This is an optimization exercise on Yosys and OpenROAD, whose aim is small area and a short achievable clock period, not a production implementation. Where RTL was checked, it was by simulation tests only, not by an equivalence proof against the original. The series may have gaps, and a smaller design here may also do less where the tests do not look. The RTL of runs 21 to 30 was laid out without a check of its function. Power and IR drop assume default switching activity.

`flow/config.mk`:
```
export PLATFORM = sky130hd
export DESIGN_NAME = cordic_top
export DESIGN_NICKNAME = cordic_top
export VERILOG_FILES = /design/flow/design.v
export SDC_FILE = /design/flow/constraint.sdc
export NUM_CORES = 4
export LEC_CHECK = 0
export ABC_AREA = 1
export CAP_MARGIN = 20
export CORE_MARGIN = 2
export CORE_UTILIZATION = 45
export CTS_BUF_LIST = sky130_fd_sc_hd__clkbuf_8
export SETUP_SLACK_MARGIN = 1.3
export SLEW_MARGIN = 20
```
`flow/constraint.sdc`:
```
create_clock -name core_clock -period 3.3 [get_ports {clk}]
set_input_delay 0.6600 -clock core_clock [delete_from_list [all_inputs] [get_ports {clk}]]
set_output_delay 0.6600 -clock core_clock [all_outputs]
set_load 0.01 [all_outputs]
```
`flow/design.v`:
```
module CORDIC_pipelined (
    input clk,
    input logic signed[15:0] angle,
    output logic signed[15:0] sin, cos
);
logic [15:0] t_in;
logic [15:0] a_q;
assign t_in = a_q - 16'd1;
logic [14:0] u0_q;
logic d0_q;
logic [14:0] u1;
logic [14:0] u1_q;
logic [1:0] i1_q;    
logic [15:0] v0;
assign v0 = {1'b0, u0_q} - 16'd12867;
logic [14:0] f1;
assign f1 = v0[14:0] ^ {15{v0[15]}};
assign u1 = f1;
logic [6:0] lpos;
logic [5:0] q0;
logic [5:0] tg;
cordic_htab htab_i (.d(u1_q[14:7]), .q({lpos, q0, tg}));
logic [5:0] q0_q;
logic [5:0] tg_q;
logic c_q;
logic [6:0] lo_q, lp_q;
assign c_q = lo_q >= lp_q;
logic [1:0] iq_q;
logic [5:0] late;
assign late = {(q0_q[5] ^ (c_q & tg_q[5])), (q0_q[4] ^ (c_q & tg_q[4])), (q0_q[3] ^ (c_q & tg_q[3])), (q0_q[2] ^ (c_q & tg_q[2])), (q0_q[1] ^ (c_q & tg_q[1])), (q0_q[0] ^ (c_q & tg_q[0]))};
logic [7:0] x0_q, x1_q, x2_q;    
logic [31:0] rom_d;
logic [32:0] rc_q;
logic rn114, rn132, rn215, rn46, rn80, rn689, rn40, rn69, rn107, rn369, rn131, rn99, rn335, rn124, rn310, rn79, rn101, rn563, rn460, rn233, rn243, rn143, rn139, rn662, rn60, rn93, rn425, rn316, rn411, rn247, rn135, rn349, rn113, rn70, rn557, rn223, rn184, rn116, rn121, rn371, rn610, rn691, rn533, rn571, rn333, rn239, rn127, rn442, rn100, rn632, rn109, rn483, rn188, rn140, rn674, rn163, rn268, rn648, rn53, rn311, rn631, rn548, rn81, rn253, rn363, rn174, rn108, rn152, rn660, rn358, rn370, rn266, rn205, rn255, rn157, rn343, rn302, rn348, rn690, rn513, rn565, rn544, rn605, rn204, rn94, rn303, rn556, rn550, rn270, rn95, rn77, rn141, rn647, rn122, rn71, rn627, rn57, rn731, rn717, rn144, rn329, rn350, rn461, rn577, rn171, rn125, rn115, rn133, rn756, rn694, rn532, rn644, rn443, rn484, rn102, rn419, rn365, rn320, rn242, rn592, rn209, rn50, rn269, rn189, rn657, rn164, rn732, rn645, rn378, rn42, rn590, rn364, rn211, rn176, rn201, rn664, rn683, rn667, rn638, rn142, rn359, rn372, rn549, rn611, rn195, rn41, rn267, rn220, rn90, rn158, rn376, rn110, rn742, rn663, rn578, rn653, rn429, rn642, rn606, rn297, rn334, rn312, rn558, rn344, rn76, rn252, rn256, rn258, rn172, rn224, rn566, rn82, rn96, rn206, rn59, rn97, rn476, rn453, rn713, rn668, rn382, rn628, rn295, rn185, rn51, rn117, rn462, rn739, rn725, rn718, rn695, rn145, rn554, rn134, rn698, rn304, rn534, rn704, rn677, rn543, rn420, rn342, rn244, rn271, rn103, rn432, rn339, rn692, rn444, rn637, rn366, rn280, rn196, rn321, rn298, rn43, rn518, rn737, rn675, rn624, rn633, rn336, rn525, rn591, rn531, rn529, rn221, rn210, rn508, rn136, rn44, rn279, rn202, rn478, rn551, rn276, rn379, rn665, rn623, rn360, rn612, rn240, rn584, rn263, rn190, rn523, rn91, rn111, rn743, rn377, rn330, rn351, rn257, rn579, rn541, rn559, rn118, rn98, rn314, rn289, rn709, rn669, rn658, rn394, rn383, rn313, rn323, rn83, rn317, rn179, rn305, rn254, rn173, rn231, rn52, rn225, rn226, rn178, rn61, rn467, rn56, rn740, rn696, rn684, rn387, rn402, rn288, rn146, rn78, rn733, rn463, rn652, rn699, rn572, rn361, rn545, rn707, rn153, rn345, rn274, rn272, rn693, rn245, rn433, rn639, rn367, rn299, rn197, rn283, rn515, rn524, rn352, rn540, rn535, rn530, rn212, rn509, rn104, rn738, rn676, rn659, rn281, rn728, rn373, rn607, rn593, rn198, rn222, rn137, rn479, rn384, rn666, rn630, rn400, rn318, rn45, rn625, rn241, rn264, rn552, rn92, rn492, rn744, rn380, rn191, rn654, rn331, rn560, rn472, rn749, rn705, rn25, rn315, rn629, rn585, rn564, rn730, rn322, rn259, rn249, rn526, rn180, rn119, rn489, rn72, rn741, rn710, rn685, rn649, rn324, rn84, rn207, rn227, rn175, rn468, rn456, rn58, rn54, rn186, rn714, rn697, rn403, rn636, rn147, rn734, rn614, rn165, rn678, rn583, rn469, rn154, rn388, rn306, rn362, rn546, rn708, rn573, rn458, rn640, rn555, rn519, rn232, rn290, rn300, rn246, rn284, rn332, rn598, rn661, rn353, rn516, rn374, rn542, rn536, rn213, rn510, rn138, rn480, rn719, rn385, rn670, rn392, rn47, rn681, rn587, rn199, rn105, rn454, rn390, rn671, rn646, rn265, rn567, rn427, rn192, rn346, rn260, rn561, rn490, rn473, rn706, rn414, rn319, rn325, rn126, rn85, rn580, rn527, rn228, rn120, rn445, rn62, rn55, rn745, rn726, rn296, rn250, rn73, rn604, rn177, rn208, rn410, rn187, rn615, rn166, rn679, rn650, rn39, rn586, rn753, rn470, rn711, rn368, rn155, rn389, rn620, rn574, rn48, rn459, rn398, rn520, rn234, rn408, rn375, rn307, rn291, rn285, rn337, rn354, rn273, rn621, rn599, rn547, rn159, rn720, rn406, rn248, rn634, rn537, rn481, rn455, rn386, rn396, rn200, rn106, rn148, rn588, rn347, rn514, rn501, rn715, rn415, rn128, rn568, rn229, rn485, rn446, rn63, rn434, rn428, rn301, rn282, rn123, rn86, rn754, rn735, rn261, rn562, rn491, rn326, rn167, rn686, rn608, rn181, rn214, rn412, rn193, rn700, rn528, rn727, rn24, rn395, rn680, rn651, rn616, rn712, rn500, rn596, rn471, rn391, rn156, rn477, rn450, rn464, rn399, rn641, rn575, rn49, rn409, rn381, rn292, rn672, rn521, rn401, rn393, rn338, rn355, rn203, rn112, rn622, rn251, rn286, rn635, rn275, rn435, rn407, rn397, rn626, rn553, rn160, rn421, rn517, rn505, rn235, rn457, rn424, rn497, rn486, rn439, rn64, rn589, rn600, rn581, rn569, rn493, rn416, rn327, rn129, rn168, rn609, rn182, rn701, rn538, rn506, rn447, rn430, rn423, rn755, rn746, rn413, rn417, rn216, rn729, rn617, rn723, rn502, rn404, rn597, rn474, rn74, rn23, rn308, rn482, rn451, rn465, rn262, rn87, rn356, rn422, rn293, rn287, rn426, rn22, rn340, rn277, rn643, rn161, rn511, rn26, rn236, rn673, rn576, rn436, rn19, rn21, rn716, rn721, rn65, rn594, rn570, rn522, rn494, rn418, rn130, rn438, rn498, rn487, rn440, rn747, rn38, rn169, rn613, rn183, rn217, rn682, rn10, rn507, rn736, rn405, rn655, rn448, rn618, rn503, rn601, rn309, rn466, rn341, rn75, rn431, rn722, rn278, rn294, rn582, rn724, rn539, rn18, rn237, rn149, rn17, rn441, rn66, rn595, rn495, rn162, rn37, rn512, rn499, rn488, rn750, rn748, rn35, rn602, rn230, rn194, rn687, rn656, rn619, rn20, rn449, rn328, rn67, rn357, rn475, rn437, rn150, rn88, rn170, rn504, rn496, rn28, rn751, rn603, rn12, rn238, rn218, rn702, rn688, rn33, rn452, rn68, rn13, rn36, rn16, rn27, rn151, rn89, rn752, rn219, rn14, rn11, rn703, rn15, rn30, rn31, rn32, rn29, rn34;
assign rn132 = ~x2_q[2];
assign rn69 = ~(x2_q[2] | x2_q[1]);
assign rn131 = ~(x2_q[1] & x2_q[0]);
assign rn99 = ~(x2_q[1] | x2_q[0]);
assign rn124 = ~(x2_q[2] & x2_q[1]);
assign rn101 = x2_q[3] | ~x2_q[2];
assign rn460 = x2_q[2] | ~x2_q[1];
assign rn143 = x2_q[2] & ~x2_q[1];
assign rn139 = x2_q[0] & ~x2_q[2];
assign rn662 = x2_q[1] | ~x2_q[0];
assign rn60 = x2_q[0] & ~x2_q[1];
assign rn93 = x2_q[1] & ~x2_q[0];
assign rn425 = x2_q[0] | ~x2_q[2];
assign rn135 = x2_q[2] | x2_q[1];
assign rn70 = x2_q[0] | x2_q[3];
assign rn223 = x2_q[1] & x2_q[0];
assign rn116 = x2_q[0] & x2_q[3];
assign rn109 = x2_q[2] & ~rn131;
assign rn266 = x2_q[3] & ~rn460;
assign rn343 = x2_q[2] & ~rn662;
assign rn513 = rn132 & ~rn60;
assign rn303 = rn60 | rn93;
assign rn141 = rn132 & ~rn223;
assign rn647 = rn425 | x2_q[1];
assign rn644 = x2_q[3] ? rn132 : rn135;
assign rn114 = ~rc_q[4];
assign rn215 = ~rc_q[6];
assign rn46 = ~rc_q[5];
assign rn80 = ~rc_q[3];
assign rn689 = ~rc_q[0];
assign rn40 = ~rc_q[7];
assign rn107 = ~(rc_q[4] | rc_q[3]);
assign rn369 = ~(rc_q[2] | rc_q[3]);
assign rn335 = ~(rc_q[4] & rc_q[5]);
assign rn310 = ~(rc_q[0] | rc_q[3]);
assign rn79 = ~(rc_q[2] | rc_q[0]);
assign rn563 = rc_q[1] & ~rc_q[3];
assign rn233 = rc_q[4] & ~rc_q[5];
assign rn243 = rc_q[3] & ~rc_q[1];
assign rn316 = rc_q[4] | ~rc_q[3];
assign rn411 = rc_q[0] & ~rc_q[5];
assign rn247 = rc_q[4] | rc_q[5];
assign rn349 = rc_q[2] & rc_q[3];
assign rn113 = rc_q[2] & rc_q[0];
assign rn557 = ~rc_q[8];
assign rn184 = ~rn79;
assign rn121 = rc_q[1] | rc_q[3];
assign rn371 = ~rn563;
assign rn610 = ~rn243;
assign rn691 = ~rc_q[27];
assign rn533 = ~rn233;
assign rn571 = ~rc_q[22];
assign rn333 = rc_q[1] ? rc_q[2] : rc_q[0];
assign rn239 = ~rn349;
assign rn127 = ~rn247;
assign rn442 = ~(rn369 & rc_q[14]);
assign rn100 = ~(rc_q[8] & rc_q[4]);
assign rn632 = ~(rn107 & rc_q[13]);
assign rn483 = rn689 & ~rc_q[26];
assign rn188 = ~(rc_q[19] & rn80);
assign rn140 = ~(rc_q[27] & rn80);
assign rn674 = rn80 & ~rc_q[12];
assign rn163 = rc_q[3] & ~rc_q[8];
assign rn268 = ~(rc_q[13] & rn80);
assign rn648 = rc_q[9] & ~rc_q[8];
assign rn53 = rn114 & ~rn310;
assign rn311 = rc_q[4] & ~rn310;
assign rn631 = rc_q[12] | rn114;
assign rn548 = ~(rc_q[18] | rn247);
assign rn81 = rn79 | rn80;
assign rn253 = ~rn442;
assign rn363 = rn369 | rc_q[4];
assign rn174 = rn369 | rn114;
assign rn108 = rn107 | rc_q[5];
assign rn152 = ~(rc_q[27] | rn121);
assign rn660 = rc_q[12] | rn46;
assign rn358 = rn114 & ~rn563;
assign rn370 = rn369 | ~rn233;
assign rn205 = rc_q[22] | ~rc_q[13];
assign rn255 = rc_q[3] & ~rc_q[24];
assign rn157 = rc_q[24] & ~rc_q[23];
assign rn302 = rc_q[19] & ~rc_q[27];
assign rn348 = rn310 & ~rc_q[22];
assign rn690 = rc_q[18] & ~rn310;
assign rn565 = rn114 & ~rn243;
assign rn544 = rc_q[25] | rn114;
assign rn605 = rc_q[27] | rn80;
assign rn204 = rc_q[3] & ~rn113;
assign rn94 = rc_q[23] | rc_q[3];
assign rn556 = rc_q[16] & ~rn310;
assign rn550 = rn113 | ~rc_q[1];
assign rn270 = rn243 | rn114;
assign rn95 = rc_q[25] | rc_q[9];
assign rn77 = ~rn674;
assign rn122 = rn121 & ~rc_q[5];
assign rn71 = rc_q[12] & ~rc_q[32];
assign rn627 = rn349 & ~rc_q[8];
assign rn57 = rn80 & ~rc_q[16];
assign rn731 = rc_q[28] | ~rn233;
assign rn717 = rc_q[2] & ~rc_q[10];
assign rn144 = rc_q[22] & ~rc_q[28];
assign rn329 = rn349 | rc_q[4];
assign rn350 = rn243 | rn349;
assign rn461 = rn316 | rc_q[10];
assign rn577 = rn247 | rn80;
assign rn171 = rc_q[28] | rn114;
assign rn125 = rc_q[32] | rc_q[26];
assign rn115 = rn113 | rn114;
assign rn133 = rc_q[9] ? rc_q[0] : rc_q[14];
assign rn756 = rc_q[26] ? rc_q[0] : rn310;
assign rn694 = rc_q[28] & rc_q[26];
assign rn532 = rn333 & ~rn80;
assign rn443 = rn114 & ~rn442;
assign rn484 = ~(rn483 | rn316);
assign rn102 = rc_q[18] & ~rn100;
assign rn419 = rn127 & ~rn442;
assign rn365 = ~(rn268 & rn114);
assign rn320 = ~(rn205 & rn691);
assign rn242 = rc_q[16] & ~rn188;
assign rn592 = rn127 & ~rn140;
assign rn209 = rn674 & ~rn333;
assign rn50 = rn239 & ~rn163;
assign rn269 = rc_q[0] & ~rn268;
assign rn189 = rn188 | ~rc_q[26];
assign rn657 = rn571 & ~rn188;
assign rn164 = rn163 & ~rc_q[15];
assign rn732 = rn127 & ~rc_q[15];
assign rn645 = rc_q[18] & ~rn631;
assign rn378 = rn371 & ~rn631;
assign rn42 = rc_q[15] | rc_q[3];
assign rn590 = rn81 & ~rn533;
assign rn364 = rn363 & ~rc_q[5];
assign rn211 = ~(rn95 & rc_q[3]);
assign rn176 = rc_q[14] & ~rn81;
assign rn201 = rc_q[15] | rc_q[4];
assign rn664 = ~(rn157 & rn204);
assign rn683 = rn121 & ~rn174;
assign rn667 = rn268 | rc_q[10];
assign rn638 = ~(rn363 | rn627);
assign rn142 = ~(rn140 & rc_q[11]);
assign rn359 = rn358 & ~rc_q[9];
assign rn372 = rn371 & ~rn370;
assign rn549 = rn548 | rc_q[6];
assign rn611 = rn610 & ~rn370;
assign rn195 = rc_q[9] & ~rn157;
assign rn41 = rn205 & ~rc_q[32];
assign rn267 = rc_q[21] & ~rc_q[0];
assign rn220 = rn163 & ~rn205;
assign rn90 = rc_q[3] & ~rn205;
assign rn158 = rn80 & ~rn157;
assign rn376 = rn46 & ~rc_q[21];
assign rn110 = rn108 | rc_q[15];
assign rn742 = rn302 & ~rc_q[3];
assign rn663 = rn46 & ~rn157;
assign rn578 = ~(rn550 | rn577);
assign rn653 = ~(rn577 | rc_q[15]);
assign rn429 = ~(rn577 | rc_q[13]);
assign rn642 = ~(rn329 & rc_q[5]);
assign rn606 = rn544 | ~rn605;
assign rn297 = rn114 & ~rn204;
assign rn334 = rn94 & ~rn333;
assign rn312 = rc_q[29] | rn483;
assign rn558 = rn557 & ~rn556;
assign rn344 = rc_q[29] | rn114;
assign rn76 = rc_q[2] & ~rc_q[31];
assign rn252 = rc_q[21] | rc_q[4];
assign rn256 = rn255 | rn114;
assign rn258 = rn690 | rn205;
assign rn172 = rc_q[30] | rc_q[29];
assign rn224 = rn205 | rc_q[10];
assign rn566 = rn565 | rc_q[5];
assign rn82 = rn648 | ~rc_q[20];
assign rn96 = rn95 & ~rn94;
assign rn206 = rn204 & ~rn205;
assign rn59 = rn690 | rn483;
assign rn97 = rc_q[4] & ~rn627;
assign rn476 = rc_q[13] & ~rn94;
assign rn453 = rn348 | rc_q[4];
assign rn713 = rn557 & ~rn605;
assign rn668 = rc_q[21] | rn114;
assign rn382 = rc_q[3] & ~rc_q[11];
assign rn628 = rn114 & ~rn627;
assign rn295 = rn80 & ~rc_q[11];
assign rn185 = rn184 & ~rn94;
assign rn51 = rc_q[15] | rc_q[11];
assign rn117 = rn71 | rc_q[28];
assign rn462 = rc_q[13] & ~rn461;
assign rn739 = rn605 | rc_q[23];
assign rn725 = rc_q[31] | rc_q[3];
assign rn718 = rn717 | rn363;
assign rn695 = rn694 | ~rn53;
assign rn145 = rn144 | rn114;
assign rn554 = rn255 | rn329;
assign rn134 = rn133 | rn80;
assign rn698 = rn411 & rn329;
assign rn304 = rn80 ? rc_q[31] : rn302;
assign rn534 = rn532 | rn533;
assign rn704 = rn80 ? rc_q[11] : rn157;
assign rn677 = rc_q[3] ? rn95 : rn550;
assign rn543 = rc_q[17] & ~rc_q[21];
assign rn420 = ~(rn419 & rc_q[7]);
assign rn342 = ~(rn50 & rn188);
assign rn244 = ~(rn242 | rn243);
assign rn271 = ~(rn270 | rn269);
assign rn103 = rc_q[5] & ~rn102;
assign rn432 = rn102 & ~rn46;
assign rn339 = rn215 & ~rn419;
assign rn692 = ~(rn320 & rc_q[4]);
assign rn444 = rn443 | rc_q[5];
assign rn637 = ~(rn42 & rc_q[4]);
assign rn366 = rn365 | rn40;
assign rn280 = rc_q[3] & ~rn320;
assign rn196 = ~(rn195 | rc_q[25]);
assign rn321 = rn107 & ~rn320;
assign rn298 = ~(rn195 | rn188);
assign rn43 = ~(rn41 | rn42);
assign rn518 = rc_q[4] & ~rn657;
assign rn737 = rc_q[4] & ~rn50;
assign rn675 = rn610 & ~rn209;
assign rn624 = rc_q[5] & ~rn645;
assign rn633 = rn632 & ~rn378;
assign rn336 = ~(rn334 | rn335);
assign rn525 = rn242 | rc_q[4];
assign rn591 = rn590 & ~rn209;
assign rn531 = ~(rn82 & rn80);
assign rn529 = rc_q[16] & ~rn211;
assign rn221 = ~(rn220 | rn96);
assign rn210 = rn209 | rn114;
assign rn508 = rn50 & ~rn201;
assign rn136 = rc_q[16] & ~rn42;
assign rn44 = rn201 & ~rn107;
assign rn279 = ~(rn269 | rn256);
assign rn202 = rn201 & ~rn108;
assign rn478 = rn42 | rc_q[8];
assign rn551 = rn364 & rn550;
assign rn276 = rc_q[6] & ~rn653;
assign rn379 = rn378 | rc_q[7];
assign rn665 = rn664 & rn358;
assign rn623 = rn359 | rn215;
assign rn360 = rn359 | rn46;
assign rn612 = rn611 | rc_q[7];
assign rn240 = rn195 | rc_q[25];
assign rn584 = rn41 | rn114;
assign rn263 = rn220 | rc_q[4];
assign rn190 = rn90 | rn114;
assign rn523 = rn220 | rn114;
assign rn91 = rn90 | rc_q[4];
assign rn111 = rn110 | rn102;
assign rn743 = rn742 | rn694;
assign rn377 = rn365 | rn376;
assign rn330 = rn329 & ~rn297;
assign rn351 = rn350 & ~rn312;
assign rn257 = rn184 & ~rn256;
assign rn579 = rn578 | rn215;
assign rn541 = rc_q[32] & ~rn224;
assign rn559 = rn211 & ~rn558;
assign rn118 = rn82 & ~rn80;
assign rn98 = rn96 | ~rn97;
assign rn314 = rn172 & ~rn80;
assign rn289 = rn258 & ~rn114;
assign rn709 = rn97 & ~rn302;
assign rn669 = rn667 & ~rn668;
assign rn658 = rn657 | ~rn97;
assign rn394 = rc_q[5] & ~rn628;
assign rn383 = rn127 & ~rn382;
assign rn313 = rn311 & ~rn312;
assign rn323 = rn125 & ~rn256;
assign rn83 = rn82 & ~rn81;
assign rn317 = rn312 | rn316;
assign rn179 = rn312 | rc_q[4];
assign rn305 = rn76 | rn195;
assign rn254 = rn252 | rn253;
assign rn173 = rn171 | rn172;
assign rn231 = rn312 | rn77;
assign rn52 = rn50 | ~rn51;
assign rn225 = rn224 & rn107;
assign rn226 = rn51 & ~rn316;
assign rn178 = rn172 | rc_q[3];
assign rn61 = rn59 | rc_q[25];
assign rn467 = rn97 & rn121;
assign rn56 = rn713 | rn114;
assign rn740 = rn739 & ~rn657;
assign rn696 = rn258 & ~rn695;
assign rn684 = rc_q[3] & ~rn51;
assign rn387 = rn382 | rc_q[5];
assign rn402 = rn46 & ~rn51;
assign rn288 = rn71 | rn252;
assign rn146 = rn142 & ~rn145;
assign rn78 = rn76 | rn77;
assign rn733 = rn732 & ~rn725;
assign rn463 = rn462 | rc_q[5];
assign rn652 = rn533 | rn51;
assign rn699 = rn698 | rn429;
assign rn572 = rn571 & ~rn304;
assign rn361 = rc_q[4] & ~rn543;
assign rn545 = rn543 & ~rn544;
assign rn707 = rc_q[3] ? rn689 : rn172;
assign rn153 = ~(rn280 | rn255);
assign rn345 = rn342 & ~rn344;
assign rn274 = rn233 & ~rn244;
assign rn272 = rn271 & ~rn267;
assign rn693 = rn59 & ~rn692;
assign rn245 = rn244 & ~rc_q[10];
assign rn433 = rn432 | rc_q[6];
assign rn639 = rn637 & ~rn638;
assign rn367 = rn364 & ~rn366;
assign rn299 = rn125 & ~rn298;
assign rn197 = rc_q[3] & ~rn196;
assign rn283 = rn196 | rc_q[3];
assign rn515 = ~(rn263 | rn483);
assign rn524 = ~(rn523 | rn298);
assign rn352 = ~(rn351 | rn348);
assign rn540 = rn525 & ~rn358;
assign rn535 = rn531 & ~rn534;
assign rn530 = rn127 & ~rn529;
assign rn212 = rn211 & ~rn210;
assign rn509 = rn508 & ~rn444;
assign rn104 = ~(rn103 & rn98);
assign rn738 = rn737 | rc_q[5];
assign rn676 = rn675 | rc_q[4];
assign rn659 = ~(rn658 & rn252);
assign rn281 = rn279 & ~rn280;
assign rn728 = rn518 & ~rn529;
assign rn373 = rn633 | rn46;
assign rn607 = rn478 & ~rn606;
assign rn593 = rn592 | rn591;
assign rn198 = ~(rn231 & rc_q[4]);
assign rn222 = rn221 | rn114;
assign rn137 = rn136 | rc_q[4];
assign rn479 = rn267 | rn44;
assign rn384 = rc_q[21] & ~rn379;
assign rn666 = rc_q[5] & ~rn665;
assign rn630 = ~(rn247 & rn387);
assign rn400 = rn624 & rc_q[17];
assign rn318 = ~(rn317 & rn46);
assign rn45 = rn43 | rn44;
assign rn625 = rn624 & ~rn623;
assign rn241 = rn239 & ~rn240;
assign rn264 = rn189 & ~rn263;
assign rn552 = rn551 | rn549;
assign rn92 = rn91 | ~rn59;
assign rn492 = rn111 & ~rn370;
assign rn744 = rn743 & ~rn335;
assign rn380 = rn377 & ~rn379;
assign rn191 = rn189 & ~rn190;
assign rn654 = ~(rn276 & rn652);
assign rn331 = rc_q[5] & ~rn330;
assign rn560 = rc_q[4] & ~rn559;
assign rn472 = rn233 & ~rn118;
assign rn749 = rn518 & ~rn314;
assign rn705 = rn289 & ~rn704;
assign rn25 = rn383 & ~rc_q[6];
assign rn315 = rn313 & ~rn314;
assign rn629 = rc_q[6] & ~rn394;
assign rn585 = rn584 | rn558;
assign rn564 = rn190 | rn563;
assign rn730 = rn240 | rc_q[3];
assign rn322 = rn317 & ~rn321;
assign rn259 = rn257 & rn258;
assign rn249 = rn46 & ~rn173;
assign rn526 = rn52 & ~rn525;
assign rn180 = rn178 & ~rn179;
assign rn119 = rn117 | rn118;
assign rn489 = rn61 & ~rn91;
assign rn72 = rn118 | rn114;
assign rn741 = rn114 & ~rn740;
assign rn710 = rn709 | rn46;
assign rn685 = rn683 & ~rn684;
assign rn649 = rn118 | rn363;
assign rn324 = rn323 | rn46;
assign rn84 = rn78 & ~rn83;
assign rn207 = rn461 & rn179;
assign rn227 = rn225 | rn226;
assign rn175 = rn173 & rn174;
assign rn468 = rn467 | rn46;
assign rn456 = rn226 | rn46;
assign rn58 = rn56 | rn57;
assign rn54 = rn52 & rn53;
assign rn186 = rn226 | rn201;
assign rn714 = rn56 | rn80;
assign rn697 = rn696 | rn46;
assign rn403 = rn402 | rc_q[6];
assign rn636 = rn253 | rn387;
assign rn147 = rn146 | rn46;
assign rn734 = rn733 | rc_q[6];
assign rn614 = rc_q[4] ? rn304 : rn351;
assign rn165 = rn361 | ~rn637;
assign rn678 = rn544 & ~rn361;
assign rn583 = ~(rn153 & rn42);
assign rn469 = rn80 ? rn550 : rn305;
assign rn154 = ~(rn153 | rn113);
assign rn388 = rn387 ? rn127 : rc_q[4];
assign rn306 = rn305 ^ rn80;
assign rn362 = rn360 | rn361;
assign rn546 = rn545 | rn46;
assign rn708 = rn707 | rc_q[4];
assign rn573 = rn153 & ~rn572;
assign rn458 = rn153 & ~rn756;
assign rn640 = rc_q[5] & ~rn639;
assign rn555 = rn299 & ~rn554;
assign rn519 = rn518 & ~rn197;
assign rn232 = rn231 & ~rn197;
assign rn290 = rn289 & ~rn197;
assign rn300 = rn299 & rn297;
assign rn246 = ~(rn245 | rn241);
assign rn284 = rn283 & ~rn270;
assign rn332 = ~(rn331 & rn283);
assign rn598 = rn233 & ~rn352;
assign rn661 = rn659 & ~rn660;
assign rn353 = rn352 & ~rn107;
assign rn516 = rn515 | rn46;
assign rn374 = rn373 & ~rn372;
assign rn542 = rn541 | rn540;
assign rn536 = rn535 | rn215;
assign rn213 = rn212 | rn46;
assign rn510 = rn509 | rc_q[6];
assign rn138 = rn134 & ~rn137;
assign rn480 = rn478 & ~rn479;
assign rn719 = rn664 & ~rn198;
assign rn385 = rn384 & ~rn247;
assign rn670 = rn666 & ~rn669;
assign rn392 = rc_q[3] & ~rn373;
assign rn47 = rn46 & ~rn45;
assign rn681 = rn90 & rn676;
assign rn587 = rn241 & ~rn525;
assign rn199 = rn197 | rn198;
assign rn105 = rn92 & ~rn104;
assign rn454 = ~(rn58 | rn41);
assign rn390 = rn630 | rn394;
assign rn671 = rn666 | rn329;
assign rn646 = rn400 | rc_q[6];
assign rn265 = rn264 | rn46;
assign rn567 = rn564 & ~rn566;
assign rn427 = rn730 & ~rn731;
assign rn192 = rn191 | rn46;
assign rn346 = rn322 & ~rn345;
assign rn260 = rn254 & ~rn259;
assign rn561 = rn560 | rn46;
assign rn490 = rn98 & ~rn489;
assign rn473 = rn472 | rc_q[6];
assign rn706 = rn705 | rc_q[5];
assign rn414 = rn46 & ~rn685;
assign rn319 = rn318 | rn315;
assign rn325 = rn322 & ~rn324;
assign rn126 = rn125 & ~rn119;
assign rn85 = rc_q[4] & ~rn84;
assign rn580 = rn579 | rn249;
assign rn527 = rn526 | rn46;
assign rn228 = rn222 & ~rn227;
assign rn120 = rn119 | rn115;
assign rn445 = rn72 | rn57;
assign rn62 = rn61 & ~rn58;
assign rn55 = rc_q[5] & ~rn54;
assign rn745 = rn744 | rn741;
assign rn726 = rn725 & ~rn186;
assign rn296 = rn72 | rn295;
assign rn250 = rn249 | rc_q[6];
assign rn73 = rn71 | rn72;
assign rn604 = ~(rn583 & rn114);
assign rn177 = rn176 | rn175;
assign rn208 = rn206 | rn207;
assign rn410 = rn697 | rn693;
assign rn187 = rn185 | rn186;
assign rn615 = rn46 & ~rn614;
assign rn166 = rn165 & ~rn164;
assign rn679 = rn677 & ~rn678;
assign rn650 = rn165 & ~rn349;
assign rn39 = rn629 ^ rc_q[7];
assign rn586 = rn583 & ~rn585;
assign rn753 = rn114 & ~rn469;
assign rn470 = rn469 & ~rn257;
assign rn711 = rn708 & ~rn710;
assign rn368 = rn362 & ~rn367;
assign rn155 = rn154 | rn114;
assign rn389 = rn388 | rc_q[6];
assign rn620 = rn362 | rn215;
assign rn574 = rn127 & ~rn573;
assign rn48 = rn233 & ~rn458;
assign rn459 = rn458 | rn114;
assign rn398 = rn636 & ~rn640;
assign rn520 = rn364 & ~rn519;
assign rn234 = rn233 & ~rn232;
assign rn408 = ~(rn670 | rn663);
assign rn375 = ~(rn374 & rc_q[7]);
assign rn307 = rc_q[4] ? rn304 : rn306;
assign rn291 = rn288 & ~rn290;
assign rn285 = rn202 & ~rn284;
assign rn337 = rn332 & ~rn336;
assign rn354 = rn46 & ~rn353;
assign rn273 = ~(rn272 | rn265);
assign rn621 = rn374 & ~rn549;
assign rn599 = rn598 | rn40;
assign rn547 = rn542 & ~rn546;
assign rn159 = rn138 & ~rn158;
assign rn720 = rn718 & ~rn719;
assign rn406 = rn661 | rn630;
assign rn248 = rn246 | rn247;
assign rn634 = rn215 & ~rn392;
assign rn537 = rn536 | rn530;
assign rn481 = rn480 | rn46;
assign rn455 = rn453 & ~rn454;
assign rn386 = rn385 | rn215;
assign rn396 = rn642 | rn392;
assign rn200 = rn199 | ~rn140;
assign rn106 = rc_q[6] & ~rn105;
assign rn148 = rn147 | rn138;
assign rn588 = rn587 | rn46;
assign rn347 = rc_q[5] & ~rn346;
assign rn514 = rn199 | rc_q[30];
assign rn501 = rn105 | rc_q[6];
assign rn715 = rn706 & ~rn714;
assign rn415 = rn414 & ~rn384;
assign rn128 = rn127 & ~rn126;
assign rn568 = rn567 | rn215;
assign rn229 = rc_q[5] & ~rn228;
assign rn485 = rn120 & ~rn484;
assign rn446 = rn445 & ~rn444;
assign rn63 = rn62 | ~rn55;
assign rn434 = rn738 & ~rn745;
assign rn428 = rn427 | rn215;
assign rn301 = rn296 & ~rn300;
assign rn282 = rn281 | rn265;
assign rn123 = rn120 | ~rn122;
assign rn86 = rn55 & ~rn85;
assign rn754 = rn445 & ~rc_q[5];
assign rn735 = rn734 | rn427;
assign rn261 = rn260 | rn46;
assign rn562 = rn561 | rn555;
assign rn491 = rn490 | rn46;
assign rn326 = rn325 | rn215;
assign rn167 = ~(rn166 | rn108);
assign rn686 = rn414 | rc_q[6];
assign rn608 = rn604 & ~rn607;
assign rn181 = rn177 & ~rn180;
assign rn214 = rn208 & ~rn213;
assign rn412 = rn410 & ~rn411;
assign rn193 = rn187 & ~rn192;
assign rn700 = rn410 & ~rn699;
assign rn528 = rn527 | rn524;
assign rn727 = rn726 | rn46;
assign rn24 = rn215 ? rn383 : rn385;
assign rn395 = ~(rn389 | rn394);
assign rn680 = rn676 & ~rn679;
assign rn651 = rn649 & ~rn650;
assign rn616 = rn615 | rn40;
assign rn712 = rn706 & ~rn711;
assign rn500 = rn444 | rn166;
assign rn596 = rn207 | rn753;
assign rn471 = rn470 | rn468;
assign rn391 = rn390 & ~rn389;
assign rn156 = rn155 | rn152;
assign rn477 = rn155 | rn476;
assign rn450 = rn48 | ~rn276;
assign rn464 = rn459 & ~rn463;
assign rn399 = rn215 & ~rn398;
assign rn641 = rn247 & ~rn398;
assign rn575 = rn574 | rc_q[6];
assign rn49 = rn47 | rn48;
assign rn409 = rn215 & ~rn408;
assign rn381 = rn375 & ~rn380;
assign rn292 = rc_q[5] & ~rn291;
assign rn672 = rn671 & ~rn408;
assign rn521 = rn520 | rc_q[6];
assign rn401 = ~(rn386 | rn400);
assign rn393 = ~(rn386 | rn392);
assign rn338 = rn307 | rc_q[5];
assign rn355 = rc_q[6] & ~rn354;
assign rn203 = ~(rn202 & rn200);
assign rn112 = ~(rn111 & rn106);
assign rn622 = rn620 & ~rn621;
assign rn251 = rn248 & ~rn250;
assign rn286 = rn285 | rn215;
assign rn635 = rn390 & ~rn634;
assign rn275 = rn274 | rn273;
assign rn435 = ~(rn433 | rn434);
assign rn407 = rn406 & ~rn386;
assign rn397 = rn396 & ~rn386;
assign rn626 = rn625 | rn621;
assign rn553 = rn552 | rn547;
assign rn160 = rn159 | rn46;
assign rn421 = rn720 | rn46;
assign rn517 = rn514 & ~rn516;
assign rn505 = ~(rn181 | rn108);
assign rn235 = ~(rn234 | rn214);
assign rn457 = rn456 | rn455;
assign rn424 = ~(rn749 | rn727);
assign rn497 = rn122 & ~rn485;
assign rn486 = rn376 & ~rn485;
assign rn439 = rn339 & ~rn434;
assign rn64 = rn63 & ~rc_q[6];
assign rn589 = rn588 | rn586;
assign rn600 = rn599 | rn347;
assign rn581 = rn261 & ~rn580;
assign rn569 = rn562 & ~rn568;
assign rn493 = rn491 & ~rn492;
assign rn416 = rn415 | rn215;
assign rn327 = rn319 & ~rn326;
assign rn129 = rn128 | rc_q[6];
assign rn168 = rn106 & ~rn167;
assign rn609 = rc_q[5] & ~rn608;
assign rn182 = rn46 & ~rn181;
assign rn701 = rc_q[6] & ~rn700;
assign rn538 = rn528 & ~rn537;
assign rn506 = rn229 | rn215;
assign rn447 = rn446 | rc_q[6];
assign rn430 = rn428 | rn429;
assign rn423 = ~(rn715 | rn712);
assign rn755 = rn754 | rn215;
assign rn746 = rn434 | rn215;
assign rn413 = rn412 | rc_q[6];
assign rn417 = rc_q[5] & ~rn680;
assign rn216 = rn214 | rn215;
assign rn729 = rn728 | rn727;
assign rn617 = rn337 & ~rn616;
assign rn723 = rn339 & ~rn712;
assign rn502 = rn500 & ~rn501;
assign rn404 = rn651 | rn46;
assign rn597 = rn46 & ~rn596;
assign rn474 = rn471 & ~rn473;
assign rn74 = rn467 | ~rn596;
assign rn23 = rn391 | ~rn386;
assign rn308 = rc_q[5] ? rn301 : rn307;
assign rn482 = rn477 & ~rn481;
assign rn451 = rn63 & ~rn450;
assign rn465 = rn464 | rn215;
assign rn262 = ~(rn261 & rn251);
assign rn87 = rn86 | rn49;
assign rn356 = rn355 & ~rn347;
assign rn422 = ~(rn420 & rn421);
assign rn293 = rn251 & ~rn292;
assign rn287 = rn282 & ~rn286;
assign rn426 = ~(rn424 & rc_q[19]);
assign rn22 = rn395 | rn393;
assign rn340 = rn338 & rn339;
assign rn277 = rn276 & ~rn275;
assign rn643 = rc_q[6] ? rn641 : rn396;
assign rn161 = rn156 & ~rn160;
assign rn511 = rn235 & ~rn510;
assign rn26 = rn215 ? rn368 : rn381;
assign rn236 = rn235 & ~rn215;
assign rn673 = rn215 ? rn406 : rn672;
assign rn576 = rn575 | rn275;
assign rn436 = rn435 | rc_q[7];
assign rn19 = rn409 | rn407;
assign rn21 = rn399 | rn397;
assign rn716 = ~(rn423 & rn339);
assign rn721 = rn421 | rn215;
assign rn65 = rn64 & ~rn49;
assign rn594 = rn589 & ~rn593;
assign rn570 = rn553 & ~rn569;
assign rn522 = rn521 | rn517;
assign rn494 = rn215 & ~rn493;
assign rn418 = ~(rn416 | rn417);
assign rn130 = rn129 | ~rn123;
assign rn438 = rn428 | rn424;
assign rn498 = rn497 | rn215;
assign rn487 = rn486 | rn215;
assign rn440 = rn439 | rn40;
assign rn747 = rn746 & ~rc_q[7];
assign rn38 = rn635 ^ rc_q[7];
assign rn169 = rn168 | rn40;
assign rn613 = rn612 | rn609;
assign rn183 = rn182 | rc_q[6];
assign rn217 = rn203 & ~rn216;
assign rn682 = rn417 & ~rn681;
assign rn10 = rc_q[7] ? rn622 : rn626;
assign rn507 = rn506 | rn505;
assign rn736 = rn729 & ~rn735;
assign rn405 = rn404 & ~rn403;
assign rn655 = rn404 & ~rn654;
assign rn448 = rn74 & ~rn46;
assign rn618 = rn617 | rn215;
assign rn503 = rn502 | rn40;
assign rn601 = rn600 | rn597;
assign rn309 = rn308 | rc_q[6];
assign rn466 = rn457 & ~rn465;
assign rn341 = ~(rn340 & rn337);
assign rn75 = rc_q[5] ? rn74 : rn73;
assign rn431 = rn426 & ~rn430;
assign rn722 = ~(rn721 & rn716);
assign rn278 = rn262 & ~rn277;
assign rn294 = rn293 | rn287;
assign rn582 = rn576 & ~rn581;
assign rn724 = rn721 & ~rn723;
assign rn539 = rn522 & ~rn538;
assign rn18 = rn413 & ~rn418;
assign rn237 = rn236 | rn40;
assign rn149 = rn148 & ~rn130;
assign rn17 = rn386 ? rn422 : rn423;
assign rn441 = rn438 & ~rn440;
assign rn66 = rn65 | rn40;
assign rn595 = rn594 | rc_q[7];
assign rn495 = rn494 | rc_q[7];
assign rn162 = rn161 | rn130;
assign rn37 = rn643 ^ rn40;
assign rn512 = rn507 & ~rn511;
assign rn499 = rn498 | rn161;
assign rn488 = rn487 | rn482;
assign rn750 = rn736 & ~rn424;
assign rn748 = rn747 & ~rn736;
assign rn35 = rn673 ^ rn40;
assign rn602 = ~(rn601 & rn215);
assign rn230 = rn229 | rn183;
assign rn194 = rn193 | rn183;
assign rn687 = rn686 | rn682;
assign rn656 = rn646 & ~rn655;
assign rn619 = rn613 & ~rn618;
assign rn20 = rn405 | rn401;
assign rn449 = rn447 | rn448;
assign rn328 = rn309 & ~rn327;
assign rn67 = rn755 | rn448;
assign rn357 = rn341 & ~rn356;
assign rn475 = rn474 | rn466;
assign rn437 = rn436 | rn431;
assign rn150 = rn112 & ~rn149;
assign rn88 = rc_q[6] ? rn75 : rn87;
assign rn170 = rn162 & ~rn169;
assign rn504 = rn499 & ~rn503;
assign rn496 = rn488 & ~rn495;
assign rn28 = rc_q[7] ? rn278 : rn294;
assign rn751 = rn746 & ~rn750;
assign rn603 = rn595 & ~rn602;
assign rn12 = rn40 ? rn570 : rn582;
assign rn238 = rn230 & ~rn237;
assign rn218 = rn194 & ~rn217;
assign rn702 = rn687 & ~rn701;
assign rn688 = rn417 & ~rn687;
assign rn33 = rc_q[7] ? rn722 : rn724;
assign rn452 = rn449 & ~rn451;
assign rn68 = rn67 & ~rn66;
assign rn13 = rc_q[7] ? rn512 : rn539;
assign rn36 = rn656 ^ rc_q[7];
assign rn16 = rn437 & ~rn441;
assign rn27 = rn40 ? rn328 : rn357;
assign rn151 = rn40 & ~rn150;
assign rn89 = rn40 & ~rn88;
assign rn752 = rc_q[7] & ~rn751;
assign rn219 = rn40 & ~rn218;
assign rn14 = rn504 | rn496;
assign rn11 = rn619 | rn603;
assign rn703 = rn702 ^ rn40;
assign rn15 = rc_q[7] ? rn452 : rn475;
assign rn30 = rn170 | rn151;
assign rn31 = rn89 | rn68;
assign rn32 = rn752 | rn748;
assign rn29 = rn238 | rn219;
assign rn34 = rn703 | rn688;
assign rom_d = {rn40, rn40, rn39, rn38, rn37, rn36, rn35, rn34, rn33, rn32, rn31, rn30, rn29, rn28, rn27, rn26, rn25, rn24, rn23, rn22, rn21, rn20, rn19, rn18, rn17, rn16, rn15, rn14, rn13, rn12, rn11, rn10};
always_ff @(posedge clk) begin
    a_q <= angle;
    u0_q <= t_in[14:0] ^ {15{t_in[15]}};
    d0_q <= ~t_in[15];
    u1_q <= u1;
    i1_q <= {d0_q, v0[15]};
    q0_q <= q0;
    tg_q <= tg;
    lo_q <= u1_q[6:0];
    lp_q <= lpos;
    iq_q <= i1_q;
    x0_q <= {iq_q, late};
    x1_q <= x0_q;
    x2_q <= x1_q;
    rc_q[0] <= x2_q[0];
    rc_q[1] <= x2_q[1];
    rc_q[2] <= x2_q[2];
    rc_q[3] <= x2_q[3];
    rc_q[4] <= x2_q[4];
    rc_q[5] <= x2_q[5];
    rc_q[6] <= x2_q[6];
    rc_q[7] <= x2_q[7];
    rc_q[8] <= rn99;
    rc_q[9] <= rn132;
    rc_q[10] <= rn223;
    rc_q[11] <= rn141;
    rc_q[12] <= rn69;
    rc_q[13] <= rn460;
    rc_q[14] <= rn131;
    rc_q[15] <= rn109;
    rc_q[16] <= rn135;
    rc_q[17] <= rn644;
    rc_q[18] <= rn101;
    rc_q[19] <= rn425;
    rc_q[20] <= rn647;
    rc_q[21] <= rn266;
    rc_q[22] <= rn143;
    rc_q[23] <= rn93;
    rc_q[24] <= rn662;
    rc_q[25] <= rn60;
    rc_q[26] <= rn124;
    rc_q[27] <= rn139;
    rc_q[28] <= rn116;
    rc_q[29] <= rn343;
    rc_q[30] <= rn513;
    rc_q[31] <= rn303;
    rc_q[32] <= rn70;
    {sin, cos} <= rom_d;
end
endmodule
module cordic_htab(d, q);
  input [7:0] d;
  wire [7:0] d;
  output [18:0] q;
  wire [18:0] q;
  wire _0_;
  wire _10_;
  wire _11_;
  wire _12_;
  wire _13_;
  wire _14_;
  wire _15_;
  wire _16_;
  wire _17_;
  wire _18_;
  wire _19_;
  wire _1_;
  wire _20_;
  wire _21_;
  wire _22_;
  wire _23_;
  wire _24_;
  wire _25_;
  wire _26_;
  wire _27_;
  wire _28_;
  wire _29_;
  wire _2_;
  wire _30_;
  wire _31_;
  wire _32_;
  wire _33_;
  wire _34_;
  wire _35_;
  wire _36_;
  wire _37_;
  wire _38_;
  wire _39_;
  wire _3_;
  wire _40_;
  wire _41_;
  wire _42_;
  wire _43_;
  wire _44_;
  wire _45_;
  wire _46_;
  wire _47_;
  wire _48_;
  wire _49_;
  wire _4_;
  wire _50_;
  wire _51_;
  wire _52_;
  wire _53_;
  wire _54_;
  wire _55_;
  wire _56_;
  wire _57_;
  wire _58_;
  wire _59_;
  wire _5_;
  wire _60_;
  wire _61_;
  wire _62_;
  wire _63_;
  wire _64_;
  wire _65_;
  wire _66_;
  wire _67_;
  wire _68_;
  wire _69_;
  wire _6_;
  wire _70_;
  wire _71_;
  wire _72_;
  wire _73_;
  wire _74_;
  wire _7_;
  wire _8_;
  wire _9_;
  assign _23_ = ~d[5];
  assign _22_ = ~_47_;
  assign q[0] = _25_ | _28_;
  assign _21_ = _30_ & ~(_23_);
  assign q[11] = _34_ & ~(_21_);
  assign _20_ = q[11] & _29_;
  assign _19_ = _20_ | _24_;
  assign _18_ = d[6] & d[5];
  assign _17_ = _18_ & ~(_47_);
  assign _16_ = _17_ | d[7];
  assign _15_ = d[1] & ~(_16_);
  assign q[6] = _15_ ^ _19_;
  assign q[1] = q[0] & ~(q[6]);
  assign _14_ = ~(_42_ | _46_);
  assign _13_ = ~(_14_ & q[1]);
  assign q[4] = _22_ & ~(_13_);
  assign q[5] = q[4] & ~(_23_);
  assign q[18] = _24_ & ~(q[5]);
  assign _12_ = _21_ | _37_;
  assign q[16] = q[18] & ~(_12_);
  assign _11_ = d[2] & ~(d[1]);
  assign _10_ = ~(_11_ | _47_);
  assign _9_ = _28_ & ~(_10_);
  assign _8_ = _9_ | ~(_13_);
  assign _7_ = _47_ & ~(_23_);
  assign _6_ = _8_ & ~(_7_);
  assign q[15] = _37_ ? d[5] : _6_;
  assign _5_ = d[3] & ~(_41_);
  assign _4_ = _5_ | d[4];
  assign _3_ = ~(_5_ | _40_);
  assign _2_ = _11_ & ~(_47_);
  assign _1_ = ~(_2_ | _3_);
  assign _0_ = ~(_1_ | d[1]);
  assign _74_ = _22_ & ~(_0_);
  assign _73_ = _4_ & ~(_74_);
  assign _72_ = _28_ & ~(_73_);
  assign _71_ = ~(_34_ | _42_);
  assign _70_ = ~(_71_ | _29_);
  assign _69_ = ~(_70_ & _1_);
  assign _68_ = d[4] & ~(_40_);
  assign _67_ = _68_ | _38_;
  assign _66_ = _69_ & ~(_67_);
  assign q[14] = _66_ | _72_;
  assign _65_ = _70_ ^ _1_;
  assign q[13] = q[0] & ~(_65_);
  assign _64_ = _23_ & ~(_47_);
  assign _63_ = _14_ & ~(_64_);
  assign q[12] = q[1] & ~(_63_);
  assign _62_ = ~(d[6] & d[1]);
  assign _61_ = _62_ & ~(d[2]);
  assign _60_ = _61_ | _16_;
  assign _59_ = _60_ | ~(_13_);
  assign _58_ = _22_ & ~(_59_);
  assign _57_ = _58_ | _23_;
  assign _56_ = _64_ & ~(_59_);
  assign _55_ = _56_ | d[7];
  assign q[10] = _57_ & ~(_55_);
  assign _54_ = _59_ | ~(d[3]);
  assign _53_ = d[4] | d[7];
  assign _52_ = _54_ & ~(_53_);
  assign q[9] = _52_ | _58_;
  assign _51_ = ~(d[3] | d[7]);
  assign q[8] = _59_ ? _51_ : d[3];
  assign _50_ = q[1] & ~(_14_);
  assign _49_ = _42_ & ~(q[11]);
  assign _48_ = ~(_49_ | _59_);
  assign q[7] = _48_ | _50_;
  assign q[3] = d[3] & ~(_13_);
  assign q[2] = ~_13_;
  assign _47_ = ~(d[3] & d[4]);
  assign _46_ = ~(d[2] | d[1]);
  assign _45_ = _46_ | _47_;
  assign _44_ = d[0] | d[7];
  assign _43_ = d[6] & ~(_44_);
  assign _42_ = d[2] & d[1];
  assign _41_ = d[5] & ~(_42_);
  assign _40_ = _41_ & ~(d[3]);
  assign _39_ = _40_ & ~(d[4]);
  assign _38_ = _39_ | ~(_43_);
  assign _37_ = _45_ & ~(_38_);
  assign _36_ = _37_ & ~(d[5]);
  assign _35_ = ~(d[0] | d[5]);
  assign _34_ = ~(d[6] | d[7]);
  assign _33_ = d[0] ^ d[5];
  assign _32_ = ~(d[2] | d[0]);
  assign _31_ = _32_ | _45_;
  assign _30_ = d[2] & ~(_47_);
  assign _29_ = _33_ ? _31_ : _30_;
  assign _28_ = _34_ & ~(_29_);
  assign _27_ = _28_ & ~(_35_);
  assign q[17] = _27_ | _36_;
  assign _26_ = d[5] & ~(_45_);
  assign _25_ = _43_ & ~(_26_);
  assign _24_ = _25_ | _27_;
endmodule
module cordic_top (
    input  logic clk,
    input  logic signed[15:0] angle,
    output logic signed[15:0] sin, cos
);
    CORDIC_pipelined dut_basic(
        .clk(clk),
        .angle(angle),
        .sin(sin),
        .cos(cos)
    );
endmodule
```
`flow/run.sh`:
```
#!/bin/bash
# synth_recipe.tcl (not shown) runs the flow's synth.tcl, then flattens the netlist and writes it again
# the make line also repeats each setting of config.mk as NAME=value (left out here)
make -C /OpenROAD-flow-scripts/flow DESIGN_CONFIG=/design/flow/config.mk WORK_HOME=/design/flow/orfs CLKGATE_MAP_FILE= SYNTH_SCRIPT=/design/flow/synth_recipe.tcl finish
```
==> run_1/m1.png <==
Bar = 50 microns. Supply wires on this layer in gray.
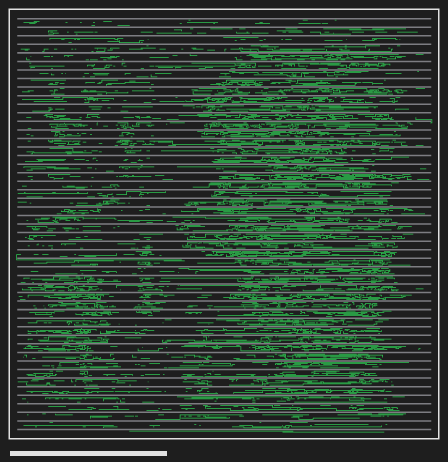
share of all routed wire = 37%
nets with wire on the layer = 1054
main direction = horizontal
longest straight run = 52.4 microns
wire length on this layer = 10100 microns

==> run_1/m2.png <==
Bar = 50 microns. Cells faint in the background.
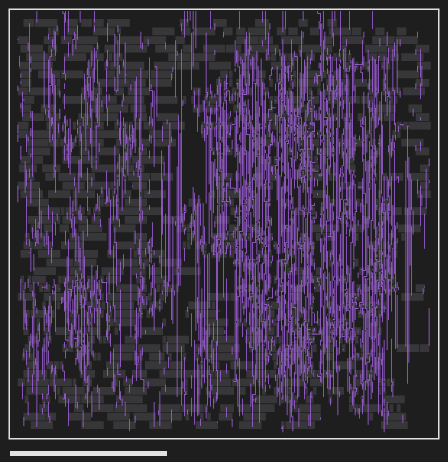
wire length on this layer = 12000 microns
main direction = vertical
longest straight run = 73.1 microns
nets with wire on the layer = 951
share of all routed wire = 45%

==> out/qor.txt, run 1 <==
=====================================================================================================
Outcome                                                                                  finished clean
Arrival time at the worst endpoint                                                            2.36 ns
Kind of critical path                                                                    flop to flop
Die width                                                                                 136 microns
Total of flip-flops plus latches after synthesis                                                  165
Final WS setup                                                                                1.33 ns
Core Region                                                                              0.0172 sq mm
Register cell area after layout                                                          0.00333 sq mm
Routed met3 length                                                                            2.43 mm
Final critical-path share of the clock period                                                   59.8%
Vias per Instance                                                                                5.63
Kind of end point of the critical path                                                           flop
Portion of netlist area occupied by mux cells                                                      0%
Family with the most delay on the worst path                                             simple AND/OR/NAND/NOR gates
Antenna Cells                                                                                       0
Mean routed wirelength per cell                                                          20.0 microns
Fraction of area in registers                                                                   35.9%
Final wirelength                                                                              26.8 mm
Post-synthesis share of cell area spent on full adders, half adders and majority gates          3.19%
First-pass GRT wire length                                                                    40.6 mm
Congestion Overflow GR                                                                              0
Cell area reported after detailed placement                                              0.00850 sq mm
Layout Area Growth over Synthesis                                                               18.1%
Worst hold slack                                                                             0.331 ns
Final-layout clock-cell area share                                                              4.54%
Number of sequential cells in the layout                                                          165
Power attributed to combinational cells                                                       5.81 mW
Synth area leader                                                                        sky130_fd_sc_hd__dfxtp_1
Initial antenna violation count                                                                     1
Hold Crit Endpoint                                                                       dut_basic.x2_q[7]
Clock power share                                                                               14.5%
I/O pin cnt                                                                                        49
Pin slew with the least headroom to its limit                                                0.783 ns
Fraction of layout instances using a drive strength above 1                                     11.8%
DRC violations left                                                                                 0
Hold WC Path Type                                                                        flop to flop
Non-clock inverters                                                                               117
Clock transition at the registers of the reported paths                                       0.10 ns
Count of yosys warnings during synthesis                                                            1
Number of flops mapped to enable cells by yosys                                                     0
Clk latency of the worst-skew pair                                                            0.47 ns
Final Cell Area                                                                          0.00926 sq mm
Share of the synthesized area in compound gates (AO/OA/AOI/OAI)                                 14.5%
Combined global-route utilization of all metal layers                                           29.8%
Yosys cell types                                                                                   50
Most repeated cell in the gate-level netlist after synthesis                             sky130_fd_sc_hd__nand2_1
=====================================================================================================
==> run_1/m3.png <==
Bar = 50 microns.
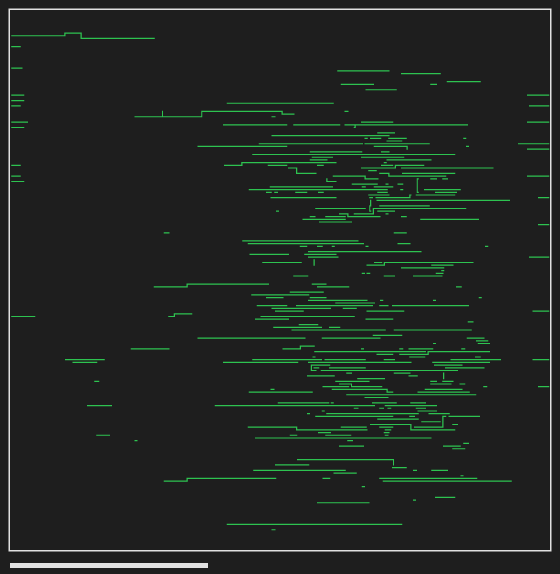
nets with wire on the layer = 162
wire length on this layer = 2430 microns

## Run 2: what changed since run 1
--- a/flow/config.mk
+++ b/flow/config.mk
@@ -11,4 +11,4 @@
 export CORE_UTILIZATION = 45
 export CTS_BUF_LIST = sky130_fd_sc_hd__clkbuf_8
-export SETUP_SLACK_MARGIN = 1.3
+export SETUP_SLACK_MARGIN = 1.5
 export SLEW_MARGIN = 20
==> out/qor.txt, run 2 <==
=====================================================================================================
Outcome                                                                                  finished clean
Die width                                                                                 136 microns   unchanged
Final Wtd Congestion                                                                             1.07
Effective utilization at floorplan                                                              45.7%
Via count of the first global-routing pass                                                       7307
Share of the synthesized area in compound gates (AO/OA/AOI/OAI)                                 14.5%   unchanged
Clock transition at the registers of the reported paths                                       0.11 ns   about the same
Crit path capture                                                                        dut_basic.cos[2]
Yosys cell types                                                                                   50   unchanged
Synth area leader                                                                        sky130_fd_sc_hd__dfxtp_1
Worst hold slack                                                                             0.332 ns   +0.000844 ns
Most repeated cell in the gate-level netlist after synthesis                             sky130_fd_sc_hd__nand2_1
Cell area reported after detailed placement                                              0.00850 sq mm   about the same
Final critical-path share of the clock period                                                   56.5%   -3.3 points
Layout Area Growth over Synthesis                                                               27.1%
Pin slew with the least headroom to its limit                                                0.595 ns   -0.188 ns
Hold Crit Endpoint                                                                       dut_basic.rc_q[7]
Vias per Instance                                                                                5.70   +1.4%
Core Region                                                                              0.0172 sq mm   unchanged
Hold Startpoint                                                                          dut_basic.x2_q[7]
Count of port buffers added during placement                                                       48
Hold WC Path Type                                                                        flop to flop
I/O pin cnt                                                                                        49   unchanged
Arrival time at the worst endpoint                                                            2.22 ns   -0.14 ns
Non-clock inverters                                                                               117   unchanged
Sequential-cell power consumption                                                             3.40 mW
Final Cell Area                                                                          0.00997 sq mm   +7.7%
Kind of end point of the critical path                                                           flop
Fraction of area in registers                                                                   33.6%   -2.3 points
Congestion Overflow GR                                                                              0   unchanged
Register cell area after layout                                                          0.00335 sq mm   +0.71%
DRC violations left                                                                                 0   unchanged
Worst endpoint required time                                                                  3.66 ns
Power attributed to combinational cells                                                       6.73 mW   +16%
Clock power share                                                                               12.5%   -2.0 points
Mean routed wirelength per cell                                                          21.7 microns   +8.4%
Count of yosys warnings during synthesis                                                            1   unchanged
Clk latency of the worst-skew pair                                                            0.47 ns   about the same
Fraction of layout instances using a drive strength above 1                                     22.2%   +10 points
Portion of netlist area occupied by mux cells                                                      0%   unchanged
Initial antenna violation count                                                                     0   -1
Dominant combinational cell family by area after synthesis                               simple AND/OR/NAND/NOR gates
Final WS setup                                                                                1.43 ns   +0.108 ns
Kind of critical path                                                                    flop to flop
Sw frac                                                                                         51.0%
Final wirelength                                                                              29.8 mm   +11%
Post-synthesis share of cell area spent on full adders, half adders and majority gates          3.19%   unchanged
Antenna Cells                                                                                       0   unchanged
Post-placement cell count                                                                        1295
Family with the most delay on the worst path                                             simple AND/OR/NAND/NOR gates
Number of flops mapped to enable cells by yosys                                                     0   unchanged
First-pass GRT wire length                                                                    42.8 mm   +5.4%
=====================================================================================================
==> run_2/m2.png <==
Bar = 50 microns. Cells faint in the background.
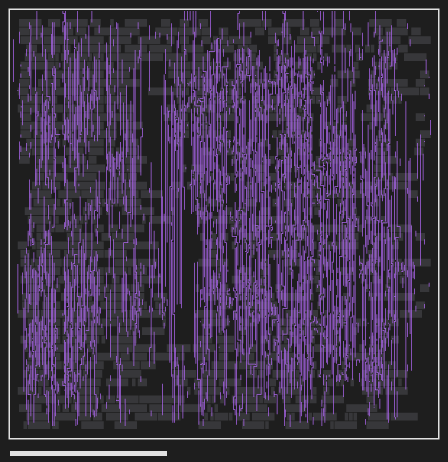
wire length on this layer = 14400 microns
longest straight run = 91.5 microns
share of all routed wire = 48%
nets with wire on the layer = 1001

==> run_2/clock_nets.png <==
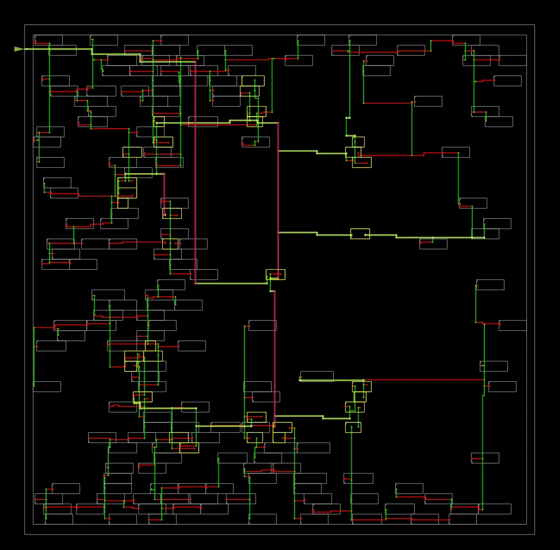
Clock Sinks: 165
worst-case clock skew: 0.0256 ns
number of sequential cells in the layout: 165

==> run_2/m4.png <==
Supply wires on this layer in gray.
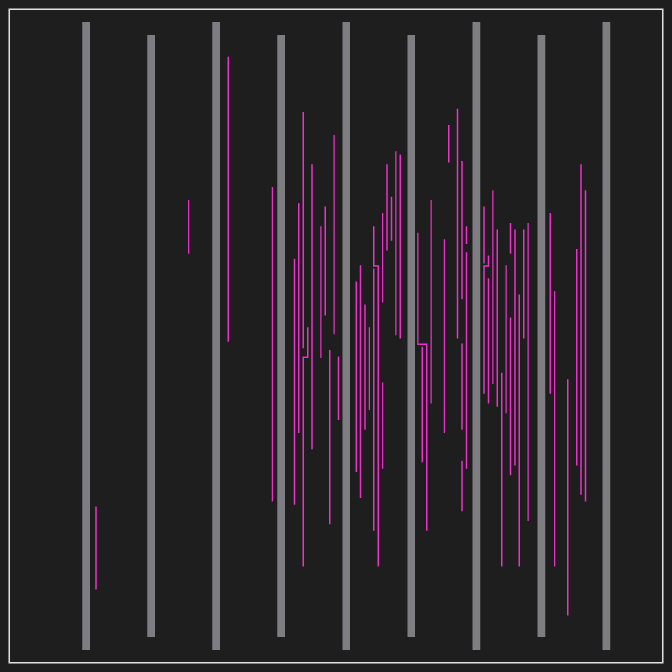
longest straight run = 68.7 microns
nets with wire on the layer = 48

## Run 3: what changed since run 2
--- a/flow/config.mk
+++ b/flow/config.mk
@@ -10,5 +10,4 @@
 export CORE_MARGIN = 2
 export CORE_UTILIZATION = 45
-export CTS_BUF_LIST = sky130_fd_sc_hd__clkbuf_8
-export SETUP_SLACK_MARGIN = 1.5
+export SETUP_SLACK_MARGIN = 1.2
 export SLEW_MARGIN = 20
==> out/qor.txt, run 3 <==
===========================================================================
Sequential-cell power consumption                                   3.33 mW   -2%
Worst-case clock skew                                             0.0139 ns   -0.0117 ns
Final Cell Area                                                0.00925 sq mm   -7.2%
Final wirelength                                                    26.3 mm   -12%
Congestion Overflow GR                                                    0   unchanged
Vias per Instance                                                      5.63   -1.2%
Worst endpoint required time                                        3.62 ns   -0.04 ns
Final Wtd Congestion                                                   1.10   +2.6%
Clock transition at the registers of the reported paths             0.07 ns   -0.04 ns
Portion of netlist area occupied by mux cells                            0%   unchanged
Clock power share                                                     18.6%   +6.1 points
I/O pin cnt                                                              49   unchanged
Register cell area after layout                                0.00332 sq mm   -1.0%
Final WS setup                                                      1.24 ns   -0.192 ns
Sw frac                                                               48.0%   -3.0 points
Outcome                                                        finished clean
Post-placement cell count                                              1294   -0.077%
Hold Crit Endpoint                                             dut_basic.x2_q[7]
Final critical-path share of the clock period                         62.4%   +5.8 points
Synth area leader                                              sky130_fd_sc_hd__dfxtp_1
Mean routed wirelength per cell                                19.8 microns   -8.6%
Pin slew with the least headroom to its limit                      0.611 ns   +0.0156 ns
Most repeated cell in the gate-level netlist after synthesis   sky130_fd_sc_hd__nand2_1
Worst hold slack                                                   0.323 ns   -0.00869 ns
DRC violations left                                                       0   unchanged
Yosys cell types                                                         50   unchanged
Fraction of layout instances using a drive strength above 1           8.70%   -13 points
Number of flops mapped to enable cells by yosys                           0   unchanged
Kind of critical path                                          flop to flop
Dominant combinational cell family by area after synthesis     simple AND/OR/NAND/NOR gates
Cell area reported after detailed placement                    0.00850 sq mm   about the same
Arrival time at the worst endpoint                                  2.38 ns   +0.16 ns
Count of port buffers added during placement                             48   unchanged
Layout Area Growth over Synthesis                                     17.9%
Crit path capture                                              dut_basic.cos[1]
Power attributed to combinational cells                             5.66 mW   -16%
===========================================================================
==> run_3/clock_nets.png <==
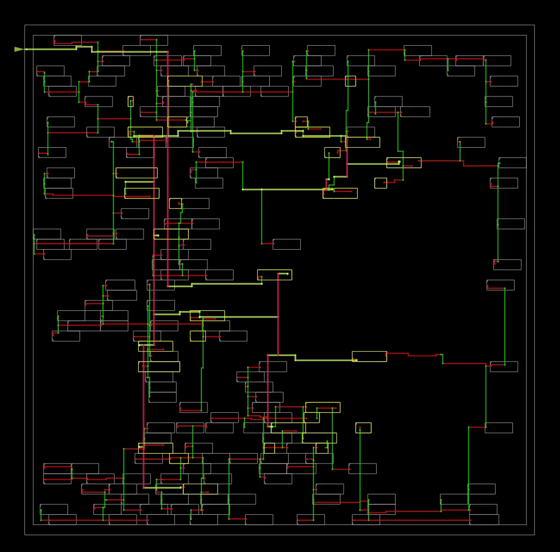
clk latency of the worst-skew pair: 0.44 ns
clock group total power: 2.06 mW

==> run_3/m2.png <==
Bar = 50 microns. Cells faint in the background.
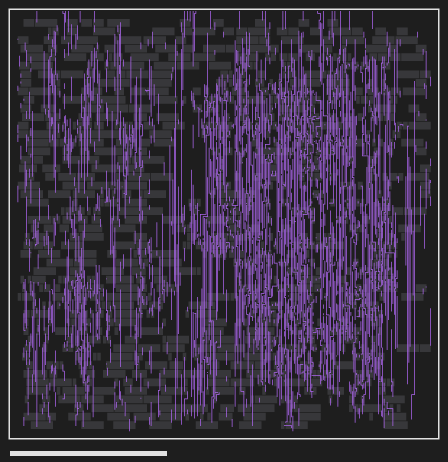
longest straight run = 99.6 microns
share of all routed wire = 46%

==> run_3/m1.png <==
Bar = 50 microns. Supply wires on this layer in gray.
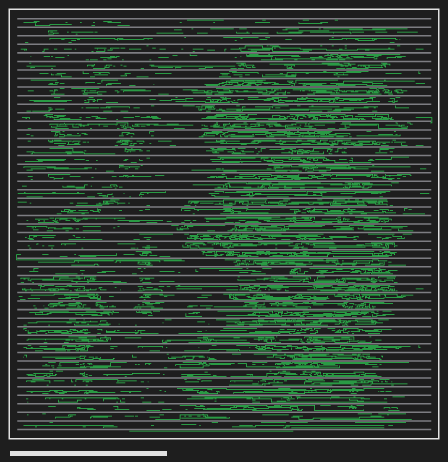
nets with wire on the layer = 1047
share of all routed wire = 38%
main direction = horizontal
longest straight run = 52.4 microns

## Run 4: what changed since run 3
--- a/flow/config.mk
+++ b/flow/config.mk
@@ -10,4 +10,4 @@
 export CORE_MARGIN = 2
 export CORE_UTILIZATION = 45
-export SETUP_SLACK_MARGIN = 1.2
+export SETUP_SLACK_MARGIN = 1.4
 export SLEW_MARGIN = 20
==> out/qor.txt, run 4 <==
===========================================================================
Most repeated cell in the gate-level netlist after synthesis   sky130_fd_sc_hd__nand2_1
Portion of netlist area occupied by mux cells                            0%   unchanged
Cell area reported after detailed placement                    0.00850 sq mm   unchanged
Register cell area after layout                                0.00334 sq mm   +0.68%
Worst endpoint required time                                        3.69 ns   +0.07 ns
Congestion Overflow GR                                                    0   unchanged
Clk latency of the worst-skew pair                                  0.44 ns   about the same
Final WS setup                                                      1.39 ns   +0.149 ns
Sequential-cell power consumption                                   3.38 mW   +2%
Final Cell Area                                                0.00964 sq mm   +4.2%
I/O pin cnt                                                              49   unchanged
Count of port buffers added during placement                             48   unchanged
Fraction of layout instances using a drive strength above 1           14.9%   +6.2 points
Sw frac                                                               48.5%   +0.46 points
Layout Area Growth over Synthesis                                     23.0%
Clock power share                                                     17.9%   -0.7 points
Worst hold slack                                                   0.323 ns   +0.0000370 ns
Mean routed wirelength per cell                                20.0 microns   +1.1%
Post-placement cell count                                              1294   unchanged
Final wirelength                                                    26.9 mm   +2.3%
Crit path capture                                              dut_basic.cos[5]
Final Wtd Congestion                                                   1.10   unchanged
Power attributed to combinational cells                             6.06 mW   +7.1%
Outcome                                                        finished clean
Dominant combinational cell family by area after synthesis     simple AND/OR/NAND/NOR gates
DRC violations left                                                       0   unchanged
Kind of critical path                                          flop to flop
Clock group total power                                             2.06 mW   about the same
Clock transition at the registers of the reported paths             0.08 ns   about the same
Number of flops mapped to enable cells by yosys                           0   unchanged
Yosys cell types                                                         50   unchanged
Pin slew with the least headroom to its limit                      0.619 ns   +0.00815 ns
===========================================================================
==> run_4/m2.png <==
Bar = 50 microns. Cells faint in the background.
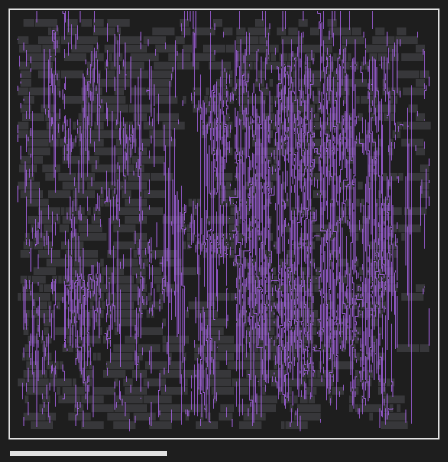
share of all routed wire = 46%
nets with wire on the layer = 960
main direction = vertical
longest straight run = 107 microns
wire length on this layer = 12300 microns

==> run_4/m3.png <==
Bar = 50 microns.
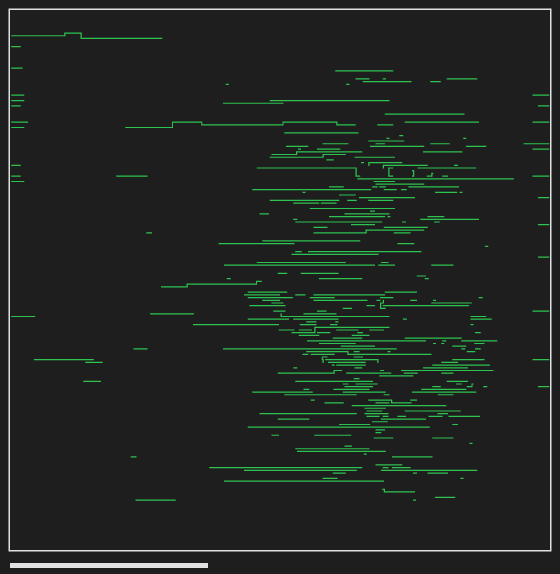
share of all routed wire = 8.4%
wire length on this layer = 2270 microns
longest straight run = 45.5 microns
main direction = horizontal

==> run_4/clock_nets.png <==
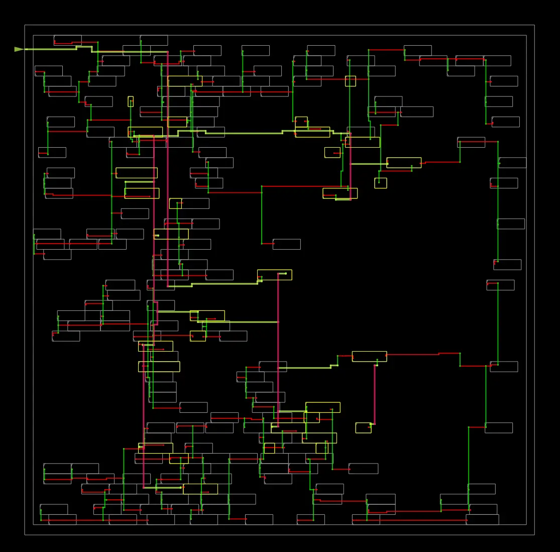
total CTS buffers: 17
worst-case clock skew: 0.0153 ns
layout clock buffer count: 20

==> run_4/m1.png <==
Bar = 50 microns. Supply wires on this layer in gray.
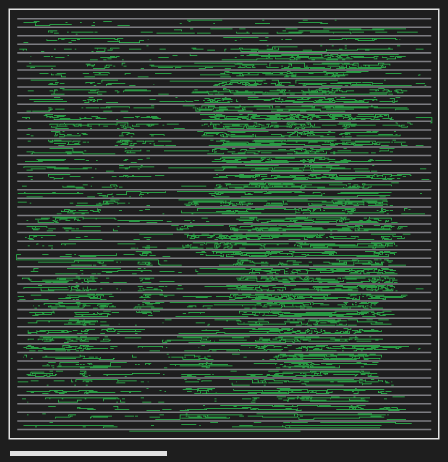

## Run 5: what changed since run 4
==> flow/flow/run.sh (new file) <==
#!/bin/bash
# The standard layout (standard.sh: the standard flow's synthesis and ORFS flow, unchanged), except
# that the port buffers ORFS puts on every input and output are plain buffers
# (sky130_fd_sc_hd__buf_2) instead of the delay buffer buffer_ports picks by default.
set -euo pipefail
export BUFFER_PORTS_ARGS="-buffer_cell sky130_fd_sc_hd__buf_2"
bash standard.sh > standard.log 2>&1
==> flow/standard.sh (new file) <==
#!/bin/bash
# synth_recipe.tcl (not shown) runs the flow's synth.tcl, then flattens the netlist and writes it again
# the make line also repeats each setting of config.mk as NAME=value (left out here)
make -C /OpenROAD-flow-scripts/flow DESIGN_CONFIG=/design/flow/config.mk WORK_HOME=/design/flow/orfs CLKGATE_MAP_FILE= SYNTH_SCRIPT=/design/flow/synth_recipe.tcl "${@:-finish}"
--- a/flow/config.mk
+++ b/flow/config.mk
@@ -10,4 +10,5 @@
 export CORE_MARGIN = 2
 export CORE_UTILIZATION = 45
-export SETUP_SLACK_MARGIN = 1.4
+export CTS_BUF_LIST = sky130_fd_sc_hd__clkbuf_8
+export SETUP_SLACK_MARGIN = 1.3
 export SLEW_MARGIN = 20
removed: flow/run.sh
==> run_5/m1.png <==
Bar = 50 microns. Supply wires on this layer in gray.
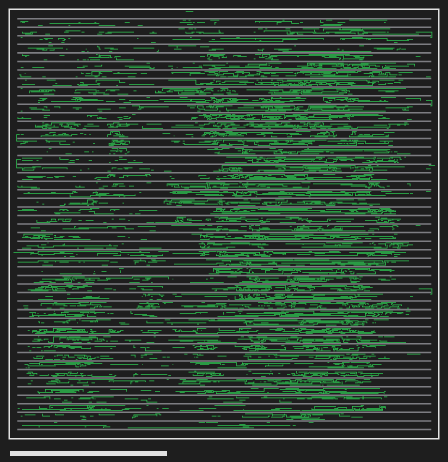
wire length on this layer = 9990 microns
share of all routed wire = 37%

==> run_5/m3.png <==
Bar = 50 microns.
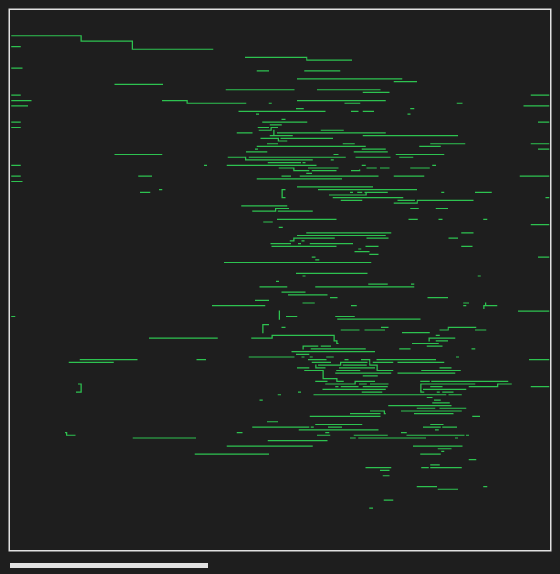
longest straight run = 36.8 microns
main direction = horizontal
nets with wire on the layer = 168

==> out/qor.txt, run 5 <==
===========================================================================
Worst endpoint required time                                        3.64 ns   -0.05 ns
Clock power share                                                     13.9%   -4.0 points
Yosys cell types                                                         50   unchanged
Outcome                                                        finished clean
Final Wtd Congestion                                                   1.08   -1.6%
Met2 Routed Length                                                  12.4 mm
Sw frac                                                               50.6%   +2.2 points
Mean routed wirelength per cell                                19.9 microns   -0.35%
Final HPWL DP                                                       20.6 mm
Register cell area after layout                                0.00332 sq mm   -0.45%
Hold Startpoint                                                    angle[2]
Portion of netlist area occupied by mux cells                            0%   unchanged
Sequential-cell power consumption                                   3.29 mW   -3%
Dominant combinational cell family by area after synthesis     simple AND/OR/NAND/NOR gates
Overall via count from detail_route                                    7545
Final wirelength                                                    26.9 mm   -0.28%
Cell area reported after detailed placement                    0.00830 sq mm   -2.3%
DRC violations left                                                       0   unchanged
I/O pin cnt                                                              49   unchanged
Clock group total power                                             1.47 mW   -29%
Worst hold slack                                                   0.287 ns   -0.0360 ns
Hold WC Path Type                                              input port to flop
Layout clock buffer count                                                17   -15%
RSZ-0062 raised after global routing                                    yes
Clock transition at the registers of the reported paths             0.10 ns   +0.02 ns
Family with the most delay on the worst path                   compound AO/OA/AOI/OAI gates
Min Clock Period, post-route                                        2.00 ns
Clk latency of the worst-skew pair                                  0.47 ns   +0.03 ns
Power attributed to combinational cells                             5.81 mW   -4.1%
Worst-case clock skew                                             0.0203 ns   +0.00500 ns
Post-placement cell count                                              1302   +0.62%
Count of port buffers added during placement                             48   unchanged
Kind of critical path                                          flop to flop
Pin slew with the least headroom to its limit                      0.801 ns   +0.182 ns
Total CTS buffers                                                        17   unchanged
Most repeated cell in the gate-level netlist after synthesis   sky130_fd_sc_hd__nand2_1
Power group with the largest share                             combinational logic
Post-synthesis sequential area ratio                                  42.1%
Internal power component                                            5.21 mW
Fraction of layout instances using a drive strength above 1           17.1%   +2.2 points
Congestion Overflow GR                                                    0   unchanged
Layout Area Growth over Synthesis                                     15.2%
Number of flops mapped to enable cells by yosys                           0   unchanged
Crit path capture                                              dut_basic.cos[2]
Endpoints failing hold                                                    0
===========================================================================
==> run_5/m2.png <==
Bar = 50 microns. Cells faint in the background.
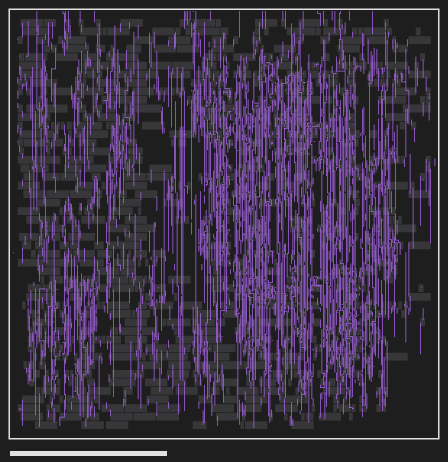
share of all routed wire = 46%
nets with wire on the layer = 945
main direction = vertical
wire length on this layer = 12400 microns

## Run 6: what changed since run 5
--- a/flow/config.mk
+++ b/flow/config.mk
@@ -13,2 +13,3 @@
 export SETUP_SLACK_MARGIN = 1.3
 export SLEW_MARGIN = 20
+export TNS_END_PERCENT = 0
==> run_6/m1.png <==
Bar = 50 microns. Supply wires on this layer in gray.
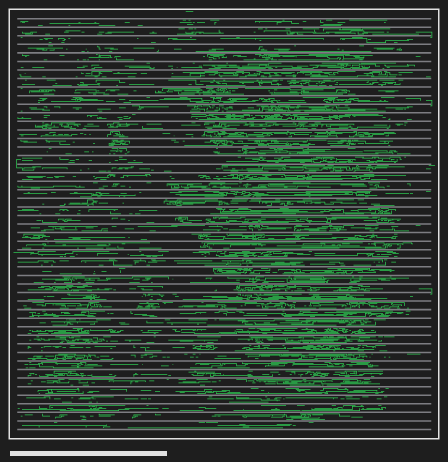
main direction = horizontal
wire length on this layer = 10000 microns
longest straight run = 55.7 microns

==> run_6/m4.png <==
Supply wires on this layer in gray.
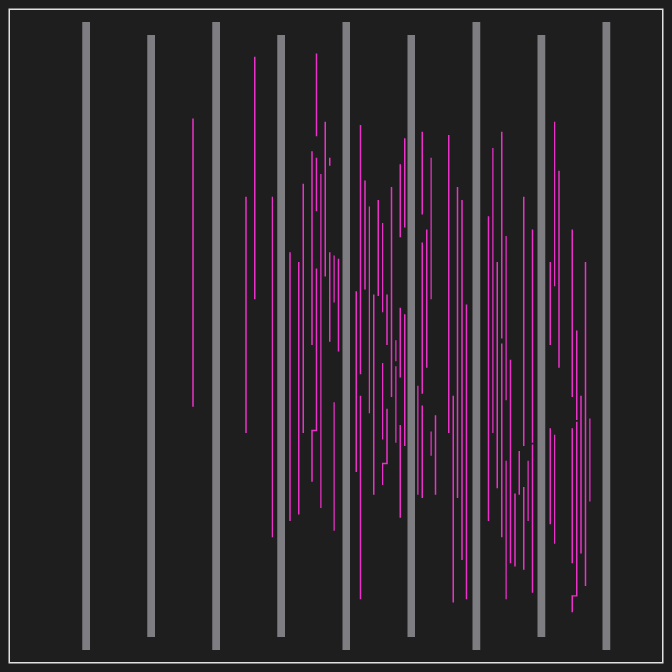
main direction = vertical
nets with wire on the layer = 63
wire length on this layer = 2540 microns

==> out/qor.txt, run 6 <==
==========================================================================
Final HPWL DP                                                      20.6 mm   unchanged
Clock transition at the registers of the reported paths            0.10 ns   about the same
Power group with the largest share                            combinational logic
Fraction of layout instances using a drive strength above 1          14.6%   -2.5 points
Total CTS buffers                                                       17   unchanged
Count of port buffers added during placement                            48   unchanged
Crit path capture                                             dut_basic.sin[2]
Clock group total power                                            1.47 mW   about the same
Congestion Overflow GR                                                   0   unchanged
Worst hold slack                                                  0.287 ns   -0.000162 ns
Endpoints failing hold                                                   0   unchanged
Cell area reported after detailed placement                   0.00830 sq mm   unchanged
Clock power share                                                    14.2%   +0.3 points
Sequential-cell power consumption                                  3.27 mW   about the same
Final Wtd Congestion                                                  1.08   unchanged
Pin slew with the least headroom to its limit                     0.799 ns   -0.00256 ns
Dominant combinational cell family by area after synthesis    simple AND/OR/NAND/NOR gates
Power attributed to combinational cells                            5.63 mW   -3%
Min Clock Period, post-route                                       2.05 ns   +0.0463 ns
Final wirelength                                                   26.8 mm   -0.37%
Overall via count from detail_route                                   7516   -0.38%
Hold WC Path Type                                             input port to flop
Layout clock buffer count                                               17   unchanged
Portion of netlist area occupied by mux cells                           0%   unchanged
Sw frac                                                              50.9%   +0.22 points
Clk latency of the worst-skew pair                                 0.47 ns   about the same
Internal power component                                           5.10 mW   -2.3%
Post-synthesis sequential area ratio                                 42.1%   unchanged
Outcome                                                       finished clean
Kind of critical path                                         flop to flop
Hold Startpoint                                                   angle[2]
Family with the most delay on the worst path                  simple AND/OR/NAND/NOR gates
==========================================================================
==> run_6/m2.png <==
Bar = 50 microns. Cells faint in the background.
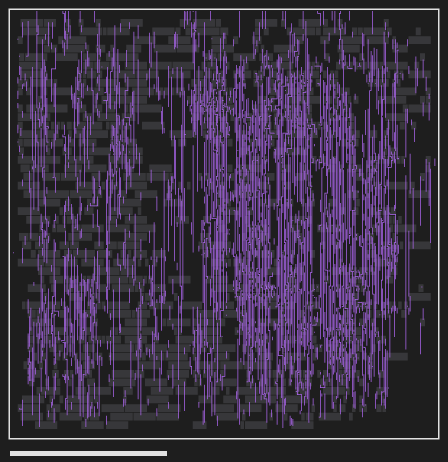
nets with wire on the layer = 927
main direction = vertical
share of all routed wire = 46%
longest straight run = 72.1 microns

## Run 7: what changed since run 6
==> flow/flow/run.sh (replaced) <==
#!/bin/bash
# The standard layout (standard.sh: the standard flow's synthesis and ORFS flow, unchanged), except:
# - the port buffers ORFS puts on every input and output are plain buffers
#   (sky130_fd_sc_hd__buf_2) instead of the delay buffer buffer_ports picks by default;
# - clock tree synthesis gets ORFS's usual arguments plus -dont_use_dummy_load, so it
#   adds no load-only inverters to the clock tree.
set -euo pipefail
export BUFFER_PORTS_ARGS="-buffer_cell sky130_fd_sc_hd__buf_2"
export CTS_ARGS="-sink_clustering_enable -repair_clock_nets -buf_list sky130_fd_sc_hd__clkbuf_8 -dont_use_dummy_load"
bash standard.sh > standard.log 2>&1
--- a/flow/config.mk
+++ b/flow/config.mk
@@ -13,3 +13,2 @@
 export SETUP_SLACK_MARGIN = 1.3
 export SLEW_MARGIN = 20
-export TNS_END_PERCENT = 0
==> run_7/m1.png <==
Bar = 50 microns. Supply wires on this layer in gray.
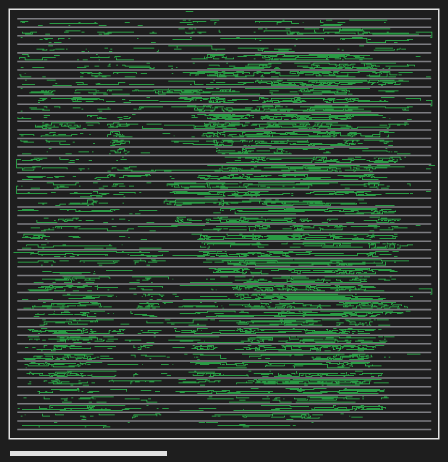
main direction = horizontal
share of all routed wire = 37%

==> run_7/m4.png <==
Supply wires on this layer in gray.
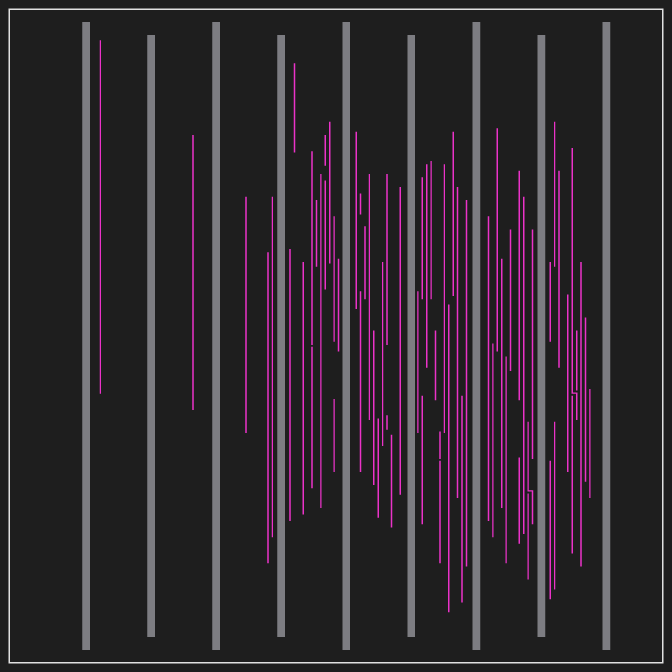
nets with wire on the layer = 62
longest straight run = 76.2 microns

==> run_7/m3.png <==
Bar = 50 microns.
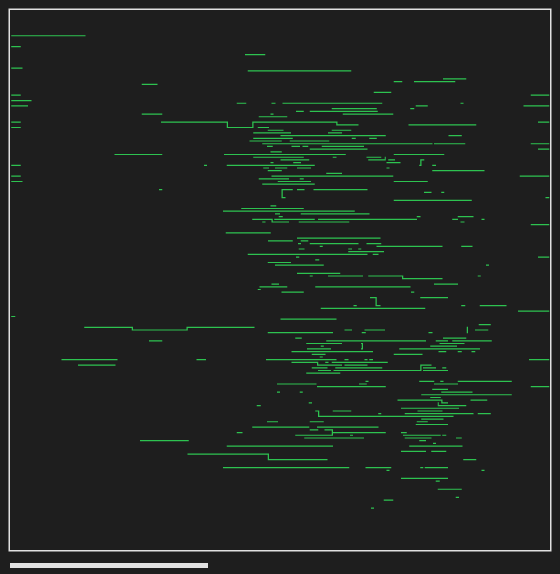
wire length on this layer = 1940 microns
share of all routed wire = 7.3%
longest straight run = 42.6 microns
main direction = horizontal
nets with wire on the layer = 154

==> out/qor.txt, run 7 <==
=====================================================================================================
I/O pin cnt                                                                                        49
Clock power share                                                                               10.6%   -3.6 points
Dominant combinational cell family by area after synthesis                               simple AND/OR/NAND/NOR gates
Family with the most delay on the worst path                                             simple AND/OR/NAND/NOR gates
Post-synthesis sequential area ratio                                                            42.1%   unchanged
Pin slew with the least headroom to its limit                                                0.785 ns   -0.0136 ns
Top cells by instance count after synthesis                                              sky130_fd_sc_hd__nand2_1, sky130_fd_sc_hd__dfxtp_1, sky130_fd_sc_hd__inv_1
Hold WC Path Type                                                                        input port to flop
Cell area reported after detailed placement                                              0.00830 sq mm   unchanged
GR met3 Demand/Resource                                                                         6.52%
Final Wtd Congestion                                                                             1.08   unchanged
Outcome                                                                                  finished clean
Clk latency of the worst-skew pair                                                            0.45 ns   -0.02 ns
Taps Inserted                                                                                     225
Core Region                                                                              0.0172 sq mm
Layout clock buffer count                                                                          17   unchanged
Clock group total power                                                                       1.09 mW   -26%
Global routing met2 resource utilization                                                        48.0%
Final HPWL DP                                                                                 20.6 mm   unchanged
Post-synthesis share of cell area spent on full adders, half adders and majority gates          3.19%
Clock transition at the registers of the reported paths                                       0.09 ns   about the same
Max incr delay on CP                                                                          0.41 ns
Area taken by multi-input logic gates                                                    0.00413 sq mm
Setup slack of the most critical reg-to-reg path                                              1.30 ns
Internal power component                                                                      5.04 mW   -1.0%
Kind of critical path                                                                    flop to flop
Hold Startpoint                                                                              angle[2]
Sequential-cell power consumption                                                             3.29 mW   about the same
Critical path peak fanout                                                                          18
Min Clock Period, post-route                                                                  2.00 ns   -0.0460 ns
Slowest cell on the critical path                                                        sky130_fd_sc_hd__dfxtp_1
Worst hold slack                                                                             0.298 ns   +0.0110 ns
Total Power                                                                                   10.3 mW
Total CTS buffers                                                                                  17   unchanged
Congestion Overflow GR                                                                              0   unchanged
Portion of netlist area occupied by mux cells                                                      0%   unchanged
Final-layout clock-cell area share                                                              2.61%
Post-Layout Cell Count                                                                           1338
Synthesized netlist net count                                                                    1086
Power attributed to combinational cells                                                       5.89 mW   +4.6%
Endpoints failing hold                                                                              0   unchanged
Mapped cell area                                                                         0.00784 sq mm
Overall via count from detail_route                                                              7503   -0.17%
Count of port buffers added during placement                                                       48   unchanged
Crit path capture                                                                        dut_basic.cos[2]
Synth area leader                                                                        sky130_fd_sc_hd__dfxtp_1
=====================================================================================================
==> run_7/clock_nets.png <==
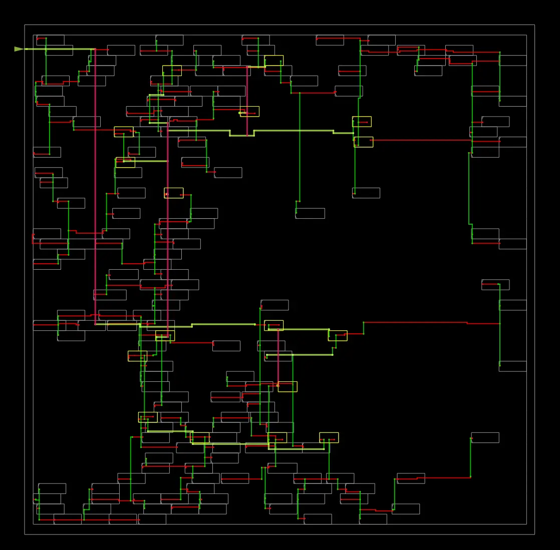

## Run 8: what changed since run 7
--- a/flow/config.mk
+++ b/flow/config.mk
@@ -11,4 +11,4 @@
 export CORE_UTILIZATION = 45
 export CTS_BUF_LIST = sky130_fd_sc_hd__clkbuf_8
-export SETUP_SLACK_MARGIN = 1.3
+export SETUP_SLACK_MARGIN = 1.2
 export SLEW_MARGIN = 20
==> run_8/clock_nets.png <==
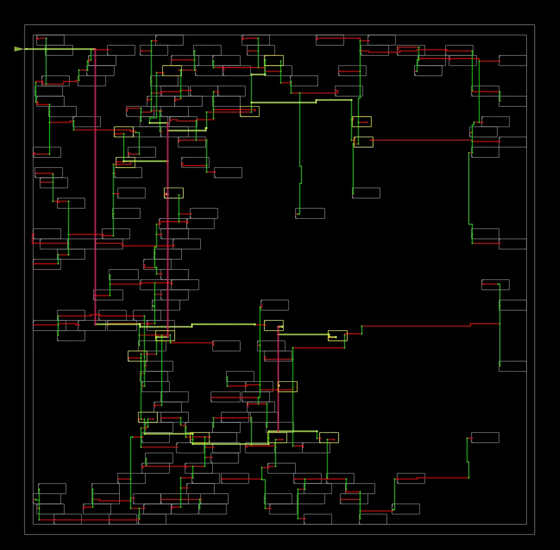
layout clock buffer count: 17
clock group total power: 1.08 mW
clk latency of the worst-skew pair: 0.45 ns
worst-case clock skew: 0.0279 ns

==> run_8/m1.png <==
Bar = 50 microns. Supply wires on this layer in gray.
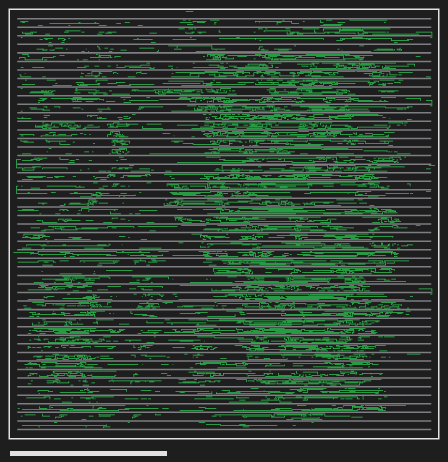
share of all routed wire = 37%
longest straight run = 55.7 microns

==> out/qor.txt, run 8 <==
=====================================================================================================
Outcome                                                                                  finished clean
Area taken by multi-input logic gates                                                    0.00400 sq mm   -3.1%
I/O pin cnt                                                                                        49   unchanged
Top cells by instance count after synthesis                                              sky130_fd_sc_hd__nand2_1, sky130_fd_sc_hd__dfxtp_1, sky130_fd_sc_hd__inv_1
Final HPWL DP                                                                                 20.6 mm   unchanged
Setup slack of the most critical reg-to-reg path                                              1.17 ns   -0.13 ns
Congestion Overflow GR                                                                              0   unchanged
Final Wtd Congestion                                                                             1.08   unchanged
Buffers from clock root to sink, at most                                                            2
Global routing met2 resource utilization                                                        48.3%   +0.31 points
Clock tree from TritonCTS                                                                       built
Combinational power share                                                                       56.2%
Arrival time at the worst endpoint                                                            2.50 ns
Initial DRC Count                                                                                 687
Total Power                                                                                   9.91 mW   -3.4%
Count of port buffers added during placement                                                       48   unchanged
Total CTS buffers                                                                                  17   unchanged
Family with the most delay on the worst path                                             compound AO/OA/AOI/OAI gates
Dominant combinational cell family by area after synthesis                               simple AND/OR/NAND/NOR gates
Post-Layout Cell Count                                                                           1323   -1.1%
Hold Startpoint                                                                              angle[2]
Worst hold slack                                                                             0.304 ns   +0.00555 ns
Filler Cell Count                                                                                1789
Final-layout clock-cell area share                                                              2.70%   +0.084 points
Overall via count from detail_route                                                              7461   -0.56%
Endpoints failing hold                                                                              0   unchanged
Min Clock Period, post-route                                                                  2.13 ns   +0.129 ns
Kind of critical path                                                                    flop to flop
Hold WC Path Type                                                                        input port to flop
Core Region                                                                              0.0172 sq mm   unchanged
Crit path capture                                                                        dut_basic.cos[5]
Non-clock buffering overhead                                                                    4.63%
Post-synthesis sequential area ratio                                                            42.1%   unchanged
Max incr delay on CP                                                                          0.49 ns   +0.08 ns
XOR/XNOR share of the synthesized area                                                          7.48%
Critical path peak fanout                                                                          18   unchanged
Portion of netlist area occupied by mux cells                                                      0%   unchanged
Synthesized netlist net count                                                                    1086   unchanged
Post-synthesis share of cell area spent on full adders, half adders and majority gates          3.19%   unchanged
Power attributed to combinational cells                                                       5.56 mW   -5.6%
Mapped cell area                                                                         0.00784 sq mm   unchanged
Slowest cell on the critical path                                                        sky130_fd_sc_hd__o21ai_1
Sequential-cell power consumption                                                             3.27 mW   about the same
Max_cap viols                                                                                       0
Taps Inserted                                                                                     225   unchanged
Clock power share                                                                               10.9%   +0.3 points
Cell area reported after detailed placement                                              0.00830 sq mm   unchanged
GR met3 Demand/Resource                                                                         6.34%   -0.19 points
Final core utilization                                                                          50.5%
Via count of the first global-routing pass                                                       7220
Synth area leader                                                                        sky130_fd_sc_hd__dfxtp_1
=====================================================================================================
==> run_8/m4.png <==
Supply wires on this layer in gray.
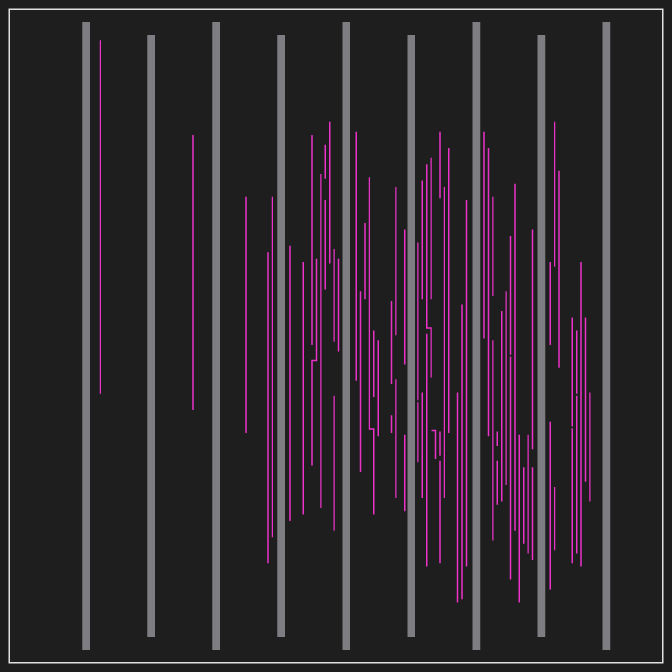
wire length on this layer = 2480 microns
longest straight run = 76.2 microns
share of all routed wire = 9.4%
nets with wire on the layer = 64

==> run_8/m2.png <==
Bar = 50 microns. Cells faint in the background.
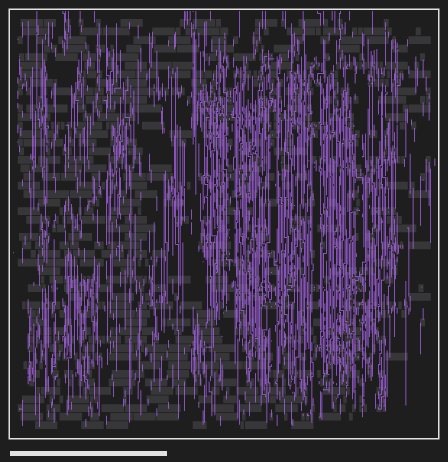

## Run 9: what changed since run 8
--- a/flow/flow/run.sh
+++ b/flow/flow/run.sh
@@ -7,4 +7,4 @@
 set -euo pipefail
 export BUFFER_PORTS_ARGS="-buffer_cell sky130_fd_sc_hd__buf_2"
-export CTS_ARGS="-sink_clustering_enable -repair_clock_nets -buf_list sky130_fd_sc_hd__clkbuf_8 -dont_use_dummy_load"
+export CTS_ARGS="-sink_clustering_enable -repair_clock_nets -buf_list sky130_fd_sc_hd__clkbuf_8 -dont_use_dummy_load -sink_clustering_size 30 -sink_clustering_max_diameter 200"
 bash standard.sh > standard.log 2>&1
--- a/flow/config.mk
+++ b/flow/config.mk
@@ -11,4 +11,4 @@
 export CORE_UTILIZATION = 45
 export CTS_BUF_LIST = sky130_fd_sc_hd__clkbuf_8
-export SETUP_SLACK_MARGIN = 1.2
+export SETUP_SLACK_MARGIN = 1.3
 export SLEW_MARGIN = 20
==> run_9/m2.png <==
Bar = 50 microns. Cells faint in the background.
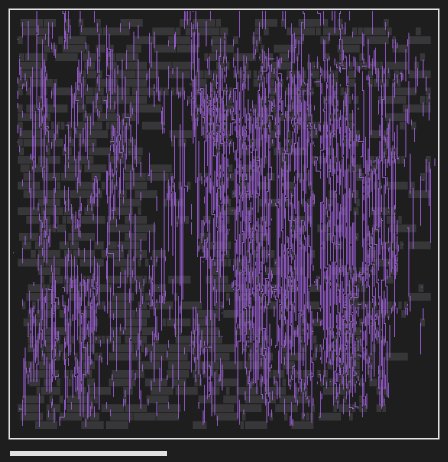
nets with wire on the layer = 947
main direction = vertical
wire length on this layer = 12300 microns
longest straight run = 72.1 microns
share of all routed wire = 46%

==> out/qor.txt, run 9 <==
=====================================================================================================
Outcome                                                                                  finished clean
Hold WC Path Type                                                                        input port to flop
Synthesized netlist net count                                                                    1086   unchanged
Sequential-cell power consumption                                                             3.29 mW   about the same
Final core utilization                                                                          52.1%   +1.6 points
Area taken by multi-input logic gates                                                    0.00413 sq mm   +3.2%
Endpoints failing hold                                                                              0   unchanged
Cell area reported after detailed placement                                              0.00830 sq mm   unchanged
Combinational power share                                                                       57.4%   +1.2 points
Taps Inserted                                                                                     225   unchanged
Initial DRC Count                                                                                 644   -6.3%
Final-layout clock-cell area share                                                              2.61%   -0.084 points
Synth area leader                                                                        sky130_fd_sc_hd__dfxtp_1
Count of port buffers added during placement                                                       48   unchanged
Total Power                                                                                   10.3 mW   +3.5%
Via count of the first global-routing pass                                                       7228   +0.11%
Arrival time at the worst endpoint                                                            2.36 ns   -0.14 ns
Family with the most delay on the worst path                                             simple AND/OR/NAND/NOR gates
Core Region                                                                              0.0172 sq mm   unchanged
Hold Startpoint                                                                              angle[2]
Dominant combinational cell family by area after synthesis                               simple AND/OR/NAND/NOR gates
Mapped cell area                                                                         0.00784 sq mm   unchanged
Portion of netlist area occupied by mux cells                                                      0%   unchanged
Worst-case clock skew                                                                       0.0285 ns   +0.000574 ns
Clock group total power                                                                       1.09 mW   about the same
Setup slack of the most critical reg-to-reg path                                              1.30 ns   +0.13 ns
Slowest cell on the critical path                                                        sky130_fd_sc_hd__dfxtp_1
Post-synthesis share of cell area spent on full adders, half adders and majority gates          3.19%   unchanged
Crit path capture                                                                        dut_basic.cos[2]
Buffers from clock root to sink, at most                                                            2   unchanged
Post-synthesis sequential area ratio                                                            42.1%   unchanged
Layout clock buffer count                                                                          17   unchanged
Kind of critical path                                                                    flop to flop
Clock tree from TritonCTS                                                                       built
Top cells by instance count after synthesis                                              sky130_fd_sc_hd__nand2_1, sky130_fd_sc_hd__dfxtp_1, sky130_fd_sc_hd__inv_1
GR met3 Demand/Resource                                                                         6.52%   +0.19 points
I/O pin cnt                                                                                        49   unchanged
XOR/XNOR share of the synthesized area                                                          7.48%   unchanged
=====================================================================================================
## Run 10: what changed since run 9
==> flow/flow/run.sh (replaced) <==
#!/bin/bash
# The standard layout (standard.sh: the standard flow's synthesis and ORFS flow, unchanged), except:
# - the port buffers ORFS puts on every input and output are plain buffers
#   (sky130_fd_sc_hd__buf_1) instead of the delay buffer buffer_ports picks by default;
# - clock tree synthesis gets ORFS's usual arguments plus -dont_use_dummy_load, so it
#   adds no load-only inverters to the clock tree.
set -euo pipefail
export BUFFER_PORTS_ARGS="-buffer_cell sky130_fd_sc_hd__buf_1"
export CTS_ARGS="-sink_clustering_enable -repair_clock_nets -buf_list sky130_fd_sc_hd__clkbuf_8 -dont_use_dummy_load"
bash standard.sh > standard.log 2>&1
==> run_10/m2.png <==
Bar = 50 microns. Cells faint in the background.
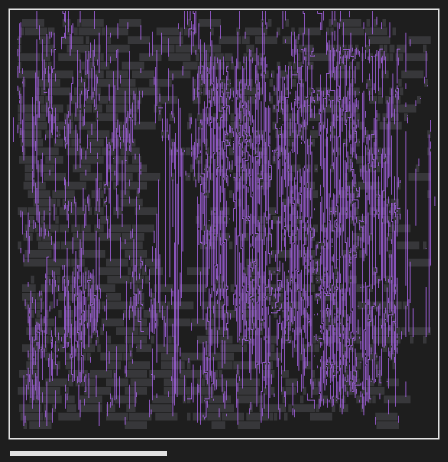
share of all routed wire = 47%
main direction = vertical
nets with wire on the layer = 941
wire length on this layer = 12600 microns

==> run_10/m1.png <==
Bar = 50 microns. Supply wires on this layer in gray.
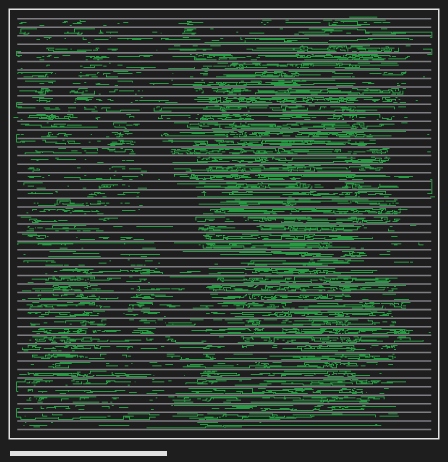
longest straight run = 50.0 microns
nets with wire on the layer = 1078
share of all routed wire = 38%

==> out/qor.txt, run 10 <==
=====================================================================================================
Family with the most delay on the worst path                                             simple AND/OR/NAND/NOR gates
Layout clock buffer count                                                                          17   unchanged
I/O pin cnt                                                                                        49   unchanged
Synthesized netlist net count                                                                    1086   unchanged
Fraction of area in registers                                                                   38.0%
Mapped cell area                                                                         0.00784 sq mm   unchanged
Hold Startpoint                                                                              angle[2]
Combinational power share                                                                       56.1%   -1.3 points
Hold WC Path Type                                                                        input port to flop
Sequential-cell power consumption                                                             3.37 mW   +2%
Setup slack of the most critical reg-to-reg path                                              1.31 ns   about the same
Initial DRC Count                                                                                 801   +24%
Area taken by multi-input logic gates                                                    0.00409 sq mm   -1.0%
Total Power                                                                                   10.1 mW   -1.4%
Outcome                                                                                  finished clean
Dominant combinational cell family by area after synthesis                               simple AND/OR/NAND/NOR gates
Post-synthesis share of cell area spent on full adders, half adders and majority gates          3.19%   unchanged
Clock group total power                                                                       1.07 mW   about the same
Biggest area consumer among cell classes                                                 multi-input combinational cells
Via count of the first global-routing pass                                                       7035   -2.7%
Most repeated cell in the gate-level netlist after synthesis                             sky130_fd_sc_hd__nand2_1
Crit path capture                                                                        dut_basic.cos[1]
Worst-case clock skew                                                                       0.0336 ns   +0.00510 ns
Final-layout clock-cell area share                                                              2.66%   +0.049 points
Kind of critical path                                                                    flop to flop
GR met3 Demand/Resource                                                                         7.08%   +0.56 points
Count of yosys warnings during synthesis                                                            1
Arrival time at the worst endpoint                                                            2.31 ns   -0.05 ns
Cell area reported after detailed placement                                              0.00823 sq mm   -0.90%
Taps Inserted                                                                                     225   unchanged
Core Region                                                                              0.0172 sq mm   unchanged
Clock tree from TritonCTS                                                                       built
Buffers from clock root to sink, at most                                                            2   unchanged
XOR/XNOR share of the synthesized area                                                          7.48%   unchanged
Post-synthesis sequential area ratio                                                            42.1%   unchanged
Endpoints failing hold                                                                              0   unchanged
Synth area leader                                                                        sky130_fd_sc_hd__dfxtp_1
=====================================================================================================
==> run_10/m4.png <==
Supply wires on this layer in gray.
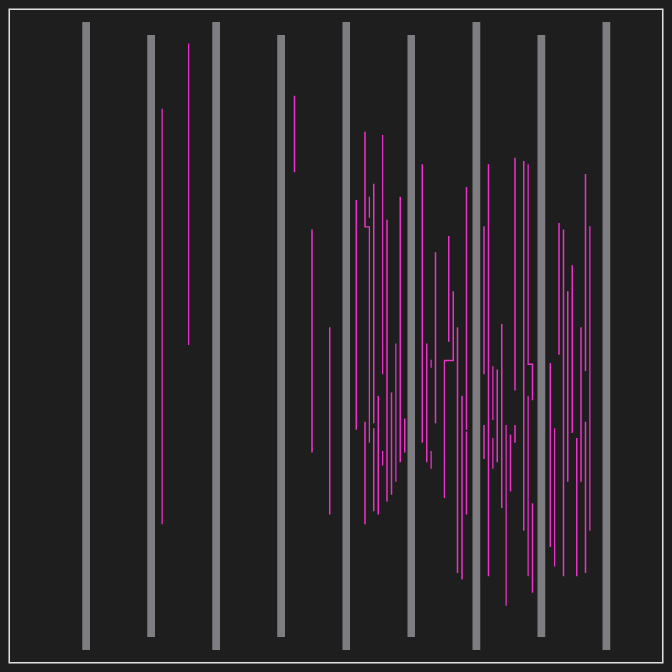
share of all routed wire = 7.3%
nets with wire on the layer = 51
wire length on this layer = 1960 microns
main direction = vertical
longest straight run = 86.4 microns

## Run 11: what changed since run 10
--- a/flow/config.mk
+++ b/flow/config.mk
@@ -11,4 +11,4 @@
 export CORE_UTILIZATION = 45
 export CTS_BUF_LIST = sky130_fd_sc_hd__clkbuf_8
-export SETUP_SLACK_MARGIN = 1.3
+export SETUP_SLACK_MARGIN = 1.4
 export SLEW_MARGIN = 20
==> run_11/m3.png <==
Bar = 50 microns.
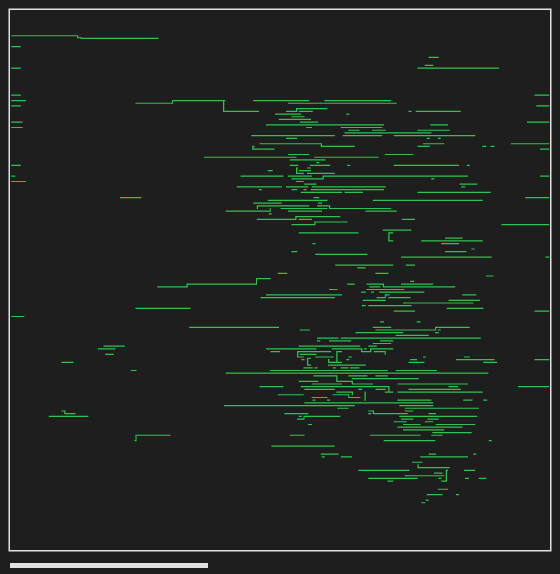
longest straight run = 65.8 microns
nets with wire on the layer = 167
wire length on this layer = 2120 microns
share of all routed wire = 7.8%

==> run_11/m4.png <==
Supply wires on this layer in gray.
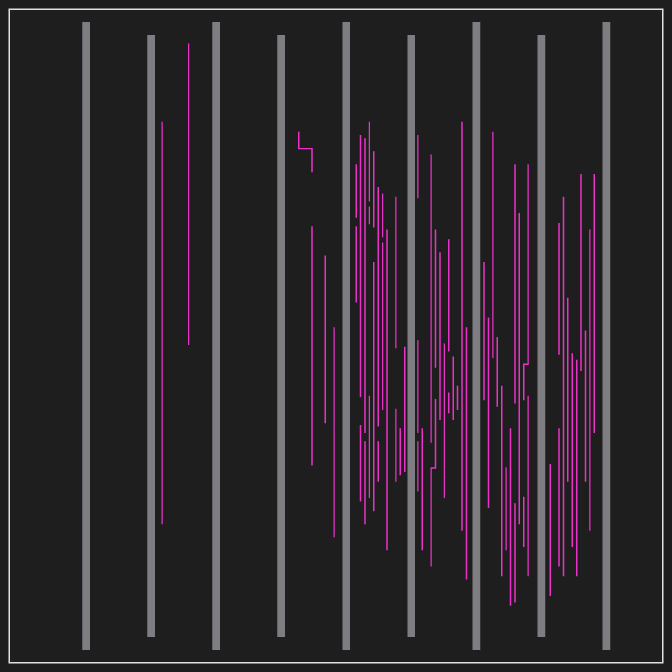
nets with wire on the layer = 54
longest straight run = 85.0 microns
main direction = vertical
wire length on this layer = 2190 microns

==> run_11/clock_nets.png <==
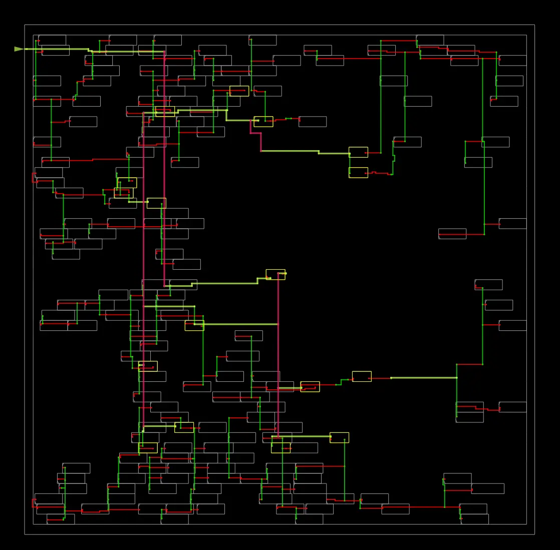
clock group total power: 1.07 mW
worst-case clock skew: 0.0324 ns

==> out/qor.txt, run 11 <==
=====================================================================================================
Outcome                                                                                  finished clean
Async SR Flop Fraction                                                                             0%
Synthesized netlist net count                                                                    1086   unchanged
Most repeated cell in the gate-level netlist after synthesis                             sky130_fd_sc_hd__nand2_1
Taps Inserted                                                                                     225   unchanged
XOR/XNOR share of the synthesized area                                                          7.48%   unchanged
Global-route layer with the greatest usage                                                       met2
Kind of critical path                                                                    flop to flop
Family with the most delay on the worst path                                               flip-flops
Post-route setup TNS                                                                             0 ns
Setup slack of the most critical reg-to-reg path                                              1.40 ns   +0.10 ns
Buf+Inv Stages, Crit Path                                                                           2
Final count of negative-setup-slack endpoints                                                       0
Worst endpoint required time                                                                  3.64 ns
Mapped cell area                                                                         0.00784 sq mm   unchanged
Sw Pwr                                                                                        5.35 mW
Top library cells by usage in the layout, fill and taps aside                            sky130_fd_sc_hd__nand2_1, sky130_fd_sc_hd__dfxtp_1, sky130_fd_sc_hd__inv_1
Clock tree from TritonCTS                                                                       built
I/O pin cnt                                                                                        49   unchanged
Sequential-cell power consumption                                                             3.38 mW   about the same
GR met3 Demand/Resource                                                                         6.49%   -0.60 points
Crit path capture                                                                        dut_basic.cos[2]
Final HPWL DP                                                                                 20.5 mm
Source of the worst register-to-register timing path                                     dut_basic.rc_q[22]
Cell area reported after detailed placement                                              0.00823 sq mm   unchanged
Final-layout clock-cell area share                                                              2.58%   -0.080 points
Hold WC Path Type                                                                        input port to flop
Hold Startpoint                                                                              angle[2]
Critical path launch point type                                                                  flop
Initial DRC Count                                                                                 747   -6.7%
Biggest area consumer among cell classes                                                 multi-input combinational cells
Endpoints failing hold                                                                              0   unchanged
Synthesized-area fraction occupied by and/or/nand/nor cells                                     24.7%
Count of yosys warnings during synthesis                                                            1   unchanged
Met2 Routed Length                                                                            12.7 mm
Total of flip-flops plus latches after synthesis                                                  165
Largest Register                                                                         dut_basic.rc_q
Buffers from clock root to sink, at most                                                            2   unchanged
Total Power                                                                                   10.5 mW   +3.8%
Arrival time at the worst endpoint                                                            2.24 ns   -0.07 ns
Total CTS buffers                                                                                  17
Power attributed to combinational cells                                                       6.05 mW
Fraction of area in registers                                                                   36.9%   -1.1 points
Layout clock buffer count                                                                          17   unchanged
Combinational power share                                                                       57.6%   +1.5 points
Die width                                                                                 136 microns
Area taken by multi-input logic gates                                                    0.00423 sq mm   +3.4%
Post-synthesis share of cell area spent on full adders, half adders and majority gates          3.19%   unchanged
=====================================================================================================
## Run 12: what changed since run 11
--- a/flow/config.mk
+++ b/flow/config.mk
@@ -11,4 +11,5 @@
 export CORE_UTILIZATION = 45
 export CTS_BUF_LIST = sky130_fd_sc_hd__clkbuf_8
+export PLACE_DENSITY = 0.8
 export SETUP_SLACK_MARGIN = 1.4
 export SLEW_MARGIN = 20
==> run_12/m2.png <==
Bar = 50 microns. Cells faint in the background.
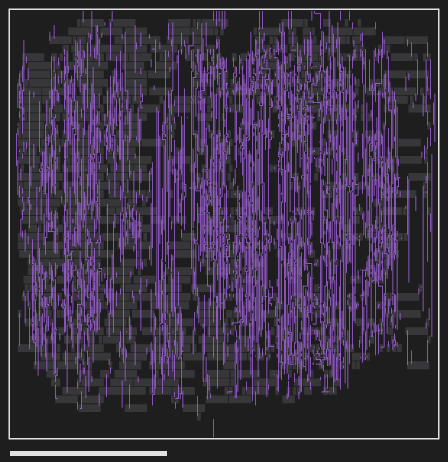
main direction = vertical
longest straight run = 75.8 microns
share of all routed wire = 49%

==> run_12/m1.png <==
Bar = 50 microns. Supply wires on this layer in gray.
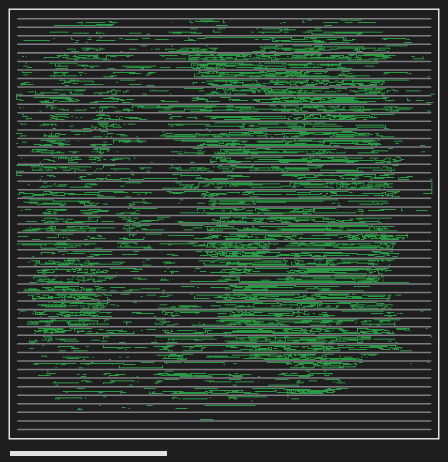
nets with wire on the layer = 1085
main direction = horizontal
longest straight run = 43.7 microns
wire length on this layer = 10200 microns
share of all routed wire = 38%

==> out/qor.txt, run 12 <==
=====================================================================================================
Sequential cell fraction of total power                                                         32.4%
Outcome                                                                                  finished clean
Top library cells by usage in the layout, fill and taps aside                            sky130_fd_sc_hd__nand2_1, sky130_fd_sc_hd__dfxtp_1, sky130_fd_sc_hd__inv_1
XOR/XNOR share of the synthesized area                                                          7.48%   unchanged
Fraction of area in registers                                                                   37.0%   +0.12 points
Largest Register                                                                         dut_basic.rc_q
Post-synthesis share of cell area spent on full adders, half adders and majority gates          3.19%   unchanged
Initial DRC Count                                                                                 691   -7.5%
Buffers from clock root to sink, at most                                                            2   unchanged
VDD IR max                                                                                     510 uV
Global-route layer with the greatest usage                                                       met2
Number of placement rows                                                                           48
Worst-case clock skew                                                                       0.0354 ns   +0.00294 ns
Clock group total power                                                                       1.07 mW   about the same
Final HPWL DP                                                                                 19.8 mm   -3.8%
Hold buffers post-CTS                                                                               0
Combinational power share                                                                       57.2%   -0.4 points
Clock tree from TritonCTS                                                                       built
Die width                                                                                 136 microns   unchanged
Synthesized netlist net count                                                                    1086   unchanged
Source of the worst register-to-register timing path                                     dut_basic.rc_q[3]
Most repeated cell in the gate-level netlist after synthesis                             sky130_fd_sc_hd__nand2_1
Biggest area consumer among cell classes                                                 multi-input combinational cells
Total of flip-flops plus latches after synthesis                                                  165   unchanged
Buf+Inv Stages, Crit Path                                                                           2   unchanged
Hold Startpoint                                                                              angle[0]
Count of yosys warnings during synthesis                                                            1   unchanged
Crit path capture                                                                        dut_basic.sin[8]
Hold WC Path Type                                                                        input port to flop
Final count of negative-setup-slack endpoints                                                       0   unchanged
Total CTS buffers                                                                                  17   unchanged
Endpoints failing hold                                                                              0   unchanged
Layout clock buffer count                                                                          17   unchanged
Sw Pwr                                                                                        5.23 mW   -2.3%
Post-route setup TNS                                                                             0 ns   unchanged
Async SR Flop Fraction                                                                             0%   unchanged
Total Power                                                                                   10.3 mW   -2.1%
Power attributed to combinational cells                                                       5.87 mW   -3%
I/O pin cnt                                                                                        49   unchanged
Setup slack of the most critical reg-to-reg path                                              1.37 ns   -0.03 ns
Sequential-cell power consumption                                                             3.32 mW   -2%
Setup fix buffers added after clock tree synthesis                                                  4
GR met3 Demand/Resource                                                                         6.41%   -0.075 points
Taps Inserted                                                                                     225   unchanged
Synthesized-area fraction occupied by and/or/nand/nor cells                                     24.7%   unchanged
Mapped cell area                                                                         0.00784 sq mm   unchanged
Final-layout clock-cell area share                                                              2.59%   +0.0097 points
Arrival time at the worst endpoint                                                            2.25 ns   about the same
=====================================================================================================
==> run_12/m4.png <==
Supply wires on this layer in gray.
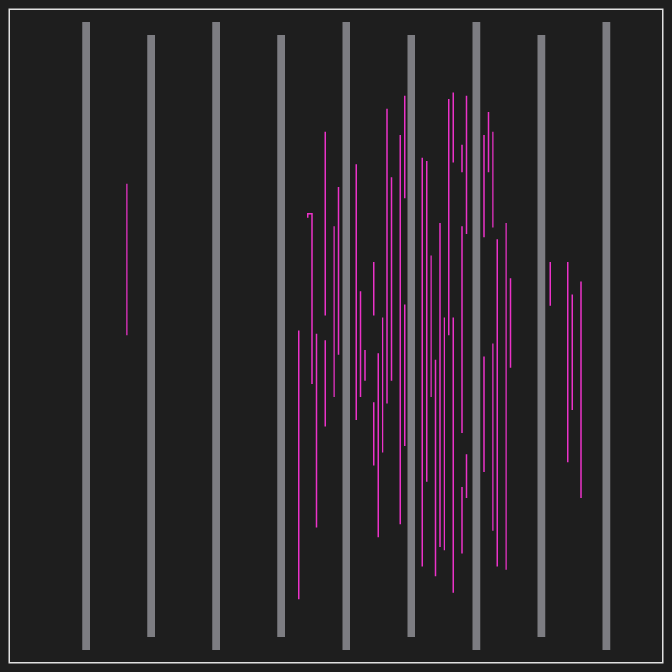
main direction = vertical
longest straight run = 85.0 microns
nets with wire on the layer = 41

## Run 13: what changed since run 12
--- a/flow/config.mk
+++ b/flow/config.mk
@@ -9,7 +9,6 @@
 export CAP_MARGIN = 20
 export CORE_MARGIN = 2
-export CORE_UTILIZATION = 45
+export CORE_UTILIZATION = 55
 export CTS_BUF_LIST = sky130_fd_sc_hd__clkbuf_8
-export PLACE_DENSITY = 0.8
 export SETUP_SLACK_MARGIN = 1.4
 export SLEW_MARGIN = 20
==> out/qor.txt, run 13 <==
=====================================================================================================
Non-clock buffering overhead                                                                    5.76%
Buffers from clock root to sink, at most                                                            2   unchanged
Global-route layer with the greatest usage                                                       met2
Portion of netlist area occupied by mux cells                                                      0%
Outcome                                                                                  finished clean
Setup fix buffers added after clock tree synthesis                                                  8   +4
XOR/XNOR share of the synthesized area                                                          7.48%   unchanged
Post-synthesis share of cell area spent on full adders, half adders and majority gates          3.19%   unchanged
Fraction of area in registers                                                                   37.0%   +0.041 points
Number of flops mapped to enable cells by yosys                                                     0
Biggest area consumer among cell classes                                                 multi-input combinational cells
Layout clock buffer count                                                                          17   unchanged
Final count of negative-setup-slack endpoints                                                       0   unchanged
Die width                                                                                 123 microns   -9.3%
I/O pin cnt                                                                                        49   unchanged
Combinational power share                                                                       57.9%   +0.7 points
Crit path capture                                                                        dut_basic.u0_q[8]
Power attributed to combinational cells                                                       6.06 mW   +3%
Number of placement rows                                                                           43   -10%
Total Power                                                                                   10.5 mW   +1.9%
Hold Startpoint                                                                              angle[2]
Largest Register                                                                         dut_basic.rc_q
Synthesized netlist net count                                                                    1086   unchanged
Top library cells by usage in the layout, fill and taps aside                            sky130_fd_sc_hd__nand2_1, sky130_fd_sc_hd__dfxtp_1, sky130_fd_sc_hd__inv_1
Core Region                                                                              0.0139 sq mm
Post-route setup TNS                                                                             0 ns   unchanged
VDD IR max                                                                                     674 uV   +32%
Setup slack of the most critical reg-to-reg path                                              1.27 ns   -0.10 ns
Clock group total power                                                                       1.07 mW   about the same
GR met3 Demand/Resource                                                                         8.99%   +2.6 points
Endpoints failing hold                                                                              0   unchanged
Synthesized-area fraction occupied by and/or/nand/nor cells                                     24.7%   unchanged
Taps Inserted                                                                                     180   -20%
Mapped cell area                                                                         0.00784 sq mm   unchanged
Sequential cell fraction of total power                                                         31.8%   -0.6 points
Arrival time at the worst endpoint                                                            2.38 ns   +0.13 ns
Sequential-cell power consumption                                                             3.33 mW   about the same
Final-layout clock-cell area share                                                              2.59%   +0.0029 points
Count of yosys warnings during synthesis                                                            1   unchanged
Total CTS buffers                                                                                  17   unchanged
Source of the worst register-to-register timing path                                     dut_basic.a_q[1]
Async SR Flop Fraction                                                                             0%   unchanged
Most repeated cell in the gate-level netlist after synthesis                             sky130_fd_sc_hd__nand2_1
Buf+Inv Stages, Crit Path                                                                           2   unchanged
Total of flip-flops plus latches after synthesis                                                  165   unchanged
Die span in y                                                                             123 microns
Sw Pwr                                                                                        5.39 mW   +3.1%
=====================================================================================================
==> run_13/m1.png <==
Bar = 20 microns. Supply wires on this layer in gray.
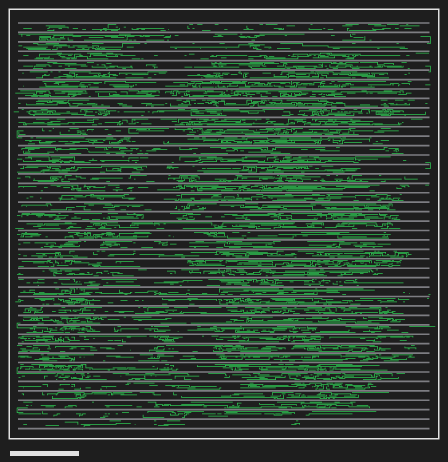
nets with wire on the layer = 1097
wire length on this layer = 9920 microns

==> run_13/m4.png <==
Supply wires on this layer in gray.
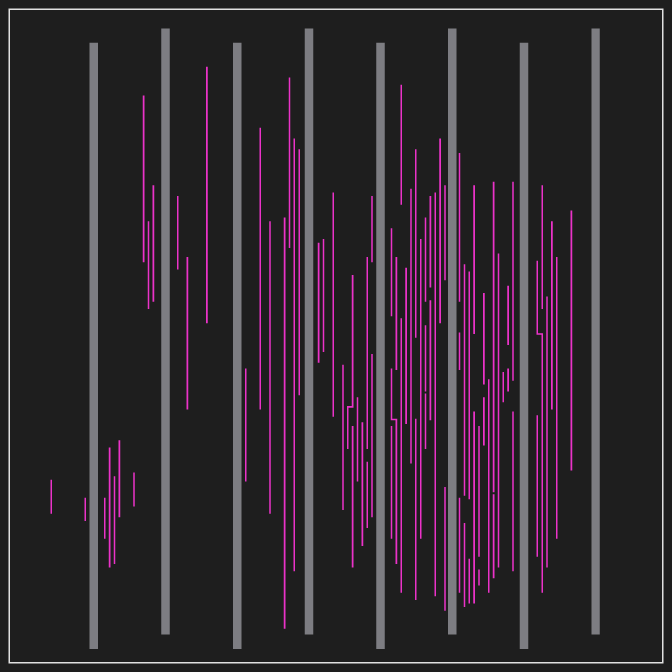
wire length on this layer = 2350 microns
share of all routed wire = 8.2%
nets with wire on the layer = 71
longest straight run = 81.6 microns

==> run_13/m3.png <==
Bar = 20 microns.
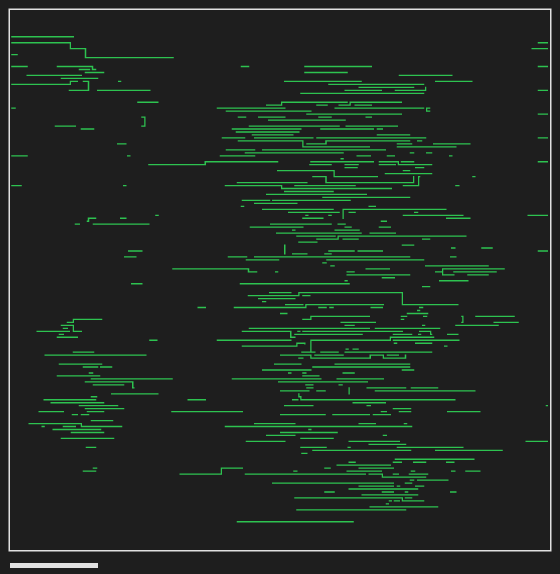
nets with wire on the layer = 213
share of all routed wire = 10%

## Run 14: what changed since run 13
--- a/flow/flow/run.sh
+++ b/flow/flow/run.sh
@@ -7,4 +7,4 @@
 set -euo pipefail
 export BUFFER_PORTS_ARGS="-buffer_cell sky130_fd_sc_hd__buf_1"
-export CTS_ARGS="-sink_clustering_enable -repair_clock_nets -buf_list sky130_fd_sc_hd__clkbuf_8 -dont_use_dummy_load"
+export CTS_ARGS="-sink_clustering_enable -repair_clock_nets -buf_list sky130_fd_sc_hd__clkbuf_8 -dont_use_dummy_load -sink_buffer_max_cap_derate 0.03"
 bash standard.sh > standard.log 2>&1
--- a/flow/config.mk
+++ b/flow/config.mk
@@ -9,5 +9,5 @@
 export CAP_MARGIN = 20
 export CORE_MARGIN = 2
-export CORE_UTILIZATION = 55
+export CORE_UTILIZATION = 45
 export CTS_BUF_LIST = sky130_fd_sc_hd__clkbuf_8
 export SETUP_SLACK_MARGIN = 1.4
==> out/qor.txt, run 14 <==
=====================================================================================================
Sequential-cell power consumption                                                             3.38 mW   +2%
Endpoints failing hold                                                                              0   unchanged
Setup slack of the most critical reg-to-reg path                                              1.40 ns   +0.13 ns
Synthesized netlist net count                                                                    1086   unchanged
Layout clock buffer count                                                                          17   unchanged
Crit path capture                                                                        dut_basic.cos[2]
VDD IR max                                                                                     507 uV   -25%
Number of flops mapped to enable cells by yosys                                                     0   unchanged
Total Power                                                                                   10.5 mW   +0.31%
GR met3 Demand/Resource                                                                         6.49%   -2.5 points
Async SR Flop Fraction                                                                             0%   unchanged
Synthesized-area fraction occupied by and/or/nand/nor cells                                     24.7%   unchanged
Post-synthesis share of cell area spent on full adders, half adders and majority gates          3.19%   unchanged
Fraction of area in registers                                                                   36.9%   -0.17 points
Total CTS buffers                                                                                  17   unchanged
I/O pin cnt                                                                                        49   unchanged
Arrival time at the worst endpoint                                                            2.24 ns   -0.14 ns
Die width                                                                                 136 microns   +10%
Final count of negative-setup-slack endpoints                                                       0   unchanged
Portion of netlist area occupied by mux cells                                                      0%   unchanged
Count of yosys warnings during synthesis                                                            1   unchanged
Die span in y                                                                             136 microns   +10%
Number of placement rows                                                                           48   +12%
Source of the worst register-to-register timing path                                     dut_basic.rc_q[22]
Largest Register                                                                         dut_basic.rc_q
Post-route setup TNS                                                                             0 ns   unchanged
Outcome                                                                                  finished clean
Sequential cell fraction of total power                                                         32.2%   +0.4 points
Buf+Inv Stages, Crit Path                                                                           2   unchanged
Non-clock buffering overhead                                                                    5.87%   +0.11 points
Mapped cell area                                                                         0.00784 sq mm   unchanged
Core Region                                                                              0.0172 sq mm   +24%
Combinational power share                                                                       57.6%   -0.3 points
Global-route layer with the greatest usage                                                       met2
Final-layout clock-cell area share                                                              2.58%   -0.013 points
=====================================================================================================
==> run_14/m2.png <==
Bar = 50 microns. Cells faint in the background.
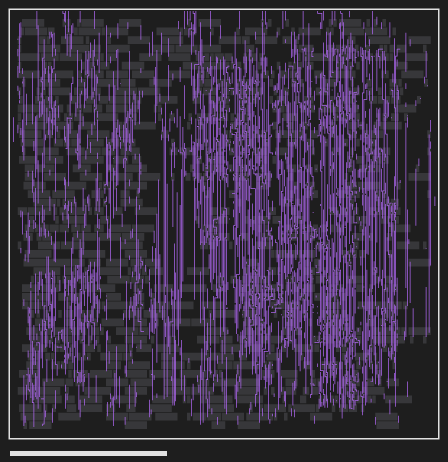
wire length on this layer = 12700 microns
longest straight run = 86.5 microns
main direction = vertical

==> run_14/m1.png <==
Bar = 50 microns. Supply wires on this layer in gray.
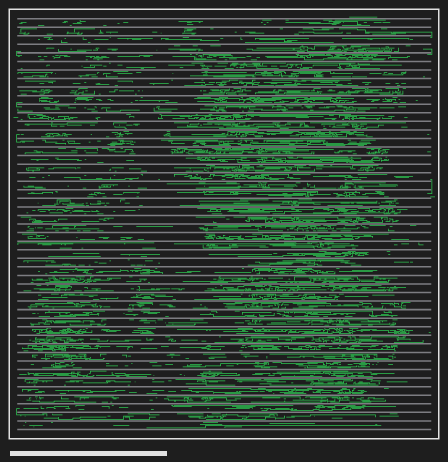
share of all routed wire = 38%
wire length on this layer = 10200 microns
longest straight run = 55.8 microns

## Run 15: what changed since run 14
--- a/flow/design.v
+++ b/flow/design.v
@@ -31,5 +31,5 @@
 logic [7:0] x0_q, x1_q, x2_q;    
 logic [31:0] rom_d;
-logic [32:0] rc_q;
+logic [36:0] rc_q;
 logic rn114, rn132, rn215, rn46, rn80, rn689, rn40, rn69, rn107, rn369, rn131, rn99, rn335, rn124, rn310, rn79, rn101, rn563, rn460, rn233, rn243, rn143, rn139, rn662, rn60, rn93, rn425, rn316, rn411, rn247, rn135, rn349, rn113, rn70, rn557, rn223, rn184, rn116, rn121, rn371, rn610, rn691, rn533, rn571, rn333, rn239, rn127, rn442, rn100, rn632, rn109, rn483, rn188, rn140, rn674, rn163, rn268, rn648, rn53, rn311, rn631, rn548, rn81, rn253, rn363, rn174, rn108, rn152, rn660, rn358, rn370, rn266, rn205, rn255, rn157, rn343, rn302, rn348, rn690, rn513, rn565, rn544, rn605, rn204, rn94, rn303, rn556, rn550, rn270, rn95, rn77, rn141, rn647, rn122, rn71, rn627, rn57, rn731, rn717, rn144, rn329, rn350, rn461, rn577, rn171, rn125, rn115, rn133, rn756, rn694, rn532, rn644, rn443, rn484, rn102, rn419, rn365, rn320, rn242, rn592, rn209, rn50, rn269, rn189, rn657, rn164, rn732, rn645, rn378, rn42, rn590, rn364, rn211, rn176, rn201, rn664, rn683, rn667, rn638, rn142, rn359, rn372, rn549, rn611, rn195, rn41, rn267, rn220, rn90, rn158, rn376, rn110, rn742, rn663, rn578, rn653, rn429, rn642, rn606, rn297, rn334, rn312, rn558, rn344, rn76, rn252, rn256, rn258, rn172, rn224, rn566, rn82, rn96, rn206, rn59, rn97, rn476, rn453, rn713, rn668, rn382, rn628, rn295, rn185, rn51, rn117, rn462, rn739, rn725, rn718, rn695, rn145, rn554, rn134, rn698, rn304, rn534, rn704, rn677, rn543, rn420, rn342, rn244, rn271, rn103, rn432, rn339, rn692, rn444, rn637, rn366, rn280, rn196, rn321, rn298, rn43, rn518, rn737, rn675, rn624, rn633, rn336, rn525, rn591, rn531, rn529, rn221, rn210, rn508, rn136, rn44, rn279, rn202, rn478, rn551, rn276, rn379, rn665, rn623, rn360, rn612, rn240, rn584, rn263, rn190, rn523, rn91, rn111, rn743, rn377, rn330, rn351, rn257, rn579, rn541, rn559, rn118, rn98, rn314, rn289, rn709, rn669, rn658, rn394, rn383, rn313, rn323, rn83, rn317, rn179, rn305, rn254, rn173, rn231, rn52, rn225, rn226, rn178, rn61, rn467, rn56, rn740, rn696, rn684, rn387, rn402, rn288, rn146, rn78, rn733, rn463, rn652, rn699, rn572, rn361, rn545, rn707, rn153, rn345, rn274, rn272, rn693, rn245, rn433, rn639, rn367, rn299, rn197, rn283, rn515, rn524, rn352, rn540, rn535, rn530, rn212, rn509, rn104, rn738, rn676, rn659, rn281, rn728, rn373, rn607, rn593, rn198, rn222, rn137, rn479, rn384, rn666, rn630, rn400, rn318, rn45, rn625, rn241, rn264, rn552, rn92, rn492, rn744, rn380, rn191, rn654, rn331, rn560, rn472, rn749, rn705, rn25, rn315, rn629, rn585, rn564, rn730, rn322, rn259, rn249, rn526, rn180, rn119, rn489, rn72, rn741, rn710, rn685, rn649, rn324, rn84, rn207, rn227, rn175, rn468, rn456, rn58, rn54, rn186, rn714, rn697, rn403, rn636, rn147, rn734, rn614, rn165, rn678, rn583, rn469, rn154, rn388, rn306, rn362, rn546, rn708, rn573, rn458, rn640, rn555, rn519, rn232, rn290, rn300, rn246, rn284, rn332, rn598, rn661, rn353, rn516, rn374, rn542, rn536, rn213, rn510, rn138, rn480, rn719, rn385, rn670, rn392, rn47, rn681, rn587, rn199, rn105, rn454, rn390, rn671, rn646, rn265, rn567, rn427, rn192, rn346, rn260, rn561, rn490, rn473, rn706, rn414, rn319, rn325, rn126, rn85, rn580, rn527, rn228, rn120, rn445, rn62, rn55, rn745, rn726, rn296, rn250, rn73, rn604, rn177, rn208, rn410, rn187, rn615, rn166, rn679, rn650, rn39, rn586, rn753, rn470, rn711, rn368, rn155, rn389, rn620, rn574, rn48, rn459, rn398, rn520, rn234, rn408, rn375, rn307, rn291, rn285, rn337, rn354, rn273, rn621, rn599, rn547, rn159, rn720, rn406, rn248, rn634, rn537, rn481, rn455, rn386, rn396, rn200, rn106, rn148, rn588, rn347, rn514, rn501, rn715, rn415, rn128, rn568, rn229, rn485, rn446, rn63, rn434, rn428, rn301, rn282, rn123, rn86, rn754, rn735, rn261, rn562, rn491, rn326, rn167, rn686, rn608, rn181, rn214, rn412, rn193, rn700, rn528, rn727, rn24, rn395, rn680, rn651, rn616, rn712, rn500, rn596, rn471, rn391, rn156, rn477, rn450, rn464, rn399, rn641, rn575, rn49, rn409, rn381, rn292, rn672, rn521, rn401, rn393, rn338, rn355, rn203, rn112, rn622, rn251, rn286, rn635, rn275, rn435, rn407, rn397, rn626, rn553, rn160, rn421, rn517, rn505, rn235, rn457, rn424, rn497, rn486, rn439, rn64, rn589, rn600, rn581, rn569, rn493, rn416, rn327, rn129, rn168, rn609, rn182, rn701, rn538, rn506, rn447, rn430, rn423, rn755, rn746, rn413, rn417, rn216, rn729, rn617, rn723, rn502, rn404, rn597, rn474, rn74, rn23, rn308, rn482, rn451, rn465, rn262, rn87, rn356, rn422, rn293, rn287, rn426, rn22, rn340, rn277, rn643, rn161, rn511, rn26, rn236, rn673, rn576, rn436, rn19, rn21, rn716, rn721, rn65, rn594, rn570, rn522, rn494, rn418, rn130, rn438, rn498, rn487, rn440, rn747, rn38, rn169, rn613, rn183, rn217, rn682, rn10, rn507, rn736, rn405, rn655, rn448, rn618, rn503, rn601, rn309, rn466, rn341, rn75, rn431, rn722, rn278, rn294, rn582, rn724, rn539, rn18, rn237, rn149, rn17, rn441, rn66, rn595, rn495, rn162, rn37, rn512, rn499, rn488, rn750, rn748, rn35, rn602, rn230, rn194, rn687, rn656, rn619, rn20, rn449, rn328, rn67, rn357, rn475, rn437, rn150, rn88, rn170, rn504, rn496, rn28, rn751, rn603, rn12, rn238, rn218, rn702, rn688, rn33, rn452, rn68, rn13, rn36, rn16, rn27, rn151, rn89, rn752, rn219, rn14, rn11, rn703, rn15, rn30, rn31, rn32, rn29, rn34;
 assign rn132 = ~x2_q[2];
@@ -38,4 +38,5 @@
 assign rn99 = ~(x2_q[1] | x2_q[0]);
 assign rn124 = ~(x2_q[2] & x2_q[1]);
+assign rn310 = ~(x2_q[0] | x2_q[3]);
 assign rn101 = x2_q[3] | ~x2_q[2];
 assign rn460 = x2_q[2] | ~x2_q[1];
@@ -47,9 +48,13 @@
 assign rn425 = x2_q[0] | ~x2_q[2];
 assign rn135 = x2_q[2] | x2_q[1];
+assign rn113 = x2_q[2] & x2_q[0];
 assign rn70 = x2_q[0] | x2_q[3];
 assign rn223 = x2_q[1] & x2_q[0];
 assign rn116 = x2_q[0] & x2_q[3];
+assign rn333 = x2_q[1] ? x2_q[2] : x2_q[0];
 assign rn109 = x2_q[2] & ~rn131;
+assign rn648 = rn132 & ~rn99;
 assign rn266 = x2_q[3] & ~rn460;
+assign rn157 = rn662 & ~rn93;
 assign rn343 = x2_q[2] & ~rn662;
 assign rn513 = rn132 & ~rn60;
@@ -58,4 +63,5 @@
 assign rn647 = rn425 | x2_q[1];
 assign rn644 = x2_q[3] ? rn132 : rn135;
+assign rn82 = rn648 | ~rn647;
 assign rn114 = ~rc_q[4];
 assign rn215 = ~rc_q[6];
@@ -67,5 +73,4 @@
 assign rn369 = ~(rc_q[2] | rc_q[3]);
 assign rn335 = ~(rc_q[4] & rc_q[5]);
-assign rn310 = ~(rc_q[0] | rc_q[3]);
 assign rn79 = ~(rc_q[2] | rc_q[0]);
 assign rn563 = rc_q[1] & ~rc_q[3];
@@ -76,5 +81,4 @@
 assign rn247 = rc_q[4] | rc_q[5];
 assign rn349 = rc_q[2] & rc_q[3];
-assign rn113 = rc_q[2] & rc_q[0];
 assign rn557 = ~rc_q[8];
 assign rn184 = ~rn79;
@@ -82,8 +86,7 @@
 assign rn371 = ~rn563;
 assign rn610 = ~rn243;
-assign rn691 = ~rc_q[27];
+assign rn691 = ~rc_q[31];
 assign rn533 = ~rn233;
 assign rn571 = ~rc_q[22];
-assign rn333 = rc_q[1] ? rc_q[2] : rc_q[0];
 assign rn239 = ~rn349;
 assign rn127 = ~rn247;
@@ -91,13 +94,12 @@
 assign rn100 = ~(rc_q[8] & rc_q[4]);
 assign rn632 = ~(rn107 & rc_q[13]);
-assign rn483 = rn689 & ~rc_q[26];
+assign rn483 = rn689 & ~rc_q[29];
 assign rn188 = ~(rc_q[19] & rn80);
-assign rn140 = ~(rc_q[27] & rn80);
+assign rn140 = ~(rc_q[31] & rn80);
 assign rn674 = rn80 & ~rc_q[12];
 assign rn163 = rc_q[3] & ~rc_q[8];
 assign rn268 = ~(rc_q[13] & rn80);
-assign rn648 = rc_q[9] & ~rc_q[8];
-assign rn53 = rn114 & ~rn310;
-assign rn311 = rc_q[4] & ~rn310;
+assign rn53 = rn114 & ~rc_q[30];
+assign rn311 = rc_q[4] & ~rc_q[30];
 assign rn631 = rc_q[12] | rn114;
 assign rn548 = ~(rc_q[18] | rn247);
@@ -107,5 +109,5 @@
 assign rn174 = rn369 | rn114;
 assign rn108 = rn107 | rc_q[5];
-assign rn152 = ~(rc_q[27] | rn121);
+assign rn152 = ~(rc_q[31] | rn121);
 assign rn660 = rc_q[12] | rn46;
 assign rn358 = rn114 & ~rn563;
@@ -113,36 +115,35 @@
 assign rn205 = rc_q[22] | ~rc_q[13];
 assign rn255 = rc_q[3] & ~rc_q[24];
-assign rn157 = rc_q[24] & ~rc_q[23];
-assign rn302 = rc_q[19] & ~rc_q[27];
-assign rn348 = rn310 & ~rc_q[22];
-assign rn690 = rc_q[18] & ~rn310;
+assign rn302 = rc_q[19] & ~rc_q[31];
+assign rn348 = rc_q[30] & ~rc_q[22];
+assign rn690 = rc_q[18] & ~rc_q[30];
 assign rn565 = rn114 & ~rn243;
-assign rn544 = rc_q[25] | rn114;
-assign rn605 = rc_q[27] | rn80;
-assign rn204 = rc_q[3] & ~rn113;
+assign rn544 = rc_q[28] | rn114;
+assign rn605 = rc_q[31] | rn80;
+assign rn204 = rc_q[3] & ~rc_q[26];
 assign rn94 = rc_q[23] | rc_q[3];
-assign rn556 = rc_q[16] & ~rn310;
-assign rn550 = rn113 | ~rc_q[1];
+assign rn556 = rc_q[16] & ~rc_q[30];
+assign rn550 = rc_q[26] | ~rc_q[1];
 assign rn270 = rn243 | rn114;
-assign rn95 = rc_q[25] | rc_q[9];
+assign rn95 = rc_q[28] | rc_q[9];
 assign rn77 = ~rn674;
 assign rn122 = rn121 & ~rc_q[5];
-assign rn71 = rc_q[12] & ~rc_q[32];
+assign rn71 = rc_q[12] & ~rc_q[36];
 assign rn627 = rn349 & ~rc_q[8];
 assign rn57 = rn80 & ~rc_q[16];
-assign rn731 = rc_q[28] | ~rn233;
+assign rn731 = rc_q[32] | ~rn233;
 assign rn717 = rc_q[2] & ~rc_q[10];
-assign rn144 = rc_q[22] & ~rc_q[28];
+assign rn144 = rc_q[22] & ~rc_q[32];
 assign rn329 = rn349 | rc_q[4];
 assign rn350 = rn243 | rn349;
 assign rn461 = rn316 | rc_q[10];
 assign rn577 = rn247 | rn80;
-assign rn171 = rc_q[28] | rn114;
-assign rn125 = rc_q[32] | rc_q[26];
-assign rn115 = rn113 | rn114;
+assign rn171 = rc_q[32] | rn114;
+assign rn125 = rc_q[36] | rc_q[29];
+assign rn115 = rc_q[26] | rn114;
 assign rn133 = rc_q[9] ? rc_q[0] : rc_q[14];
-assign rn756 = rc_q[26] ? rc_q[0] : rn310;
-assign rn694 = rc_q[28] & rc_q[26];
-assign rn532 = rn333 & ~rn80;
+assign rn756 = rc_q[29] ? rc_q[0] : rc_q[30];
+assign rn694 = rc_q[32] & rc_q[29];
+assign rn532 = rc_q[27] & ~rn80;
 assign rn443 = rn114 & ~rn442;
 assign rn484 = ~(rn483 | rn316);
@@ -153,8 +154,8 @@
 assign rn242 = rc_q[16] & ~rn188;
 assign rn592 = rn127 & ~rn140;
-assign rn209 = rn674 & ~rn333;
+assign rn209 = rn674 & ~rc_q[27];
 assign rn50 = rn239 & ~rn163;
 assign rn269 = rc_q[0] & ~rn268;
-assign rn189 = rn188 | ~rc_q[26];
+assign rn189 = rn188 | ~rc_q[29];
 assign rn657 = rn571 & ~rn188;
 assign rn164 = rn163 & ~rc_q[15];
@@ -168,5 +169,5 @@
 assign rn176 = rc_q[14] & ~rn81;
 assign rn201 = rc_q[15] | rc_q[4];
-assign rn664 = ~(rn157 & rn204);
+assign rn664 = ~(rc_q[25] & rn204);
 assign rn683 = rn121 & ~rn174;
 assign rn667 = rn268 | rc_q[10];
@@ -177,14 +178,14 @@
 assign rn549 = rn548 | rc_q[6];
 assign rn611 = rn610 & ~rn370;
-assign rn195 = rc_q[9] & ~rn157;
-assign rn41 = rn205 & ~rc_q[32];
+assign rn195 = rc_q[9] & ~rc_q[25];
+assign rn41 = rn205 & ~rc_q[36];
 assign rn267 = rc_q[21] & ~rc_q[0];
 assign rn220 = rn163 & ~rn205;
 assign rn90 = rc_q[3] & ~rn205;
-assign rn158 = rn80 & ~rn157;
+assign rn158 = rn80 & ~rc_q[25];
 assign rn376 = rn46 & ~rc_q[21];
 assign rn110 = rn108 | rc_q[15];
 assign rn742 = rn302 & ~rc_q[3];
-assign rn663 = rn46 & ~rn157;
+assign rn663 = rn46 & ~rc_q[25];
 assign rn578 = ~(rn550 | rn577);
 assign rn653 = ~(rn577 | rc_q[15]);
@@ -193,16 +194,15 @@
 assign rn606 = rn544 | ~rn605;
 assign rn297 = rn114 & ~rn204;
-assign rn334 = rn94 & ~rn333;
-assign rn312 = rc_q[29] | rn483;
+assign rn334 = rn94 & ~rc_q[27];
+assign rn312 = rc_q[33] | rn483;
 assign rn558 = rn557 & ~rn556;
-assign rn344 = rc_q[29] | rn114;
-assign rn76 = rc_q[2] & ~rc_q[31];
+assign rn344 = rc_q[33] | rn114;
+assign rn76 = rc_q[2] & ~rc_q[35];
 assign rn252 = rc_q[21] | rc_q[4];
 assign rn256 = rn255 | rn114;
 assign rn258 = rn690 | rn205;
-assign rn172 = rc_q[30] | rc_q[29];
+assign rn172 = rc_q[34] | rc_q[33];
 assign rn224 = rn205 | rc_q[10];
 assign rn566 = rn565 | rc_q[5];
-assign rn82 = rn648 | ~rc_q[20];
 assign rn96 = rn95 & ~rn94;
 assign rn206 = rn204 & ~rn205;
@@ -218,8 +218,8 @@
 assign rn185 = rn184 & ~rn94;
 assign rn51 = rc_q[15] | rc_q[11];
-assign rn117 = rn71 | rc_q[28];
+assign rn117 = rn71 | rc_q[32];
 assign rn462 = rc_q[13] & ~rn461;
 assign rn739 = rn605 | rc_q[23];
-assign rn725 = rc_q[31] | rc_q[3];
+assign rn725 = rc_q[35] | rc_q[3];
 assign rn718 = rn717 | rn363;
 assign rn695 = rn694 | ~rn53;
@@ -228,7 +228,7 @@
 assign rn134 = rn133 | rn80;
 assign rn698 = rn411 & rn329;
-assign rn304 = rn80 ? rc_q[31] : rn302;
+assign rn304 = rn80 ? rc_q[35] : rn302;
 assign rn534 = rn532 | rn533;
-assign rn704 = rn80 ? rc_q[11] : rn157;
+assign rn704 = rn80 ? rc_q[11] : rc_q[25];
 assign rn677 = rc_q[3] ? rn95 : rn550;
 assign rn543 = rc_q[17] & ~rc_q[21];
@@ -245,5 +245,5 @@
 assign rn366 = rn365 | rn40;
 assign rn280 = rc_q[3] & ~rn320;
-assign rn196 = ~(rn195 | rc_q[25]);
+assign rn196 = ~(rn195 | rc_q[28]);
 assign rn321 = rn107 & ~rn320;
 assign rn298 = ~(rn195 | rn188);
@@ -257,5 +257,5 @@
 assign rn525 = rn242 | rc_q[4];
 assign rn591 = rn590 & ~rn209;
-assign rn531 = ~(rn82 & rn80);
+assign rn531 = ~(rc_q[20] & rn80);
 assign rn529 = rc_q[16] & ~rn211;
 assign rn221 = ~(rn220 | rn96);
@@ -274,5 +274,5 @@
 assign rn360 = rn359 | rn46;
 assign rn612 = rn611 | rc_q[7];
-assign rn240 = rn195 | rc_q[25];
+assign rn240 = rn195 | rc_q[28];
 assign rn584 = rn41 | rn114;
 assign rn263 = rn220 | rc_q[4];
@@ -287,7 +287,7 @@
 assign rn257 = rn184 & ~rn256;
 assign rn579 = rn578 | rn215;
-assign rn541 = rc_q[32] & ~rn224;
+assign rn541 = rc_q[36] & ~rn224;
 assign rn559 = rn211 & ~rn558;
-assign rn118 = rn82 & ~rn80;
+assign rn118 = rc_q[20] & ~rn80;
 assign rn98 = rn96 | ~rn97;
 assign rn314 = rn172 & ~rn80;
@@ -300,5 +300,5 @@
 assign rn313 = rn311 & ~rn312;
 assign rn323 = rn125 & ~rn256;
-assign rn83 = rn82 & ~rn81;
+assign rn83 = rc_q[20] & ~rn81;
 assign rn317 = rn312 | rn316;
 assign rn179 = rn312 | rc_q[4];
@@ -311,5 +311,5 @@
 assign rn226 = rn51 & ~rn316;
 assign rn178 = rn172 | rc_q[3];
-assign rn61 = rn59 | rc_q[25];
+assign rn61 = rn59 | rc_q[28];
 assign rn467 = rn97 & rn121;
 assign rn56 = rn713 | rn114;
@@ -423,5 +423,5 @@
 assign rn583 = ~(rn153 & rn42);
 assign rn469 = rn80 ? rn550 : rn305;
-assign rn154 = ~(rn153 | rn113);
+assign rn154 = ~(rn153 | rc_q[26]);
 assign rn388 = rn387 ? rn127 : rc_q[4];
 assign rn306 = rn305 ^ rn80;
@@ -541,5 +541,5 @@
 assign rn588 = rn587 | rn46;
 assign rn347 = rc_q[5] & ~rn346;
-assign rn514 = rn199 | rc_q[30];
+assign rn514 = rn199 | rc_q[34];
 assign rn501 = rn105 | rc_q[6];
 assign rn715 = rn706 & ~rn714;
@@ -815,17 +815,21 @@
     rc_q[18] <= rn101;
     rc_q[19] <= rn425;
-    rc_q[20] <= rn647;
+    rc_q[20] <= rn82;
     rc_q[21] <= rn266;
     rc_q[22] <= rn143;
     rc_q[23] <= rn93;
     rc_q[24] <= rn662;
-    rc_q[25] <= rn60;
-    rc_q[26] <= rn124;
-    rc_q[27] <= rn139;
-    rc_q[28] <= rn116;
-    rc_q[29] <= rn343;
-    rc_q[30] <= rn513;
-    rc_q[31] <= rn303;
-    rc_q[32] <= rn70;
+    rc_q[25] <= rn157;
+    rc_q[26] <= rn113;
+    rc_q[27] <= rn333;
+    rc_q[28] <= rn60;
+    rc_q[29] <= rn124;
+    rc_q[30] <= rn310;
+    rc_q[31] <= rn139;
+    rc_q[32] <= rn116;
+    rc_q[33] <= rn343;
+    rc_q[34] <= rn513;
+    rc_q[35] <= rn303;
+    rc_q[36] <= rn70;
     {sin, cos} <= rom_d;
 end
--- a/flow/flow/run.sh
+++ b/flow/flow/run.sh
@@ -7,4 +7,4 @@
 set -euo pipefail
 export BUFFER_PORTS_ARGS="-buffer_cell sky130_fd_sc_hd__buf_1"
-export CTS_ARGS="-sink_clustering_enable -repair_clock_nets -buf_list sky130_fd_sc_hd__clkbuf_8 -dont_use_dummy_load -sink_buffer_max_cap_derate 0.03"
+export CTS_ARGS="-sink_clustering_enable -repair_clock_nets -buf_list sky130_fd_sc_hd__clkbuf_8 -dont_use_dummy_load"
 bash standard.sh > standard.log 2>&1
==> run_15/m1.png <==
Bar = 50 microns. Supply wires on this layer in gray.
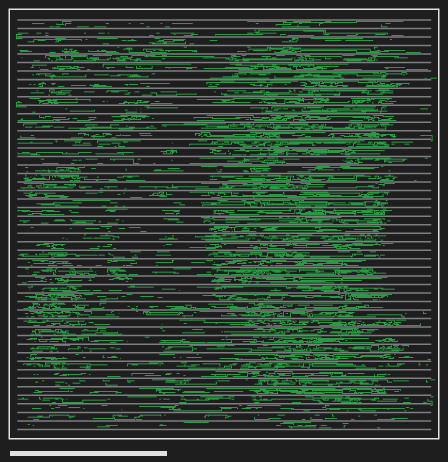
longest straight run = 51.5 microns
share of all routed wire = 38%
wire length on this layer = 10100 microns

==> run_15/clock_nets.png <==
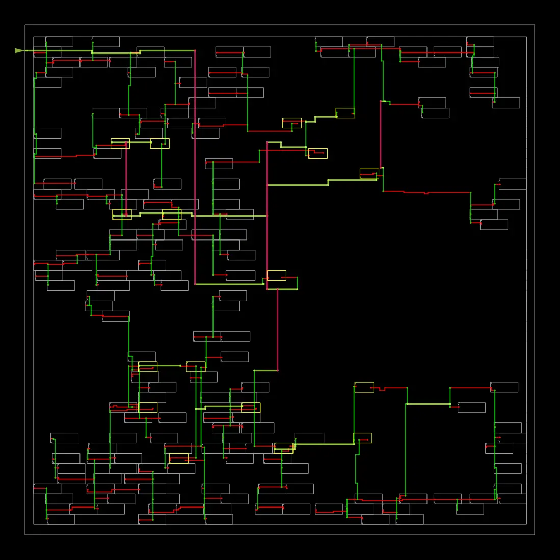
clock group total power: 1.08 mW
number of sequential cells in the layout: 169
clk latency of the worst-skew pair: 0.47 ns
Clock Sinks: 169
worst-case clock skew: 0.0410 ns

==> run_15/m4.png <==
Supply wires on this layer in gray.
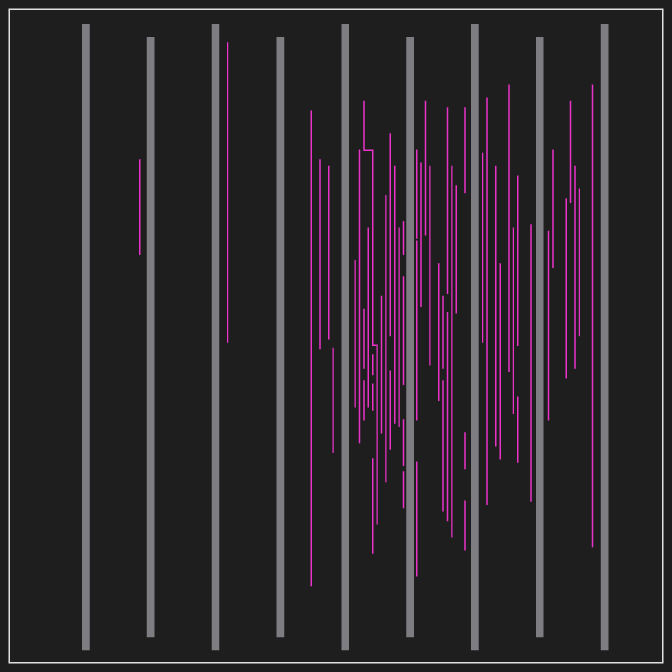
share of all routed wire = 7.7%
longest straight run = 99.3 microns
nets with wire on the layer = 51

==> out/qor.txt, run 15 <==
==========================================================================
Count of yosys warnings during synthesis                                 1   unchanged
Filler Cell Count                                                     1659
Die span in y                                                  136 microns   +0.30%
Fraction of area in registers                                        37.7%   +0.82 points
Buf+Inv Stages, Crit Path                                                2   unchanged
Synthesized-area fraction occupied by and/or/nand/nor cells          23.9%   -0.77 points
Final count of negative-setup-slack endpoints                            0   unchanged
Number of flops mapped to enable cells by yosys                          0   unchanged
Clock tree from TritonCTS                                            built
Source of the worst register-to-register timing path          dut_basic.rc_q[4]
Total CTS buffers                                                       17   unchanged
Portion of netlist area occupied by mux cells                           0%   unchanged
Synthesized netlist net count                                         1095   +0.83%
Setup slack of the most critical reg-to-reg path                   1.40 ns   about the same
Layout clock buffer count                                               17   unchanged
Kind of end point of the critical path                                flop
Sequential-cell power consumption                                  3.39 mW   about the same
Largest Register                                              dut_basic.rc_q
Async SR Flop Fraction                                                  0%   unchanged
Outcome                                                       finished clean
Sequential cell fraction of total power                              33.2%   +1.0 points
Endpoints failing hold                                                   0   unchanged
Crit path capture                                             dut_basic.cos[5]
Post-route setup TNS                                                  0 ns   unchanged
Final-layout clock-cell area share                                   2.59%   +0.0061 points
Total Power                                                        10.2 mW   -2.6%
Combinational power share                                            56.3%   -1.3 points
Mapped cell area                                              0.00789 sq mm   +0.62%
Non-clock buffering overhead                                         4.64%   -1.2 points
Arrival time at the worst endpoint                                 2.24 ns   about the same
Number of placement rows                                                48   unchanged
Vias per Instance                                                     5.58
==========================================================================
## Run 16: what changed since run 15
--- a/flow/config.mk
+++ b/flow/config.mk
@@ -11,4 +11,5 @@
 export CORE_UTILIZATION = 45
 export CTS_BUF_LIST = sky130_fd_sc_hd__clkbuf_8
+export PLACE_DENSITY = 0.8
 export SETUP_SLACK_MARGIN = 1.4
 export SLEW_MARGIN = 20
==> run_16/m3.png <==
Bar = 50 microns.
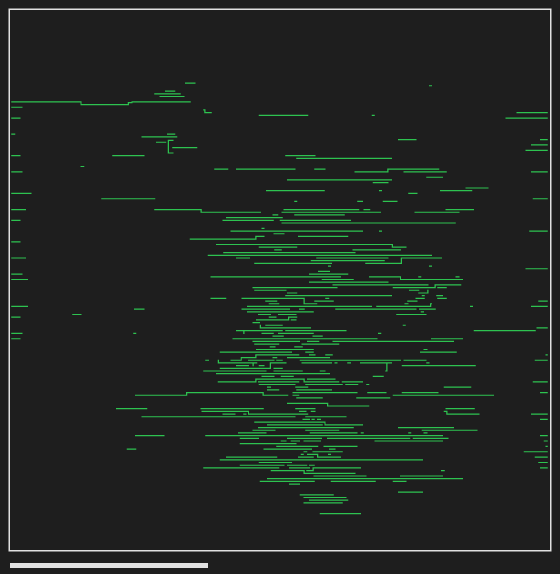
share of all routed wire = 10%
nets with wire on the layer = 181
longest straight run = 59.8 microns

==> run_16/m4.png <==
Supply wires on this layer in gray.
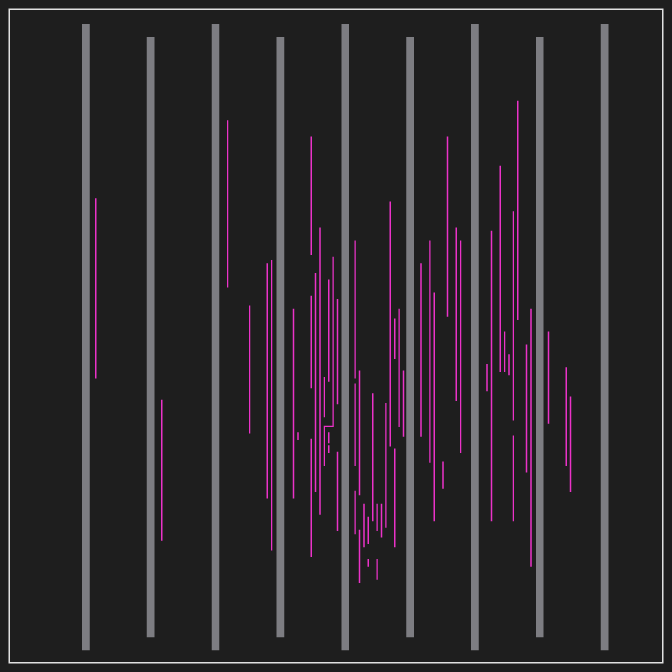
nets with wire on the layer = 52
share of all routed wire = 5.5%

==> run_16/clock_nets.png <==
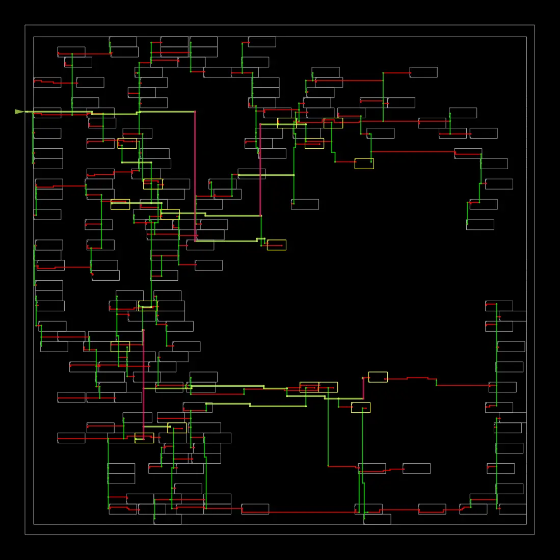
clk latency of the worst-skew pair: 0.46 ns
clock group total power: 1.09 mW
worst-case clock skew: 0.0317 ns

==> out/qor.txt, run 16 <==
==============================================================================
Total CTS buffers                                                           17   unchanged
Sequential cell fraction of total power                                  31.9%   -1.3 points
Combinational power share                                                57.9%   +1.6 points
Fraction of area in registers                                            36.5%   -1.2 points
Max incr delay on CP                                                   0.30 ns
Final HPWL DP                                                          19.7 mm
Area taken by multi-input logic gates                             0.00429 sq mm
Global-route layer with the greatest usage                                met2
Highest clock frequency the design can meet                            515 MHz
Number of logic stages on the critical path including buffering              8
CTS Root Cell                                                     sky130_fd_sc_hd__clkbuf_8
Synthesized netlist net count                                             1095   unchanged
Combined global-route utilization of all metal layers                    28.9%
Setup slack of the most critical reg-to-reg path                       1.36 ns   -0.04 ns
Total Power                                                            10.7 mW   +4.9%
Portion of netlist area occupied by mux cells                               0%   unchanged
Clock tree from TritonCTS                                                built
Post-route setup TNS                                                      0 ns   unchanged
Layout Area Growth over Synthesis                                        18.5%
Async SR Flop Fraction                                                      0%   unchanged
Layout clock buffer count                                                   17   unchanged
Hold Crit Endpoint                                                dut_basic.a_q[4]
Die span in y                                                      136 microns   unchanged
Final count of negative-setup-slack endpoints                                0   unchanged
Top cells by instance count after synthesis                       sky130_fd_sc_hd__nand2_1, sky130_fd_sc_hd__dfxtp_1, sky130_fd_sc_hd__inv_1
Sequential-cell power consumption                                      3.42 mW   about the same
Final-layout clock-cell area share                                       2.50%   -0.087 points
Clock Sinks                                                                169   unchanged
Mapped cell area                                                  0.00789 sq mm   unchanged
Number of flops mapped to enable cells by yosys                              0   unchanged
Buf+Inv Stages, Crit Path                                                    1   -1
Synthesized-area fraction occupied by and/or/nand/nor cells              23.9%   unchanged
Critical path, cell by cell                                       inv_1, nand2_1, nor2_2, o21ai_2, o22ai_2, nand2_1, o21ai_0, xor2_1
Count of yosys warnings during synthesis                                     1   unchanged
Non-clock buffering overhead                                             6.46%   +1.8 points
I/O pin cnt                                                                 49
Endpoints failing hold                                                       0   unchanged
Worst max-slew margin expressed relative to the limit                    59.0%
Setup slack after placement                                           0.844 ns
Final core utilization                                                   54.3%
XOR/XNOR share of the synthesized area                                   7.53%
Vias per Instance                                                         5.65   +1.3%
Kind of end point of the critical path                                    flop
Filler Cell Count                                                         1621   -2.3%
Outcome                                                           finished clean
Largest Register                                                  dut_basic.rc_q
Crit path capture                                                 dut_basic.sin[9]
Arrival time at the worst endpoint                                     2.32 ns   +0.08 ns
Post-placement cell count                                                 1308
Cell area reported after detailed placement                       0.00828 sq mm
Taps Inserted                                                              225
Average cell area after synthesis                                   7.46 sq um
Number of placement rows                                                    48   unchanged
Number of sequential cells in the layout                                   169   unchanged
Source of the worst register-to-register timing path              dut_basic.rc_q[26]
==============================================================================
==> run_16/m2.png <==
Bar = 50 microns. Cells faint in the background.
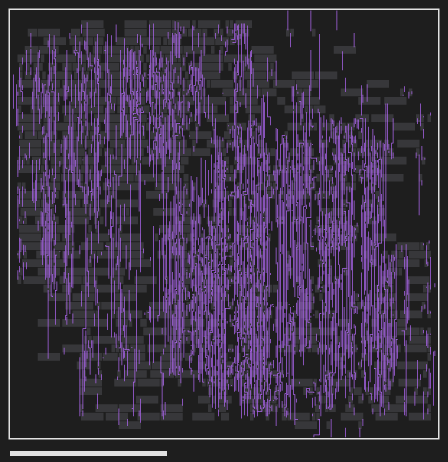

## Run 17: what changed since run 16
--- a/flow/config.mk
+++ b/flow/config.mk
@@ -7,9 +7,9 @@
 export LEC_CHECK = 0
 export ABC_AREA = 1
+export ABC_CLOCK_PERIOD_IN_PS = 1500
 export CAP_MARGIN = 20
 export CORE_MARGIN = 2
 export CORE_UTILIZATION = 45
 export CTS_BUF_LIST = sky130_fd_sc_hd__clkbuf_8
-export PLACE_DENSITY = 0.8
 export SETUP_SLACK_MARGIN = 1.4
 export SLEW_MARGIN = 20
==> run_17/m2.png <==
Bar = 50 microns. Cells faint in the background.
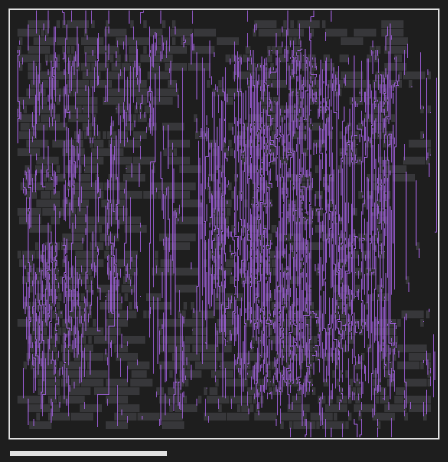
longest straight run = 75.8 microns
wire length on this layer = 12300 microns
main direction = vertical

==> run_17/m3.png <==
Bar = 50 microns.
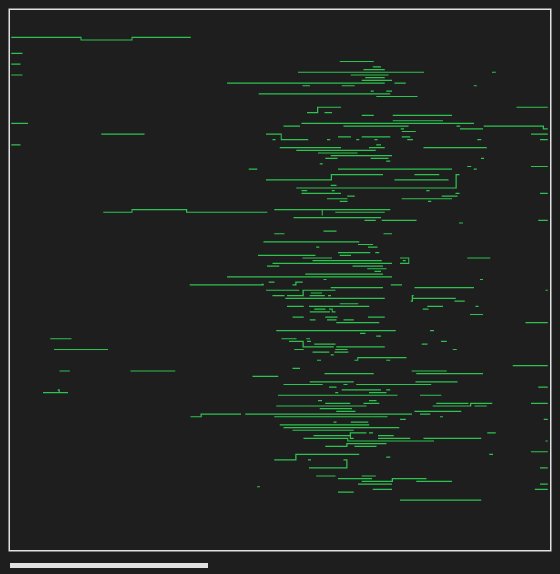
longest straight run = 43.2 microns
nets with wire on the layer = 140
wire length on this layer = 1940 microns

==> out/qor.txt, run 17 <==
==============================================================================
Layout Area Growth over Synthesis                                        14.5%
Core Region                                                       0.0172 sq mm
Setup slack after placement                                           0.988 ns   +0.144 ns
Layout clock buffer count                                                   17   unchanged
Highest clock frequency the design can meet                            525 MHz   +1.9%
Largest Register                                                  dut_basic.rc_q
Arrival time at the worst endpoint                                     2.24 ns   -0.08 ns
Synthesized-area fraction occupied by and/or/nand/nor cells              23.9%   unchanged
Fraction of area in registers                                            37.7%   +1.2 points
Hold Crit Endpoint                                                dut_basic.a_q[6]
Number of sequential cells in the layout                                   169   unchanged
R2R cell count                                                               8
Max incr delay on CP                                                   0.39 ns   +0.09 ns
Number of logic stages on the critical path including buffering              8   unchanged
Top cells by instance count after synthesis                       sky130_fd_sc_hd__nand2_1, sky130_fd_sc_hd__dfxtp_1, sky130_fd_sc_hd__inv_1
Non-clock buffering overhead                                             4.64%   -1.8 points
Critical path, cell by cell                                       buf_12, o21ai_0, inv_1, o21ai_0, o22ai_1, nand3_1, nand3_1, a22oi_1
Final core utilization                                                   52.4%   -1.8 points
Die span in y                                                      136 microns   unchanged
Combinational power share                                                56.3%   -1.6 points
Source of the worst register-to-register timing path              dut_basic.rc_q[4]
Post-route setup TNS                                                      0 ns   unchanged
Outcome                                                           finished clean
Crit path capture                                                 dut_basic.cos[5]
Final critical-path share of the clock period                            57.7%
Global-route layer with the greatest usage                                met2
Mapped cell area                                                  0.00789 sq mm   unchanged
CTS Root Cell                                                     sky130_fd_sc_hd__clkbuf_8
Async SR Flop Fraction                                                      0%   unchanged
Worst-case clock skew                                                0.0410 ns   +0.00932 ns
Setup slack of the most critical reg-to-reg path                       1.40 ns   +0.04 ns
Post-placement cell count                                                 1307   -0.076%
Area taken by multi-input logic gates                             0.00417 sq mm   -2.6%
Average cell area after synthesis                                   7.46 sq um   unchanged
Final-layout clock-cell area share                                       2.59%   +0.087 points
Taps Inserted                                                              225   unchanged
Portion of netlist area occupied by mux cells                               0%   unchanged
Count of yosys warnings during synthesis                                     1   unchanged
Sequential cell fraction of total power                                  33.2%   +1.3 points
Sequential-cell power consumption                                      3.39 mW   about the same
I/O pin cnt                                                                 49   unchanged
Final HPWL DP                                                          19.9 mm   +1.1%
Number of flops mapped to enable cells by yosys                              0   unchanged
Final count of negative-setup-slack endpoints                                0   unchanged
Buf+Inv Stages, Crit Path                                                    2   +1
Cell area reported after detailed placement                       0.00827 sq mm   about the same
Total Power                                                            10.2 mW   -4.7%
Worst max-slew margin expressed relative to the limit                    62.0%   +3.0 points
XOR/XNOR share of the synthesized area                                   7.53%   unchanged
Clock tree from TritonCTS                                                built
==============================================================================
## Run 18: what changed since run 17
--- a/flow/config.mk
+++ b/flow/config.mk
@@ -7,5 +7,5 @@
 export LEC_CHECK = 0
 export ABC_AREA = 1
-export ABC_CLOCK_PERIOD_IN_PS = 1500
+export ABC_CLOCK_PERIOD_IN_PS = 2500
 export CAP_MARGIN = 20
 export CORE_MARGIN = 2
==> out/qor.txt, run 18 <==
====================================================================
Final core utilization                                         52.4%   unchanged
Combinational power share                                      56.3%   about the same
Highest clock frequency the design can meet                  525 MHz   unchanged
Final-layout clock-cell area share                             2.59%   unchanged
XOR/XNOR share of the synthesized area                         7.53%   unchanged
Global-route layer with the greatest usage                      met2
I/O pin cnt                                                       49   unchanged
Mapped cell area                                        0.00789 sq mm   unchanged
Cell area reported after detailed placement             0.00827 sq mm   unchanged
Layout Area Growth over Synthesis                              14.5%   unchanged
Post-route setup TNS                                            0 ns   unchanged
Crit path capture                                       dut_basic.cos[5]
Max incr delay on CP                                         0.39 ns   about the same
Largest Register                                        dut_basic.rc_q
Non-clock buffering overhead                                   4.64%   unchanged
Post-placement cell count                                       1307   unchanged
Clock tree from TritonCTS                                      built
Setup slack after placement                                 0.988 ns   unchanged
Outcome                                                 finished clean
Layout clock buffer count                                         17   unchanged
Top cells by instance count after synthesis             sky130_fd_sc_hd__nand2_1, sky130_fd_sc_hd__dfxtp_1, sky130_fd_sc_hd__inv_1
Worst max-slew margin expressed relative to the limit          62.0%   unchanged
Async SR Flop Fraction                                            0%   unchanged
Final critical-path share of the clock period                  57.7%   unchanged
Buf+Inv Stages, Crit Path                                          2   unchanged
====================================================================
## Run 19: what changed since run 18
--- a/flow/config.mk
+++ b/flow/config.mk
@@ -7,9 +7,8 @@
 export LEC_CHECK = 0
 export ABC_AREA = 1
-export ABC_CLOCK_PERIOD_IN_PS = 2500
 export CAP_MARGIN = 20
 export CORE_MARGIN = 2
 export CORE_UTILIZATION = 45
 export CTS_BUF_LIST = sky130_fd_sc_hd__clkbuf_8
-export SETUP_SLACK_MARGIN = 1.4
+export SETUP_SLACK_MARGIN = 1.5
 export SLEW_MARGIN = 20
==> out/qor.txt, run 19 <==
====================================================================
Clock power share                                              10.2%
Highest clock frequency the design can meet                  529 MHz   +0.75%
XOR/XNOR share of the synthesized area                         7.53%   unchanged
Non-clock buffering overhead                                   7.13%   +2.5 points
Min Clock Period, post-route                                 1.89 ns
Cell area reported after detailed placement             0.00833 sq mm   +0.76%
Worst max-slew margin expressed relative to the limit          62.6%   +0.56 points
Final-layout clock-cell area share                             2.44%   -0.15 points
Final core utilization                                         55.6%   +3.2 points
Mean routed wirelength per cell                         20.6 microns
Crit path capture                                       dut_basic.cos[2]
R2R cell count                                                     9
Layout clock buffer count                                         17   unchanged
Max incr delay on CP                                         0.43 ns   +0.04 ns
Async SR Flop Fraction                                            0%   unchanged
Post-placement cell count                                       1311   +0.31%
Top cells by instance count after synthesis             sky130_fd_sc_hd__nand2_1, sky130_fd_sc_hd__dfxtp_1, sky130_fd_sc_hd__inv_1
Filler Cell Count                                               1646
Die Area                                                0.0186 sq mm
Final critical-path share of the clock period                  57.3%   -0.43 points
Largest Register                                        dut_basic.rc_q
Post-route setup TNS                                            0 ns   unchanged
Final count of negative-setup-slack endpoints                      0
Via count of the first global-routing pass                      7238
Fraction of met1 tracks used by global routing                 34.6%
Mapped cell area                                        0.00789 sq mm   unchanged
Total Power                                                  11.0 mW
Number of placement rows                                          48
Setup slack after placement                                 0.858 ns   -0.130 ns
Global-route layer with the greatest usage                      met2
Layout Area Growth over Synthesis                              21.5%
Clock tree from TritonCTS                                      built
Buf+Inv Stages, Crit Path                                          2   unchanged
Die width                                                136 microns
Biggest area consumer among cell classes                multi-input combinational cells
Outcome                                                 finished clean
Combinational power share                                      58.5%   +2.2 points
====================================================================
==> run_19/m3.png <==
Bar = 50 microns.
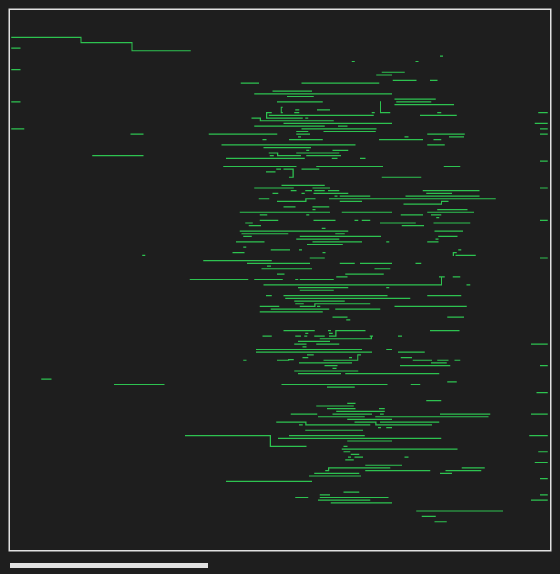
main direction = horizontal
share of all routed wire = 7.8%

==> run_19/m1.png <==
Bar = 50 microns. Supply wires on this layer in gray.
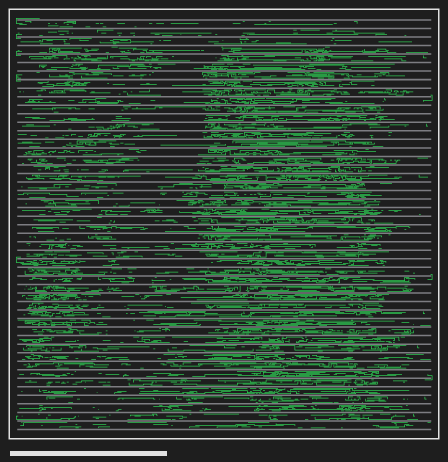
share of all routed wire = 38%
main direction = horizontal
longest straight run = 39.6 microns

==> run_19/m4.png <==
Supply wires on this layer in gray.
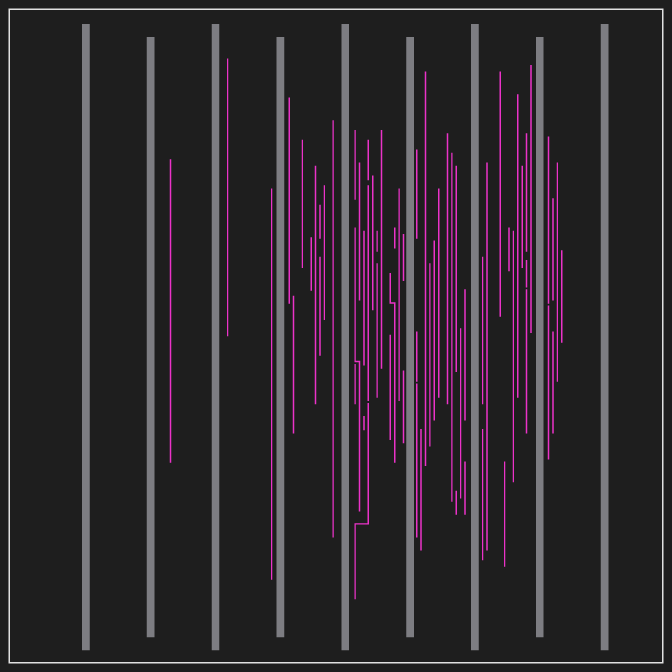
share of all routed wire = 7.7%
main direction = vertical
longest straight run = 87.0 microns
nets with wire on the layer = 57

==> run_19/m2.png <==
Bar = 50 microns. Cells faint in the background.
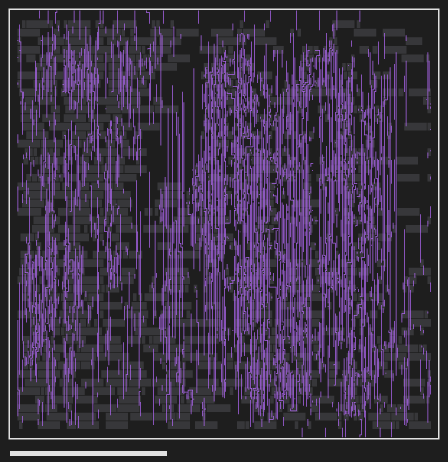

## Run 20: what changed since run 19
==> flow/run.sh (new file) <==
#!/bin/bash
# synth_recipe.tcl (not shown) runs the flow's synth.tcl, then flattens the netlist and writes it again
# the make line also repeats each setting of config.mk as NAME=value (left out here)
make -C /OpenROAD-flow-scripts/flow DESIGN_CONFIG=/design/flow/config.mk WORK_HOME=/design/flow/orfs CLKGATE_MAP_FILE= SYNTH_SCRIPT=/design/flow/synth_recipe.tcl finish
--- a/flow/config.mk
+++ b/flow/config.mk
@@ -11,4 +11,4 @@
 export CORE_UTILIZATION = 45
 export CTS_BUF_LIST = sky130_fd_sc_hd__clkbuf_8
-export SETUP_SLACK_MARGIN = 1.5
+export SETUP_SLACK_MARGIN = 1.4
 export SLEW_MARGIN = 20
removed: flow/flow/run.sh
removed: flow/standard.sh
==> run_20/m2.png <==
Bar = 50 microns. Cells faint in the background.
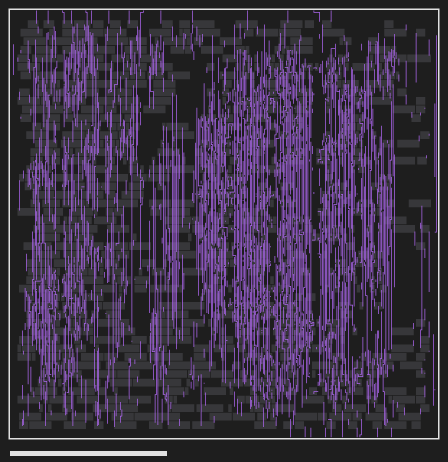
longest straight run = 62.9 microns
nets with wire on the layer = 979
share of all routed wire = 48%

==> run_20/m4.png <==
Supply wires on this layer in gray.
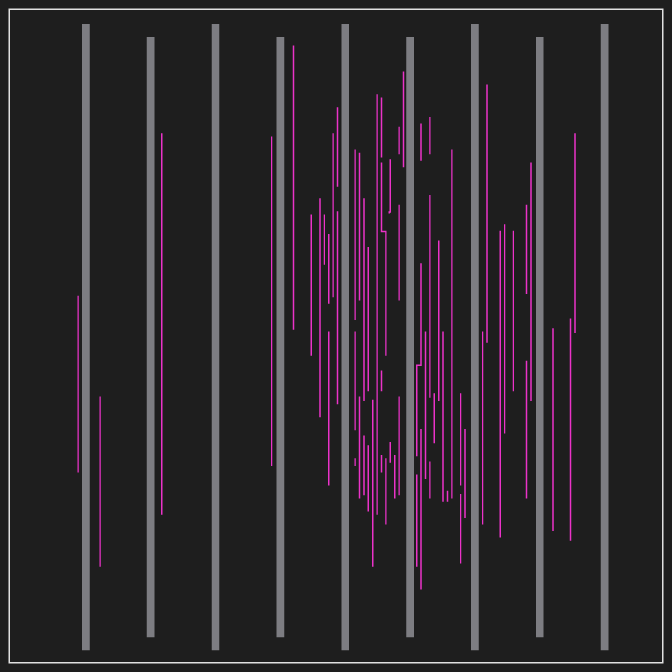
nets with wire on the layer = 56
share of all routed wire = 6.7%
wire length on this layer = 1850 microns
main direction = vertical

==> run_20/m3.png <==
Bar = 50 microns.
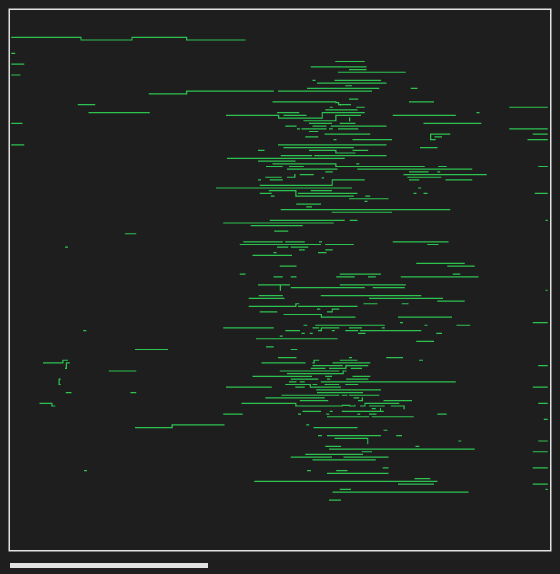
wire length on this layer = 2130 microns
nets with wire on the layer = 167
longest straight run = 46.0 microns

==> out/qor.txt, run 20 <==
=====================================================================================================
Mapped cell area                                                                         0.00789 sq mm   unchanged
Number of flops mapped to enable cells by yosys                                                     0
Post-placement cell count                                                                        1311   unchanged
Final-layout clock-cell area share                                                              4.53%   +2.1 points
Proportion of netlist area held by the largest area contributor                                 42.9%
Final critical-path share of the clock period                                                   56.9%   -0.35 points
Worst-case clock skew                                                                       0.0164 ns
Max incr delay on CP                                                                          0.31 ns   -0.12 ns
Post-Layout Cell Count                                                                           1363
XOR/XNOR share of the synthesized area                                                          7.53%   unchanged
Clock tree from TritonCTS                                                                       built
Setup slack after placement                                                                   1.02 ns   +0.166 ns
Outcome                                                                                  finished clean
Top cells by instance count after synthesis                                              sky130_fd_sc_hd__nand2_1, sky130_fd_sc_hd__dfxtp_1, sky130_fd_sc_hd__inv_1
Biggest area consumer among cell classes                                                 multi-input combinational cells
Largest Register                                                                         dut_basic.rc_q
R2R cell count                                                                                     10   +1
Layout Area Growth over Synthesis                                                               21.4%
Total Power                                                                                   10.9 mW   -0.43%
Min Clock Period, post-route                                                                  1.88 ns   -0.0117 ns
Combinational power share                                                                       54.4%   -4.1 points
Non-clock buffering overhead                                                                    7.59%   +0.46 points
Filler Cell Count                                                                                1657   +0.67%
Fraction of met1 tracks used by global routing                                                  34.9%   +0.26 points
Routed met3 length                                                                            2.13 mm
Share of the synthesized area in compound gates (AO/OA/AOI/OAI)                                 13.8%
Maximum number of pins on one net before global-route repair                                       34
Worst max-slew margin expressed relative to the limit                                           58.8%   -3.8 points
Clock group total power                                                                       1.60 mW
Layout clock buffer count                                                                          17   unchanged
Final Cell Area                                                                          0.00958 sq mm
Buf+Inv Stages, Crit Path                                                                           2   unchanged
Mean routed wirelength per cell                                                          20.2 microns   -1.7%
Cell types occupying the most area after synthesis                                       sky130_fd_sc_hd__dfxtp_1, sky130_fd_sc_hd__nand2_1, sky130_fd_sc_hd__inv_1
Die width                                                                                 136 microns   unchanged
Via count of the first global-routing pass                                                       7206   -0.44%
Global-route layer with the greatest usage                                                       met2
Die Area                                                                                 0.0186 sq mm   unchanged
Flip-flop count of the largest register, all copies and words added                                37
Async SR Flop Fraction                                                                             0%   unchanged
Hold Startpoint                                                                          dut_basic.iq_q[1]
Die span in y                                                                             136 microns
Final count of negative-setup-slack endpoints                                                       0   unchanged
Final core utilization                                                                          55.6%   -0.058 points
Post-synthesis share of cell area spent on full adders, half adders and majority gates          3.17%
Post-route setup TNS                                                                             0 ns   unchanged
Buffers from clock root to sink, at most                                                            2
DRC violations left                                                                                 0
Cell area reported after detailed placement                                              0.00860 sq mm   +3.2%
=====================================================================================================
## Run 21: large edit since run 20, in outline
flow/design.v: 1023 -> 1032 lines; modules unchanged: 2
  CORDIC_pipelined: edited, 836 -> 845 lines
==> run_21/m3.png <==
Bar = 50 microns.
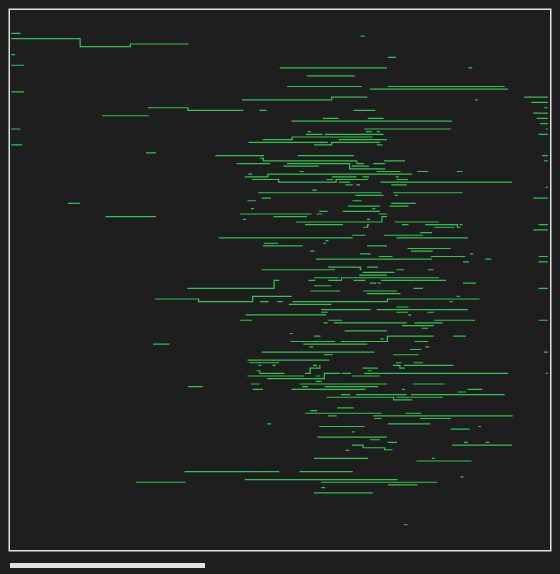
wire length on this layer = 2180 microns
share of all routed wire = 7.7%

==> run_21/m4.png <==
Supply wires on this layer in gray.
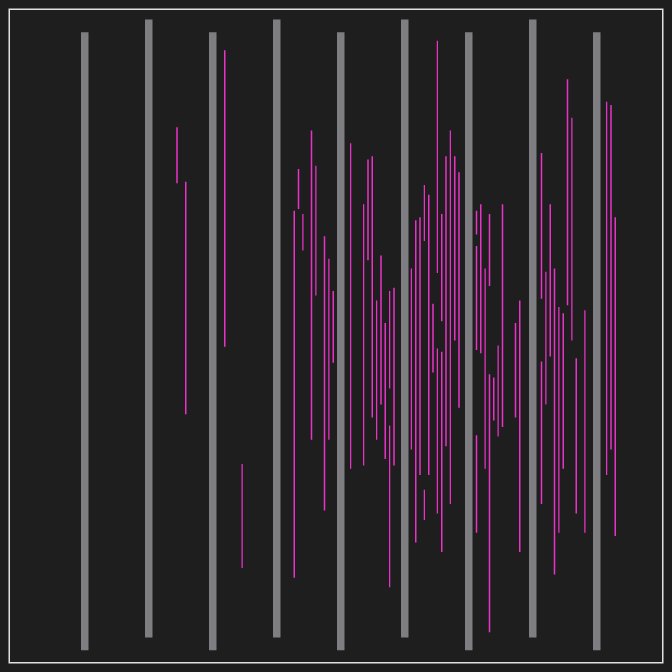
wire length on this layer = 2450 microns
longest straight run = 78.9 microns

==> run_21/m1.png <==
Bar = 50 microns. Supply wires on this layer in gray.
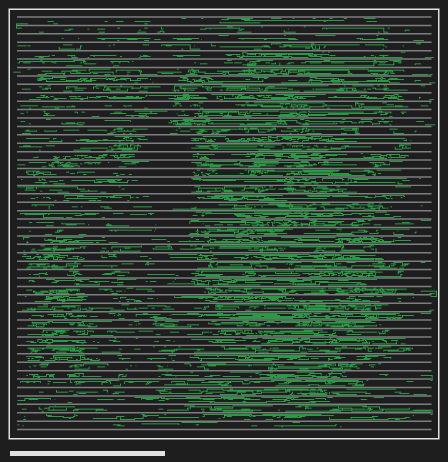
longest straight run = 45.7 microns
main direction = horizontal
wire length on this layer = 10300 microns
nets with wire on the layer = 1099
share of all routed wire = 36%

==> out/qor.txt, run 21 <==
=====================================================================================================
Clock group total power                                                                       1.57 mW   about the same
Worst-case clock skew                                                                       0.0231 ns   +0.00669 ns
R2R cell count                                                                                      8   -2
Final Cell Area                                                                          0.00969 sq mm   +1.2%
Async SR Flop Fraction                                                                             0%   unchanged
VDD IR max                                                                                     525 uV
Proportion of netlist area held by the largest area contributor                                 43.9%   +1.1 points
Final count of negative-setup-slack endpoints                                                       0   unchanged
Pin slew with the least headroom to its limit                                                0.645 ns
XOR/XNOR share of the synthesized area                                                          7.68%   +0.15 points
Routed met3 length                                                                            2.18 mm   +2.3%
Maximum number of pins on one net before global-route repair                                       33   -2.9%
Highest clock frequency the design can meet                                                   525 MHz
Via count of the first global-routing pass                                                       7748   +7.5%
Clock tree from TritonCTS                                                                       built
Post-Layout Cell Count                                                                           1371   +0.59%
Buf+Inv Stages, Crit Path                                                                           2   unchanged
Post-placement cell count                                                                        1325   +1.1%
DRC violations left                                                                                 0   unchanged
Cell types occupying the most area after synthesis                                       sky130_fd_sc_hd__dfxtp_1, sky130_fd_sc_hd__nand2_1, sky130_fd_sc_hd__inv_1
Flip-flop count of the largest register, all copies and words added                                46   +24%
Final-layout clock-cell area share                                                              4.36%   -0.17 points
Max incr delay on CP                                                                          0.46 ns   +0.15 ns
Number of placement rows                                                                           49
Count of port buffers added during placement                                                       48
Filler Cell Count                                                                                1764   +6.5%
Non-clock buffering overhead                                                                    7.57%   -0.025 points
Number of flops mapped to enable cells by yosys                                                     0   unchanged
Final WS setup                                                                                1.40 ns
Outcome                                                                                  finished clean
Worst max-slew margin expressed relative to the limit                                           57.0%   -1.8 points
Die width                                                                                 138 microns   +1.3%
Die Area                                                                                 0.0191 sq mm   +2.7%
Buffers from clock root to sink, at most                                                            2   unchanged
Share of the synthesized area in compound gates (AO/OA/AOI/OAI)                                 14.0%   +0.17 points
Worst hold path stage count                                                                         0
Hold Startpoint                                                                          dut_basic.u1_q[4]
Top routing layer used                                                                           met4
Number of logic stages on the critical path including buffering                                     8
Combinational power share                                                                       52.6%   -1.8 points
Mapped cell area                                                                         0.00811 sq mm   +2.8%
Post-synthesis share of cell area spent on full adders, half adders and majority gates          3.39%   +0.22 points
Layout Area Growth over Synthesis                                                               19.5%
Final critical-path share of the clock period                                                   57.7%   +0.75 points
Largest Register                                                                         dut_basic.rc_q
Biggest area consumer among cell classes                                                 multi-input combinational cells
Top cells by instance count after synthesis                                              sky130_fd_sc_hd__nand2_1, sky130_fd_sc_hd__dfxtp_1, sky130_fd_sc_hd__inv_1
Cell area reported after detailed placement                                              0.00886 sq mm   +3.0%
Sw frac                                                                                         49.8%
Die span in y                                                                             138 microns   +1.3%
Kind of critical path                                                                    flop to flop
Count of yosys warnings during synthesis                                                            1
Global-route layer with the greatest usage                                                       met2
Final core utilization                                                                          54.3%   -1.2 points
Average cell area after synthesis                                                          7.64 sq um
=====================================================================================================
## Run 22: what changed since run 21
==> flow/flow/run.sh (new file) <==
#!/bin/bash
# The standard layout (standard.sh: the standard flow's synthesis and ORFS flow, unchanged), except:
# - the port buffers ORFS puts on every input and output are plain buffers
#   (sky130_fd_sc_hd__buf_1) instead of the delay buffer buffer_ports picks by default;
# - clock tree synthesis gets ORFS's usual arguments plus -dont_use_dummy_load, so it
#   adds no load-only inverters to the clock tree.
set -euo pipefail
export BUFFER_PORTS_ARGS="-buffer_cell sky130_fd_sc_hd__buf_1"
export CTS_ARGS="-sink_clustering_enable -repair_clock_nets -buf_list sky130_fd_sc_hd__clkbuf_8 -dont_use_dummy_load"
bash standard.sh > standard.log 2>&1
==> flow/standard.sh (new file) <==
#!/bin/bash
# synth_recipe.tcl (not shown) runs the flow's synth.tcl, then flattens the netlist and writes it again
# the make line also repeats each setting of config.mk as NAME=value (left out here)
make -C /OpenROAD-flow-scripts/flow DESIGN_CONFIG=/design/flow/config.mk WORK_HOME=/design/flow/orfs CLKGATE_MAP_FILE= SYNTH_SCRIPT=/design/flow/synth_recipe.tcl "${@:-finish}"
removed: flow/run.sh
==> run_22/clock_nets.png <==
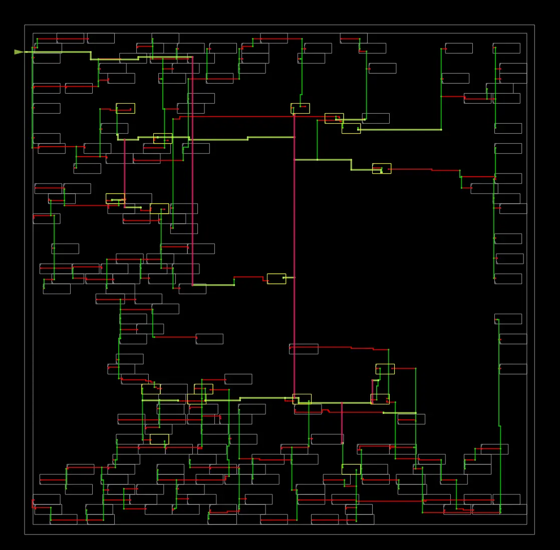
clk latency of the worst-skew pair: 0.48 ns
worst-case clock skew: 0.0378 ns
clock group total power: 1.14 mW

==> run_22/m3.png <==
Bar = 50 microns.
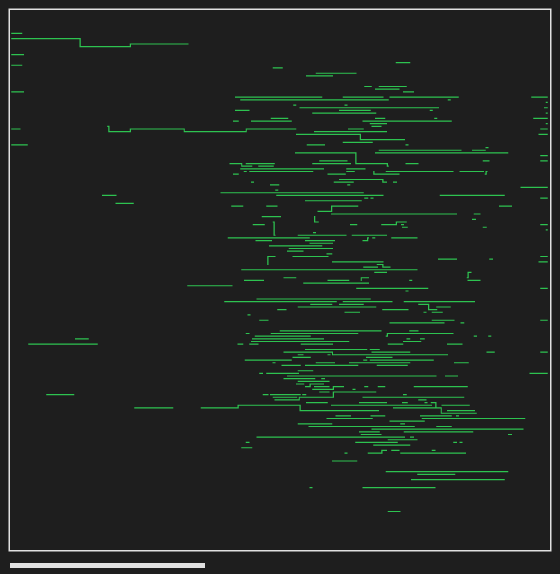
nets with wire on the layer = 168
share of all routed wire = 7.9%
longest straight run = 44.9 microns
main direction = horizontal

==> run_22/m1.png <==
Bar = 50 microns. Supply wires on this layer in gray.
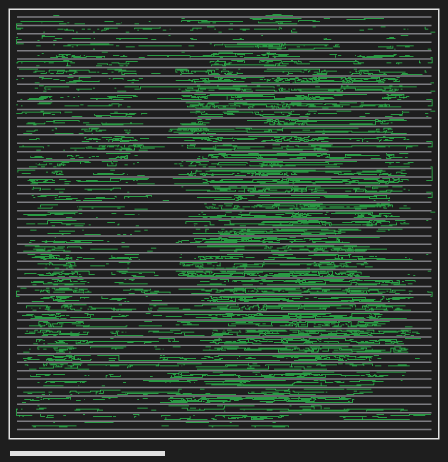
longest straight run = 52.0 microns
nets with wire on the layer = 1101

==> out/qor.txt, run 22 <==
=====================================================================================================
Outcome                                                                                  finished clean
Proportion of netlist area held by the largest area contributor                                 43.9%   unchanged
DRC violations left                                                                                 0   unchanged
Share of the synthesized area in compound gates (AO/OA/AOI/OAI)                                 14.0%   unchanged
Count of port buffers added during placement                                                       48   unchanged
Critical path, cell by cell                                                              buf_4, nand2_1, o21ai_0, nand3_1, nand2_1, nor3_1, o31ai_1
Die width                                                                                 138 microns   unchanged
Final WS setup                                                                                1.38 ns   -0.0151 ns
Filler Cell Count                                                                                1808   +2.5%
Top routing layer used                                                                           met4
Number of flops mapped to enable cells by yosys                                                     0   unchanged
Post-placement cell count                                                                        1324   -0.075%
Flip-flop count of the largest register, all copies and words added                                46   unchanged
Number of placement rows                                                                           49   unchanged
Cell types occupying the most area after synthesis                                       sky130_fd_sc_hd__dfxtp_1, sky130_fd_sc_hd__nand2_1, sky130_fd_sc_hd__inv_1
Async SR Flop Fraction                                                                             0%   unchanged
Critical path peak fanout                                                                          11
Hold Startpoint                                                                             angle[13]
Buf+Inv Stages, Crit Path                                                                           1   -1
Post-Layout Cell Count                                                                           1359   -0.88%
Maximum number of pins on one net before global-route repair                                       33   unchanged
Combinational power share                                                                       54.1%   +1.5 points
Clock tree from TritonCTS                                                                       built
Via count of the first global-routing pass                                                       7404   -4.4%
Count of yosys warnings during synthesis                                                            1   unchanged
Post-synthesis share of cell area spent on full adders, half adders and majority gates          3.39%   unchanged
Layout Area Growth over Synthesis                                                               14.2%
Cell area reported after detailed placement                                              0.00855 sq mm   -3.5%
Final core utilization                                                                          51.9%   -2.4 points
R2R cell count                                                                                      7   -1
Non-clk bufs                                                                                       84
Max incr delay on CP                                                                          0.46 ns   about the same
Kind of critical path                                                                    flop to flop
XOR/XNOR share of the synthesized area                                                          7.68%   unchanged
Final critical-path share of the clock period                                                   58.1%   +0.46 points
Average cell area after synthesis                                                          7.64 sq um   unchanged
Die span in y                                                                             138 microns   unchanged
VDD IR max                                                                                     531 uV   +1.1%
Worst max-slew margin expressed relative to the limit                                           59.5%   +2.5 points
Final Cell Area                                                                          0.00926 sq mm   -4.5%
Pin slew with the least headroom to its limit                                                0.607 ns   -0.0380 ns
Slowest cell on the critical path                                                        sky130_fd_sc_hd__dfxtp_4
Biggest area consumer among cell classes                                                 multi-input combinational cells
Sw frac                                                                                         50.6%   +0.80 points
Die Area                                                                                 0.0191 sq mm   unchanged
Final count of negative-setup-slack endpoints                                                       0   unchanged
Buffers from clock root to sink, at most                                                            2   unchanged
=====================================================================================================
## Run 23: what changed since run 22
--- a/flow/design.v
+++ b/flow/design.v
@@ -5,6 +5,5 @@
 );
 logic [15:0] t_in;
-logic [15:0] a_q;
-assign t_in = a_q - 16'd1;
+assign t_in = angle - 16'd1;
 logic [14:0] u0_q;
 logic d0_q;
@@ -29,45 +28,45 @@
 logic [5:0] late;
 assign late = {(q0_q[5] ^ (c_q & tg_q[5])), (q0_q[4] ^ (c_q & tg_q[4])), (q0_q[3] ^ (c_q & tg_q[3])), (q0_q[2] ^ (c_q & tg_q[2])), (q0_q[1] ^ (c_q & tg_q[1])), (q0_q[0] ^ (c_q & tg_q[0]))};
-logic [7:0] x0_q, x1_q, x2_q;    
+logic [7:0] x0_q, x1_q, x2_q, x3_q;    
 logic [31:0] rom_d;
 logic [45:0] rc_q;
 logic rn114, rn132, rn215, rn46, rn80, rn689, rn40, rn69, rn107, rn369, rn131, rn99, rn335, rn124, rn310, rn79, rn101, rn563, rn460, rn233, rn243, rn143, rn139, rn662, rn60, rn93, rn425, rn316, rn411, rn247, rn135, rn349, rn113, rn70, rn557, rn223, rn184, rn116, rn121, rn371, rn610, rn691, rn533, rn571, rn333, rn239, rn127, rn442, rn100, rn632, rn109, rn483, rn188, rn140, rn674, rn163, rn268, rn648, rn53, rn311, rn631, rn548, rn81, rn253, rn363, rn174, rn108, rn152, rn660, rn358, rn370, rn266, rn205, rn255, rn157, rn343, rn302, rn348, rn690, rn513, rn565, rn544, rn605, rn204, rn94, rn303, rn556, rn550, rn270, rn95, rn77, rn141, rn647, rn122, rn71, rn627, rn57, rn731, rn717, rn144, rn329, rn350, rn461, rn577, rn171, rn125, rn115, rn133, rn756, rn694, rn532, rn644, rn443, rn484, rn102, rn419, rn365, rn320, rn242, rn592, rn209, rn50, rn269, rn189, rn657, rn164, rn732, rn645, rn378, rn42, rn590, rn364, rn211, rn176, rn201, rn664, rn683, rn667, rn638, rn142, rn359, rn372, rn549, rn611, rn195, rn41, rn267, rn220, rn90, rn158, rn376, rn110, rn742, rn663, rn578, rn653, rn429, rn642, rn606, rn297, rn334, rn312, rn558, rn344, rn76, rn252, rn256, rn258, rn172, rn224, rn566, rn82, rn96, rn206, rn59, rn97, rn476, rn453, rn713, rn668, rn382, rn628, rn295, rn185, rn51, rn117, rn462, rn739, rn725, rn718, rn695, rn145, rn554, rn134, rn698, rn304, rn534, rn704, rn677, rn543, rn420, rn342, rn244, rn271, rn103, rn432, rn339, rn692, rn444, rn637, rn366, rn280, rn196, rn321, rn298, rn43, rn518, rn737, rn675, rn624, rn633, rn336, rn525, rn591, rn531, rn529, rn221, rn210, rn508, rn136, rn44, rn279, rn202, rn478, rn551, rn276, rn379, rn665, rn623, rn360, rn612, rn240, rn584, rn263, rn190, rn523, rn91, rn111, rn743, rn377, rn330, rn351, rn257, rn579, rn541, rn559, rn118, rn98, rn314, rn289, rn709, rn669, rn658, rn394, rn383, rn313, rn323, rn83, rn317, rn179, rn305, rn254, rn173, rn231, rn52, rn225, rn226, rn178, rn61, rn467, rn56, rn740, rn696, rn684, rn387, rn402, rn288, rn146, rn78, rn733, rn463, rn652, rn699, rn572, rn361, rn545, rn707, rn153, rn345, rn274, rn272, rn693, rn245, rn433, rn639, rn367, rn299, rn197, rn283, rn515, rn524, rn352, rn540, rn535, rn530, rn212, rn509, rn104, rn738, rn676, rn659, rn281, rn728, rn373, rn607, rn593, rn198, rn222, rn137, rn479, rn384, rn666, rn630, rn400, rn318, rn45, rn625, rn241, rn264, rn552, rn92, rn492, rn744, rn380, rn191, rn654, rn331, rn560, rn472, rn749, rn705, rn25, rn315, rn629, rn585, rn564, rn730, rn322, rn259, rn249, rn526, rn180, rn119, rn489, rn72, rn741, rn710, rn685, rn649, rn324, rn84, rn207, rn227, rn175, rn468, rn456, rn58, rn54, rn186, rn714, rn697, rn403, rn636, rn147, rn734, rn614, rn165, rn678, rn583, rn469, rn154, rn388, rn306, rn362, rn546, rn708, rn573, rn458, rn640, rn555, rn519, rn232, rn290, rn300, rn246, rn284, rn332, rn598, rn661, rn353, rn516, rn374, rn542, rn536, rn213, rn510, rn138, rn480, rn719, rn385, rn670, rn392, rn47, rn681, rn587, rn199, rn105, rn454, rn390, rn671, rn646, rn265, rn567, rn427, rn192, rn346, rn260, rn561, rn490, rn473, rn706, rn414, rn319, rn325, rn126, rn85, rn580, rn527, rn228, rn120, rn445, rn62, rn55, rn745, rn726, rn296, rn250, rn73, rn604, rn177, rn208, rn410, rn187, rn615, rn166, rn679, rn650, rn39, rn586, rn753, rn470, rn711, rn368, rn155, rn389, rn620, rn574, rn48, rn459, rn398, rn520, rn234, rn408, rn375, rn307, rn291, rn285, rn337, rn354, rn273, rn621, rn599, rn547, rn159, rn720, rn406, rn248, rn634, rn537, rn481, rn455, rn386, rn396, rn200, rn106, rn148, rn588, rn347, rn514, rn501, rn715, rn415, rn128, rn568, rn229, rn485, rn446, rn63, rn434, rn428, rn301, rn282, rn123, rn86, rn754, rn735, rn261, rn562, rn491, rn326, rn167, rn686, rn608, rn181, rn214, rn412, rn193, rn700, rn528, rn727, rn24, rn395, rn680, rn651, rn616, rn712, rn500, rn596, rn471, rn391, rn156, rn477, rn450, rn464, rn399, rn641, rn575, rn49, rn409, rn381, rn292, rn672, rn521, rn401, rn393, rn338, rn355, rn203, rn112, rn622, rn251, rn286, rn635, rn275, rn435, rn407, rn397, rn626, rn553, rn160, rn421, rn517, rn505, rn235, rn457, rn424, rn497, rn486, rn439, rn64, rn589, rn600, rn581, rn569, rn493, rn416, rn327, rn129, rn168, rn609, rn182, rn701, rn538, rn506, rn447, rn430, rn423, rn755, rn746, rn413, rn417, rn216, rn729, rn617, rn723, rn502, rn404, rn597, rn474, rn74, rn23, rn308, rn482, rn451, rn465, rn262, rn87, rn356, rn422, rn293, rn287, rn426, rn22, rn340, rn277, rn643, rn161, rn511, rn26, rn236, rn673, rn576, rn436, rn19, rn21, rn716, rn721, rn65, rn594, rn570, rn522, rn494, rn418, rn130, rn438, rn498, rn487, rn440, rn747, rn38, rn169, rn613, rn183, rn217, rn682, rn10, rn507, rn736, rn405, rn655, rn448, rn618, rn503, rn601, rn309, rn466, rn341, rn75, rn431, rn722, rn278, rn294, rn582, rn724, rn539, rn18, rn237, rn149, rn17, rn441, rn66, rn595, rn495, rn162, rn37, rn512, rn499, rn488, rn750, rn748, rn35, rn602, rn230, rn194, rn687, rn656, rn619, rn20, rn449, rn328, rn67, rn357, rn475, rn437, rn150, rn88, rn170, rn504, rn496, rn28, rn751, rn603, rn12, rn238, rn218, rn702, rn688, rn33, rn452, rn68, rn13, rn36, rn16, rn27, rn151, rn89, rn752, rn219, rn14, rn11, rn703, rn15, rn30, rn31, rn32, rn29, rn34;
-assign rn114 = ~x2_q[4];
-assign rn132 = ~x2_q[2];
-assign rn80 = ~x2_q[3];
-assign rn689 = ~x2_q[0];
-assign rn69 = ~(x2_q[2] | x2_q[1]);
-assign rn131 = ~(x2_q[1] & x2_q[0]);
-assign rn99 = ~(x2_q[1] | x2_q[0]);
-assign rn124 = ~(x2_q[2] & x2_q[1]);
-assign rn310 = ~(x2_q[0] | x2_q[3]);
-assign rn101 = x2_q[3] | ~x2_q[2];
-assign rn460 = x2_q[2] | ~x2_q[1];
-assign rn143 = x2_q[2] & ~x2_q[1];
-assign rn139 = x2_q[0] & ~x2_q[2];
-assign rn662 = x2_q[1] | ~x2_q[0];
-assign rn60 = x2_q[0] & ~x2_q[1];
-assign rn93 = x2_q[1] & ~x2_q[0];
-assign rn425 = x2_q[0] | ~x2_q[2];
-assign rn135 = x2_q[2] | x2_q[1];
-assign rn349 = x2_q[2] & x2_q[3];
-assign rn113 = x2_q[2] & x2_q[0];
-assign rn70 = x2_q[0] | x2_q[3];
-assign rn223 = x2_q[1] & x2_q[0];
-assign rn116 = x2_q[0] & x2_q[3];
-assign rn333 = x2_q[1] ? x2_q[2] : x2_q[0];
-assign rn109 = x2_q[2] & ~rn131;
+assign rn114 = ~x3_q[4];
+assign rn132 = ~x3_q[2];
+assign rn80 = ~x3_q[3];
+assign rn689 = ~x3_q[0];
+assign rn69 = ~(x3_q[2] | x3_q[1]);
+assign rn131 = ~(x3_q[1] & x3_q[0]);
+assign rn99 = ~(x3_q[1] | x3_q[0]);
+assign rn124 = ~(x3_q[2] & x3_q[1]);
+assign rn310 = ~(x3_q[0] | x3_q[3]);
+assign rn101 = x3_q[3] | ~x3_q[2];
+assign rn460 = x3_q[2] | ~x3_q[1];
+assign rn143 = x3_q[2] & ~x3_q[1];
+assign rn139 = x3_q[0] & ~x3_q[2];
+assign rn662 = x3_q[1] | ~x3_q[0];
+assign rn60 = x3_q[0] & ~x3_q[1];
+assign rn93 = x3_q[1] & ~x3_q[0];
+assign rn425 = x3_q[0] | ~x3_q[2];
+assign rn135 = x3_q[2] | x3_q[1];
+assign rn349 = x3_q[2] & x3_q[3];
+assign rn113 = x3_q[2] & x3_q[0];
+assign rn70 = x3_q[0] | x3_q[3];
+assign rn223 = x3_q[1] & x3_q[0];
+assign rn116 = x3_q[0] & x3_q[3];
+assign rn333 = x3_q[1] ? x3_q[2] : x3_q[0];
+assign rn109 = x3_q[2] & ~rn131;
 assign rn483 = rn689 & ~rn124;
 assign rn674 = rn80 & ~rn69;
 assign rn648 = rn132 & ~rn99;
-assign rn266 = x2_q[3] & ~rn460;
+assign rn266 = x3_q[3] & ~rn460;
 assign rn157 = rn662 & ~rn93;
-assign rn343 = x2_q[2] & ~rn662;
+assign rn343 = x3_q[2] & ~rn662;
 assign rn513 = rn132 & ~rn60;
 assign rn303 = rn60 | rn93;
 assign rn141 = rn132 & ~rn223;
-assign rn647 = rn425 | x2_q[1];
+assign rn647 = rn425 | x3_q[1];
 assign rn171 = rn116 | rn114;
-assign rn644 = x2_q[3] ? rn132 : rn135;
+assign rn644 = x3_q[3] ? rn132 : rn135;
 assign rn172 = rn513 | rn343;
 assign rn82 = rn648 | ~rn647;
@@ -782,5 +781,4 @@
 assign rom_d = {rn40, rn40, rn39, rn38, rn37, rn36, rn35, rn34, rn33, rn32, rn31, rn30, rn29, rn28, rn27, rn26, rn25, rn24, rn23, rn22, rn21, rn20, rn19, rn18, rn17, rn16, rn15, rn14, rn13, rn12, rn11, rn10};
 always_ff @(posedge clk) begin
-    a_q <= angle;
     u0_q <= t_in[14:0] ^ {15{t_in[15]}};
     d0_q <= ~t_in[15];
@@ -795,12 +793,13 @@
     x1_q <= x0_q;
     x2_q <= x1_q;
-    rc_q[0] <= x2_q[0];
-    rc_q[1] <= x2_q[1];
-    rc_q[2] <= x2_q[2];
-    rc_q[3] <= x2_q[3];
-    rc_q[4] <= x2_q[4];
-    rc_q[5] <= x2_q[5];
-    rc_q[6] <= x2_q[6];
-    rc_q[7] <= x2_q[7];
+    x3_q <= x2_q;
+    rc_q[0] <= x3_q[0];
+    rc_q[1] <= x3_q[1];
+    rc_q[2] <= x3_q[2];
+    rc_q[3] <= x3_q[3];
+    rc_q[4] <= x3_q[4];
+    rc_q[5] <= x3_q[5];
+    rc_q[6] <= x3_q[6];
+    rc_q[7] <= x3_q[7];
     rc_q[8] <= rn171;
     rc_q[9] <= rn114;
==> flow/run.sh (new file) <==
#!/bin/bash
# synth_recipe.tcl (not shown) runs the flow's synth.tcl, then flattens the netlist and writes it again
# the make line also repeats each setting of config.mk as NAME=value (left out here)
make -C /OpenROAD-flow-scripts/flow DESIGN_CONFIG=/design/flow/config.mk WORK_HOME=/design/flow/orfs CLKGATE_MAP_FILE= SYNTH_SCRIPT=/design/flow/synth_recipe.tcl finish
removed: flow/flow/run.sh
removed: flow/standard.sh
==> run_23/m2.png <==
Bar = 50 microns. Cells faint in the background.
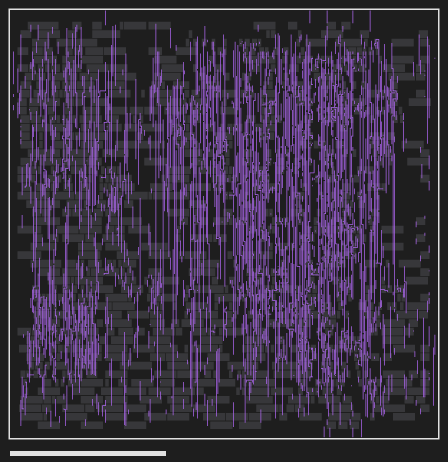
longest straight run = 68.7 microns
main direction = vertical
wire length on this layer = 12100 microns
nets with wire on the layer = 930

==> run_23/m4.png <==
Supply wires on this layer in gray.
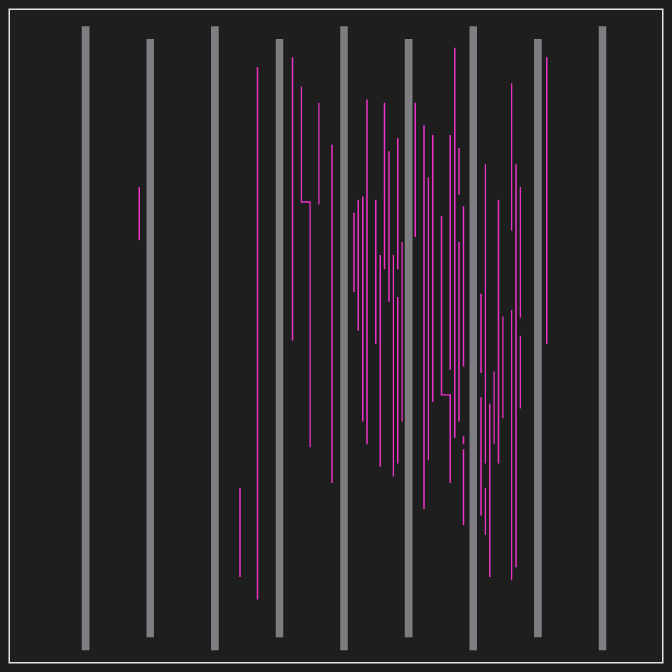
main direction = vertical
nets with wire on the layer = 40

==> run_23/m1.png <==
Bar = 50 microns. Supply wires on this layer in gray.
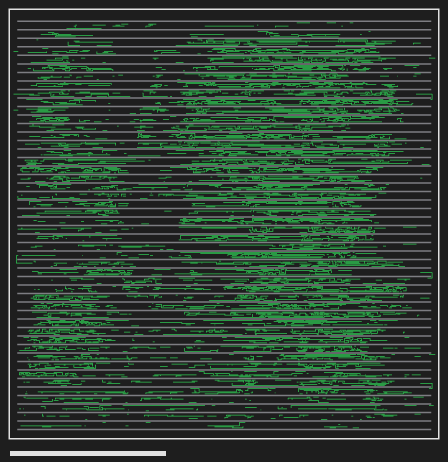
share of all routed wire = 40%
main direction = horizontal
nets with wire on the layer = 1082
longest straight run = 63.9 microns
wire length on this layer = 10400 microns

==> out/qor.txt, run 23 <==
=====================================================================================================
Critical path peak fanout                                                                          20   +9
Cell types occupying the most area after synthesis                                       sky130_fd_sc_hd__dfxtp_1, sky130_fd_sc_hd__nand2_1, sky130_fd_sc_hd__inv_1
Flip-flop count of the largest register, all copies and words added                                46   unchanged
Average cell area after synthesis                                                          7.54 sq um   -1.2%
Top routing layer used                                                                           met4
Filler Cell Count                                                                                1670   -7.6%
Clock tree from TritonCTS                                                                       built
Die Area                                                                                 0.0187 sq mm   -1.9%
Clk latency of the worst-skew pair                                                            0.46 ns   -0.02 ns
Buf+Inv Stages, Crit Path                                                                           1   unchanged
VDD IR max                                                                                     502 uV   -5.4%
Worst max-slew margin expressed relative to the limit                                           54.2%   -5.3 points
Combinational power share                                                                       52.5%   -1.6 points
Kind of critical path                                                                    flop to flop
Non-clk bufs                                                                                       83   -1.2%
Clock group total power                                                                       1.48 mW   +30%
Final WS setup                                                                                1.31 ns   -0.0702 ns
Async SR Flop Fraction                                                                             0%   unchanged
Max incr delay on CP                                                                          0.34 ns   -0.12 ns
Count of yosys warnings during synthesis                                                            1   unchanged
Maximum number of pins on one net before global-route repair                                       46   +39%
Proportion of netlist area held by the largest area contributor                                 42.8%   -1.1 points
Final count of negative-setup-slack endpoints                                                       0   unchanged
Count of nets after finishing                                                                    1162
Via count of the first global-routing pass                                                       7053   -4.7%
Final critical-path share of the clock period                                                   60.3%   +2.1 points
Slowest cell on the critical path                                                        sky130_fd_sc_hd__dfxtp_1
Final Wtd Congestion                                                                             1.07
Post-placement cell count                                                                        1312   -0.91%
XOR/XNOR share of the synthesized area                                                          7.84%   +0.15 points
Share of the synthesized area in compound gates (AO/OA/AOI/OAI)                                 14.3%   +0.28 points
Worst-case clock skew                                                                       0.0180 ns   -0.0198 ns
Non-clock inverters                                                                               143
Cell area reported after detailed placement                                              0.00869 sq mm   +1.6%
Biggest area consumer among cell classes                                                 multi-input combinational cells
Die width                                                                                 137 microns   -0.97%
Initial antenna violation count                                                                     0
Die span in y                                                                             137 microns   -0.97%
Layout Area Growth over Synthesis                                                               19.7%
Outcome                                                                                  finished clean
Hold Startpoint                                                                          dut_basic.x2_q[5]
Count of port buffers added during placement                                                       48   unchanged
DRC violations left                                                                                 0   unchanged
Final Cell Area                                                                          0.00952 sq mm   +2.8%
Buffers from clock root to sink, at most                                                            2   unchanged
Post-Layout Cell Count                                                                           1361   +0.15%
Clock power share                                                                               14.2%
Post-synthesis share of cell area spent on full adders, half adders and majority gates          3.46%   +0.068 points
Pin slew with the least headroom to its limit                                                0.685 ns   +0.0782 ns
R2R cell count                                                                                      8   +1
Family with the most delay on the worst path                                             compound AO/OA/AOI/OAI gates
Number of placement rows                                                                           48   -2.0%
Final core utilization                                                                          55.0%   +3.1 points
Sw frac                                                                                         49.4%   -1.2 points
=====================================================================================================
--- run 24: outline of the changes from run 23 ---
flow/design.v: 1031 -> 1034 lines; modules unchanged: 1
  CORDIC_pipelined: edited, 844 -> 845 lines
  cordic_htab: edited, 175 -> 177 lines
==> module cordic_htab as of run 24 <==
module cordic_htab(d, q);
  input [7:0] d;
  wire [7:0] d;
  output [18:0] q;
  wire [18:0] q;
  wire _0_;
  wire _10_;
  wire _11_;
  wire _12_;
  wire _13_;
  wire _14_;
  wire _15_;
  wire _16_;
  wire _17_;
  wire _18_;
  wire _19_;
  wire _1_;
  wire _20_;
  wire _21_;
  wire _22_;
  wire _23_;
  wire _24_;
  wire _25_;
  wire _26_;
  wire _27_;
  wire _28_;
  wire _29_;
  wire _2_;
  wire _30_;
  wire _31_;
  wire _32_;
  wire _33_;
  wire _34_;
  wire _35_;
  wire _36_;
  wire _37_;
  wire _38_;
  wire _39_;
  wire _3_;
  wire _40_;
  wire _41_;
  wire _42_;
  wire _43_;
  wire _44_;
  wire _45_;
  wire _46_;
  wire _47_;
  wire _48_;
  wire _49_;
  wire _4_;
  wire _50_;
  wire _51_;
  wire _52_;
  wire _53_;
  wire _54_;
  wire _55_;
  wire _56_;
  wire _57_;
  wire _58_;
  wire _59_;
  wire _5_;
  wire _60_;
  wire _61_;
  wire _62_;
  wire _63_;
  wire _64_;
  wire _65_;
  wire _66_;
  wire _67_;
  wire _68_;
  wire _69_;
  wire _6_;
  wire _70_;
  wire _71_;
  wire _72_;
  wire _73_;
  wire _74_;
  wire _75_;
  wire _7_;
  wire _8_;
  wire _9_;
  assign _24_ = ~(d[0] | d[5]);
  assign _23_ = _24_ | d[6];
  assign _22_ = _25_ & ~(_23_);
  assign _21_ = _27_ & ~(_22_);
  assign _20_ = ~(_21_ | _40_);
  assign q[17] = _20_ & ~(_29_);
  assign _19_ = _42_ | _26_;
  assign _18_ = _19_ & _32_;
  assign q[0] = _18_ | _38_;
  assign _17_ = ~d[1];
  assign _16_ = _21_ ^ _17_;
  assign q[1] = q[0] & ~(_16_);
  assign _15_ = _37_ | _43_;
  assign _14_ = _15_ | ~(q[1]);
  assign q[4] = ~(_14_ | _47_);
  assign q[5] = q[4] & ~(_26_);
  assign _13_ = q[0] & ~(_21_);
  assign q[18] = _13_ & ~(q[5]);
  assign _12_ = _30_ | ~(_25_);
  assign q[16] = q[18] & ~(_12_);
  assign _11_ = _41_ | _48_;
  assign _10_ = _17_ & ~(_11_);
  assign _9_ = q[0] & ~(_10_);
  assign _8_ = ~_47_;
  assign _7_ = _21_ & ~(_8_);
  assign _6_ = _7_ | _40_;
  assign _5_ = _6_ | ~(_9_);
  assign _4_ = _5_ & ~(_29_);
  assign q[15] = _4_ | q[4];
  assign _3_ = _40_ | ~(d[4]);
  assign _2_ = d[6] & ~(_19_);
  assign _1_ = _2_ | d[7];
  assign _0_ = d[6] & d[1];
  assign _75_ = _45_ & ~(_0_);
  assign _74_ = _75_ | _1_;
  assign _73_ = _74_ | ~(_14_);
  assign _72_ = _8_ & ~(_73_);
  assign _71_ = ~(d[5] | d[7]);
  assign _70_ = ~_71_;
  assign _69_ = _72_ ? _26_ : _70_;
  assign _68_ = _69_ | d[6];
  assign _67_ = _68_ & ~(_37_);
  assign _66_ = ~d[3];
  assign _65_ = _40_ ^ _66_;
  assign _64_ = _65_ ^ _67_;
  assign q[13] = _9_ & ~(_64_);
  assign _63_ = _17_ & ~(q[13]);
  assign _62_ = d[3] & ~(_63_);
  assign _61_ = _62_ | _3_;
  assign _60_ = d[3] & ~(_40_);
  assign _59_ = d[4] ? _40_ : _60_;
  assign _58_ = _59_ & q[13];
  assign _57_ = _58_ | _29_;
  assign q[14] = _61_ & ~(_57_);
  assign _56_ = _42_ | d[5];
  assign _55_ = _56_ & ~(_15_);
  assign q[12] = q[1] & ~(_55_);
  assign q[11] = _25_ & ~(_39_);
  assign q[10] = ~_69_;
  assign _54_ = _73_ | _66_;
  assign _53_ = d[4] | d[7];
  assign _52_ = _54_ & ~(_53_);
  assign q[9] = _52_ | _72_;
  assign _51_ = ~(d[3] | d[7]);
  assign q[8] = _73_ ? _51_ : d[3];
  assign _50_ = _15_ & ~(q[11]);
  assign _49_ = ~(_50_ | _74_);
  assign q[7] = q[1] ? _15_ : _49_;
  assign q[6] = _16_ & ~(_1_);
  assign q[3] = d[3] & ~(_14_);
  assign q[2] = ~_14_;
  assign _48_ = ~(d[0] ^ d[5]);
  assign _47_ = ~(d[3] & d[4]);
  assign _46_ = d[2] & ~(_47_);
  assign _45_ = ~d[2];
  assign _44_ = _47_ | _45_;
  assign _43_ = ~(d[2] | d[1]);
  assign _42_ = _43_ | _47_;
  assign _41_ = d[5] ? _44_ : _42_;
  assign _40_ = _48_ ? _46_ : _41_;
  assign _39_ = d[6] | d[7];
  assign _38_ = ~(_39_ | _40_);
  assign _37_ = d[2] & d[1];
  assign _36_ = d[4] | ~(d[5]);
  assign _35_ = _36_ | d[3];
  assign _34_ = _35_ | _37_;
  assign _33_ = d[0] | ~(d[6]);
  assign _32_ = ~(_33_ | d[7]);
  assign _31_ = ~(_32_ & _42_);
  assign _30_ = _34_ & ~(_31_);
  assign _29_ = ~(_30_ | _38_);
  assign _28_ = _44_ & ~(d[6]);
  assign _27_ = _28_ | d[0];
  assign _26_ = ~d[5];
  assign _25_ = _44_ | _26_;
endmodule
==> flow/flow/run.sh (new file) <==
#!/bin/bash
# The standard layout (standard.sh: the standard flow's synthesis and ORFS flow, unchanged), except:
# - the port buffers ORFS puts on every input and output are plain buffers
#   (sky130_fd_sc_hd__buf_2) instead of the delay buffer buffer_ports picks by default;
# - clock tree synthesis gets ORFS's usual arguments plus -dont_use_dummy_load, so it
#   adds no load-only inverters to the clock tree.
set -euo pipefail
export BUFFER_PORTS_ARGS="-buffer_cell sky130_fd_sc_hd__buf_2"
export CTS_ARGS="-sink_clustering_enable -repair_clock_nets -buf_list sky130_fd_sc_hd__clkbuf_8 -dont_use_dummy_load"
bash standard.sh > standard.log 2>&1
==> flow/standard.sh (new file) <==
#!/bin/bash
# synth_recipe.tcl (not shown) runs the flow's synth.tcl, then flattens the netlist and writes it again
# the make line also repeats each setting of config.mk as NAME=value (left out here)
make -C /OpenROAD-flow-scripts/flow DESIGN_CONFIG=/design/flow/config.mk WORK_HOME=/design/flow/orfs CLKGATE_MAP_FILE= SYNTH_SCRIPT=/design/flow/synth_recipe.tcl "${@:-finish}"
--- a/flow/config.mk
+++ b/flow/config.mk
@@ -11,4 +11,4 @@
 export CORE_UTILIZATION = 45
 export CTS_BUF_LIST = sky130_fd_sc_hd__clkbuf_8
-export SETUP_SLACK_MARGIN = 1.4
+export SETUP_SLACK_MARGIN = 1.3
 export SLEW_MARGIN = 20
removed: flow/run.sh
==> run_24/m1.png <==
Bar = 50 microns. Supply wires on this layer in gray.
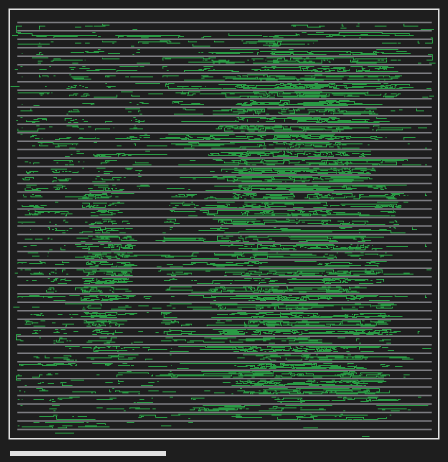
longest straight run = 49.7 microns
main direction = horizontal
wire length on this layer = 9790 microns

==> run_24/m2.png <==
Bar = 50 microns. Cells faint in the background.
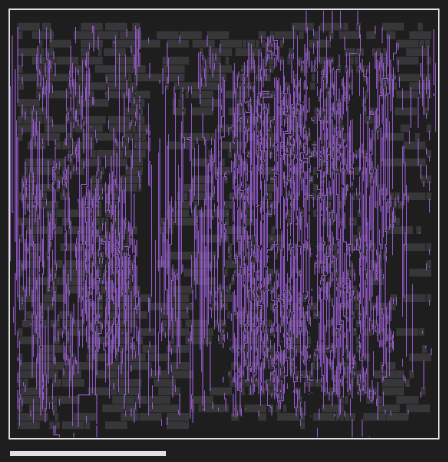
share of all routed wire = 49%
main direction = vertical
wire length on this layer = 13800 microns
nets with wire on the layer = 941
longest straight run = 76.8 microns

==> run_24/m3.png <==
Bar = 50 microns.
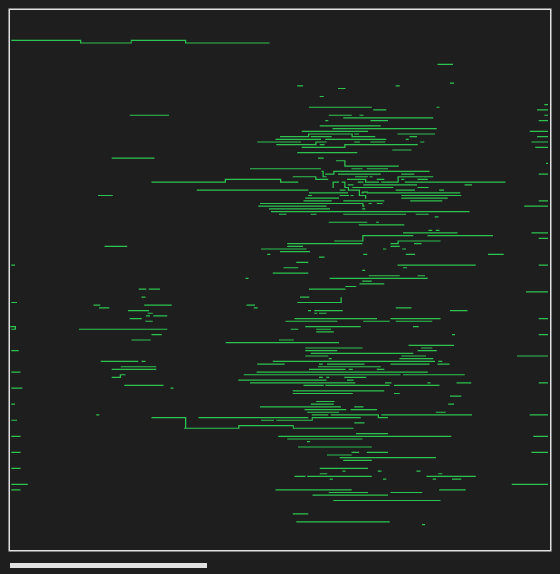
nets with wire on the layer = 166
share of all routed wire = 8.4%

==> out/qor.txt, run 24 <==
=====================================================================================================
Outcome                                                                                  finished clean
Count of nets after finishing                                                                    1134   -2.4%
Via count of the first global-routing pass                                                       7275   +3.1%
Proportion of netlist area held by the largest area contributor                                 44.6%   +1.8 points
Maximum number of pins on one net before global-route repair                                       49   +6.5%
Effective utilization at floorplan                                                              46.0%
Biggest area consumer among cell classes                                                 multi-input combinational cells
Buffers from clock root to sink, at most                                                            2   unchanged
Die Area                                                                                 0.0188 sq mm   +0.49%
Clock tree from TritonCTS                                                                       built
Share of the synthesized area in compound gates (AO/OA/AOI/OAI)                                 16.1%   +1.9 points
Clk latency of the worst-skew pair                                                            0.47 ns   about the same
Number of placement rows                                                                           48   unchanged
Worst max-slew margin expressed relative to the limit                                           55.4%   +1.2 points
Final Cell Area                                                                          0.00931 sq mm   -2.2%
Combinational power share                                                                       54.5%   +2.0 points
Family with the most delay on the worst path                                             compound AO/OA/AOI/OAI gates
Final critical-path share of the clock period                                                   61.3%   +1.0 points
Hold Startpoint                                                                              angle[2]
Layout Area Growth over Synthesis                                                               16.5%
Non-clk bufs                                                                                       81   -2.4%
Kind of critical path                                                                    flop to flop
Pin slew with the least headroom to its limit                                                0.667 ns   -0.0182 ns
Critical path peak fanout                                                                           4   -80%
Non-clock inverters                                                                               145   +1.4%
Post-synthesis share of cell area spent on full adders, half adders and majority gates          2.98%   -0.49 points
Worst-case clock skew                                                                       0.0401 ns   +0.0222 ns
Clock power share                                                                               10.9%   -3.3 points
Count of port buffers added during placement                                                       48   unchanged
Buf+Inv Stages, Crit Path                                                                           1   unchanged
Post-placement cell count                                                                        1291   -1.6%
Setup slack of the most critical reg-to-reg path                                              1.28 ns
Max incr delay on CP                                                                          0.48 ns   +0.14 ns
Initial antenna violation count                                                                     0   unchanged
VDD IR max                                                                                     509 uV   +1.5%
Filler Cell Count                                                                                1653   -1.0%
Die span in y                                                                             137 microns   +0.24%
Hold Crit Endpoint                                                                       dut_basic.a_q[2]
Die width                                                                                 137 microns   +0.24%
Async SR Flop Fraction                                                                             0%   unchanged
Met2 Routed Length                                                                            13.8 mm
Average cell area after synthesis                                                          7.76 sq um   +2.8%
Post-Layout Cell Count                                                                           1321   -2.9%
Count of yosys warnings during synthesis                                                            1   unchanged
Cell area reported after detailed placement                                              0.00853 sq mm   -1.9%
Flip-flop count of the largest register, all copies and words added                                46   unchanged
=====================================================================================================
## Run 25: large edit since run 24, in outline
flow/design.v: 1034 -> 1020 lines; modules unchanged: 2
  CORDIC_pipelined: edited, 845 -> 831 lines
==> flow/flow/run.sh (replaced) <==
#!/bin/bash
# The standard layout (standard.sh: the standard flow's synthesis and ORFS flow, unchanged), except:
# - the port buffers ORFS puts on every input and output are plain buffers
#   (sky130_fd_sc_hd__buf_1) instead of the delay buffer buffer_ports picks by default;
# - clock tree synthesis gets ORFS's usual arguments plus -dont_use_dummy_load, so it
#   adds no load-only inverters to the clock tree.
set -euo pipefail
export BUFFER_PORTS_ARGS="-buffer_cell sky130_fd_sc_hd__buf_1"
export CTS_ARGS="-sink_clustering_enable -repair_clock_nets -buf_list sky130_fd_sc_hd__clkbuf_8 -dont_use_dummy_load"
bash standard.sh > standard.log 2>&1
--- a/flow/config.mk
+++ b/flow/config.mk
@@ -11,4 +11,4 @@
 export CORE_UTILIZATION = 45
 export CTS_BUF_LIST = sky130_fd_sc_hd__clkbuf_8
-export SETUP_SLACK_MARGIN = 1.3
+export SETUP_SLACK_MARGIN = 1.4
 export SLEW_MARGIN = 20
==> run_25/m3.png <==
Bar = 50 microns.
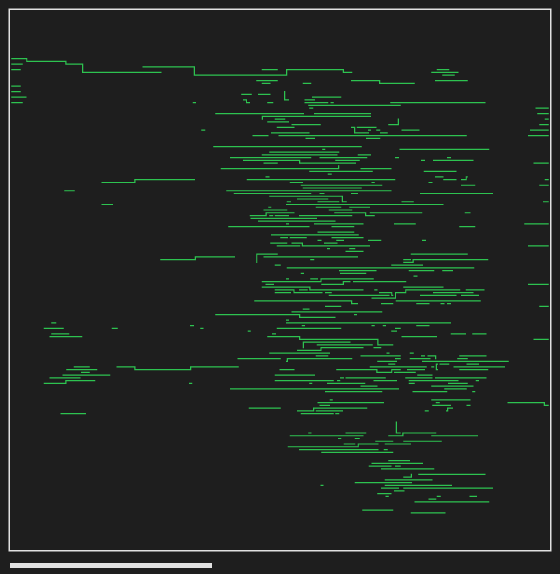
wire length on this layer = 2630 microns
share of all routed wire = 9.4%
nets with wire on the layer = 198

==> run_25/m2.png <==
Bar = 50 microns. Cells faint in the background.
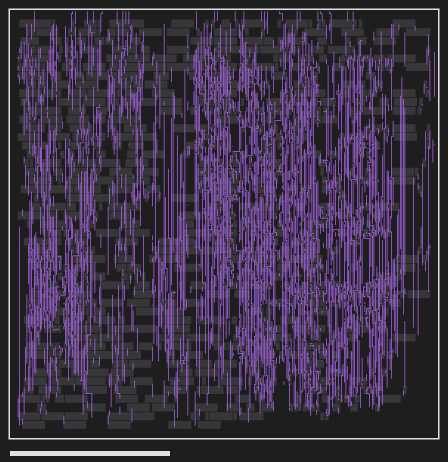
longest straight run = 75.0 microns
wire length on this layer = 13500 microns
main direction = vertical
share of all routed wire = 48%

==> run_25/m1.png <==
Bar = 50 microns. Supply wires on this layer in gray.
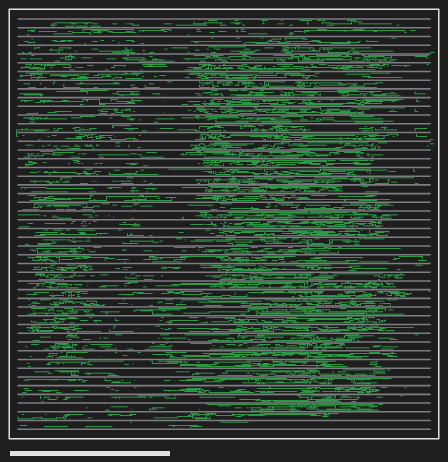
longest straight run = 31.3 microns
share of all routed wire = 35%
nets with wire on the layer = 1088
wire length on this layer = 9790 microns
main direction = horizontal

==> out/qor.txt, run 25 <==
==================================================================================
Biggest area consumer among cell classes                              multi-input combinational cells
Pin slew with the least headroom to its limit                             0.487 ns   -0.180 ns
Hold Startpoint                                                       dut_basic.x3_q[7]
Clock transition at the registers of the reported paths                    0.07 ns
Outcome                                                               finished clean
Number of placement rows                                                        47   -2.1%
Count of port buffers added during placement                                    48   unchanged
Share of the synthesized area in compound gates (AO/OA/AOI/OAI)              17.1%   +0.96 points
Post-placement cell count                                                     1265   -2.0%
Buffers from clock root to sink, at most                                         2   unchanged
Proportion of netlist area held by the largest area contributor              41.7%   -2.9 points
Non-clock inverters                                                            129   -11%
Clk latency of the worst-skew pair                                         0.47 ns   about the same
Async SR Flop Fraction                                                          0%   unchanged
Non-clk bufs                                                                   118   +46%
Filler Cell Count                                                             1582   -4.3%
Worst max-slew margin expressed relative to the limit                        67.3%   +12 points
Die span in y                                                          133 microns   -2.8%
Mapped cell area                                                      0.00753 sq mm
Cell area reported after detailed placement                           0.00799 sq mm   -6.3%
Effective utilization at floorplan                                           45.8%   -0.28 points
Met2 Routed Length                                                         13.5 mm   -2.6%
Die width                                                              133 microns   -2.8%
Maximum number of pins on one net before global-route repair                    37   -24%
Critical path peak fanout                                                        5   +1
Hold Crit Endpoint                                                    dut_basic.rc_q[7]
Via count of the first global-routing pass                                    7334   +0.81%
Initial antenna violation count                                                  0   unchanged
Die Area                                                              0.0178 sq mm   -5.6%
Post-Layout Cell Count                                                        1334   +0.98%
Setup slack of the most critical reg-to-reg path                           1.34 ns   +0.07 ns
Worst-case clock skew                                                    0.0346 ns   -0.00548 ns
Clock tree from TritonCTS                                                    built
Flip-flop count of the largest register, all copies and words added             33   -28%
Count of yosys warnings during synthesis                                         1   unchanged
Max incr delay on CP                                                       0.43 ns   -0.05 ns
Post-synthesis sequential area ratio                                         41.7%
Buf+Inv Stages, Crit Path                                                        2   +1
Count of nets after finishing                                                 1150   +1.4%
Family with the most delay on the worst path                          compound AO/OA/AOI/OAI gates
Clock power share                                                            10.0%   -0.9 points
Final Cell Area                                                       0.00942 sq mm   +1.2%
Final critical-path share of the clock period                                59.3%   -2.0 points
VDD IR max                                                                  436 uV   -14%
Layout Area Growth over Synthesis                                            25.0%
==================================================================================
## Run 26: what changed since run 25
==> flow/run.sh (new file) <==
#!/bin/bash
# synth_recipe.tcl (not shown) runs the flow's synth.tcl, then flattens the netlist and writes it again
# the make line also repeats each setting of config.mk as NAME=value (left out here)
make -C /OpenROAD-flow-scripts/flow DESIGN_CONFIG=/design/flow/config.mk WORK_HOME=/design/flow/orfs CLKGATE_MAP_FILE= SYNTH_SCRIPT=/design/flow/synth_recipe.tcl finish
--- a/flow/config.mk
+++ b/flow/config.mk
@@ -11,4 +11,4 @@
 export CORE_UTILIZATION = 45
 export CTS_BUF_LIST = sky130_fd_sc_hd__clkbuf_8
-export SETUP_SLACK_MARGIN = 1.4
+export SETUP_SLACK_MARGIN = 1.3
 export SLEW_MARGIN = 20
removed: flow/flow/run.sh
removed: flow/standard.sh
==> out/qor.txt, run 26 <==
==================================================================================
Final critical-path share of the clock period                                62.1%   +2.8 points
Non-clk bufs                                                                   116   -1.7%
Clock transition at the registers of the reported paths                    0.11 ns   +0.04 ns
Post-Layout Cell Count                                                        1348   +1.0%
Family with the most delay on the worst path                          simple AND/OR/NAND/NOR gates
Biggest area consumer among cell classes                              multi-input combinational cells
Clock tree from TritonCTS                                                    built
Hold Startpoint                                                       dut_basic.x0_q[4]
Maximum number of pins on one net before global-route repair                    37   unchanged
Count of nets after finishing                                                 1149   -0.087%
Final Cell Area                                                       0.00965 sq mm   +2.4%
Proportion of netlist area held by the largest area contributor              41.7%   unchanged
Outcome                                                               finished clean
Layout Area Growth over Synthesis                                            28.0%
Mapped cell area                                                      0.00753 sq mm   unchanged
Share of the synthesized area in compound gates (AO/OA/AOI/OAI)              17.1%   unchanged
VDD IR max                                                                  470 uV   +7.7%
Via count of the first global-routing pass                                    7386   +0.71%
Number of placement rows                                                        47   unchanged
Count of port buffers added during placement                                    48   unchanged
Cell area reported after detailed placement                           0.00831 sq mm   +4.0%
Non-clock inverters                                                            130   +0.78%
Flip-flop count of the largest register, all copies and words added             33   unchanged
Effective utilization at floorplan                                           45.8%   unchanged
Post-synthesis sequential area ratio                                         41.7%   unchanged
Hold Crit Endpoint                                                    dut_basic.x1_q[4]
Initial antenna violation count                                                  0   unchanged
Buf+Inv Stages, Crit Path                                                        3   +1
Max incr delay on CP                                                       0.38 ns   -0.05 ns
Setup slack of the most critical reg-to-reg path                           1.25 ns   -0.09 ns
Post-placement cell count                                                     1269   +0.32%
==================================================================================
==> run_26/clock_nets.png <==
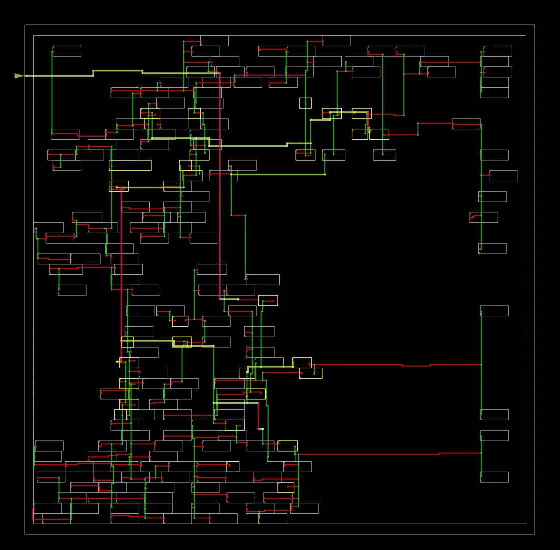
worst-case clock skew: 0.0172 ns
number of sequential cells in the layout: 157
clk latency of the worst-skew pair: 0.46 ns
Clock Sinks: 157
clock group total power: 1.51 mW

==> run_26/m1.png <==
Bar = 50 microns. Supply wires on this layer in gray.
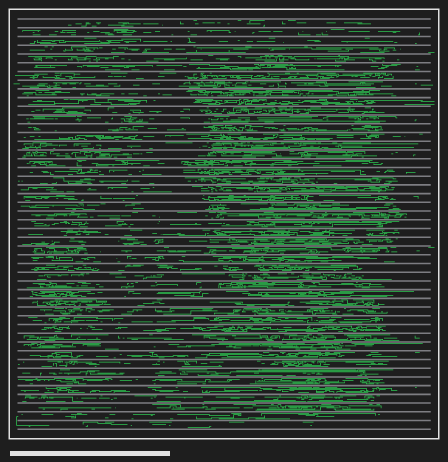
longest straight run = 50.6 microns
wire length on this layer = 10100 microns
share of all routed wire = 36%
nets with wire on the layer = 1079
main direction = horizontal

==> run_26/m3.png <==
Bar = 50 microns.
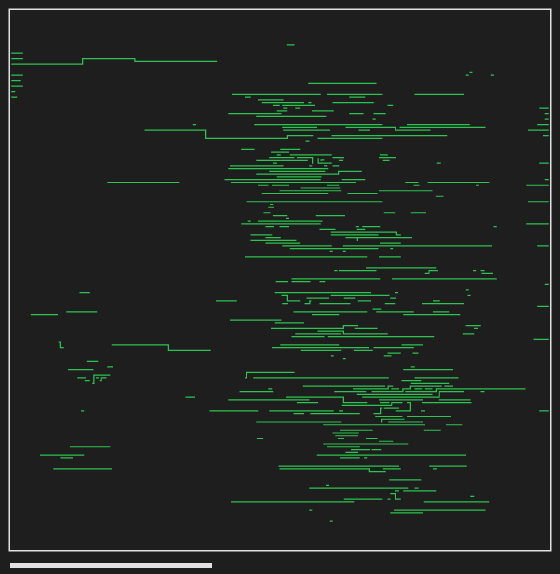
nets with wire on the layer = 173
main direction = horizontal

==> run_26/m4.png <==
Supply wires on this layer in gray.
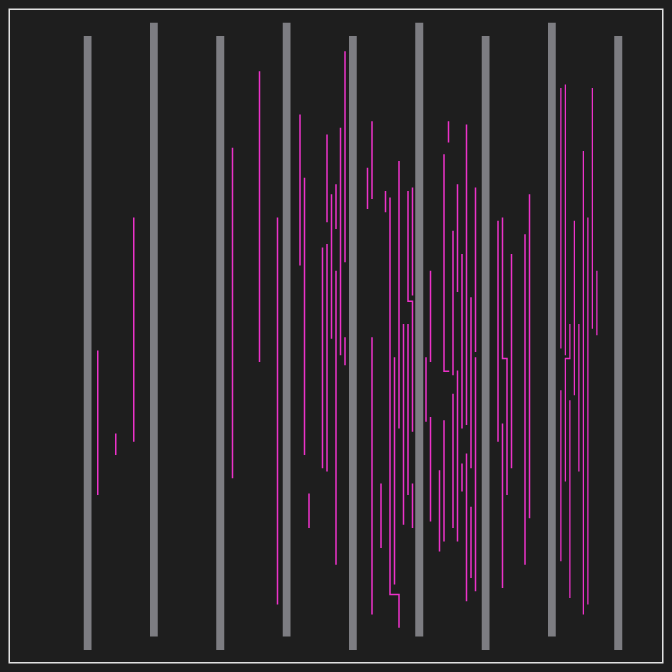

## Run 27: what changed since run 26
--- a/flow/config.mk
+++ b/flow/config.mk
@@ -10,5 +10,4 @@
 export CORE_MARGIN = 2
 export CORE_UTILIZATION = 45
-export CTS_BUF_LIST = sky130_fd_sc_hd__clkbuf_8
-export SETUP_SLACK_MARGIN = 1.3
+export SETUP_SLACK_MARGIN = 1.0
 export SLEW_MARGIN = 20
==> run_27/m4.png <==
Supply wires on this layer in gray.
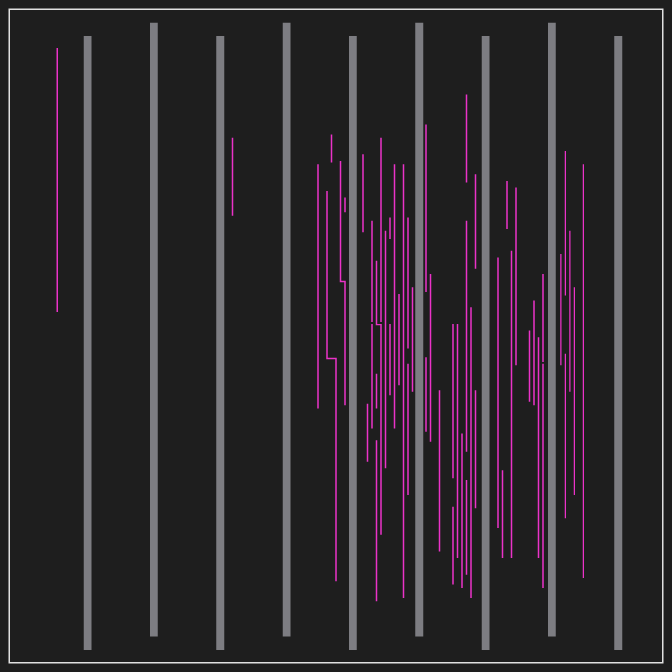
share of all routed wire = 6.8%
nets with wire on the layer = 47

==> run_27/m1.png <==
Bar = 50 microns. Supply wires on this layer in gray.
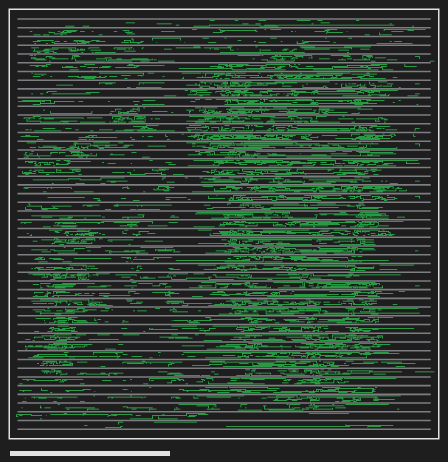
longest straight run = 38.6 microns
nets with wire on the layer = 1046
share of all routed wire = 37%
main direction = horizontal
wire length on this layer = 9660 microns

==> out/qor.txt, run 27 <==
==============================================================================
Outcome                                                           finished clean
Maximum number of pins on one net before global-route repair                53   +43%
Non-clk bufs                                                                77   -34%
Via count of the first global-routing pass                                7061   -4.4%
Hold Crit Endpoint                                                dut_basic.x0_q[6]
Max incr delay on CP                                                   0.37 ns   about the same
Post-synthesis sequential area ratio                                     41.7%   unchanged
Proportion of netlist area held by the largest area contributor          41.7%   unchanged
Hold Startpoint                                                   dut_basic.iq_q[0]
Clock Sinks                                                                157   unchanged
Biggest area consumer among cell classes                          multi-input combinational cells
Count of port buffers added during placement                                48   unchanged
Clock group total power                                                2.08 mW   +38%
Final Cell Area                                                   0.00917 sq mm   -4.9%
Buf+Inv Stages, Crit Path                                                    3   unchanged
Effective utilization at floorplan                                       45.8%   unchanged
Worst-case clock skew                                                0.0108 ns   -0.00635 ns
Family with the most delay on the worst path                      simple AND/OR/NAND/NOR gates
Post-placement cell count                                                 1266   -0.24%
Initial antenna violation count                                              0   unchanged
Layout Area Growth over Synthesis                                        21.7%
Post-Layout Cell Count                                                    1309   -2.9%
Clk latency of the worst-skew pair                                     0.44 ns   -0.02 ns
VDD IR max                                                              481 uV   +2.2%
Count of nets after finishing                                             1110   -3.4%
Cell area reported after detailed placement                       0.00829 sq mm   -0.30%
==============================================================================
==> run_27/m3.png <==
Bar = 50 microns.
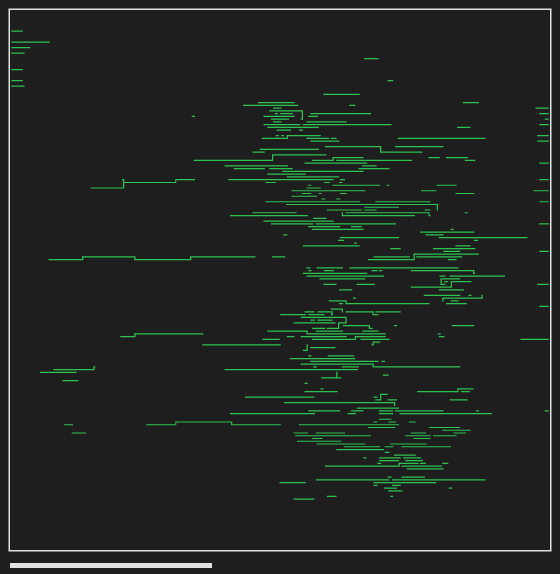
share of all routed wire = 8.2%
main direction = horizontal
nets with wire on the layer = 164
longest straight run = 37.3 microns

## Run 28: what changed since run 27
--- a/flow/design.v
+++ b/flow/design.v
@@ -4,15 +4,15 @@
     output logic signed[15:0] sin, cos
 );
-logic [15:0] t_in;
-assign t_in = angle - 16'd1;
-logic [14:0] u0_q;
+logic s_in;
+assign s_in = angle[15] ^ (|angle[14:0]);
+logic [16:0] b_q;
 logic d0_q;
 logic [14:0] u1;
 logic [14:0] u1_q;
 logic [1:0] i1_q;    
-logic [15:0] v0;
-assign v0 = {1'b0, u0_q} - 16'd12867;
+logic [16:0] v0;
+assign v0 = b_q - (d0_q ? 17'd12868 : 17'd12866);
 logic [14:0] f1;
-assign f1 = v0[14:0] ^ {15{v0[15]}};
+assign f1 = v0[14:0] ^ {15{v0[16]}};
 assign u1 = f1;
 logic [6:0] lpos;
@@ -781,8 +781,8 @@
 assign rom_d = {rn40, rn40, rn39, rn38, rn37, rn36, rn35, rn34, rn33, rn32, rn31, rn30, rn29, rn28, rn27, rn26, rn25, rn24, rn23, rn22, rn21, rn20, rn19, rn18, rn17, rn16, rn15, rn14, rn13, rn12, rn11, rn10};
 always_ff @(posedge clk) begin
-    u0_q <= t_in[14:0] ^ {15{t_in[15]}};
-    d0_q <= ~t_in[15];
+    b_q <= s_in ? {1'b0, angle} : {~angle[15], ~angle};
+    d0_q <= s_in;
     u1_q <= u1;
-    i1_q <= {d0_q, v0[15]};
+    i1_q <= {d0_q, v0[16]};
     q0_q <= q0;
     tg_q <= tg;
--- a/flow/config.mk
+++ b/flow/config.mk
@@ -10,4 +10,5 @@
 export CORE_MARGIN = 2
 export CORE_UTILIZATION = 45
-export SETUP_SLACK_MARGIN = 1.0
+export CTS_BUF_LIST = sky130_fd_sc_hd__clkbuf_8
+export SETUP_SLACK_MARGIN = 1.3
 export SLEW_MARGIN = 20
==> out/qor.txt, run 28 <==
=====================================================================================================
Outcome                                                                                  finished clean
Buf+Inv Stages, Crit Path                                                                           2   -1
Post-synthesis share of cell area spent on full adders, half adders and majority gates          3.15%
Setup slack after placement                                                                  0.852 ns
Kind of end point of the critical path                                                           flop
Post-synthesis sequential area ratio                                                            43.1%   +1.3 points
Via count of the first global-routing pass                                                       7174   +1.6%
Post-Layout Cell Count                                                                           1302   -0.53%
Max incr delay on CP                                                                          0.34 ns   -0.03 ns
Non-clk bufs                                                                                      110   +43%
Global routing met2 resource utilization                                                        50.8%
Hold Startpoint                                                                          dut_basic.x3_q[5]
Cell area reported after detailed placement                                              0.00817 sq mm   -1.4%
Total CTS buffers                                                                                  17
Post-placement cell count                                                                        1229   -2.9%
Flip-flop count of the largest register, all copies and words added                                33
Clock Sinks                                                                                       159   +1.3%
Proportion of netlist area held by the largest area contributor                                 43.1%   +1.3 points
Effective utilization at floorplan                                                              46.4%   +0.61 points
Count of port buffers added during placement                                                       48   unchanged
DRC violations left                                                                                 0
Kind of critical path                                                                    flop to flop
Dominant combinational cell family by area after synthesis                               simple AND/OR/NAND/NOR gates
Hold Crit Endpoint                                                                       dut_basic.rc_q[5]
Synthesized netlist net count                                                                    1013
I/O pin cnt                                                                                        49
Async SR Flop Fraction                                                                             0%
VDD IR max                                                                                     510 uV   +6.1%
Initial antenna violation count                                                                     0   unchanged
Final-layout clock-cell area share                                                              4.21%
Number of iterations in the first detailed-routing pass                                             7
Crit path capture                                                                        dut_basic.u1_q[11]
Primary flip-flop cell chosen by synthesis mapping                                       sky130_fd_sc_hd__dfxtp_1
Family with the most delay on the worst path                                             simple AND/OR/NAND/NOR gates
=====================================================================================================
==> run_28/m4.png <==
Supply wires on this layer in gray.
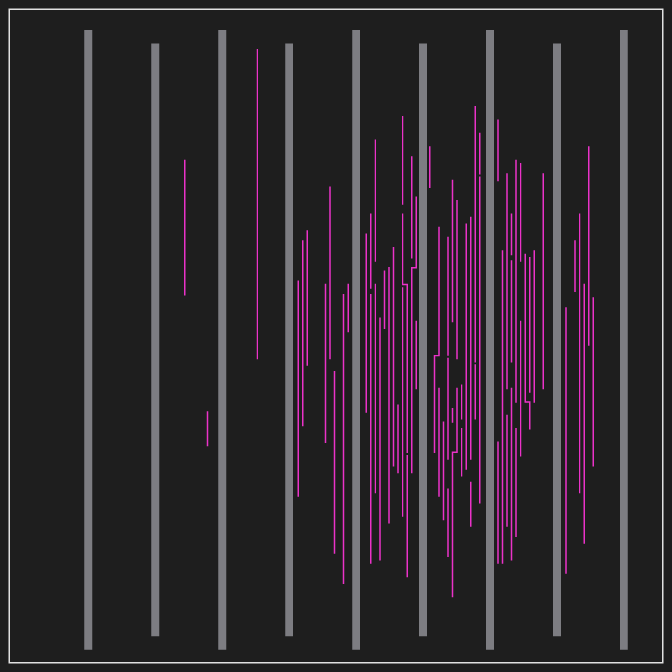
main direction = vertical
longest straight run = 66.0 microns
share of all routed wire = 8.2%
wire length on this layer = 2200 microns
nets with wire on the layer = 57

==> run_28/m3.png <==
Bar = 50 microns.
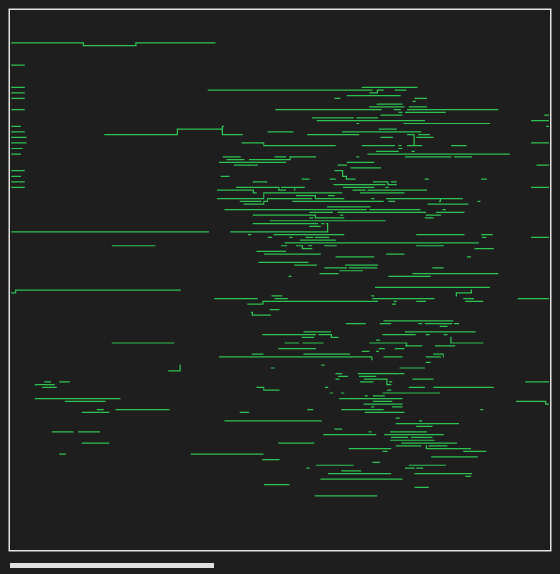
share of all routed wire = 8.2%
main direction = horizontal
wire length on this layer = 2200 microns

==> run_28/clock_nets.png <==
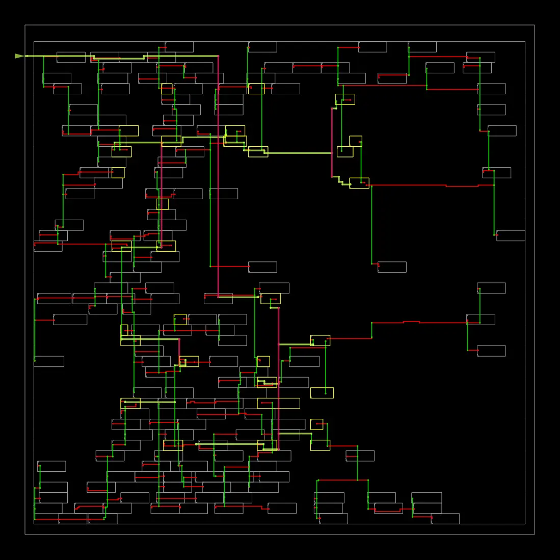
worst-case clock skew: 0.0285 ns
clock group total power: 1.44 mW
number of sequential cells in the layout: 159
layout clock buffer count: 18

## Run 29: large edit since run 28, in outline
flow/design.v: 1020 -> 1104 lines; modules unchanged: 1
  CORDIC_pipelined: edited, 831 -> 827 lines
  cordic_lpos: new, 155 lines
  cordic_qtab: new, 110 lines
  removed: cordic_htab
==> module cordic_qtab as of run 29 <==
module cordic_qtab(d, q);
  input [8:0] d;
  wire [8:0] d;
  output [5:0] q;
  wire [5:0] q;
  wire _0_;
  wire _10_;
  wire _11_;
  wire _12_;
  wire _13_;
  wire _14_;
  wire _15_;
  wire _16_;
  wire _17_;
  wire _18_;
  wire _19_;
  wire _1_;
  wire _20_;
  wire _21_;
  wire _22_;
  wire _23_;
  wire _24_;
  wire _25_;
  wire _26_;
  wire _27_;
  wire _28_;
  wire _29_;
  wire _2_;
  wire _30_;
  wire _31_;
  wire _32_;
  wire _33_;
  wire _34_;
  wire _35_;
  wire _36_;
  wire _37_;
  wire _38_;
  wire _39_;
  wire _3_;
  wire _40_;
  wire _41_;
  wire _42_;
  wire _43_;
  wire _44_;
  wire _45_;
  wire _46_;
  wire _47_;
  wire _48_;
  wire _4_;
  wire _5_;
  wire _6_;
  wire _7_;
  wire _8_;
  wire _9_;
  assign q[1] = _38_ ? _37_ : _35_;
  assign _34_ = _42_ & ~(_44_);
  assign q[0] = _38_ & ~(_34_);
  assign q[5] = ~(_45_ | _17_);
  assign _33_ = ~d[6];
  assign _32_ = ~(d[4] & d[5]);
  assign _31_ = ~d[3];
  assign _30_ = ~(d[0] | d[1]);
  assign _29_ = _30_ & ~(d[2]);
  assign _28_ = _29_ | _31_;
  assign _27_ = ~(d[0] & d[1]);
  assign _26_ = d[2] & ~(_27_);
  assign _25_ = _31_ & ~(_26_);
  assign _24_ = d[6] & ~(_25_);
  assign _23_ = _28_ & ~(_24_);
  assign _22_ = ~d[4];
  assign _21_ = ~(_25_ | _32_);
  assign _20_ = _21_ | _22_;
  assign _19_ = _23_ & ~(_20_);
  assign _18_ = _22_ & ~(_23_);
  assign _17_ = d[7] | d[8];
  assign _16_ = _17_ | _18_;
  assign _15_ = _16_ | _19_;
  assign _14_ = d[2] & ~(_30_);
  assign _13_ = _31_ & ~(_14_);
  assign _12_ = _13_ ^ d[4];
  assign _11_ = ~d[7];
  assign _10_ = d[6] & ~(_32_);
  assign _9_ = _10_ | d[8];
  assign _8_ = _9_ | _11_;
  assign _7_ = _12_ & ~(_8_);
  assign _6_ = _15_ & ~(_7_);
  assign _5_ = ~(_6_ | _32_);
  assign _4_ = _5_ | _33_;
  assign _3_ = _5_ & ~(d[6]);
  assign _2_ = _3_ | d[8];
  assign q[4] = _4_ & ~(_2_);
  assign _1_ = _6_ | _22_;
  assign _0_ = d[5] | d[8];
  assign _48_ = _1_ & ~(_0_);
  assign q[3] = _48_ | _5_;
  assign q[2] = ~_6_;
  assign _47_ = ~(_12_ | d[8]);
  assign _46_ = _47_ | ~(_6_);
  assign _45_ = _10_ & ~(_25_);
  assign _44_ = _11_ & ~(_45_);
  assign _43_ = _33_ & ~(_21_);
  assign _42_ = ~(_14_ | _29_);
  assign _41_ = _27_ ^ d[2];
  assign _40_ = _43_ ? _42_ : _41_;
  assign _39_ = _44_ & ~(_40_);
  assign _38_ = _46_ & ~(_39_);
  assign _37_ = _14_ ^ d[3];
  assign _36_ = _29_ ^ d[3];
  assign _35_ = _36_ & ~(_9_);
endmodule
--- a/flow/config.mk
+++ b/flow/config.mk
@@ -10,5 +10,3 @@
 export CORE_MARGIN = 2
 export CORE_UTILIZATION = 45
-export CTS_BUF_LIST = sky130_fd_sc_hd__clkbuf_8
-export SETUP_SLACK_MARGIN = 1.3
 export SLEW_MARGIN = 20
==> out/qor.txt, run 29 <==
=====================================================================================================
Hold Crit Endpoint                                                                       dut_basic.x3_q[6]
Worst hold slack                                                                             0.326 ns
Family with the most delay on the worst path                                             simple AND/OR/NAND/NOR gates
Endpoint of the worst register-to-register path                                          dut_basic.x0_q[1]
Count of port buffers added during placement                                                       48   unchanged
Buf+Inv Stages, Crit Path                                                                           3   +1
Kind of critical path                                                                    flop to flop
Synthesized netlist net count                                                                    1208   +19%
Crit path capture                                                                        dut_basic.x0_q[1]
Post-synthesis share of cell area spent on full adders, half adders and majority gates          3.80%   +0.66 points
Via count of the first global-routing pass                                                       7398   +3.1%
VDD IR max                                                                                     457 uV   -10%
Cell area reported after detailed placement                                              0.00857 sq mm   +4.9%
Non-clk bufs                                                                                       63   -43%
Final-layout clock-cell area share                                                              6.25%   +2.0 points
DRC violations left                                                                                 0   unchanged
Clock Sinks                                                                                       153   -3.8%
Async SR Flop Fraction                                                                             0%   unchanged
Hold Startpoint                                                                          dut_basic.x2_q[6]
Portion of netlist area occupied by mux cells                                                      0%
Dominant combinational cell family by area after synthesis                               simple AND/OR/NAND/NOR gates
Kind of end point of the critical path                                                           flop
Outcome                                                                                  finished clean
Flip-flop count of the largest register, all copies and words added                                33   unchanged
Effective utilization at floorplan                                                              45.8%   -0.56 points
Post-placement cell count                                                                        1418   +15%
Number of iterations in the first detailed-routing pass                                             8   +1
Total CTS buffers                                                                                  17   unchanged
Number of sequential cells in the layout                                                          153   -3.8%
Primary flip-flop cell chosen by synthesis mapping                                       sky130_fd_sc_hd__dfxtp_1
Fraction of area in registers                                                                   33.5%
=====================================================================================================
==> run_29/m3.png <==
Bar = 50 microns.
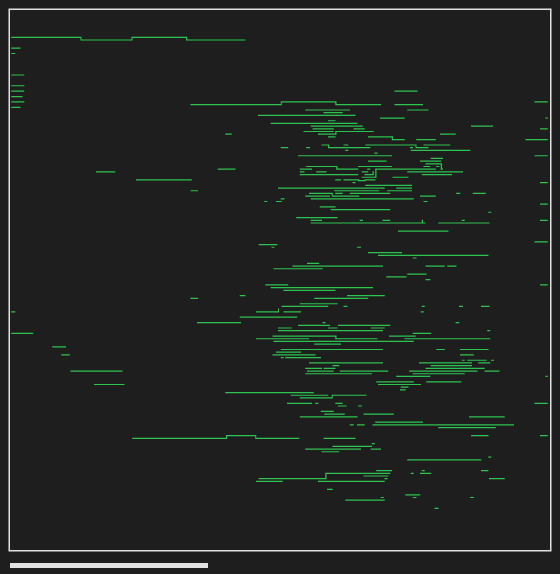
main direction = horizontal
nets with wire on the layer = 136
wire length on this layer = 1770 microns

==> run_29/m4.png <==
Supply wires on this layer in gray.
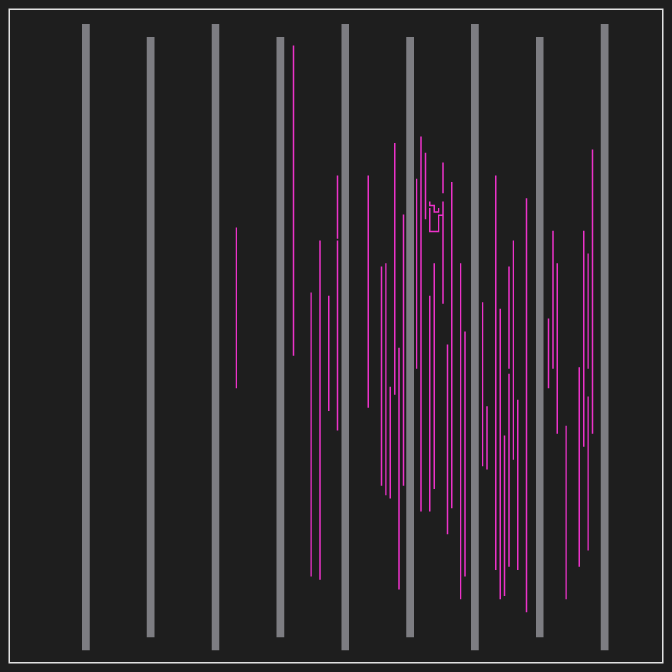
longest straight run = 86.4 microns
main direction = vertical
share of all routed wire = 7.3%
wire length on this layer = 1890 microns
nets with wire on the layer = 38

==> run_29/clock_nets.png <==
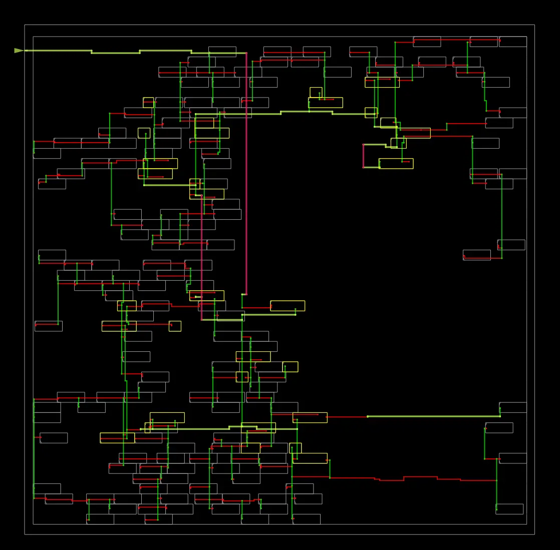
clk latency of the worst-skew pair: 0.42 ns
clock group total power: 1.86 mW
layout clock buffer count: 21
worst-case clock skew: 0.0111 ns

## Run 30: large edit since run 29, in outline
flow/design.v: 1104 -> 1093 lines; modules unchanged: 2
  CORDIC_pipelined: edited, 827 -> 828 lines
  cordic_lpos: edited, 155 -> 143 lines
--- a/flow/config.mk
+++ b/flow/config.mk
@@ -10,3 +10,5 @@
 export CORE_MARGIN = 2
 export CORE_UTILIZATION = 45
+export CTS_BUF_LIST = sky130_fd_sc_hd__clkbuf_8
+export SETUP_SLACK_MARGIN = 1.4
 export SLEW_MARGIN = 20
==> run_30/m2.png <==
Bar = 50 microns. Cells faint in the background.
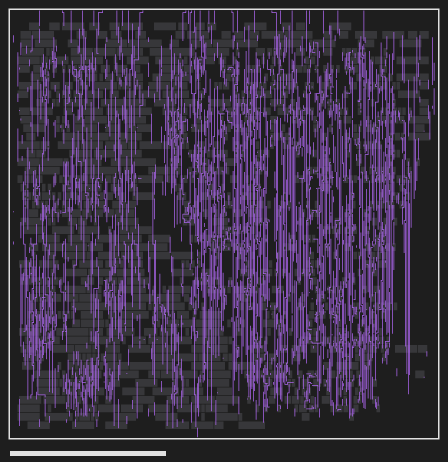
main direction = vertical
wire length on this layer = 13100 microns
share of all routed wire = 47%

==> run_30/m4.png <==
Supply wires on this layer in gray.
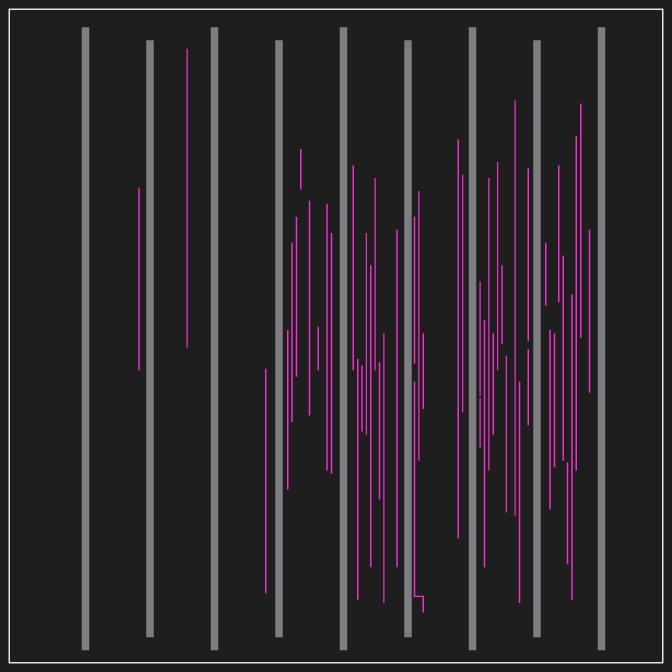
share of all routed wire = 7.0%
nets with wire on the layer = 43
wire length on this layer = 1950 microns
main direction = vertical
longest straight run = 87.0 microns

==> out/qor.txt, run 30 <==
=====================================================================================================
Outcome                                                                                  finished clean
Clk latency of the worst-skew pair                                                            0.46 ns   +0.04 ns
Clock group total power                                                                       1.57 mW   -16%
Kind of critical path                                                                    flop to flop
Buf+Inv Stages, Crit Path                                                                           3   unchanged
Critical path, cell by cell                                                              inv_2, ha_4, nand2_1, or3_1, nand3_2, nor2_2, inv_1, ha_2, inv_2, ha_4, xor2_2, or2_4, nand3_2, nand2_2, nand2_1, nand2_1
Antenna Cells                                                                                       0
Critical path launch point type                                                                  flop
Final WS setup                                                                               0.948 ns
Number of flops mapped to enable cells by yosys                                                     0
Async SR Flop Fraction                                                                             0%   unchanged
Worst-case clock skew                                                                       0.0158 ns   +0.00469 ns
VDD IR max                                                                                     489 uV   +7.1%
Via count of the first global-routing pass                                                       7653   +3.4%
Synthesized netlist net count                                                                    1211   +0.25%
Count of port buffers added during placement                                                       48   unchanged
Cell area reported after detailed placement                                              0.00880 sq mm   +2.6%
Final core utilization                                                                          54.8%
Combined global-route utilization of all metal layers                                           30.7%
Number of sequential cells in the layout                                                          161   +5.2%
Dominant combinational cell family by area after synthesis                               simple AND/OR/NAND/NOR gates
Critical path peak fanout                                                                           3
Portion of netlist area occupied by mux cells                                                      0%   unchanged
Clock Sinks                                                                                       161   +5.2%
Primary flip-flop cell chosen by synthesis mapping                                       sky130_fd_sc_hd__dfxtp_1
Fraction of area in registers                                                                   34.2%   +0.67 points
Endpoints failing hold                                                                              0
Filler Cell Count                                                                                1733
Worst hold slack                                                                             0.331 ns   +0.00517 ns
Number of iterations in the first detailed-routing pass                                             5   -3
Most repeated cell in the gate-level netlist after synthesis                             sky130_fd_sc_hd__nand2_1
Endpoint of the worst register-to-register path                                          dut_basic.x0_q[1]
Layout clock buffer count                                                                          18   -14%
Total CTS buffers                                                                                  17   unchanged
Effective utilization at floorplan                                                              46.1%   +0.34 points
DRC violations left                                                                                 0   unchanged
Final-layout clock-cell area share                                                              4.62%   -1.6 points
Post-synthesis share of cell area spent on full adders, half adders and majority gates          3.45%   -0.35 points
Flip-flop count of the largest register, all copies and words added                                33   unchanged
Kind of end point of the critical path                                                           flop
Post-placement cell count                                                                        1436   +1.3%
Family with the most delay on the worst path                                             simple AND/OR/NAND/NOR gates
Crit path capture                                                                        dut_basic.x0_q[1]
Die span in y                                                                             137 microns
=====================================================================================================
==> run_30/m3.png <==
Bar = 50 microns.
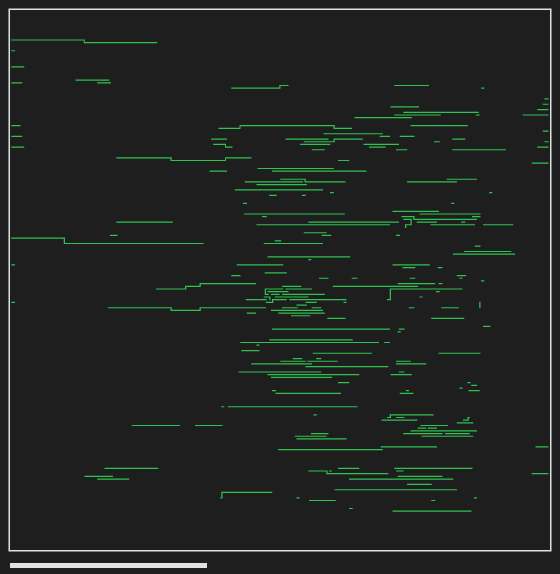
share of all routed wire = 6.3%
nets with wire on the layer = 130
longest straight run = 35.2 microns
wire length on this layer = 1750 microns
main direction = horizontal


==> screenshots <==
Signal wires on met4.
Supply wires on this layer in gray.
(a)
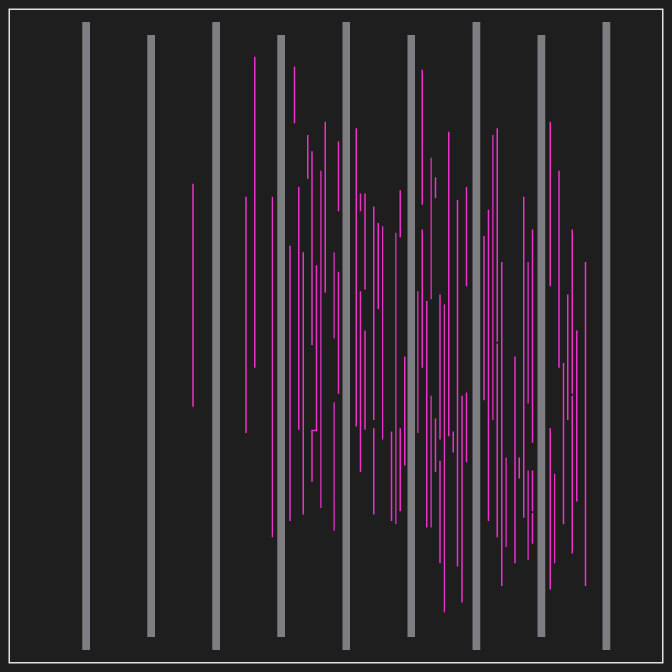
(b)
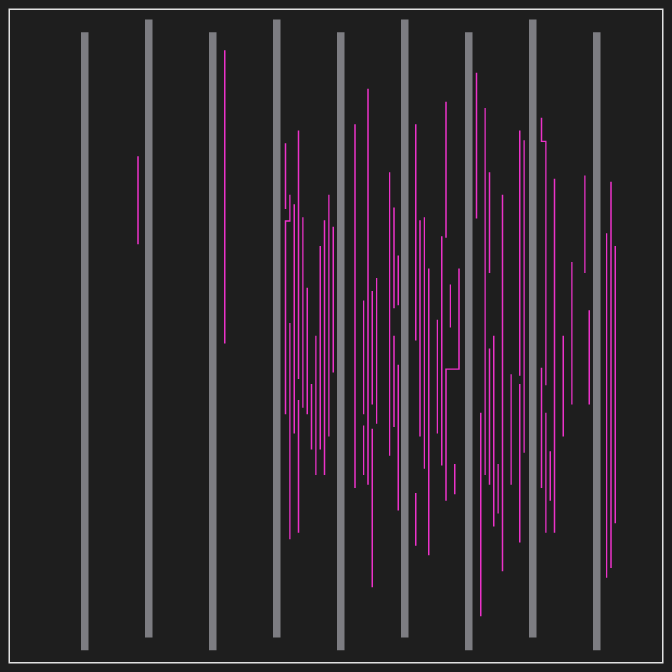
(c)
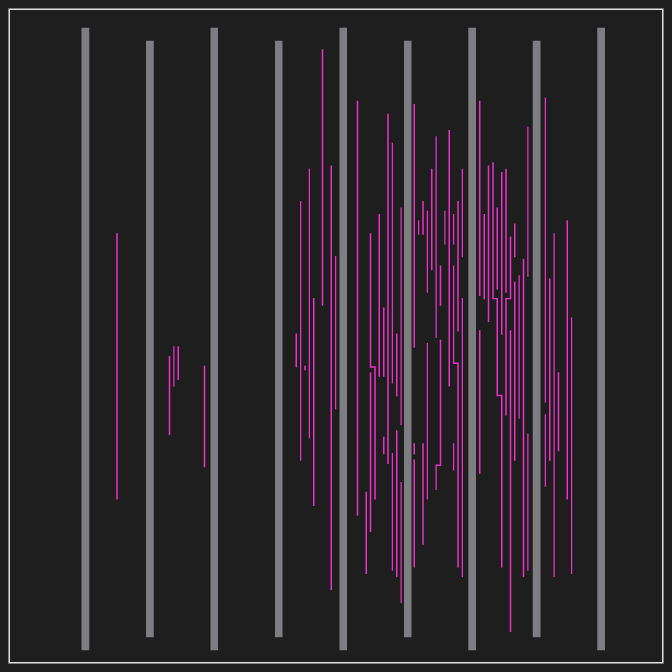
run 5: (a)
run 24: (c)
run 22: (b)

Key to (b):
nets with wire on the layer = 59
wire length on this layer = 2410 microns
share of all routed wire = 8.3%
main direction = vertical


==> screenshots <==
Signal wires on met3.
Bar = 50 microns.
picture 1
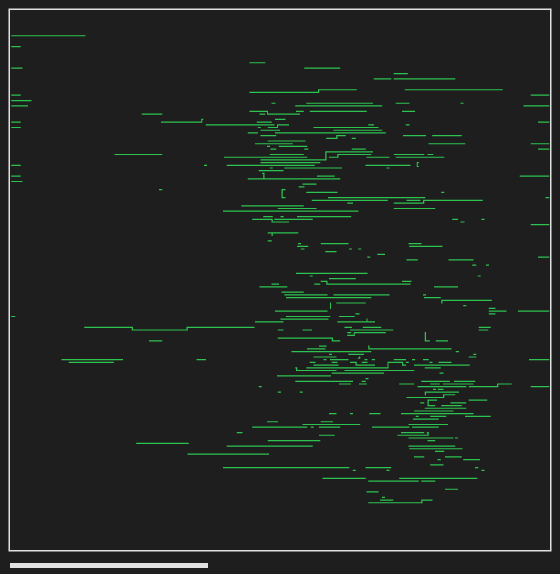
picture 2
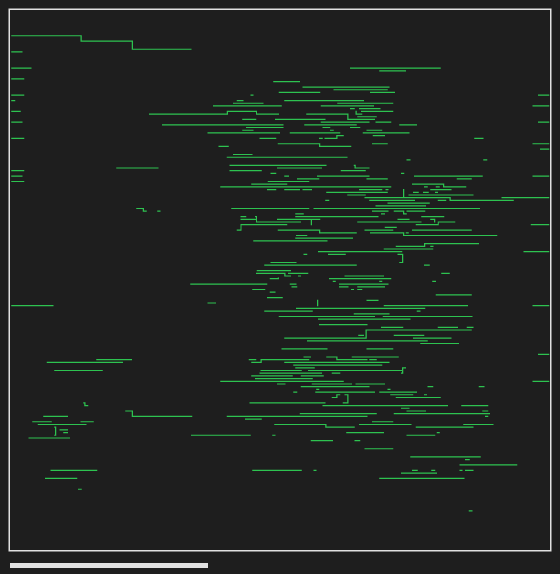
Picture 2 is run 2.
Picture 1 is run 8.

Key to picture 2:
longest straight run = 42.8 microns
wire length on this layer = 2450 microns
nets with wire on the layer = 167
share of all routed wire = 8.2%
main direction = horizontal

port drivers added, routing unchanged:
Ports are ideal in the flow. The routed layouts listed here were re-timed in OpenROAD. Step 1: set_driving_cell puts a clkbuf_16 on clk and a buf_2 on each other input, an assumption about the parent block. Step 2 also shifts input and output timing later by t, the mid clock arrival at the registers, as if the neighbouring blocks saw the same clock. a / b / c = no drivers / after step 1 / after step 2; a / b = the first two.
| run | t, ns | setup slack, ns | cell pins on the clock port's net |
|---|---|---|---|
| run 1 | 0.498 | 1.327 / 1.327 / 1.327 | 1 |
| run 2 | 0.500 | 1.435 / 1.435 / 1.435 | 1 |
| run 3 | 0.476 | 1.242 / 1.226 / 1.242 | 1 |
| run 4 | 0.473 | 1.391 / 1.391 / 1.391 | 1 |
| run 5 | 0.501 | 1.301 / 1.301 / 1.301 | 1 |
| run 6 | 0.500 | 1.255 / 1.255 / 1.255 | 1 |
| run 7 | 0.482 | 1.301 / 1.301 / 1.301 | 1 |
| run 8 | 0.477 | 1.172 / 1.172 / 1.172 | 1 |
| run 9 | 0.482 | 1.301 / 1.301 / 1.301 | 1 |
| run 10 | 0.480 | 1.305 / 1.305 / 1.305 | 1 |
| run 11 | 0.475 | 1.401 / 1.401 / 1.401 | 1 |
| run 12 | 0.479 | 1.374 / 1.374 / 1.374 | 1 |
| run 13 | 0.490 | 1.275 / 1.275 / 1.275 | 1 |
| run 14 | 0.475 | 1.401 / 1.401 / 1.401 | 1 |
| run 15 | 0.492 | 1.396 / 1.396 / 1.396 | 1 |
| run 16 | 0.480 | 1.360 / 1.360 / 1.360 | 1 |
| run 17 | 0.492 | 1.396 / 1.396 / 1.396 | 1 |
| run 18 | 0.492 | 1.396 / 1.396 / 1.396 | 1 |
| run 19 | 0.489 | 1.410 / 1.410 / 1.410 | 1 |
| run 20 | 0.502 | 1.421 / 1.421 / 1.421 | 1 |
| run 21 | 0.510 | 1.397 / 1.397 / 1.397 | 1 |
| run 22 | 0.495 | 1.382 / 1.382 / 1.382 | 1 |
| run 23 | 0.496 | 1.311 / 1.311 / 0.991 | 1 |
| run 24 | 0.484 | 1.278 / 1.278 / 1.278 | 1 |
| run 25 | 0.490 | 1.344 / 1.344 / 0.887 | 1 |
| run 26 | 0.492 | 1.252 / 1.252 / 0.877 | 1 |
| run 27 | 0.474 | 1.061 / 1.061 / 0.670 | 1 |
| run 28 | 0.496 | 1.204 / 1.204 / 0.930 | 1 |
| run 29 | 0.464 | 0.883 / 0.883 / 0.683 | 1 |
| run 30 | 0.490 | 0.948 / 0.948 / 0.948 | 1 |
After both steps setup and hold are still met in every run listed. For run 25, which loses most, drivers alone change the setup slack by 0.000 ns; drivers and shift together by -0.457 ns.
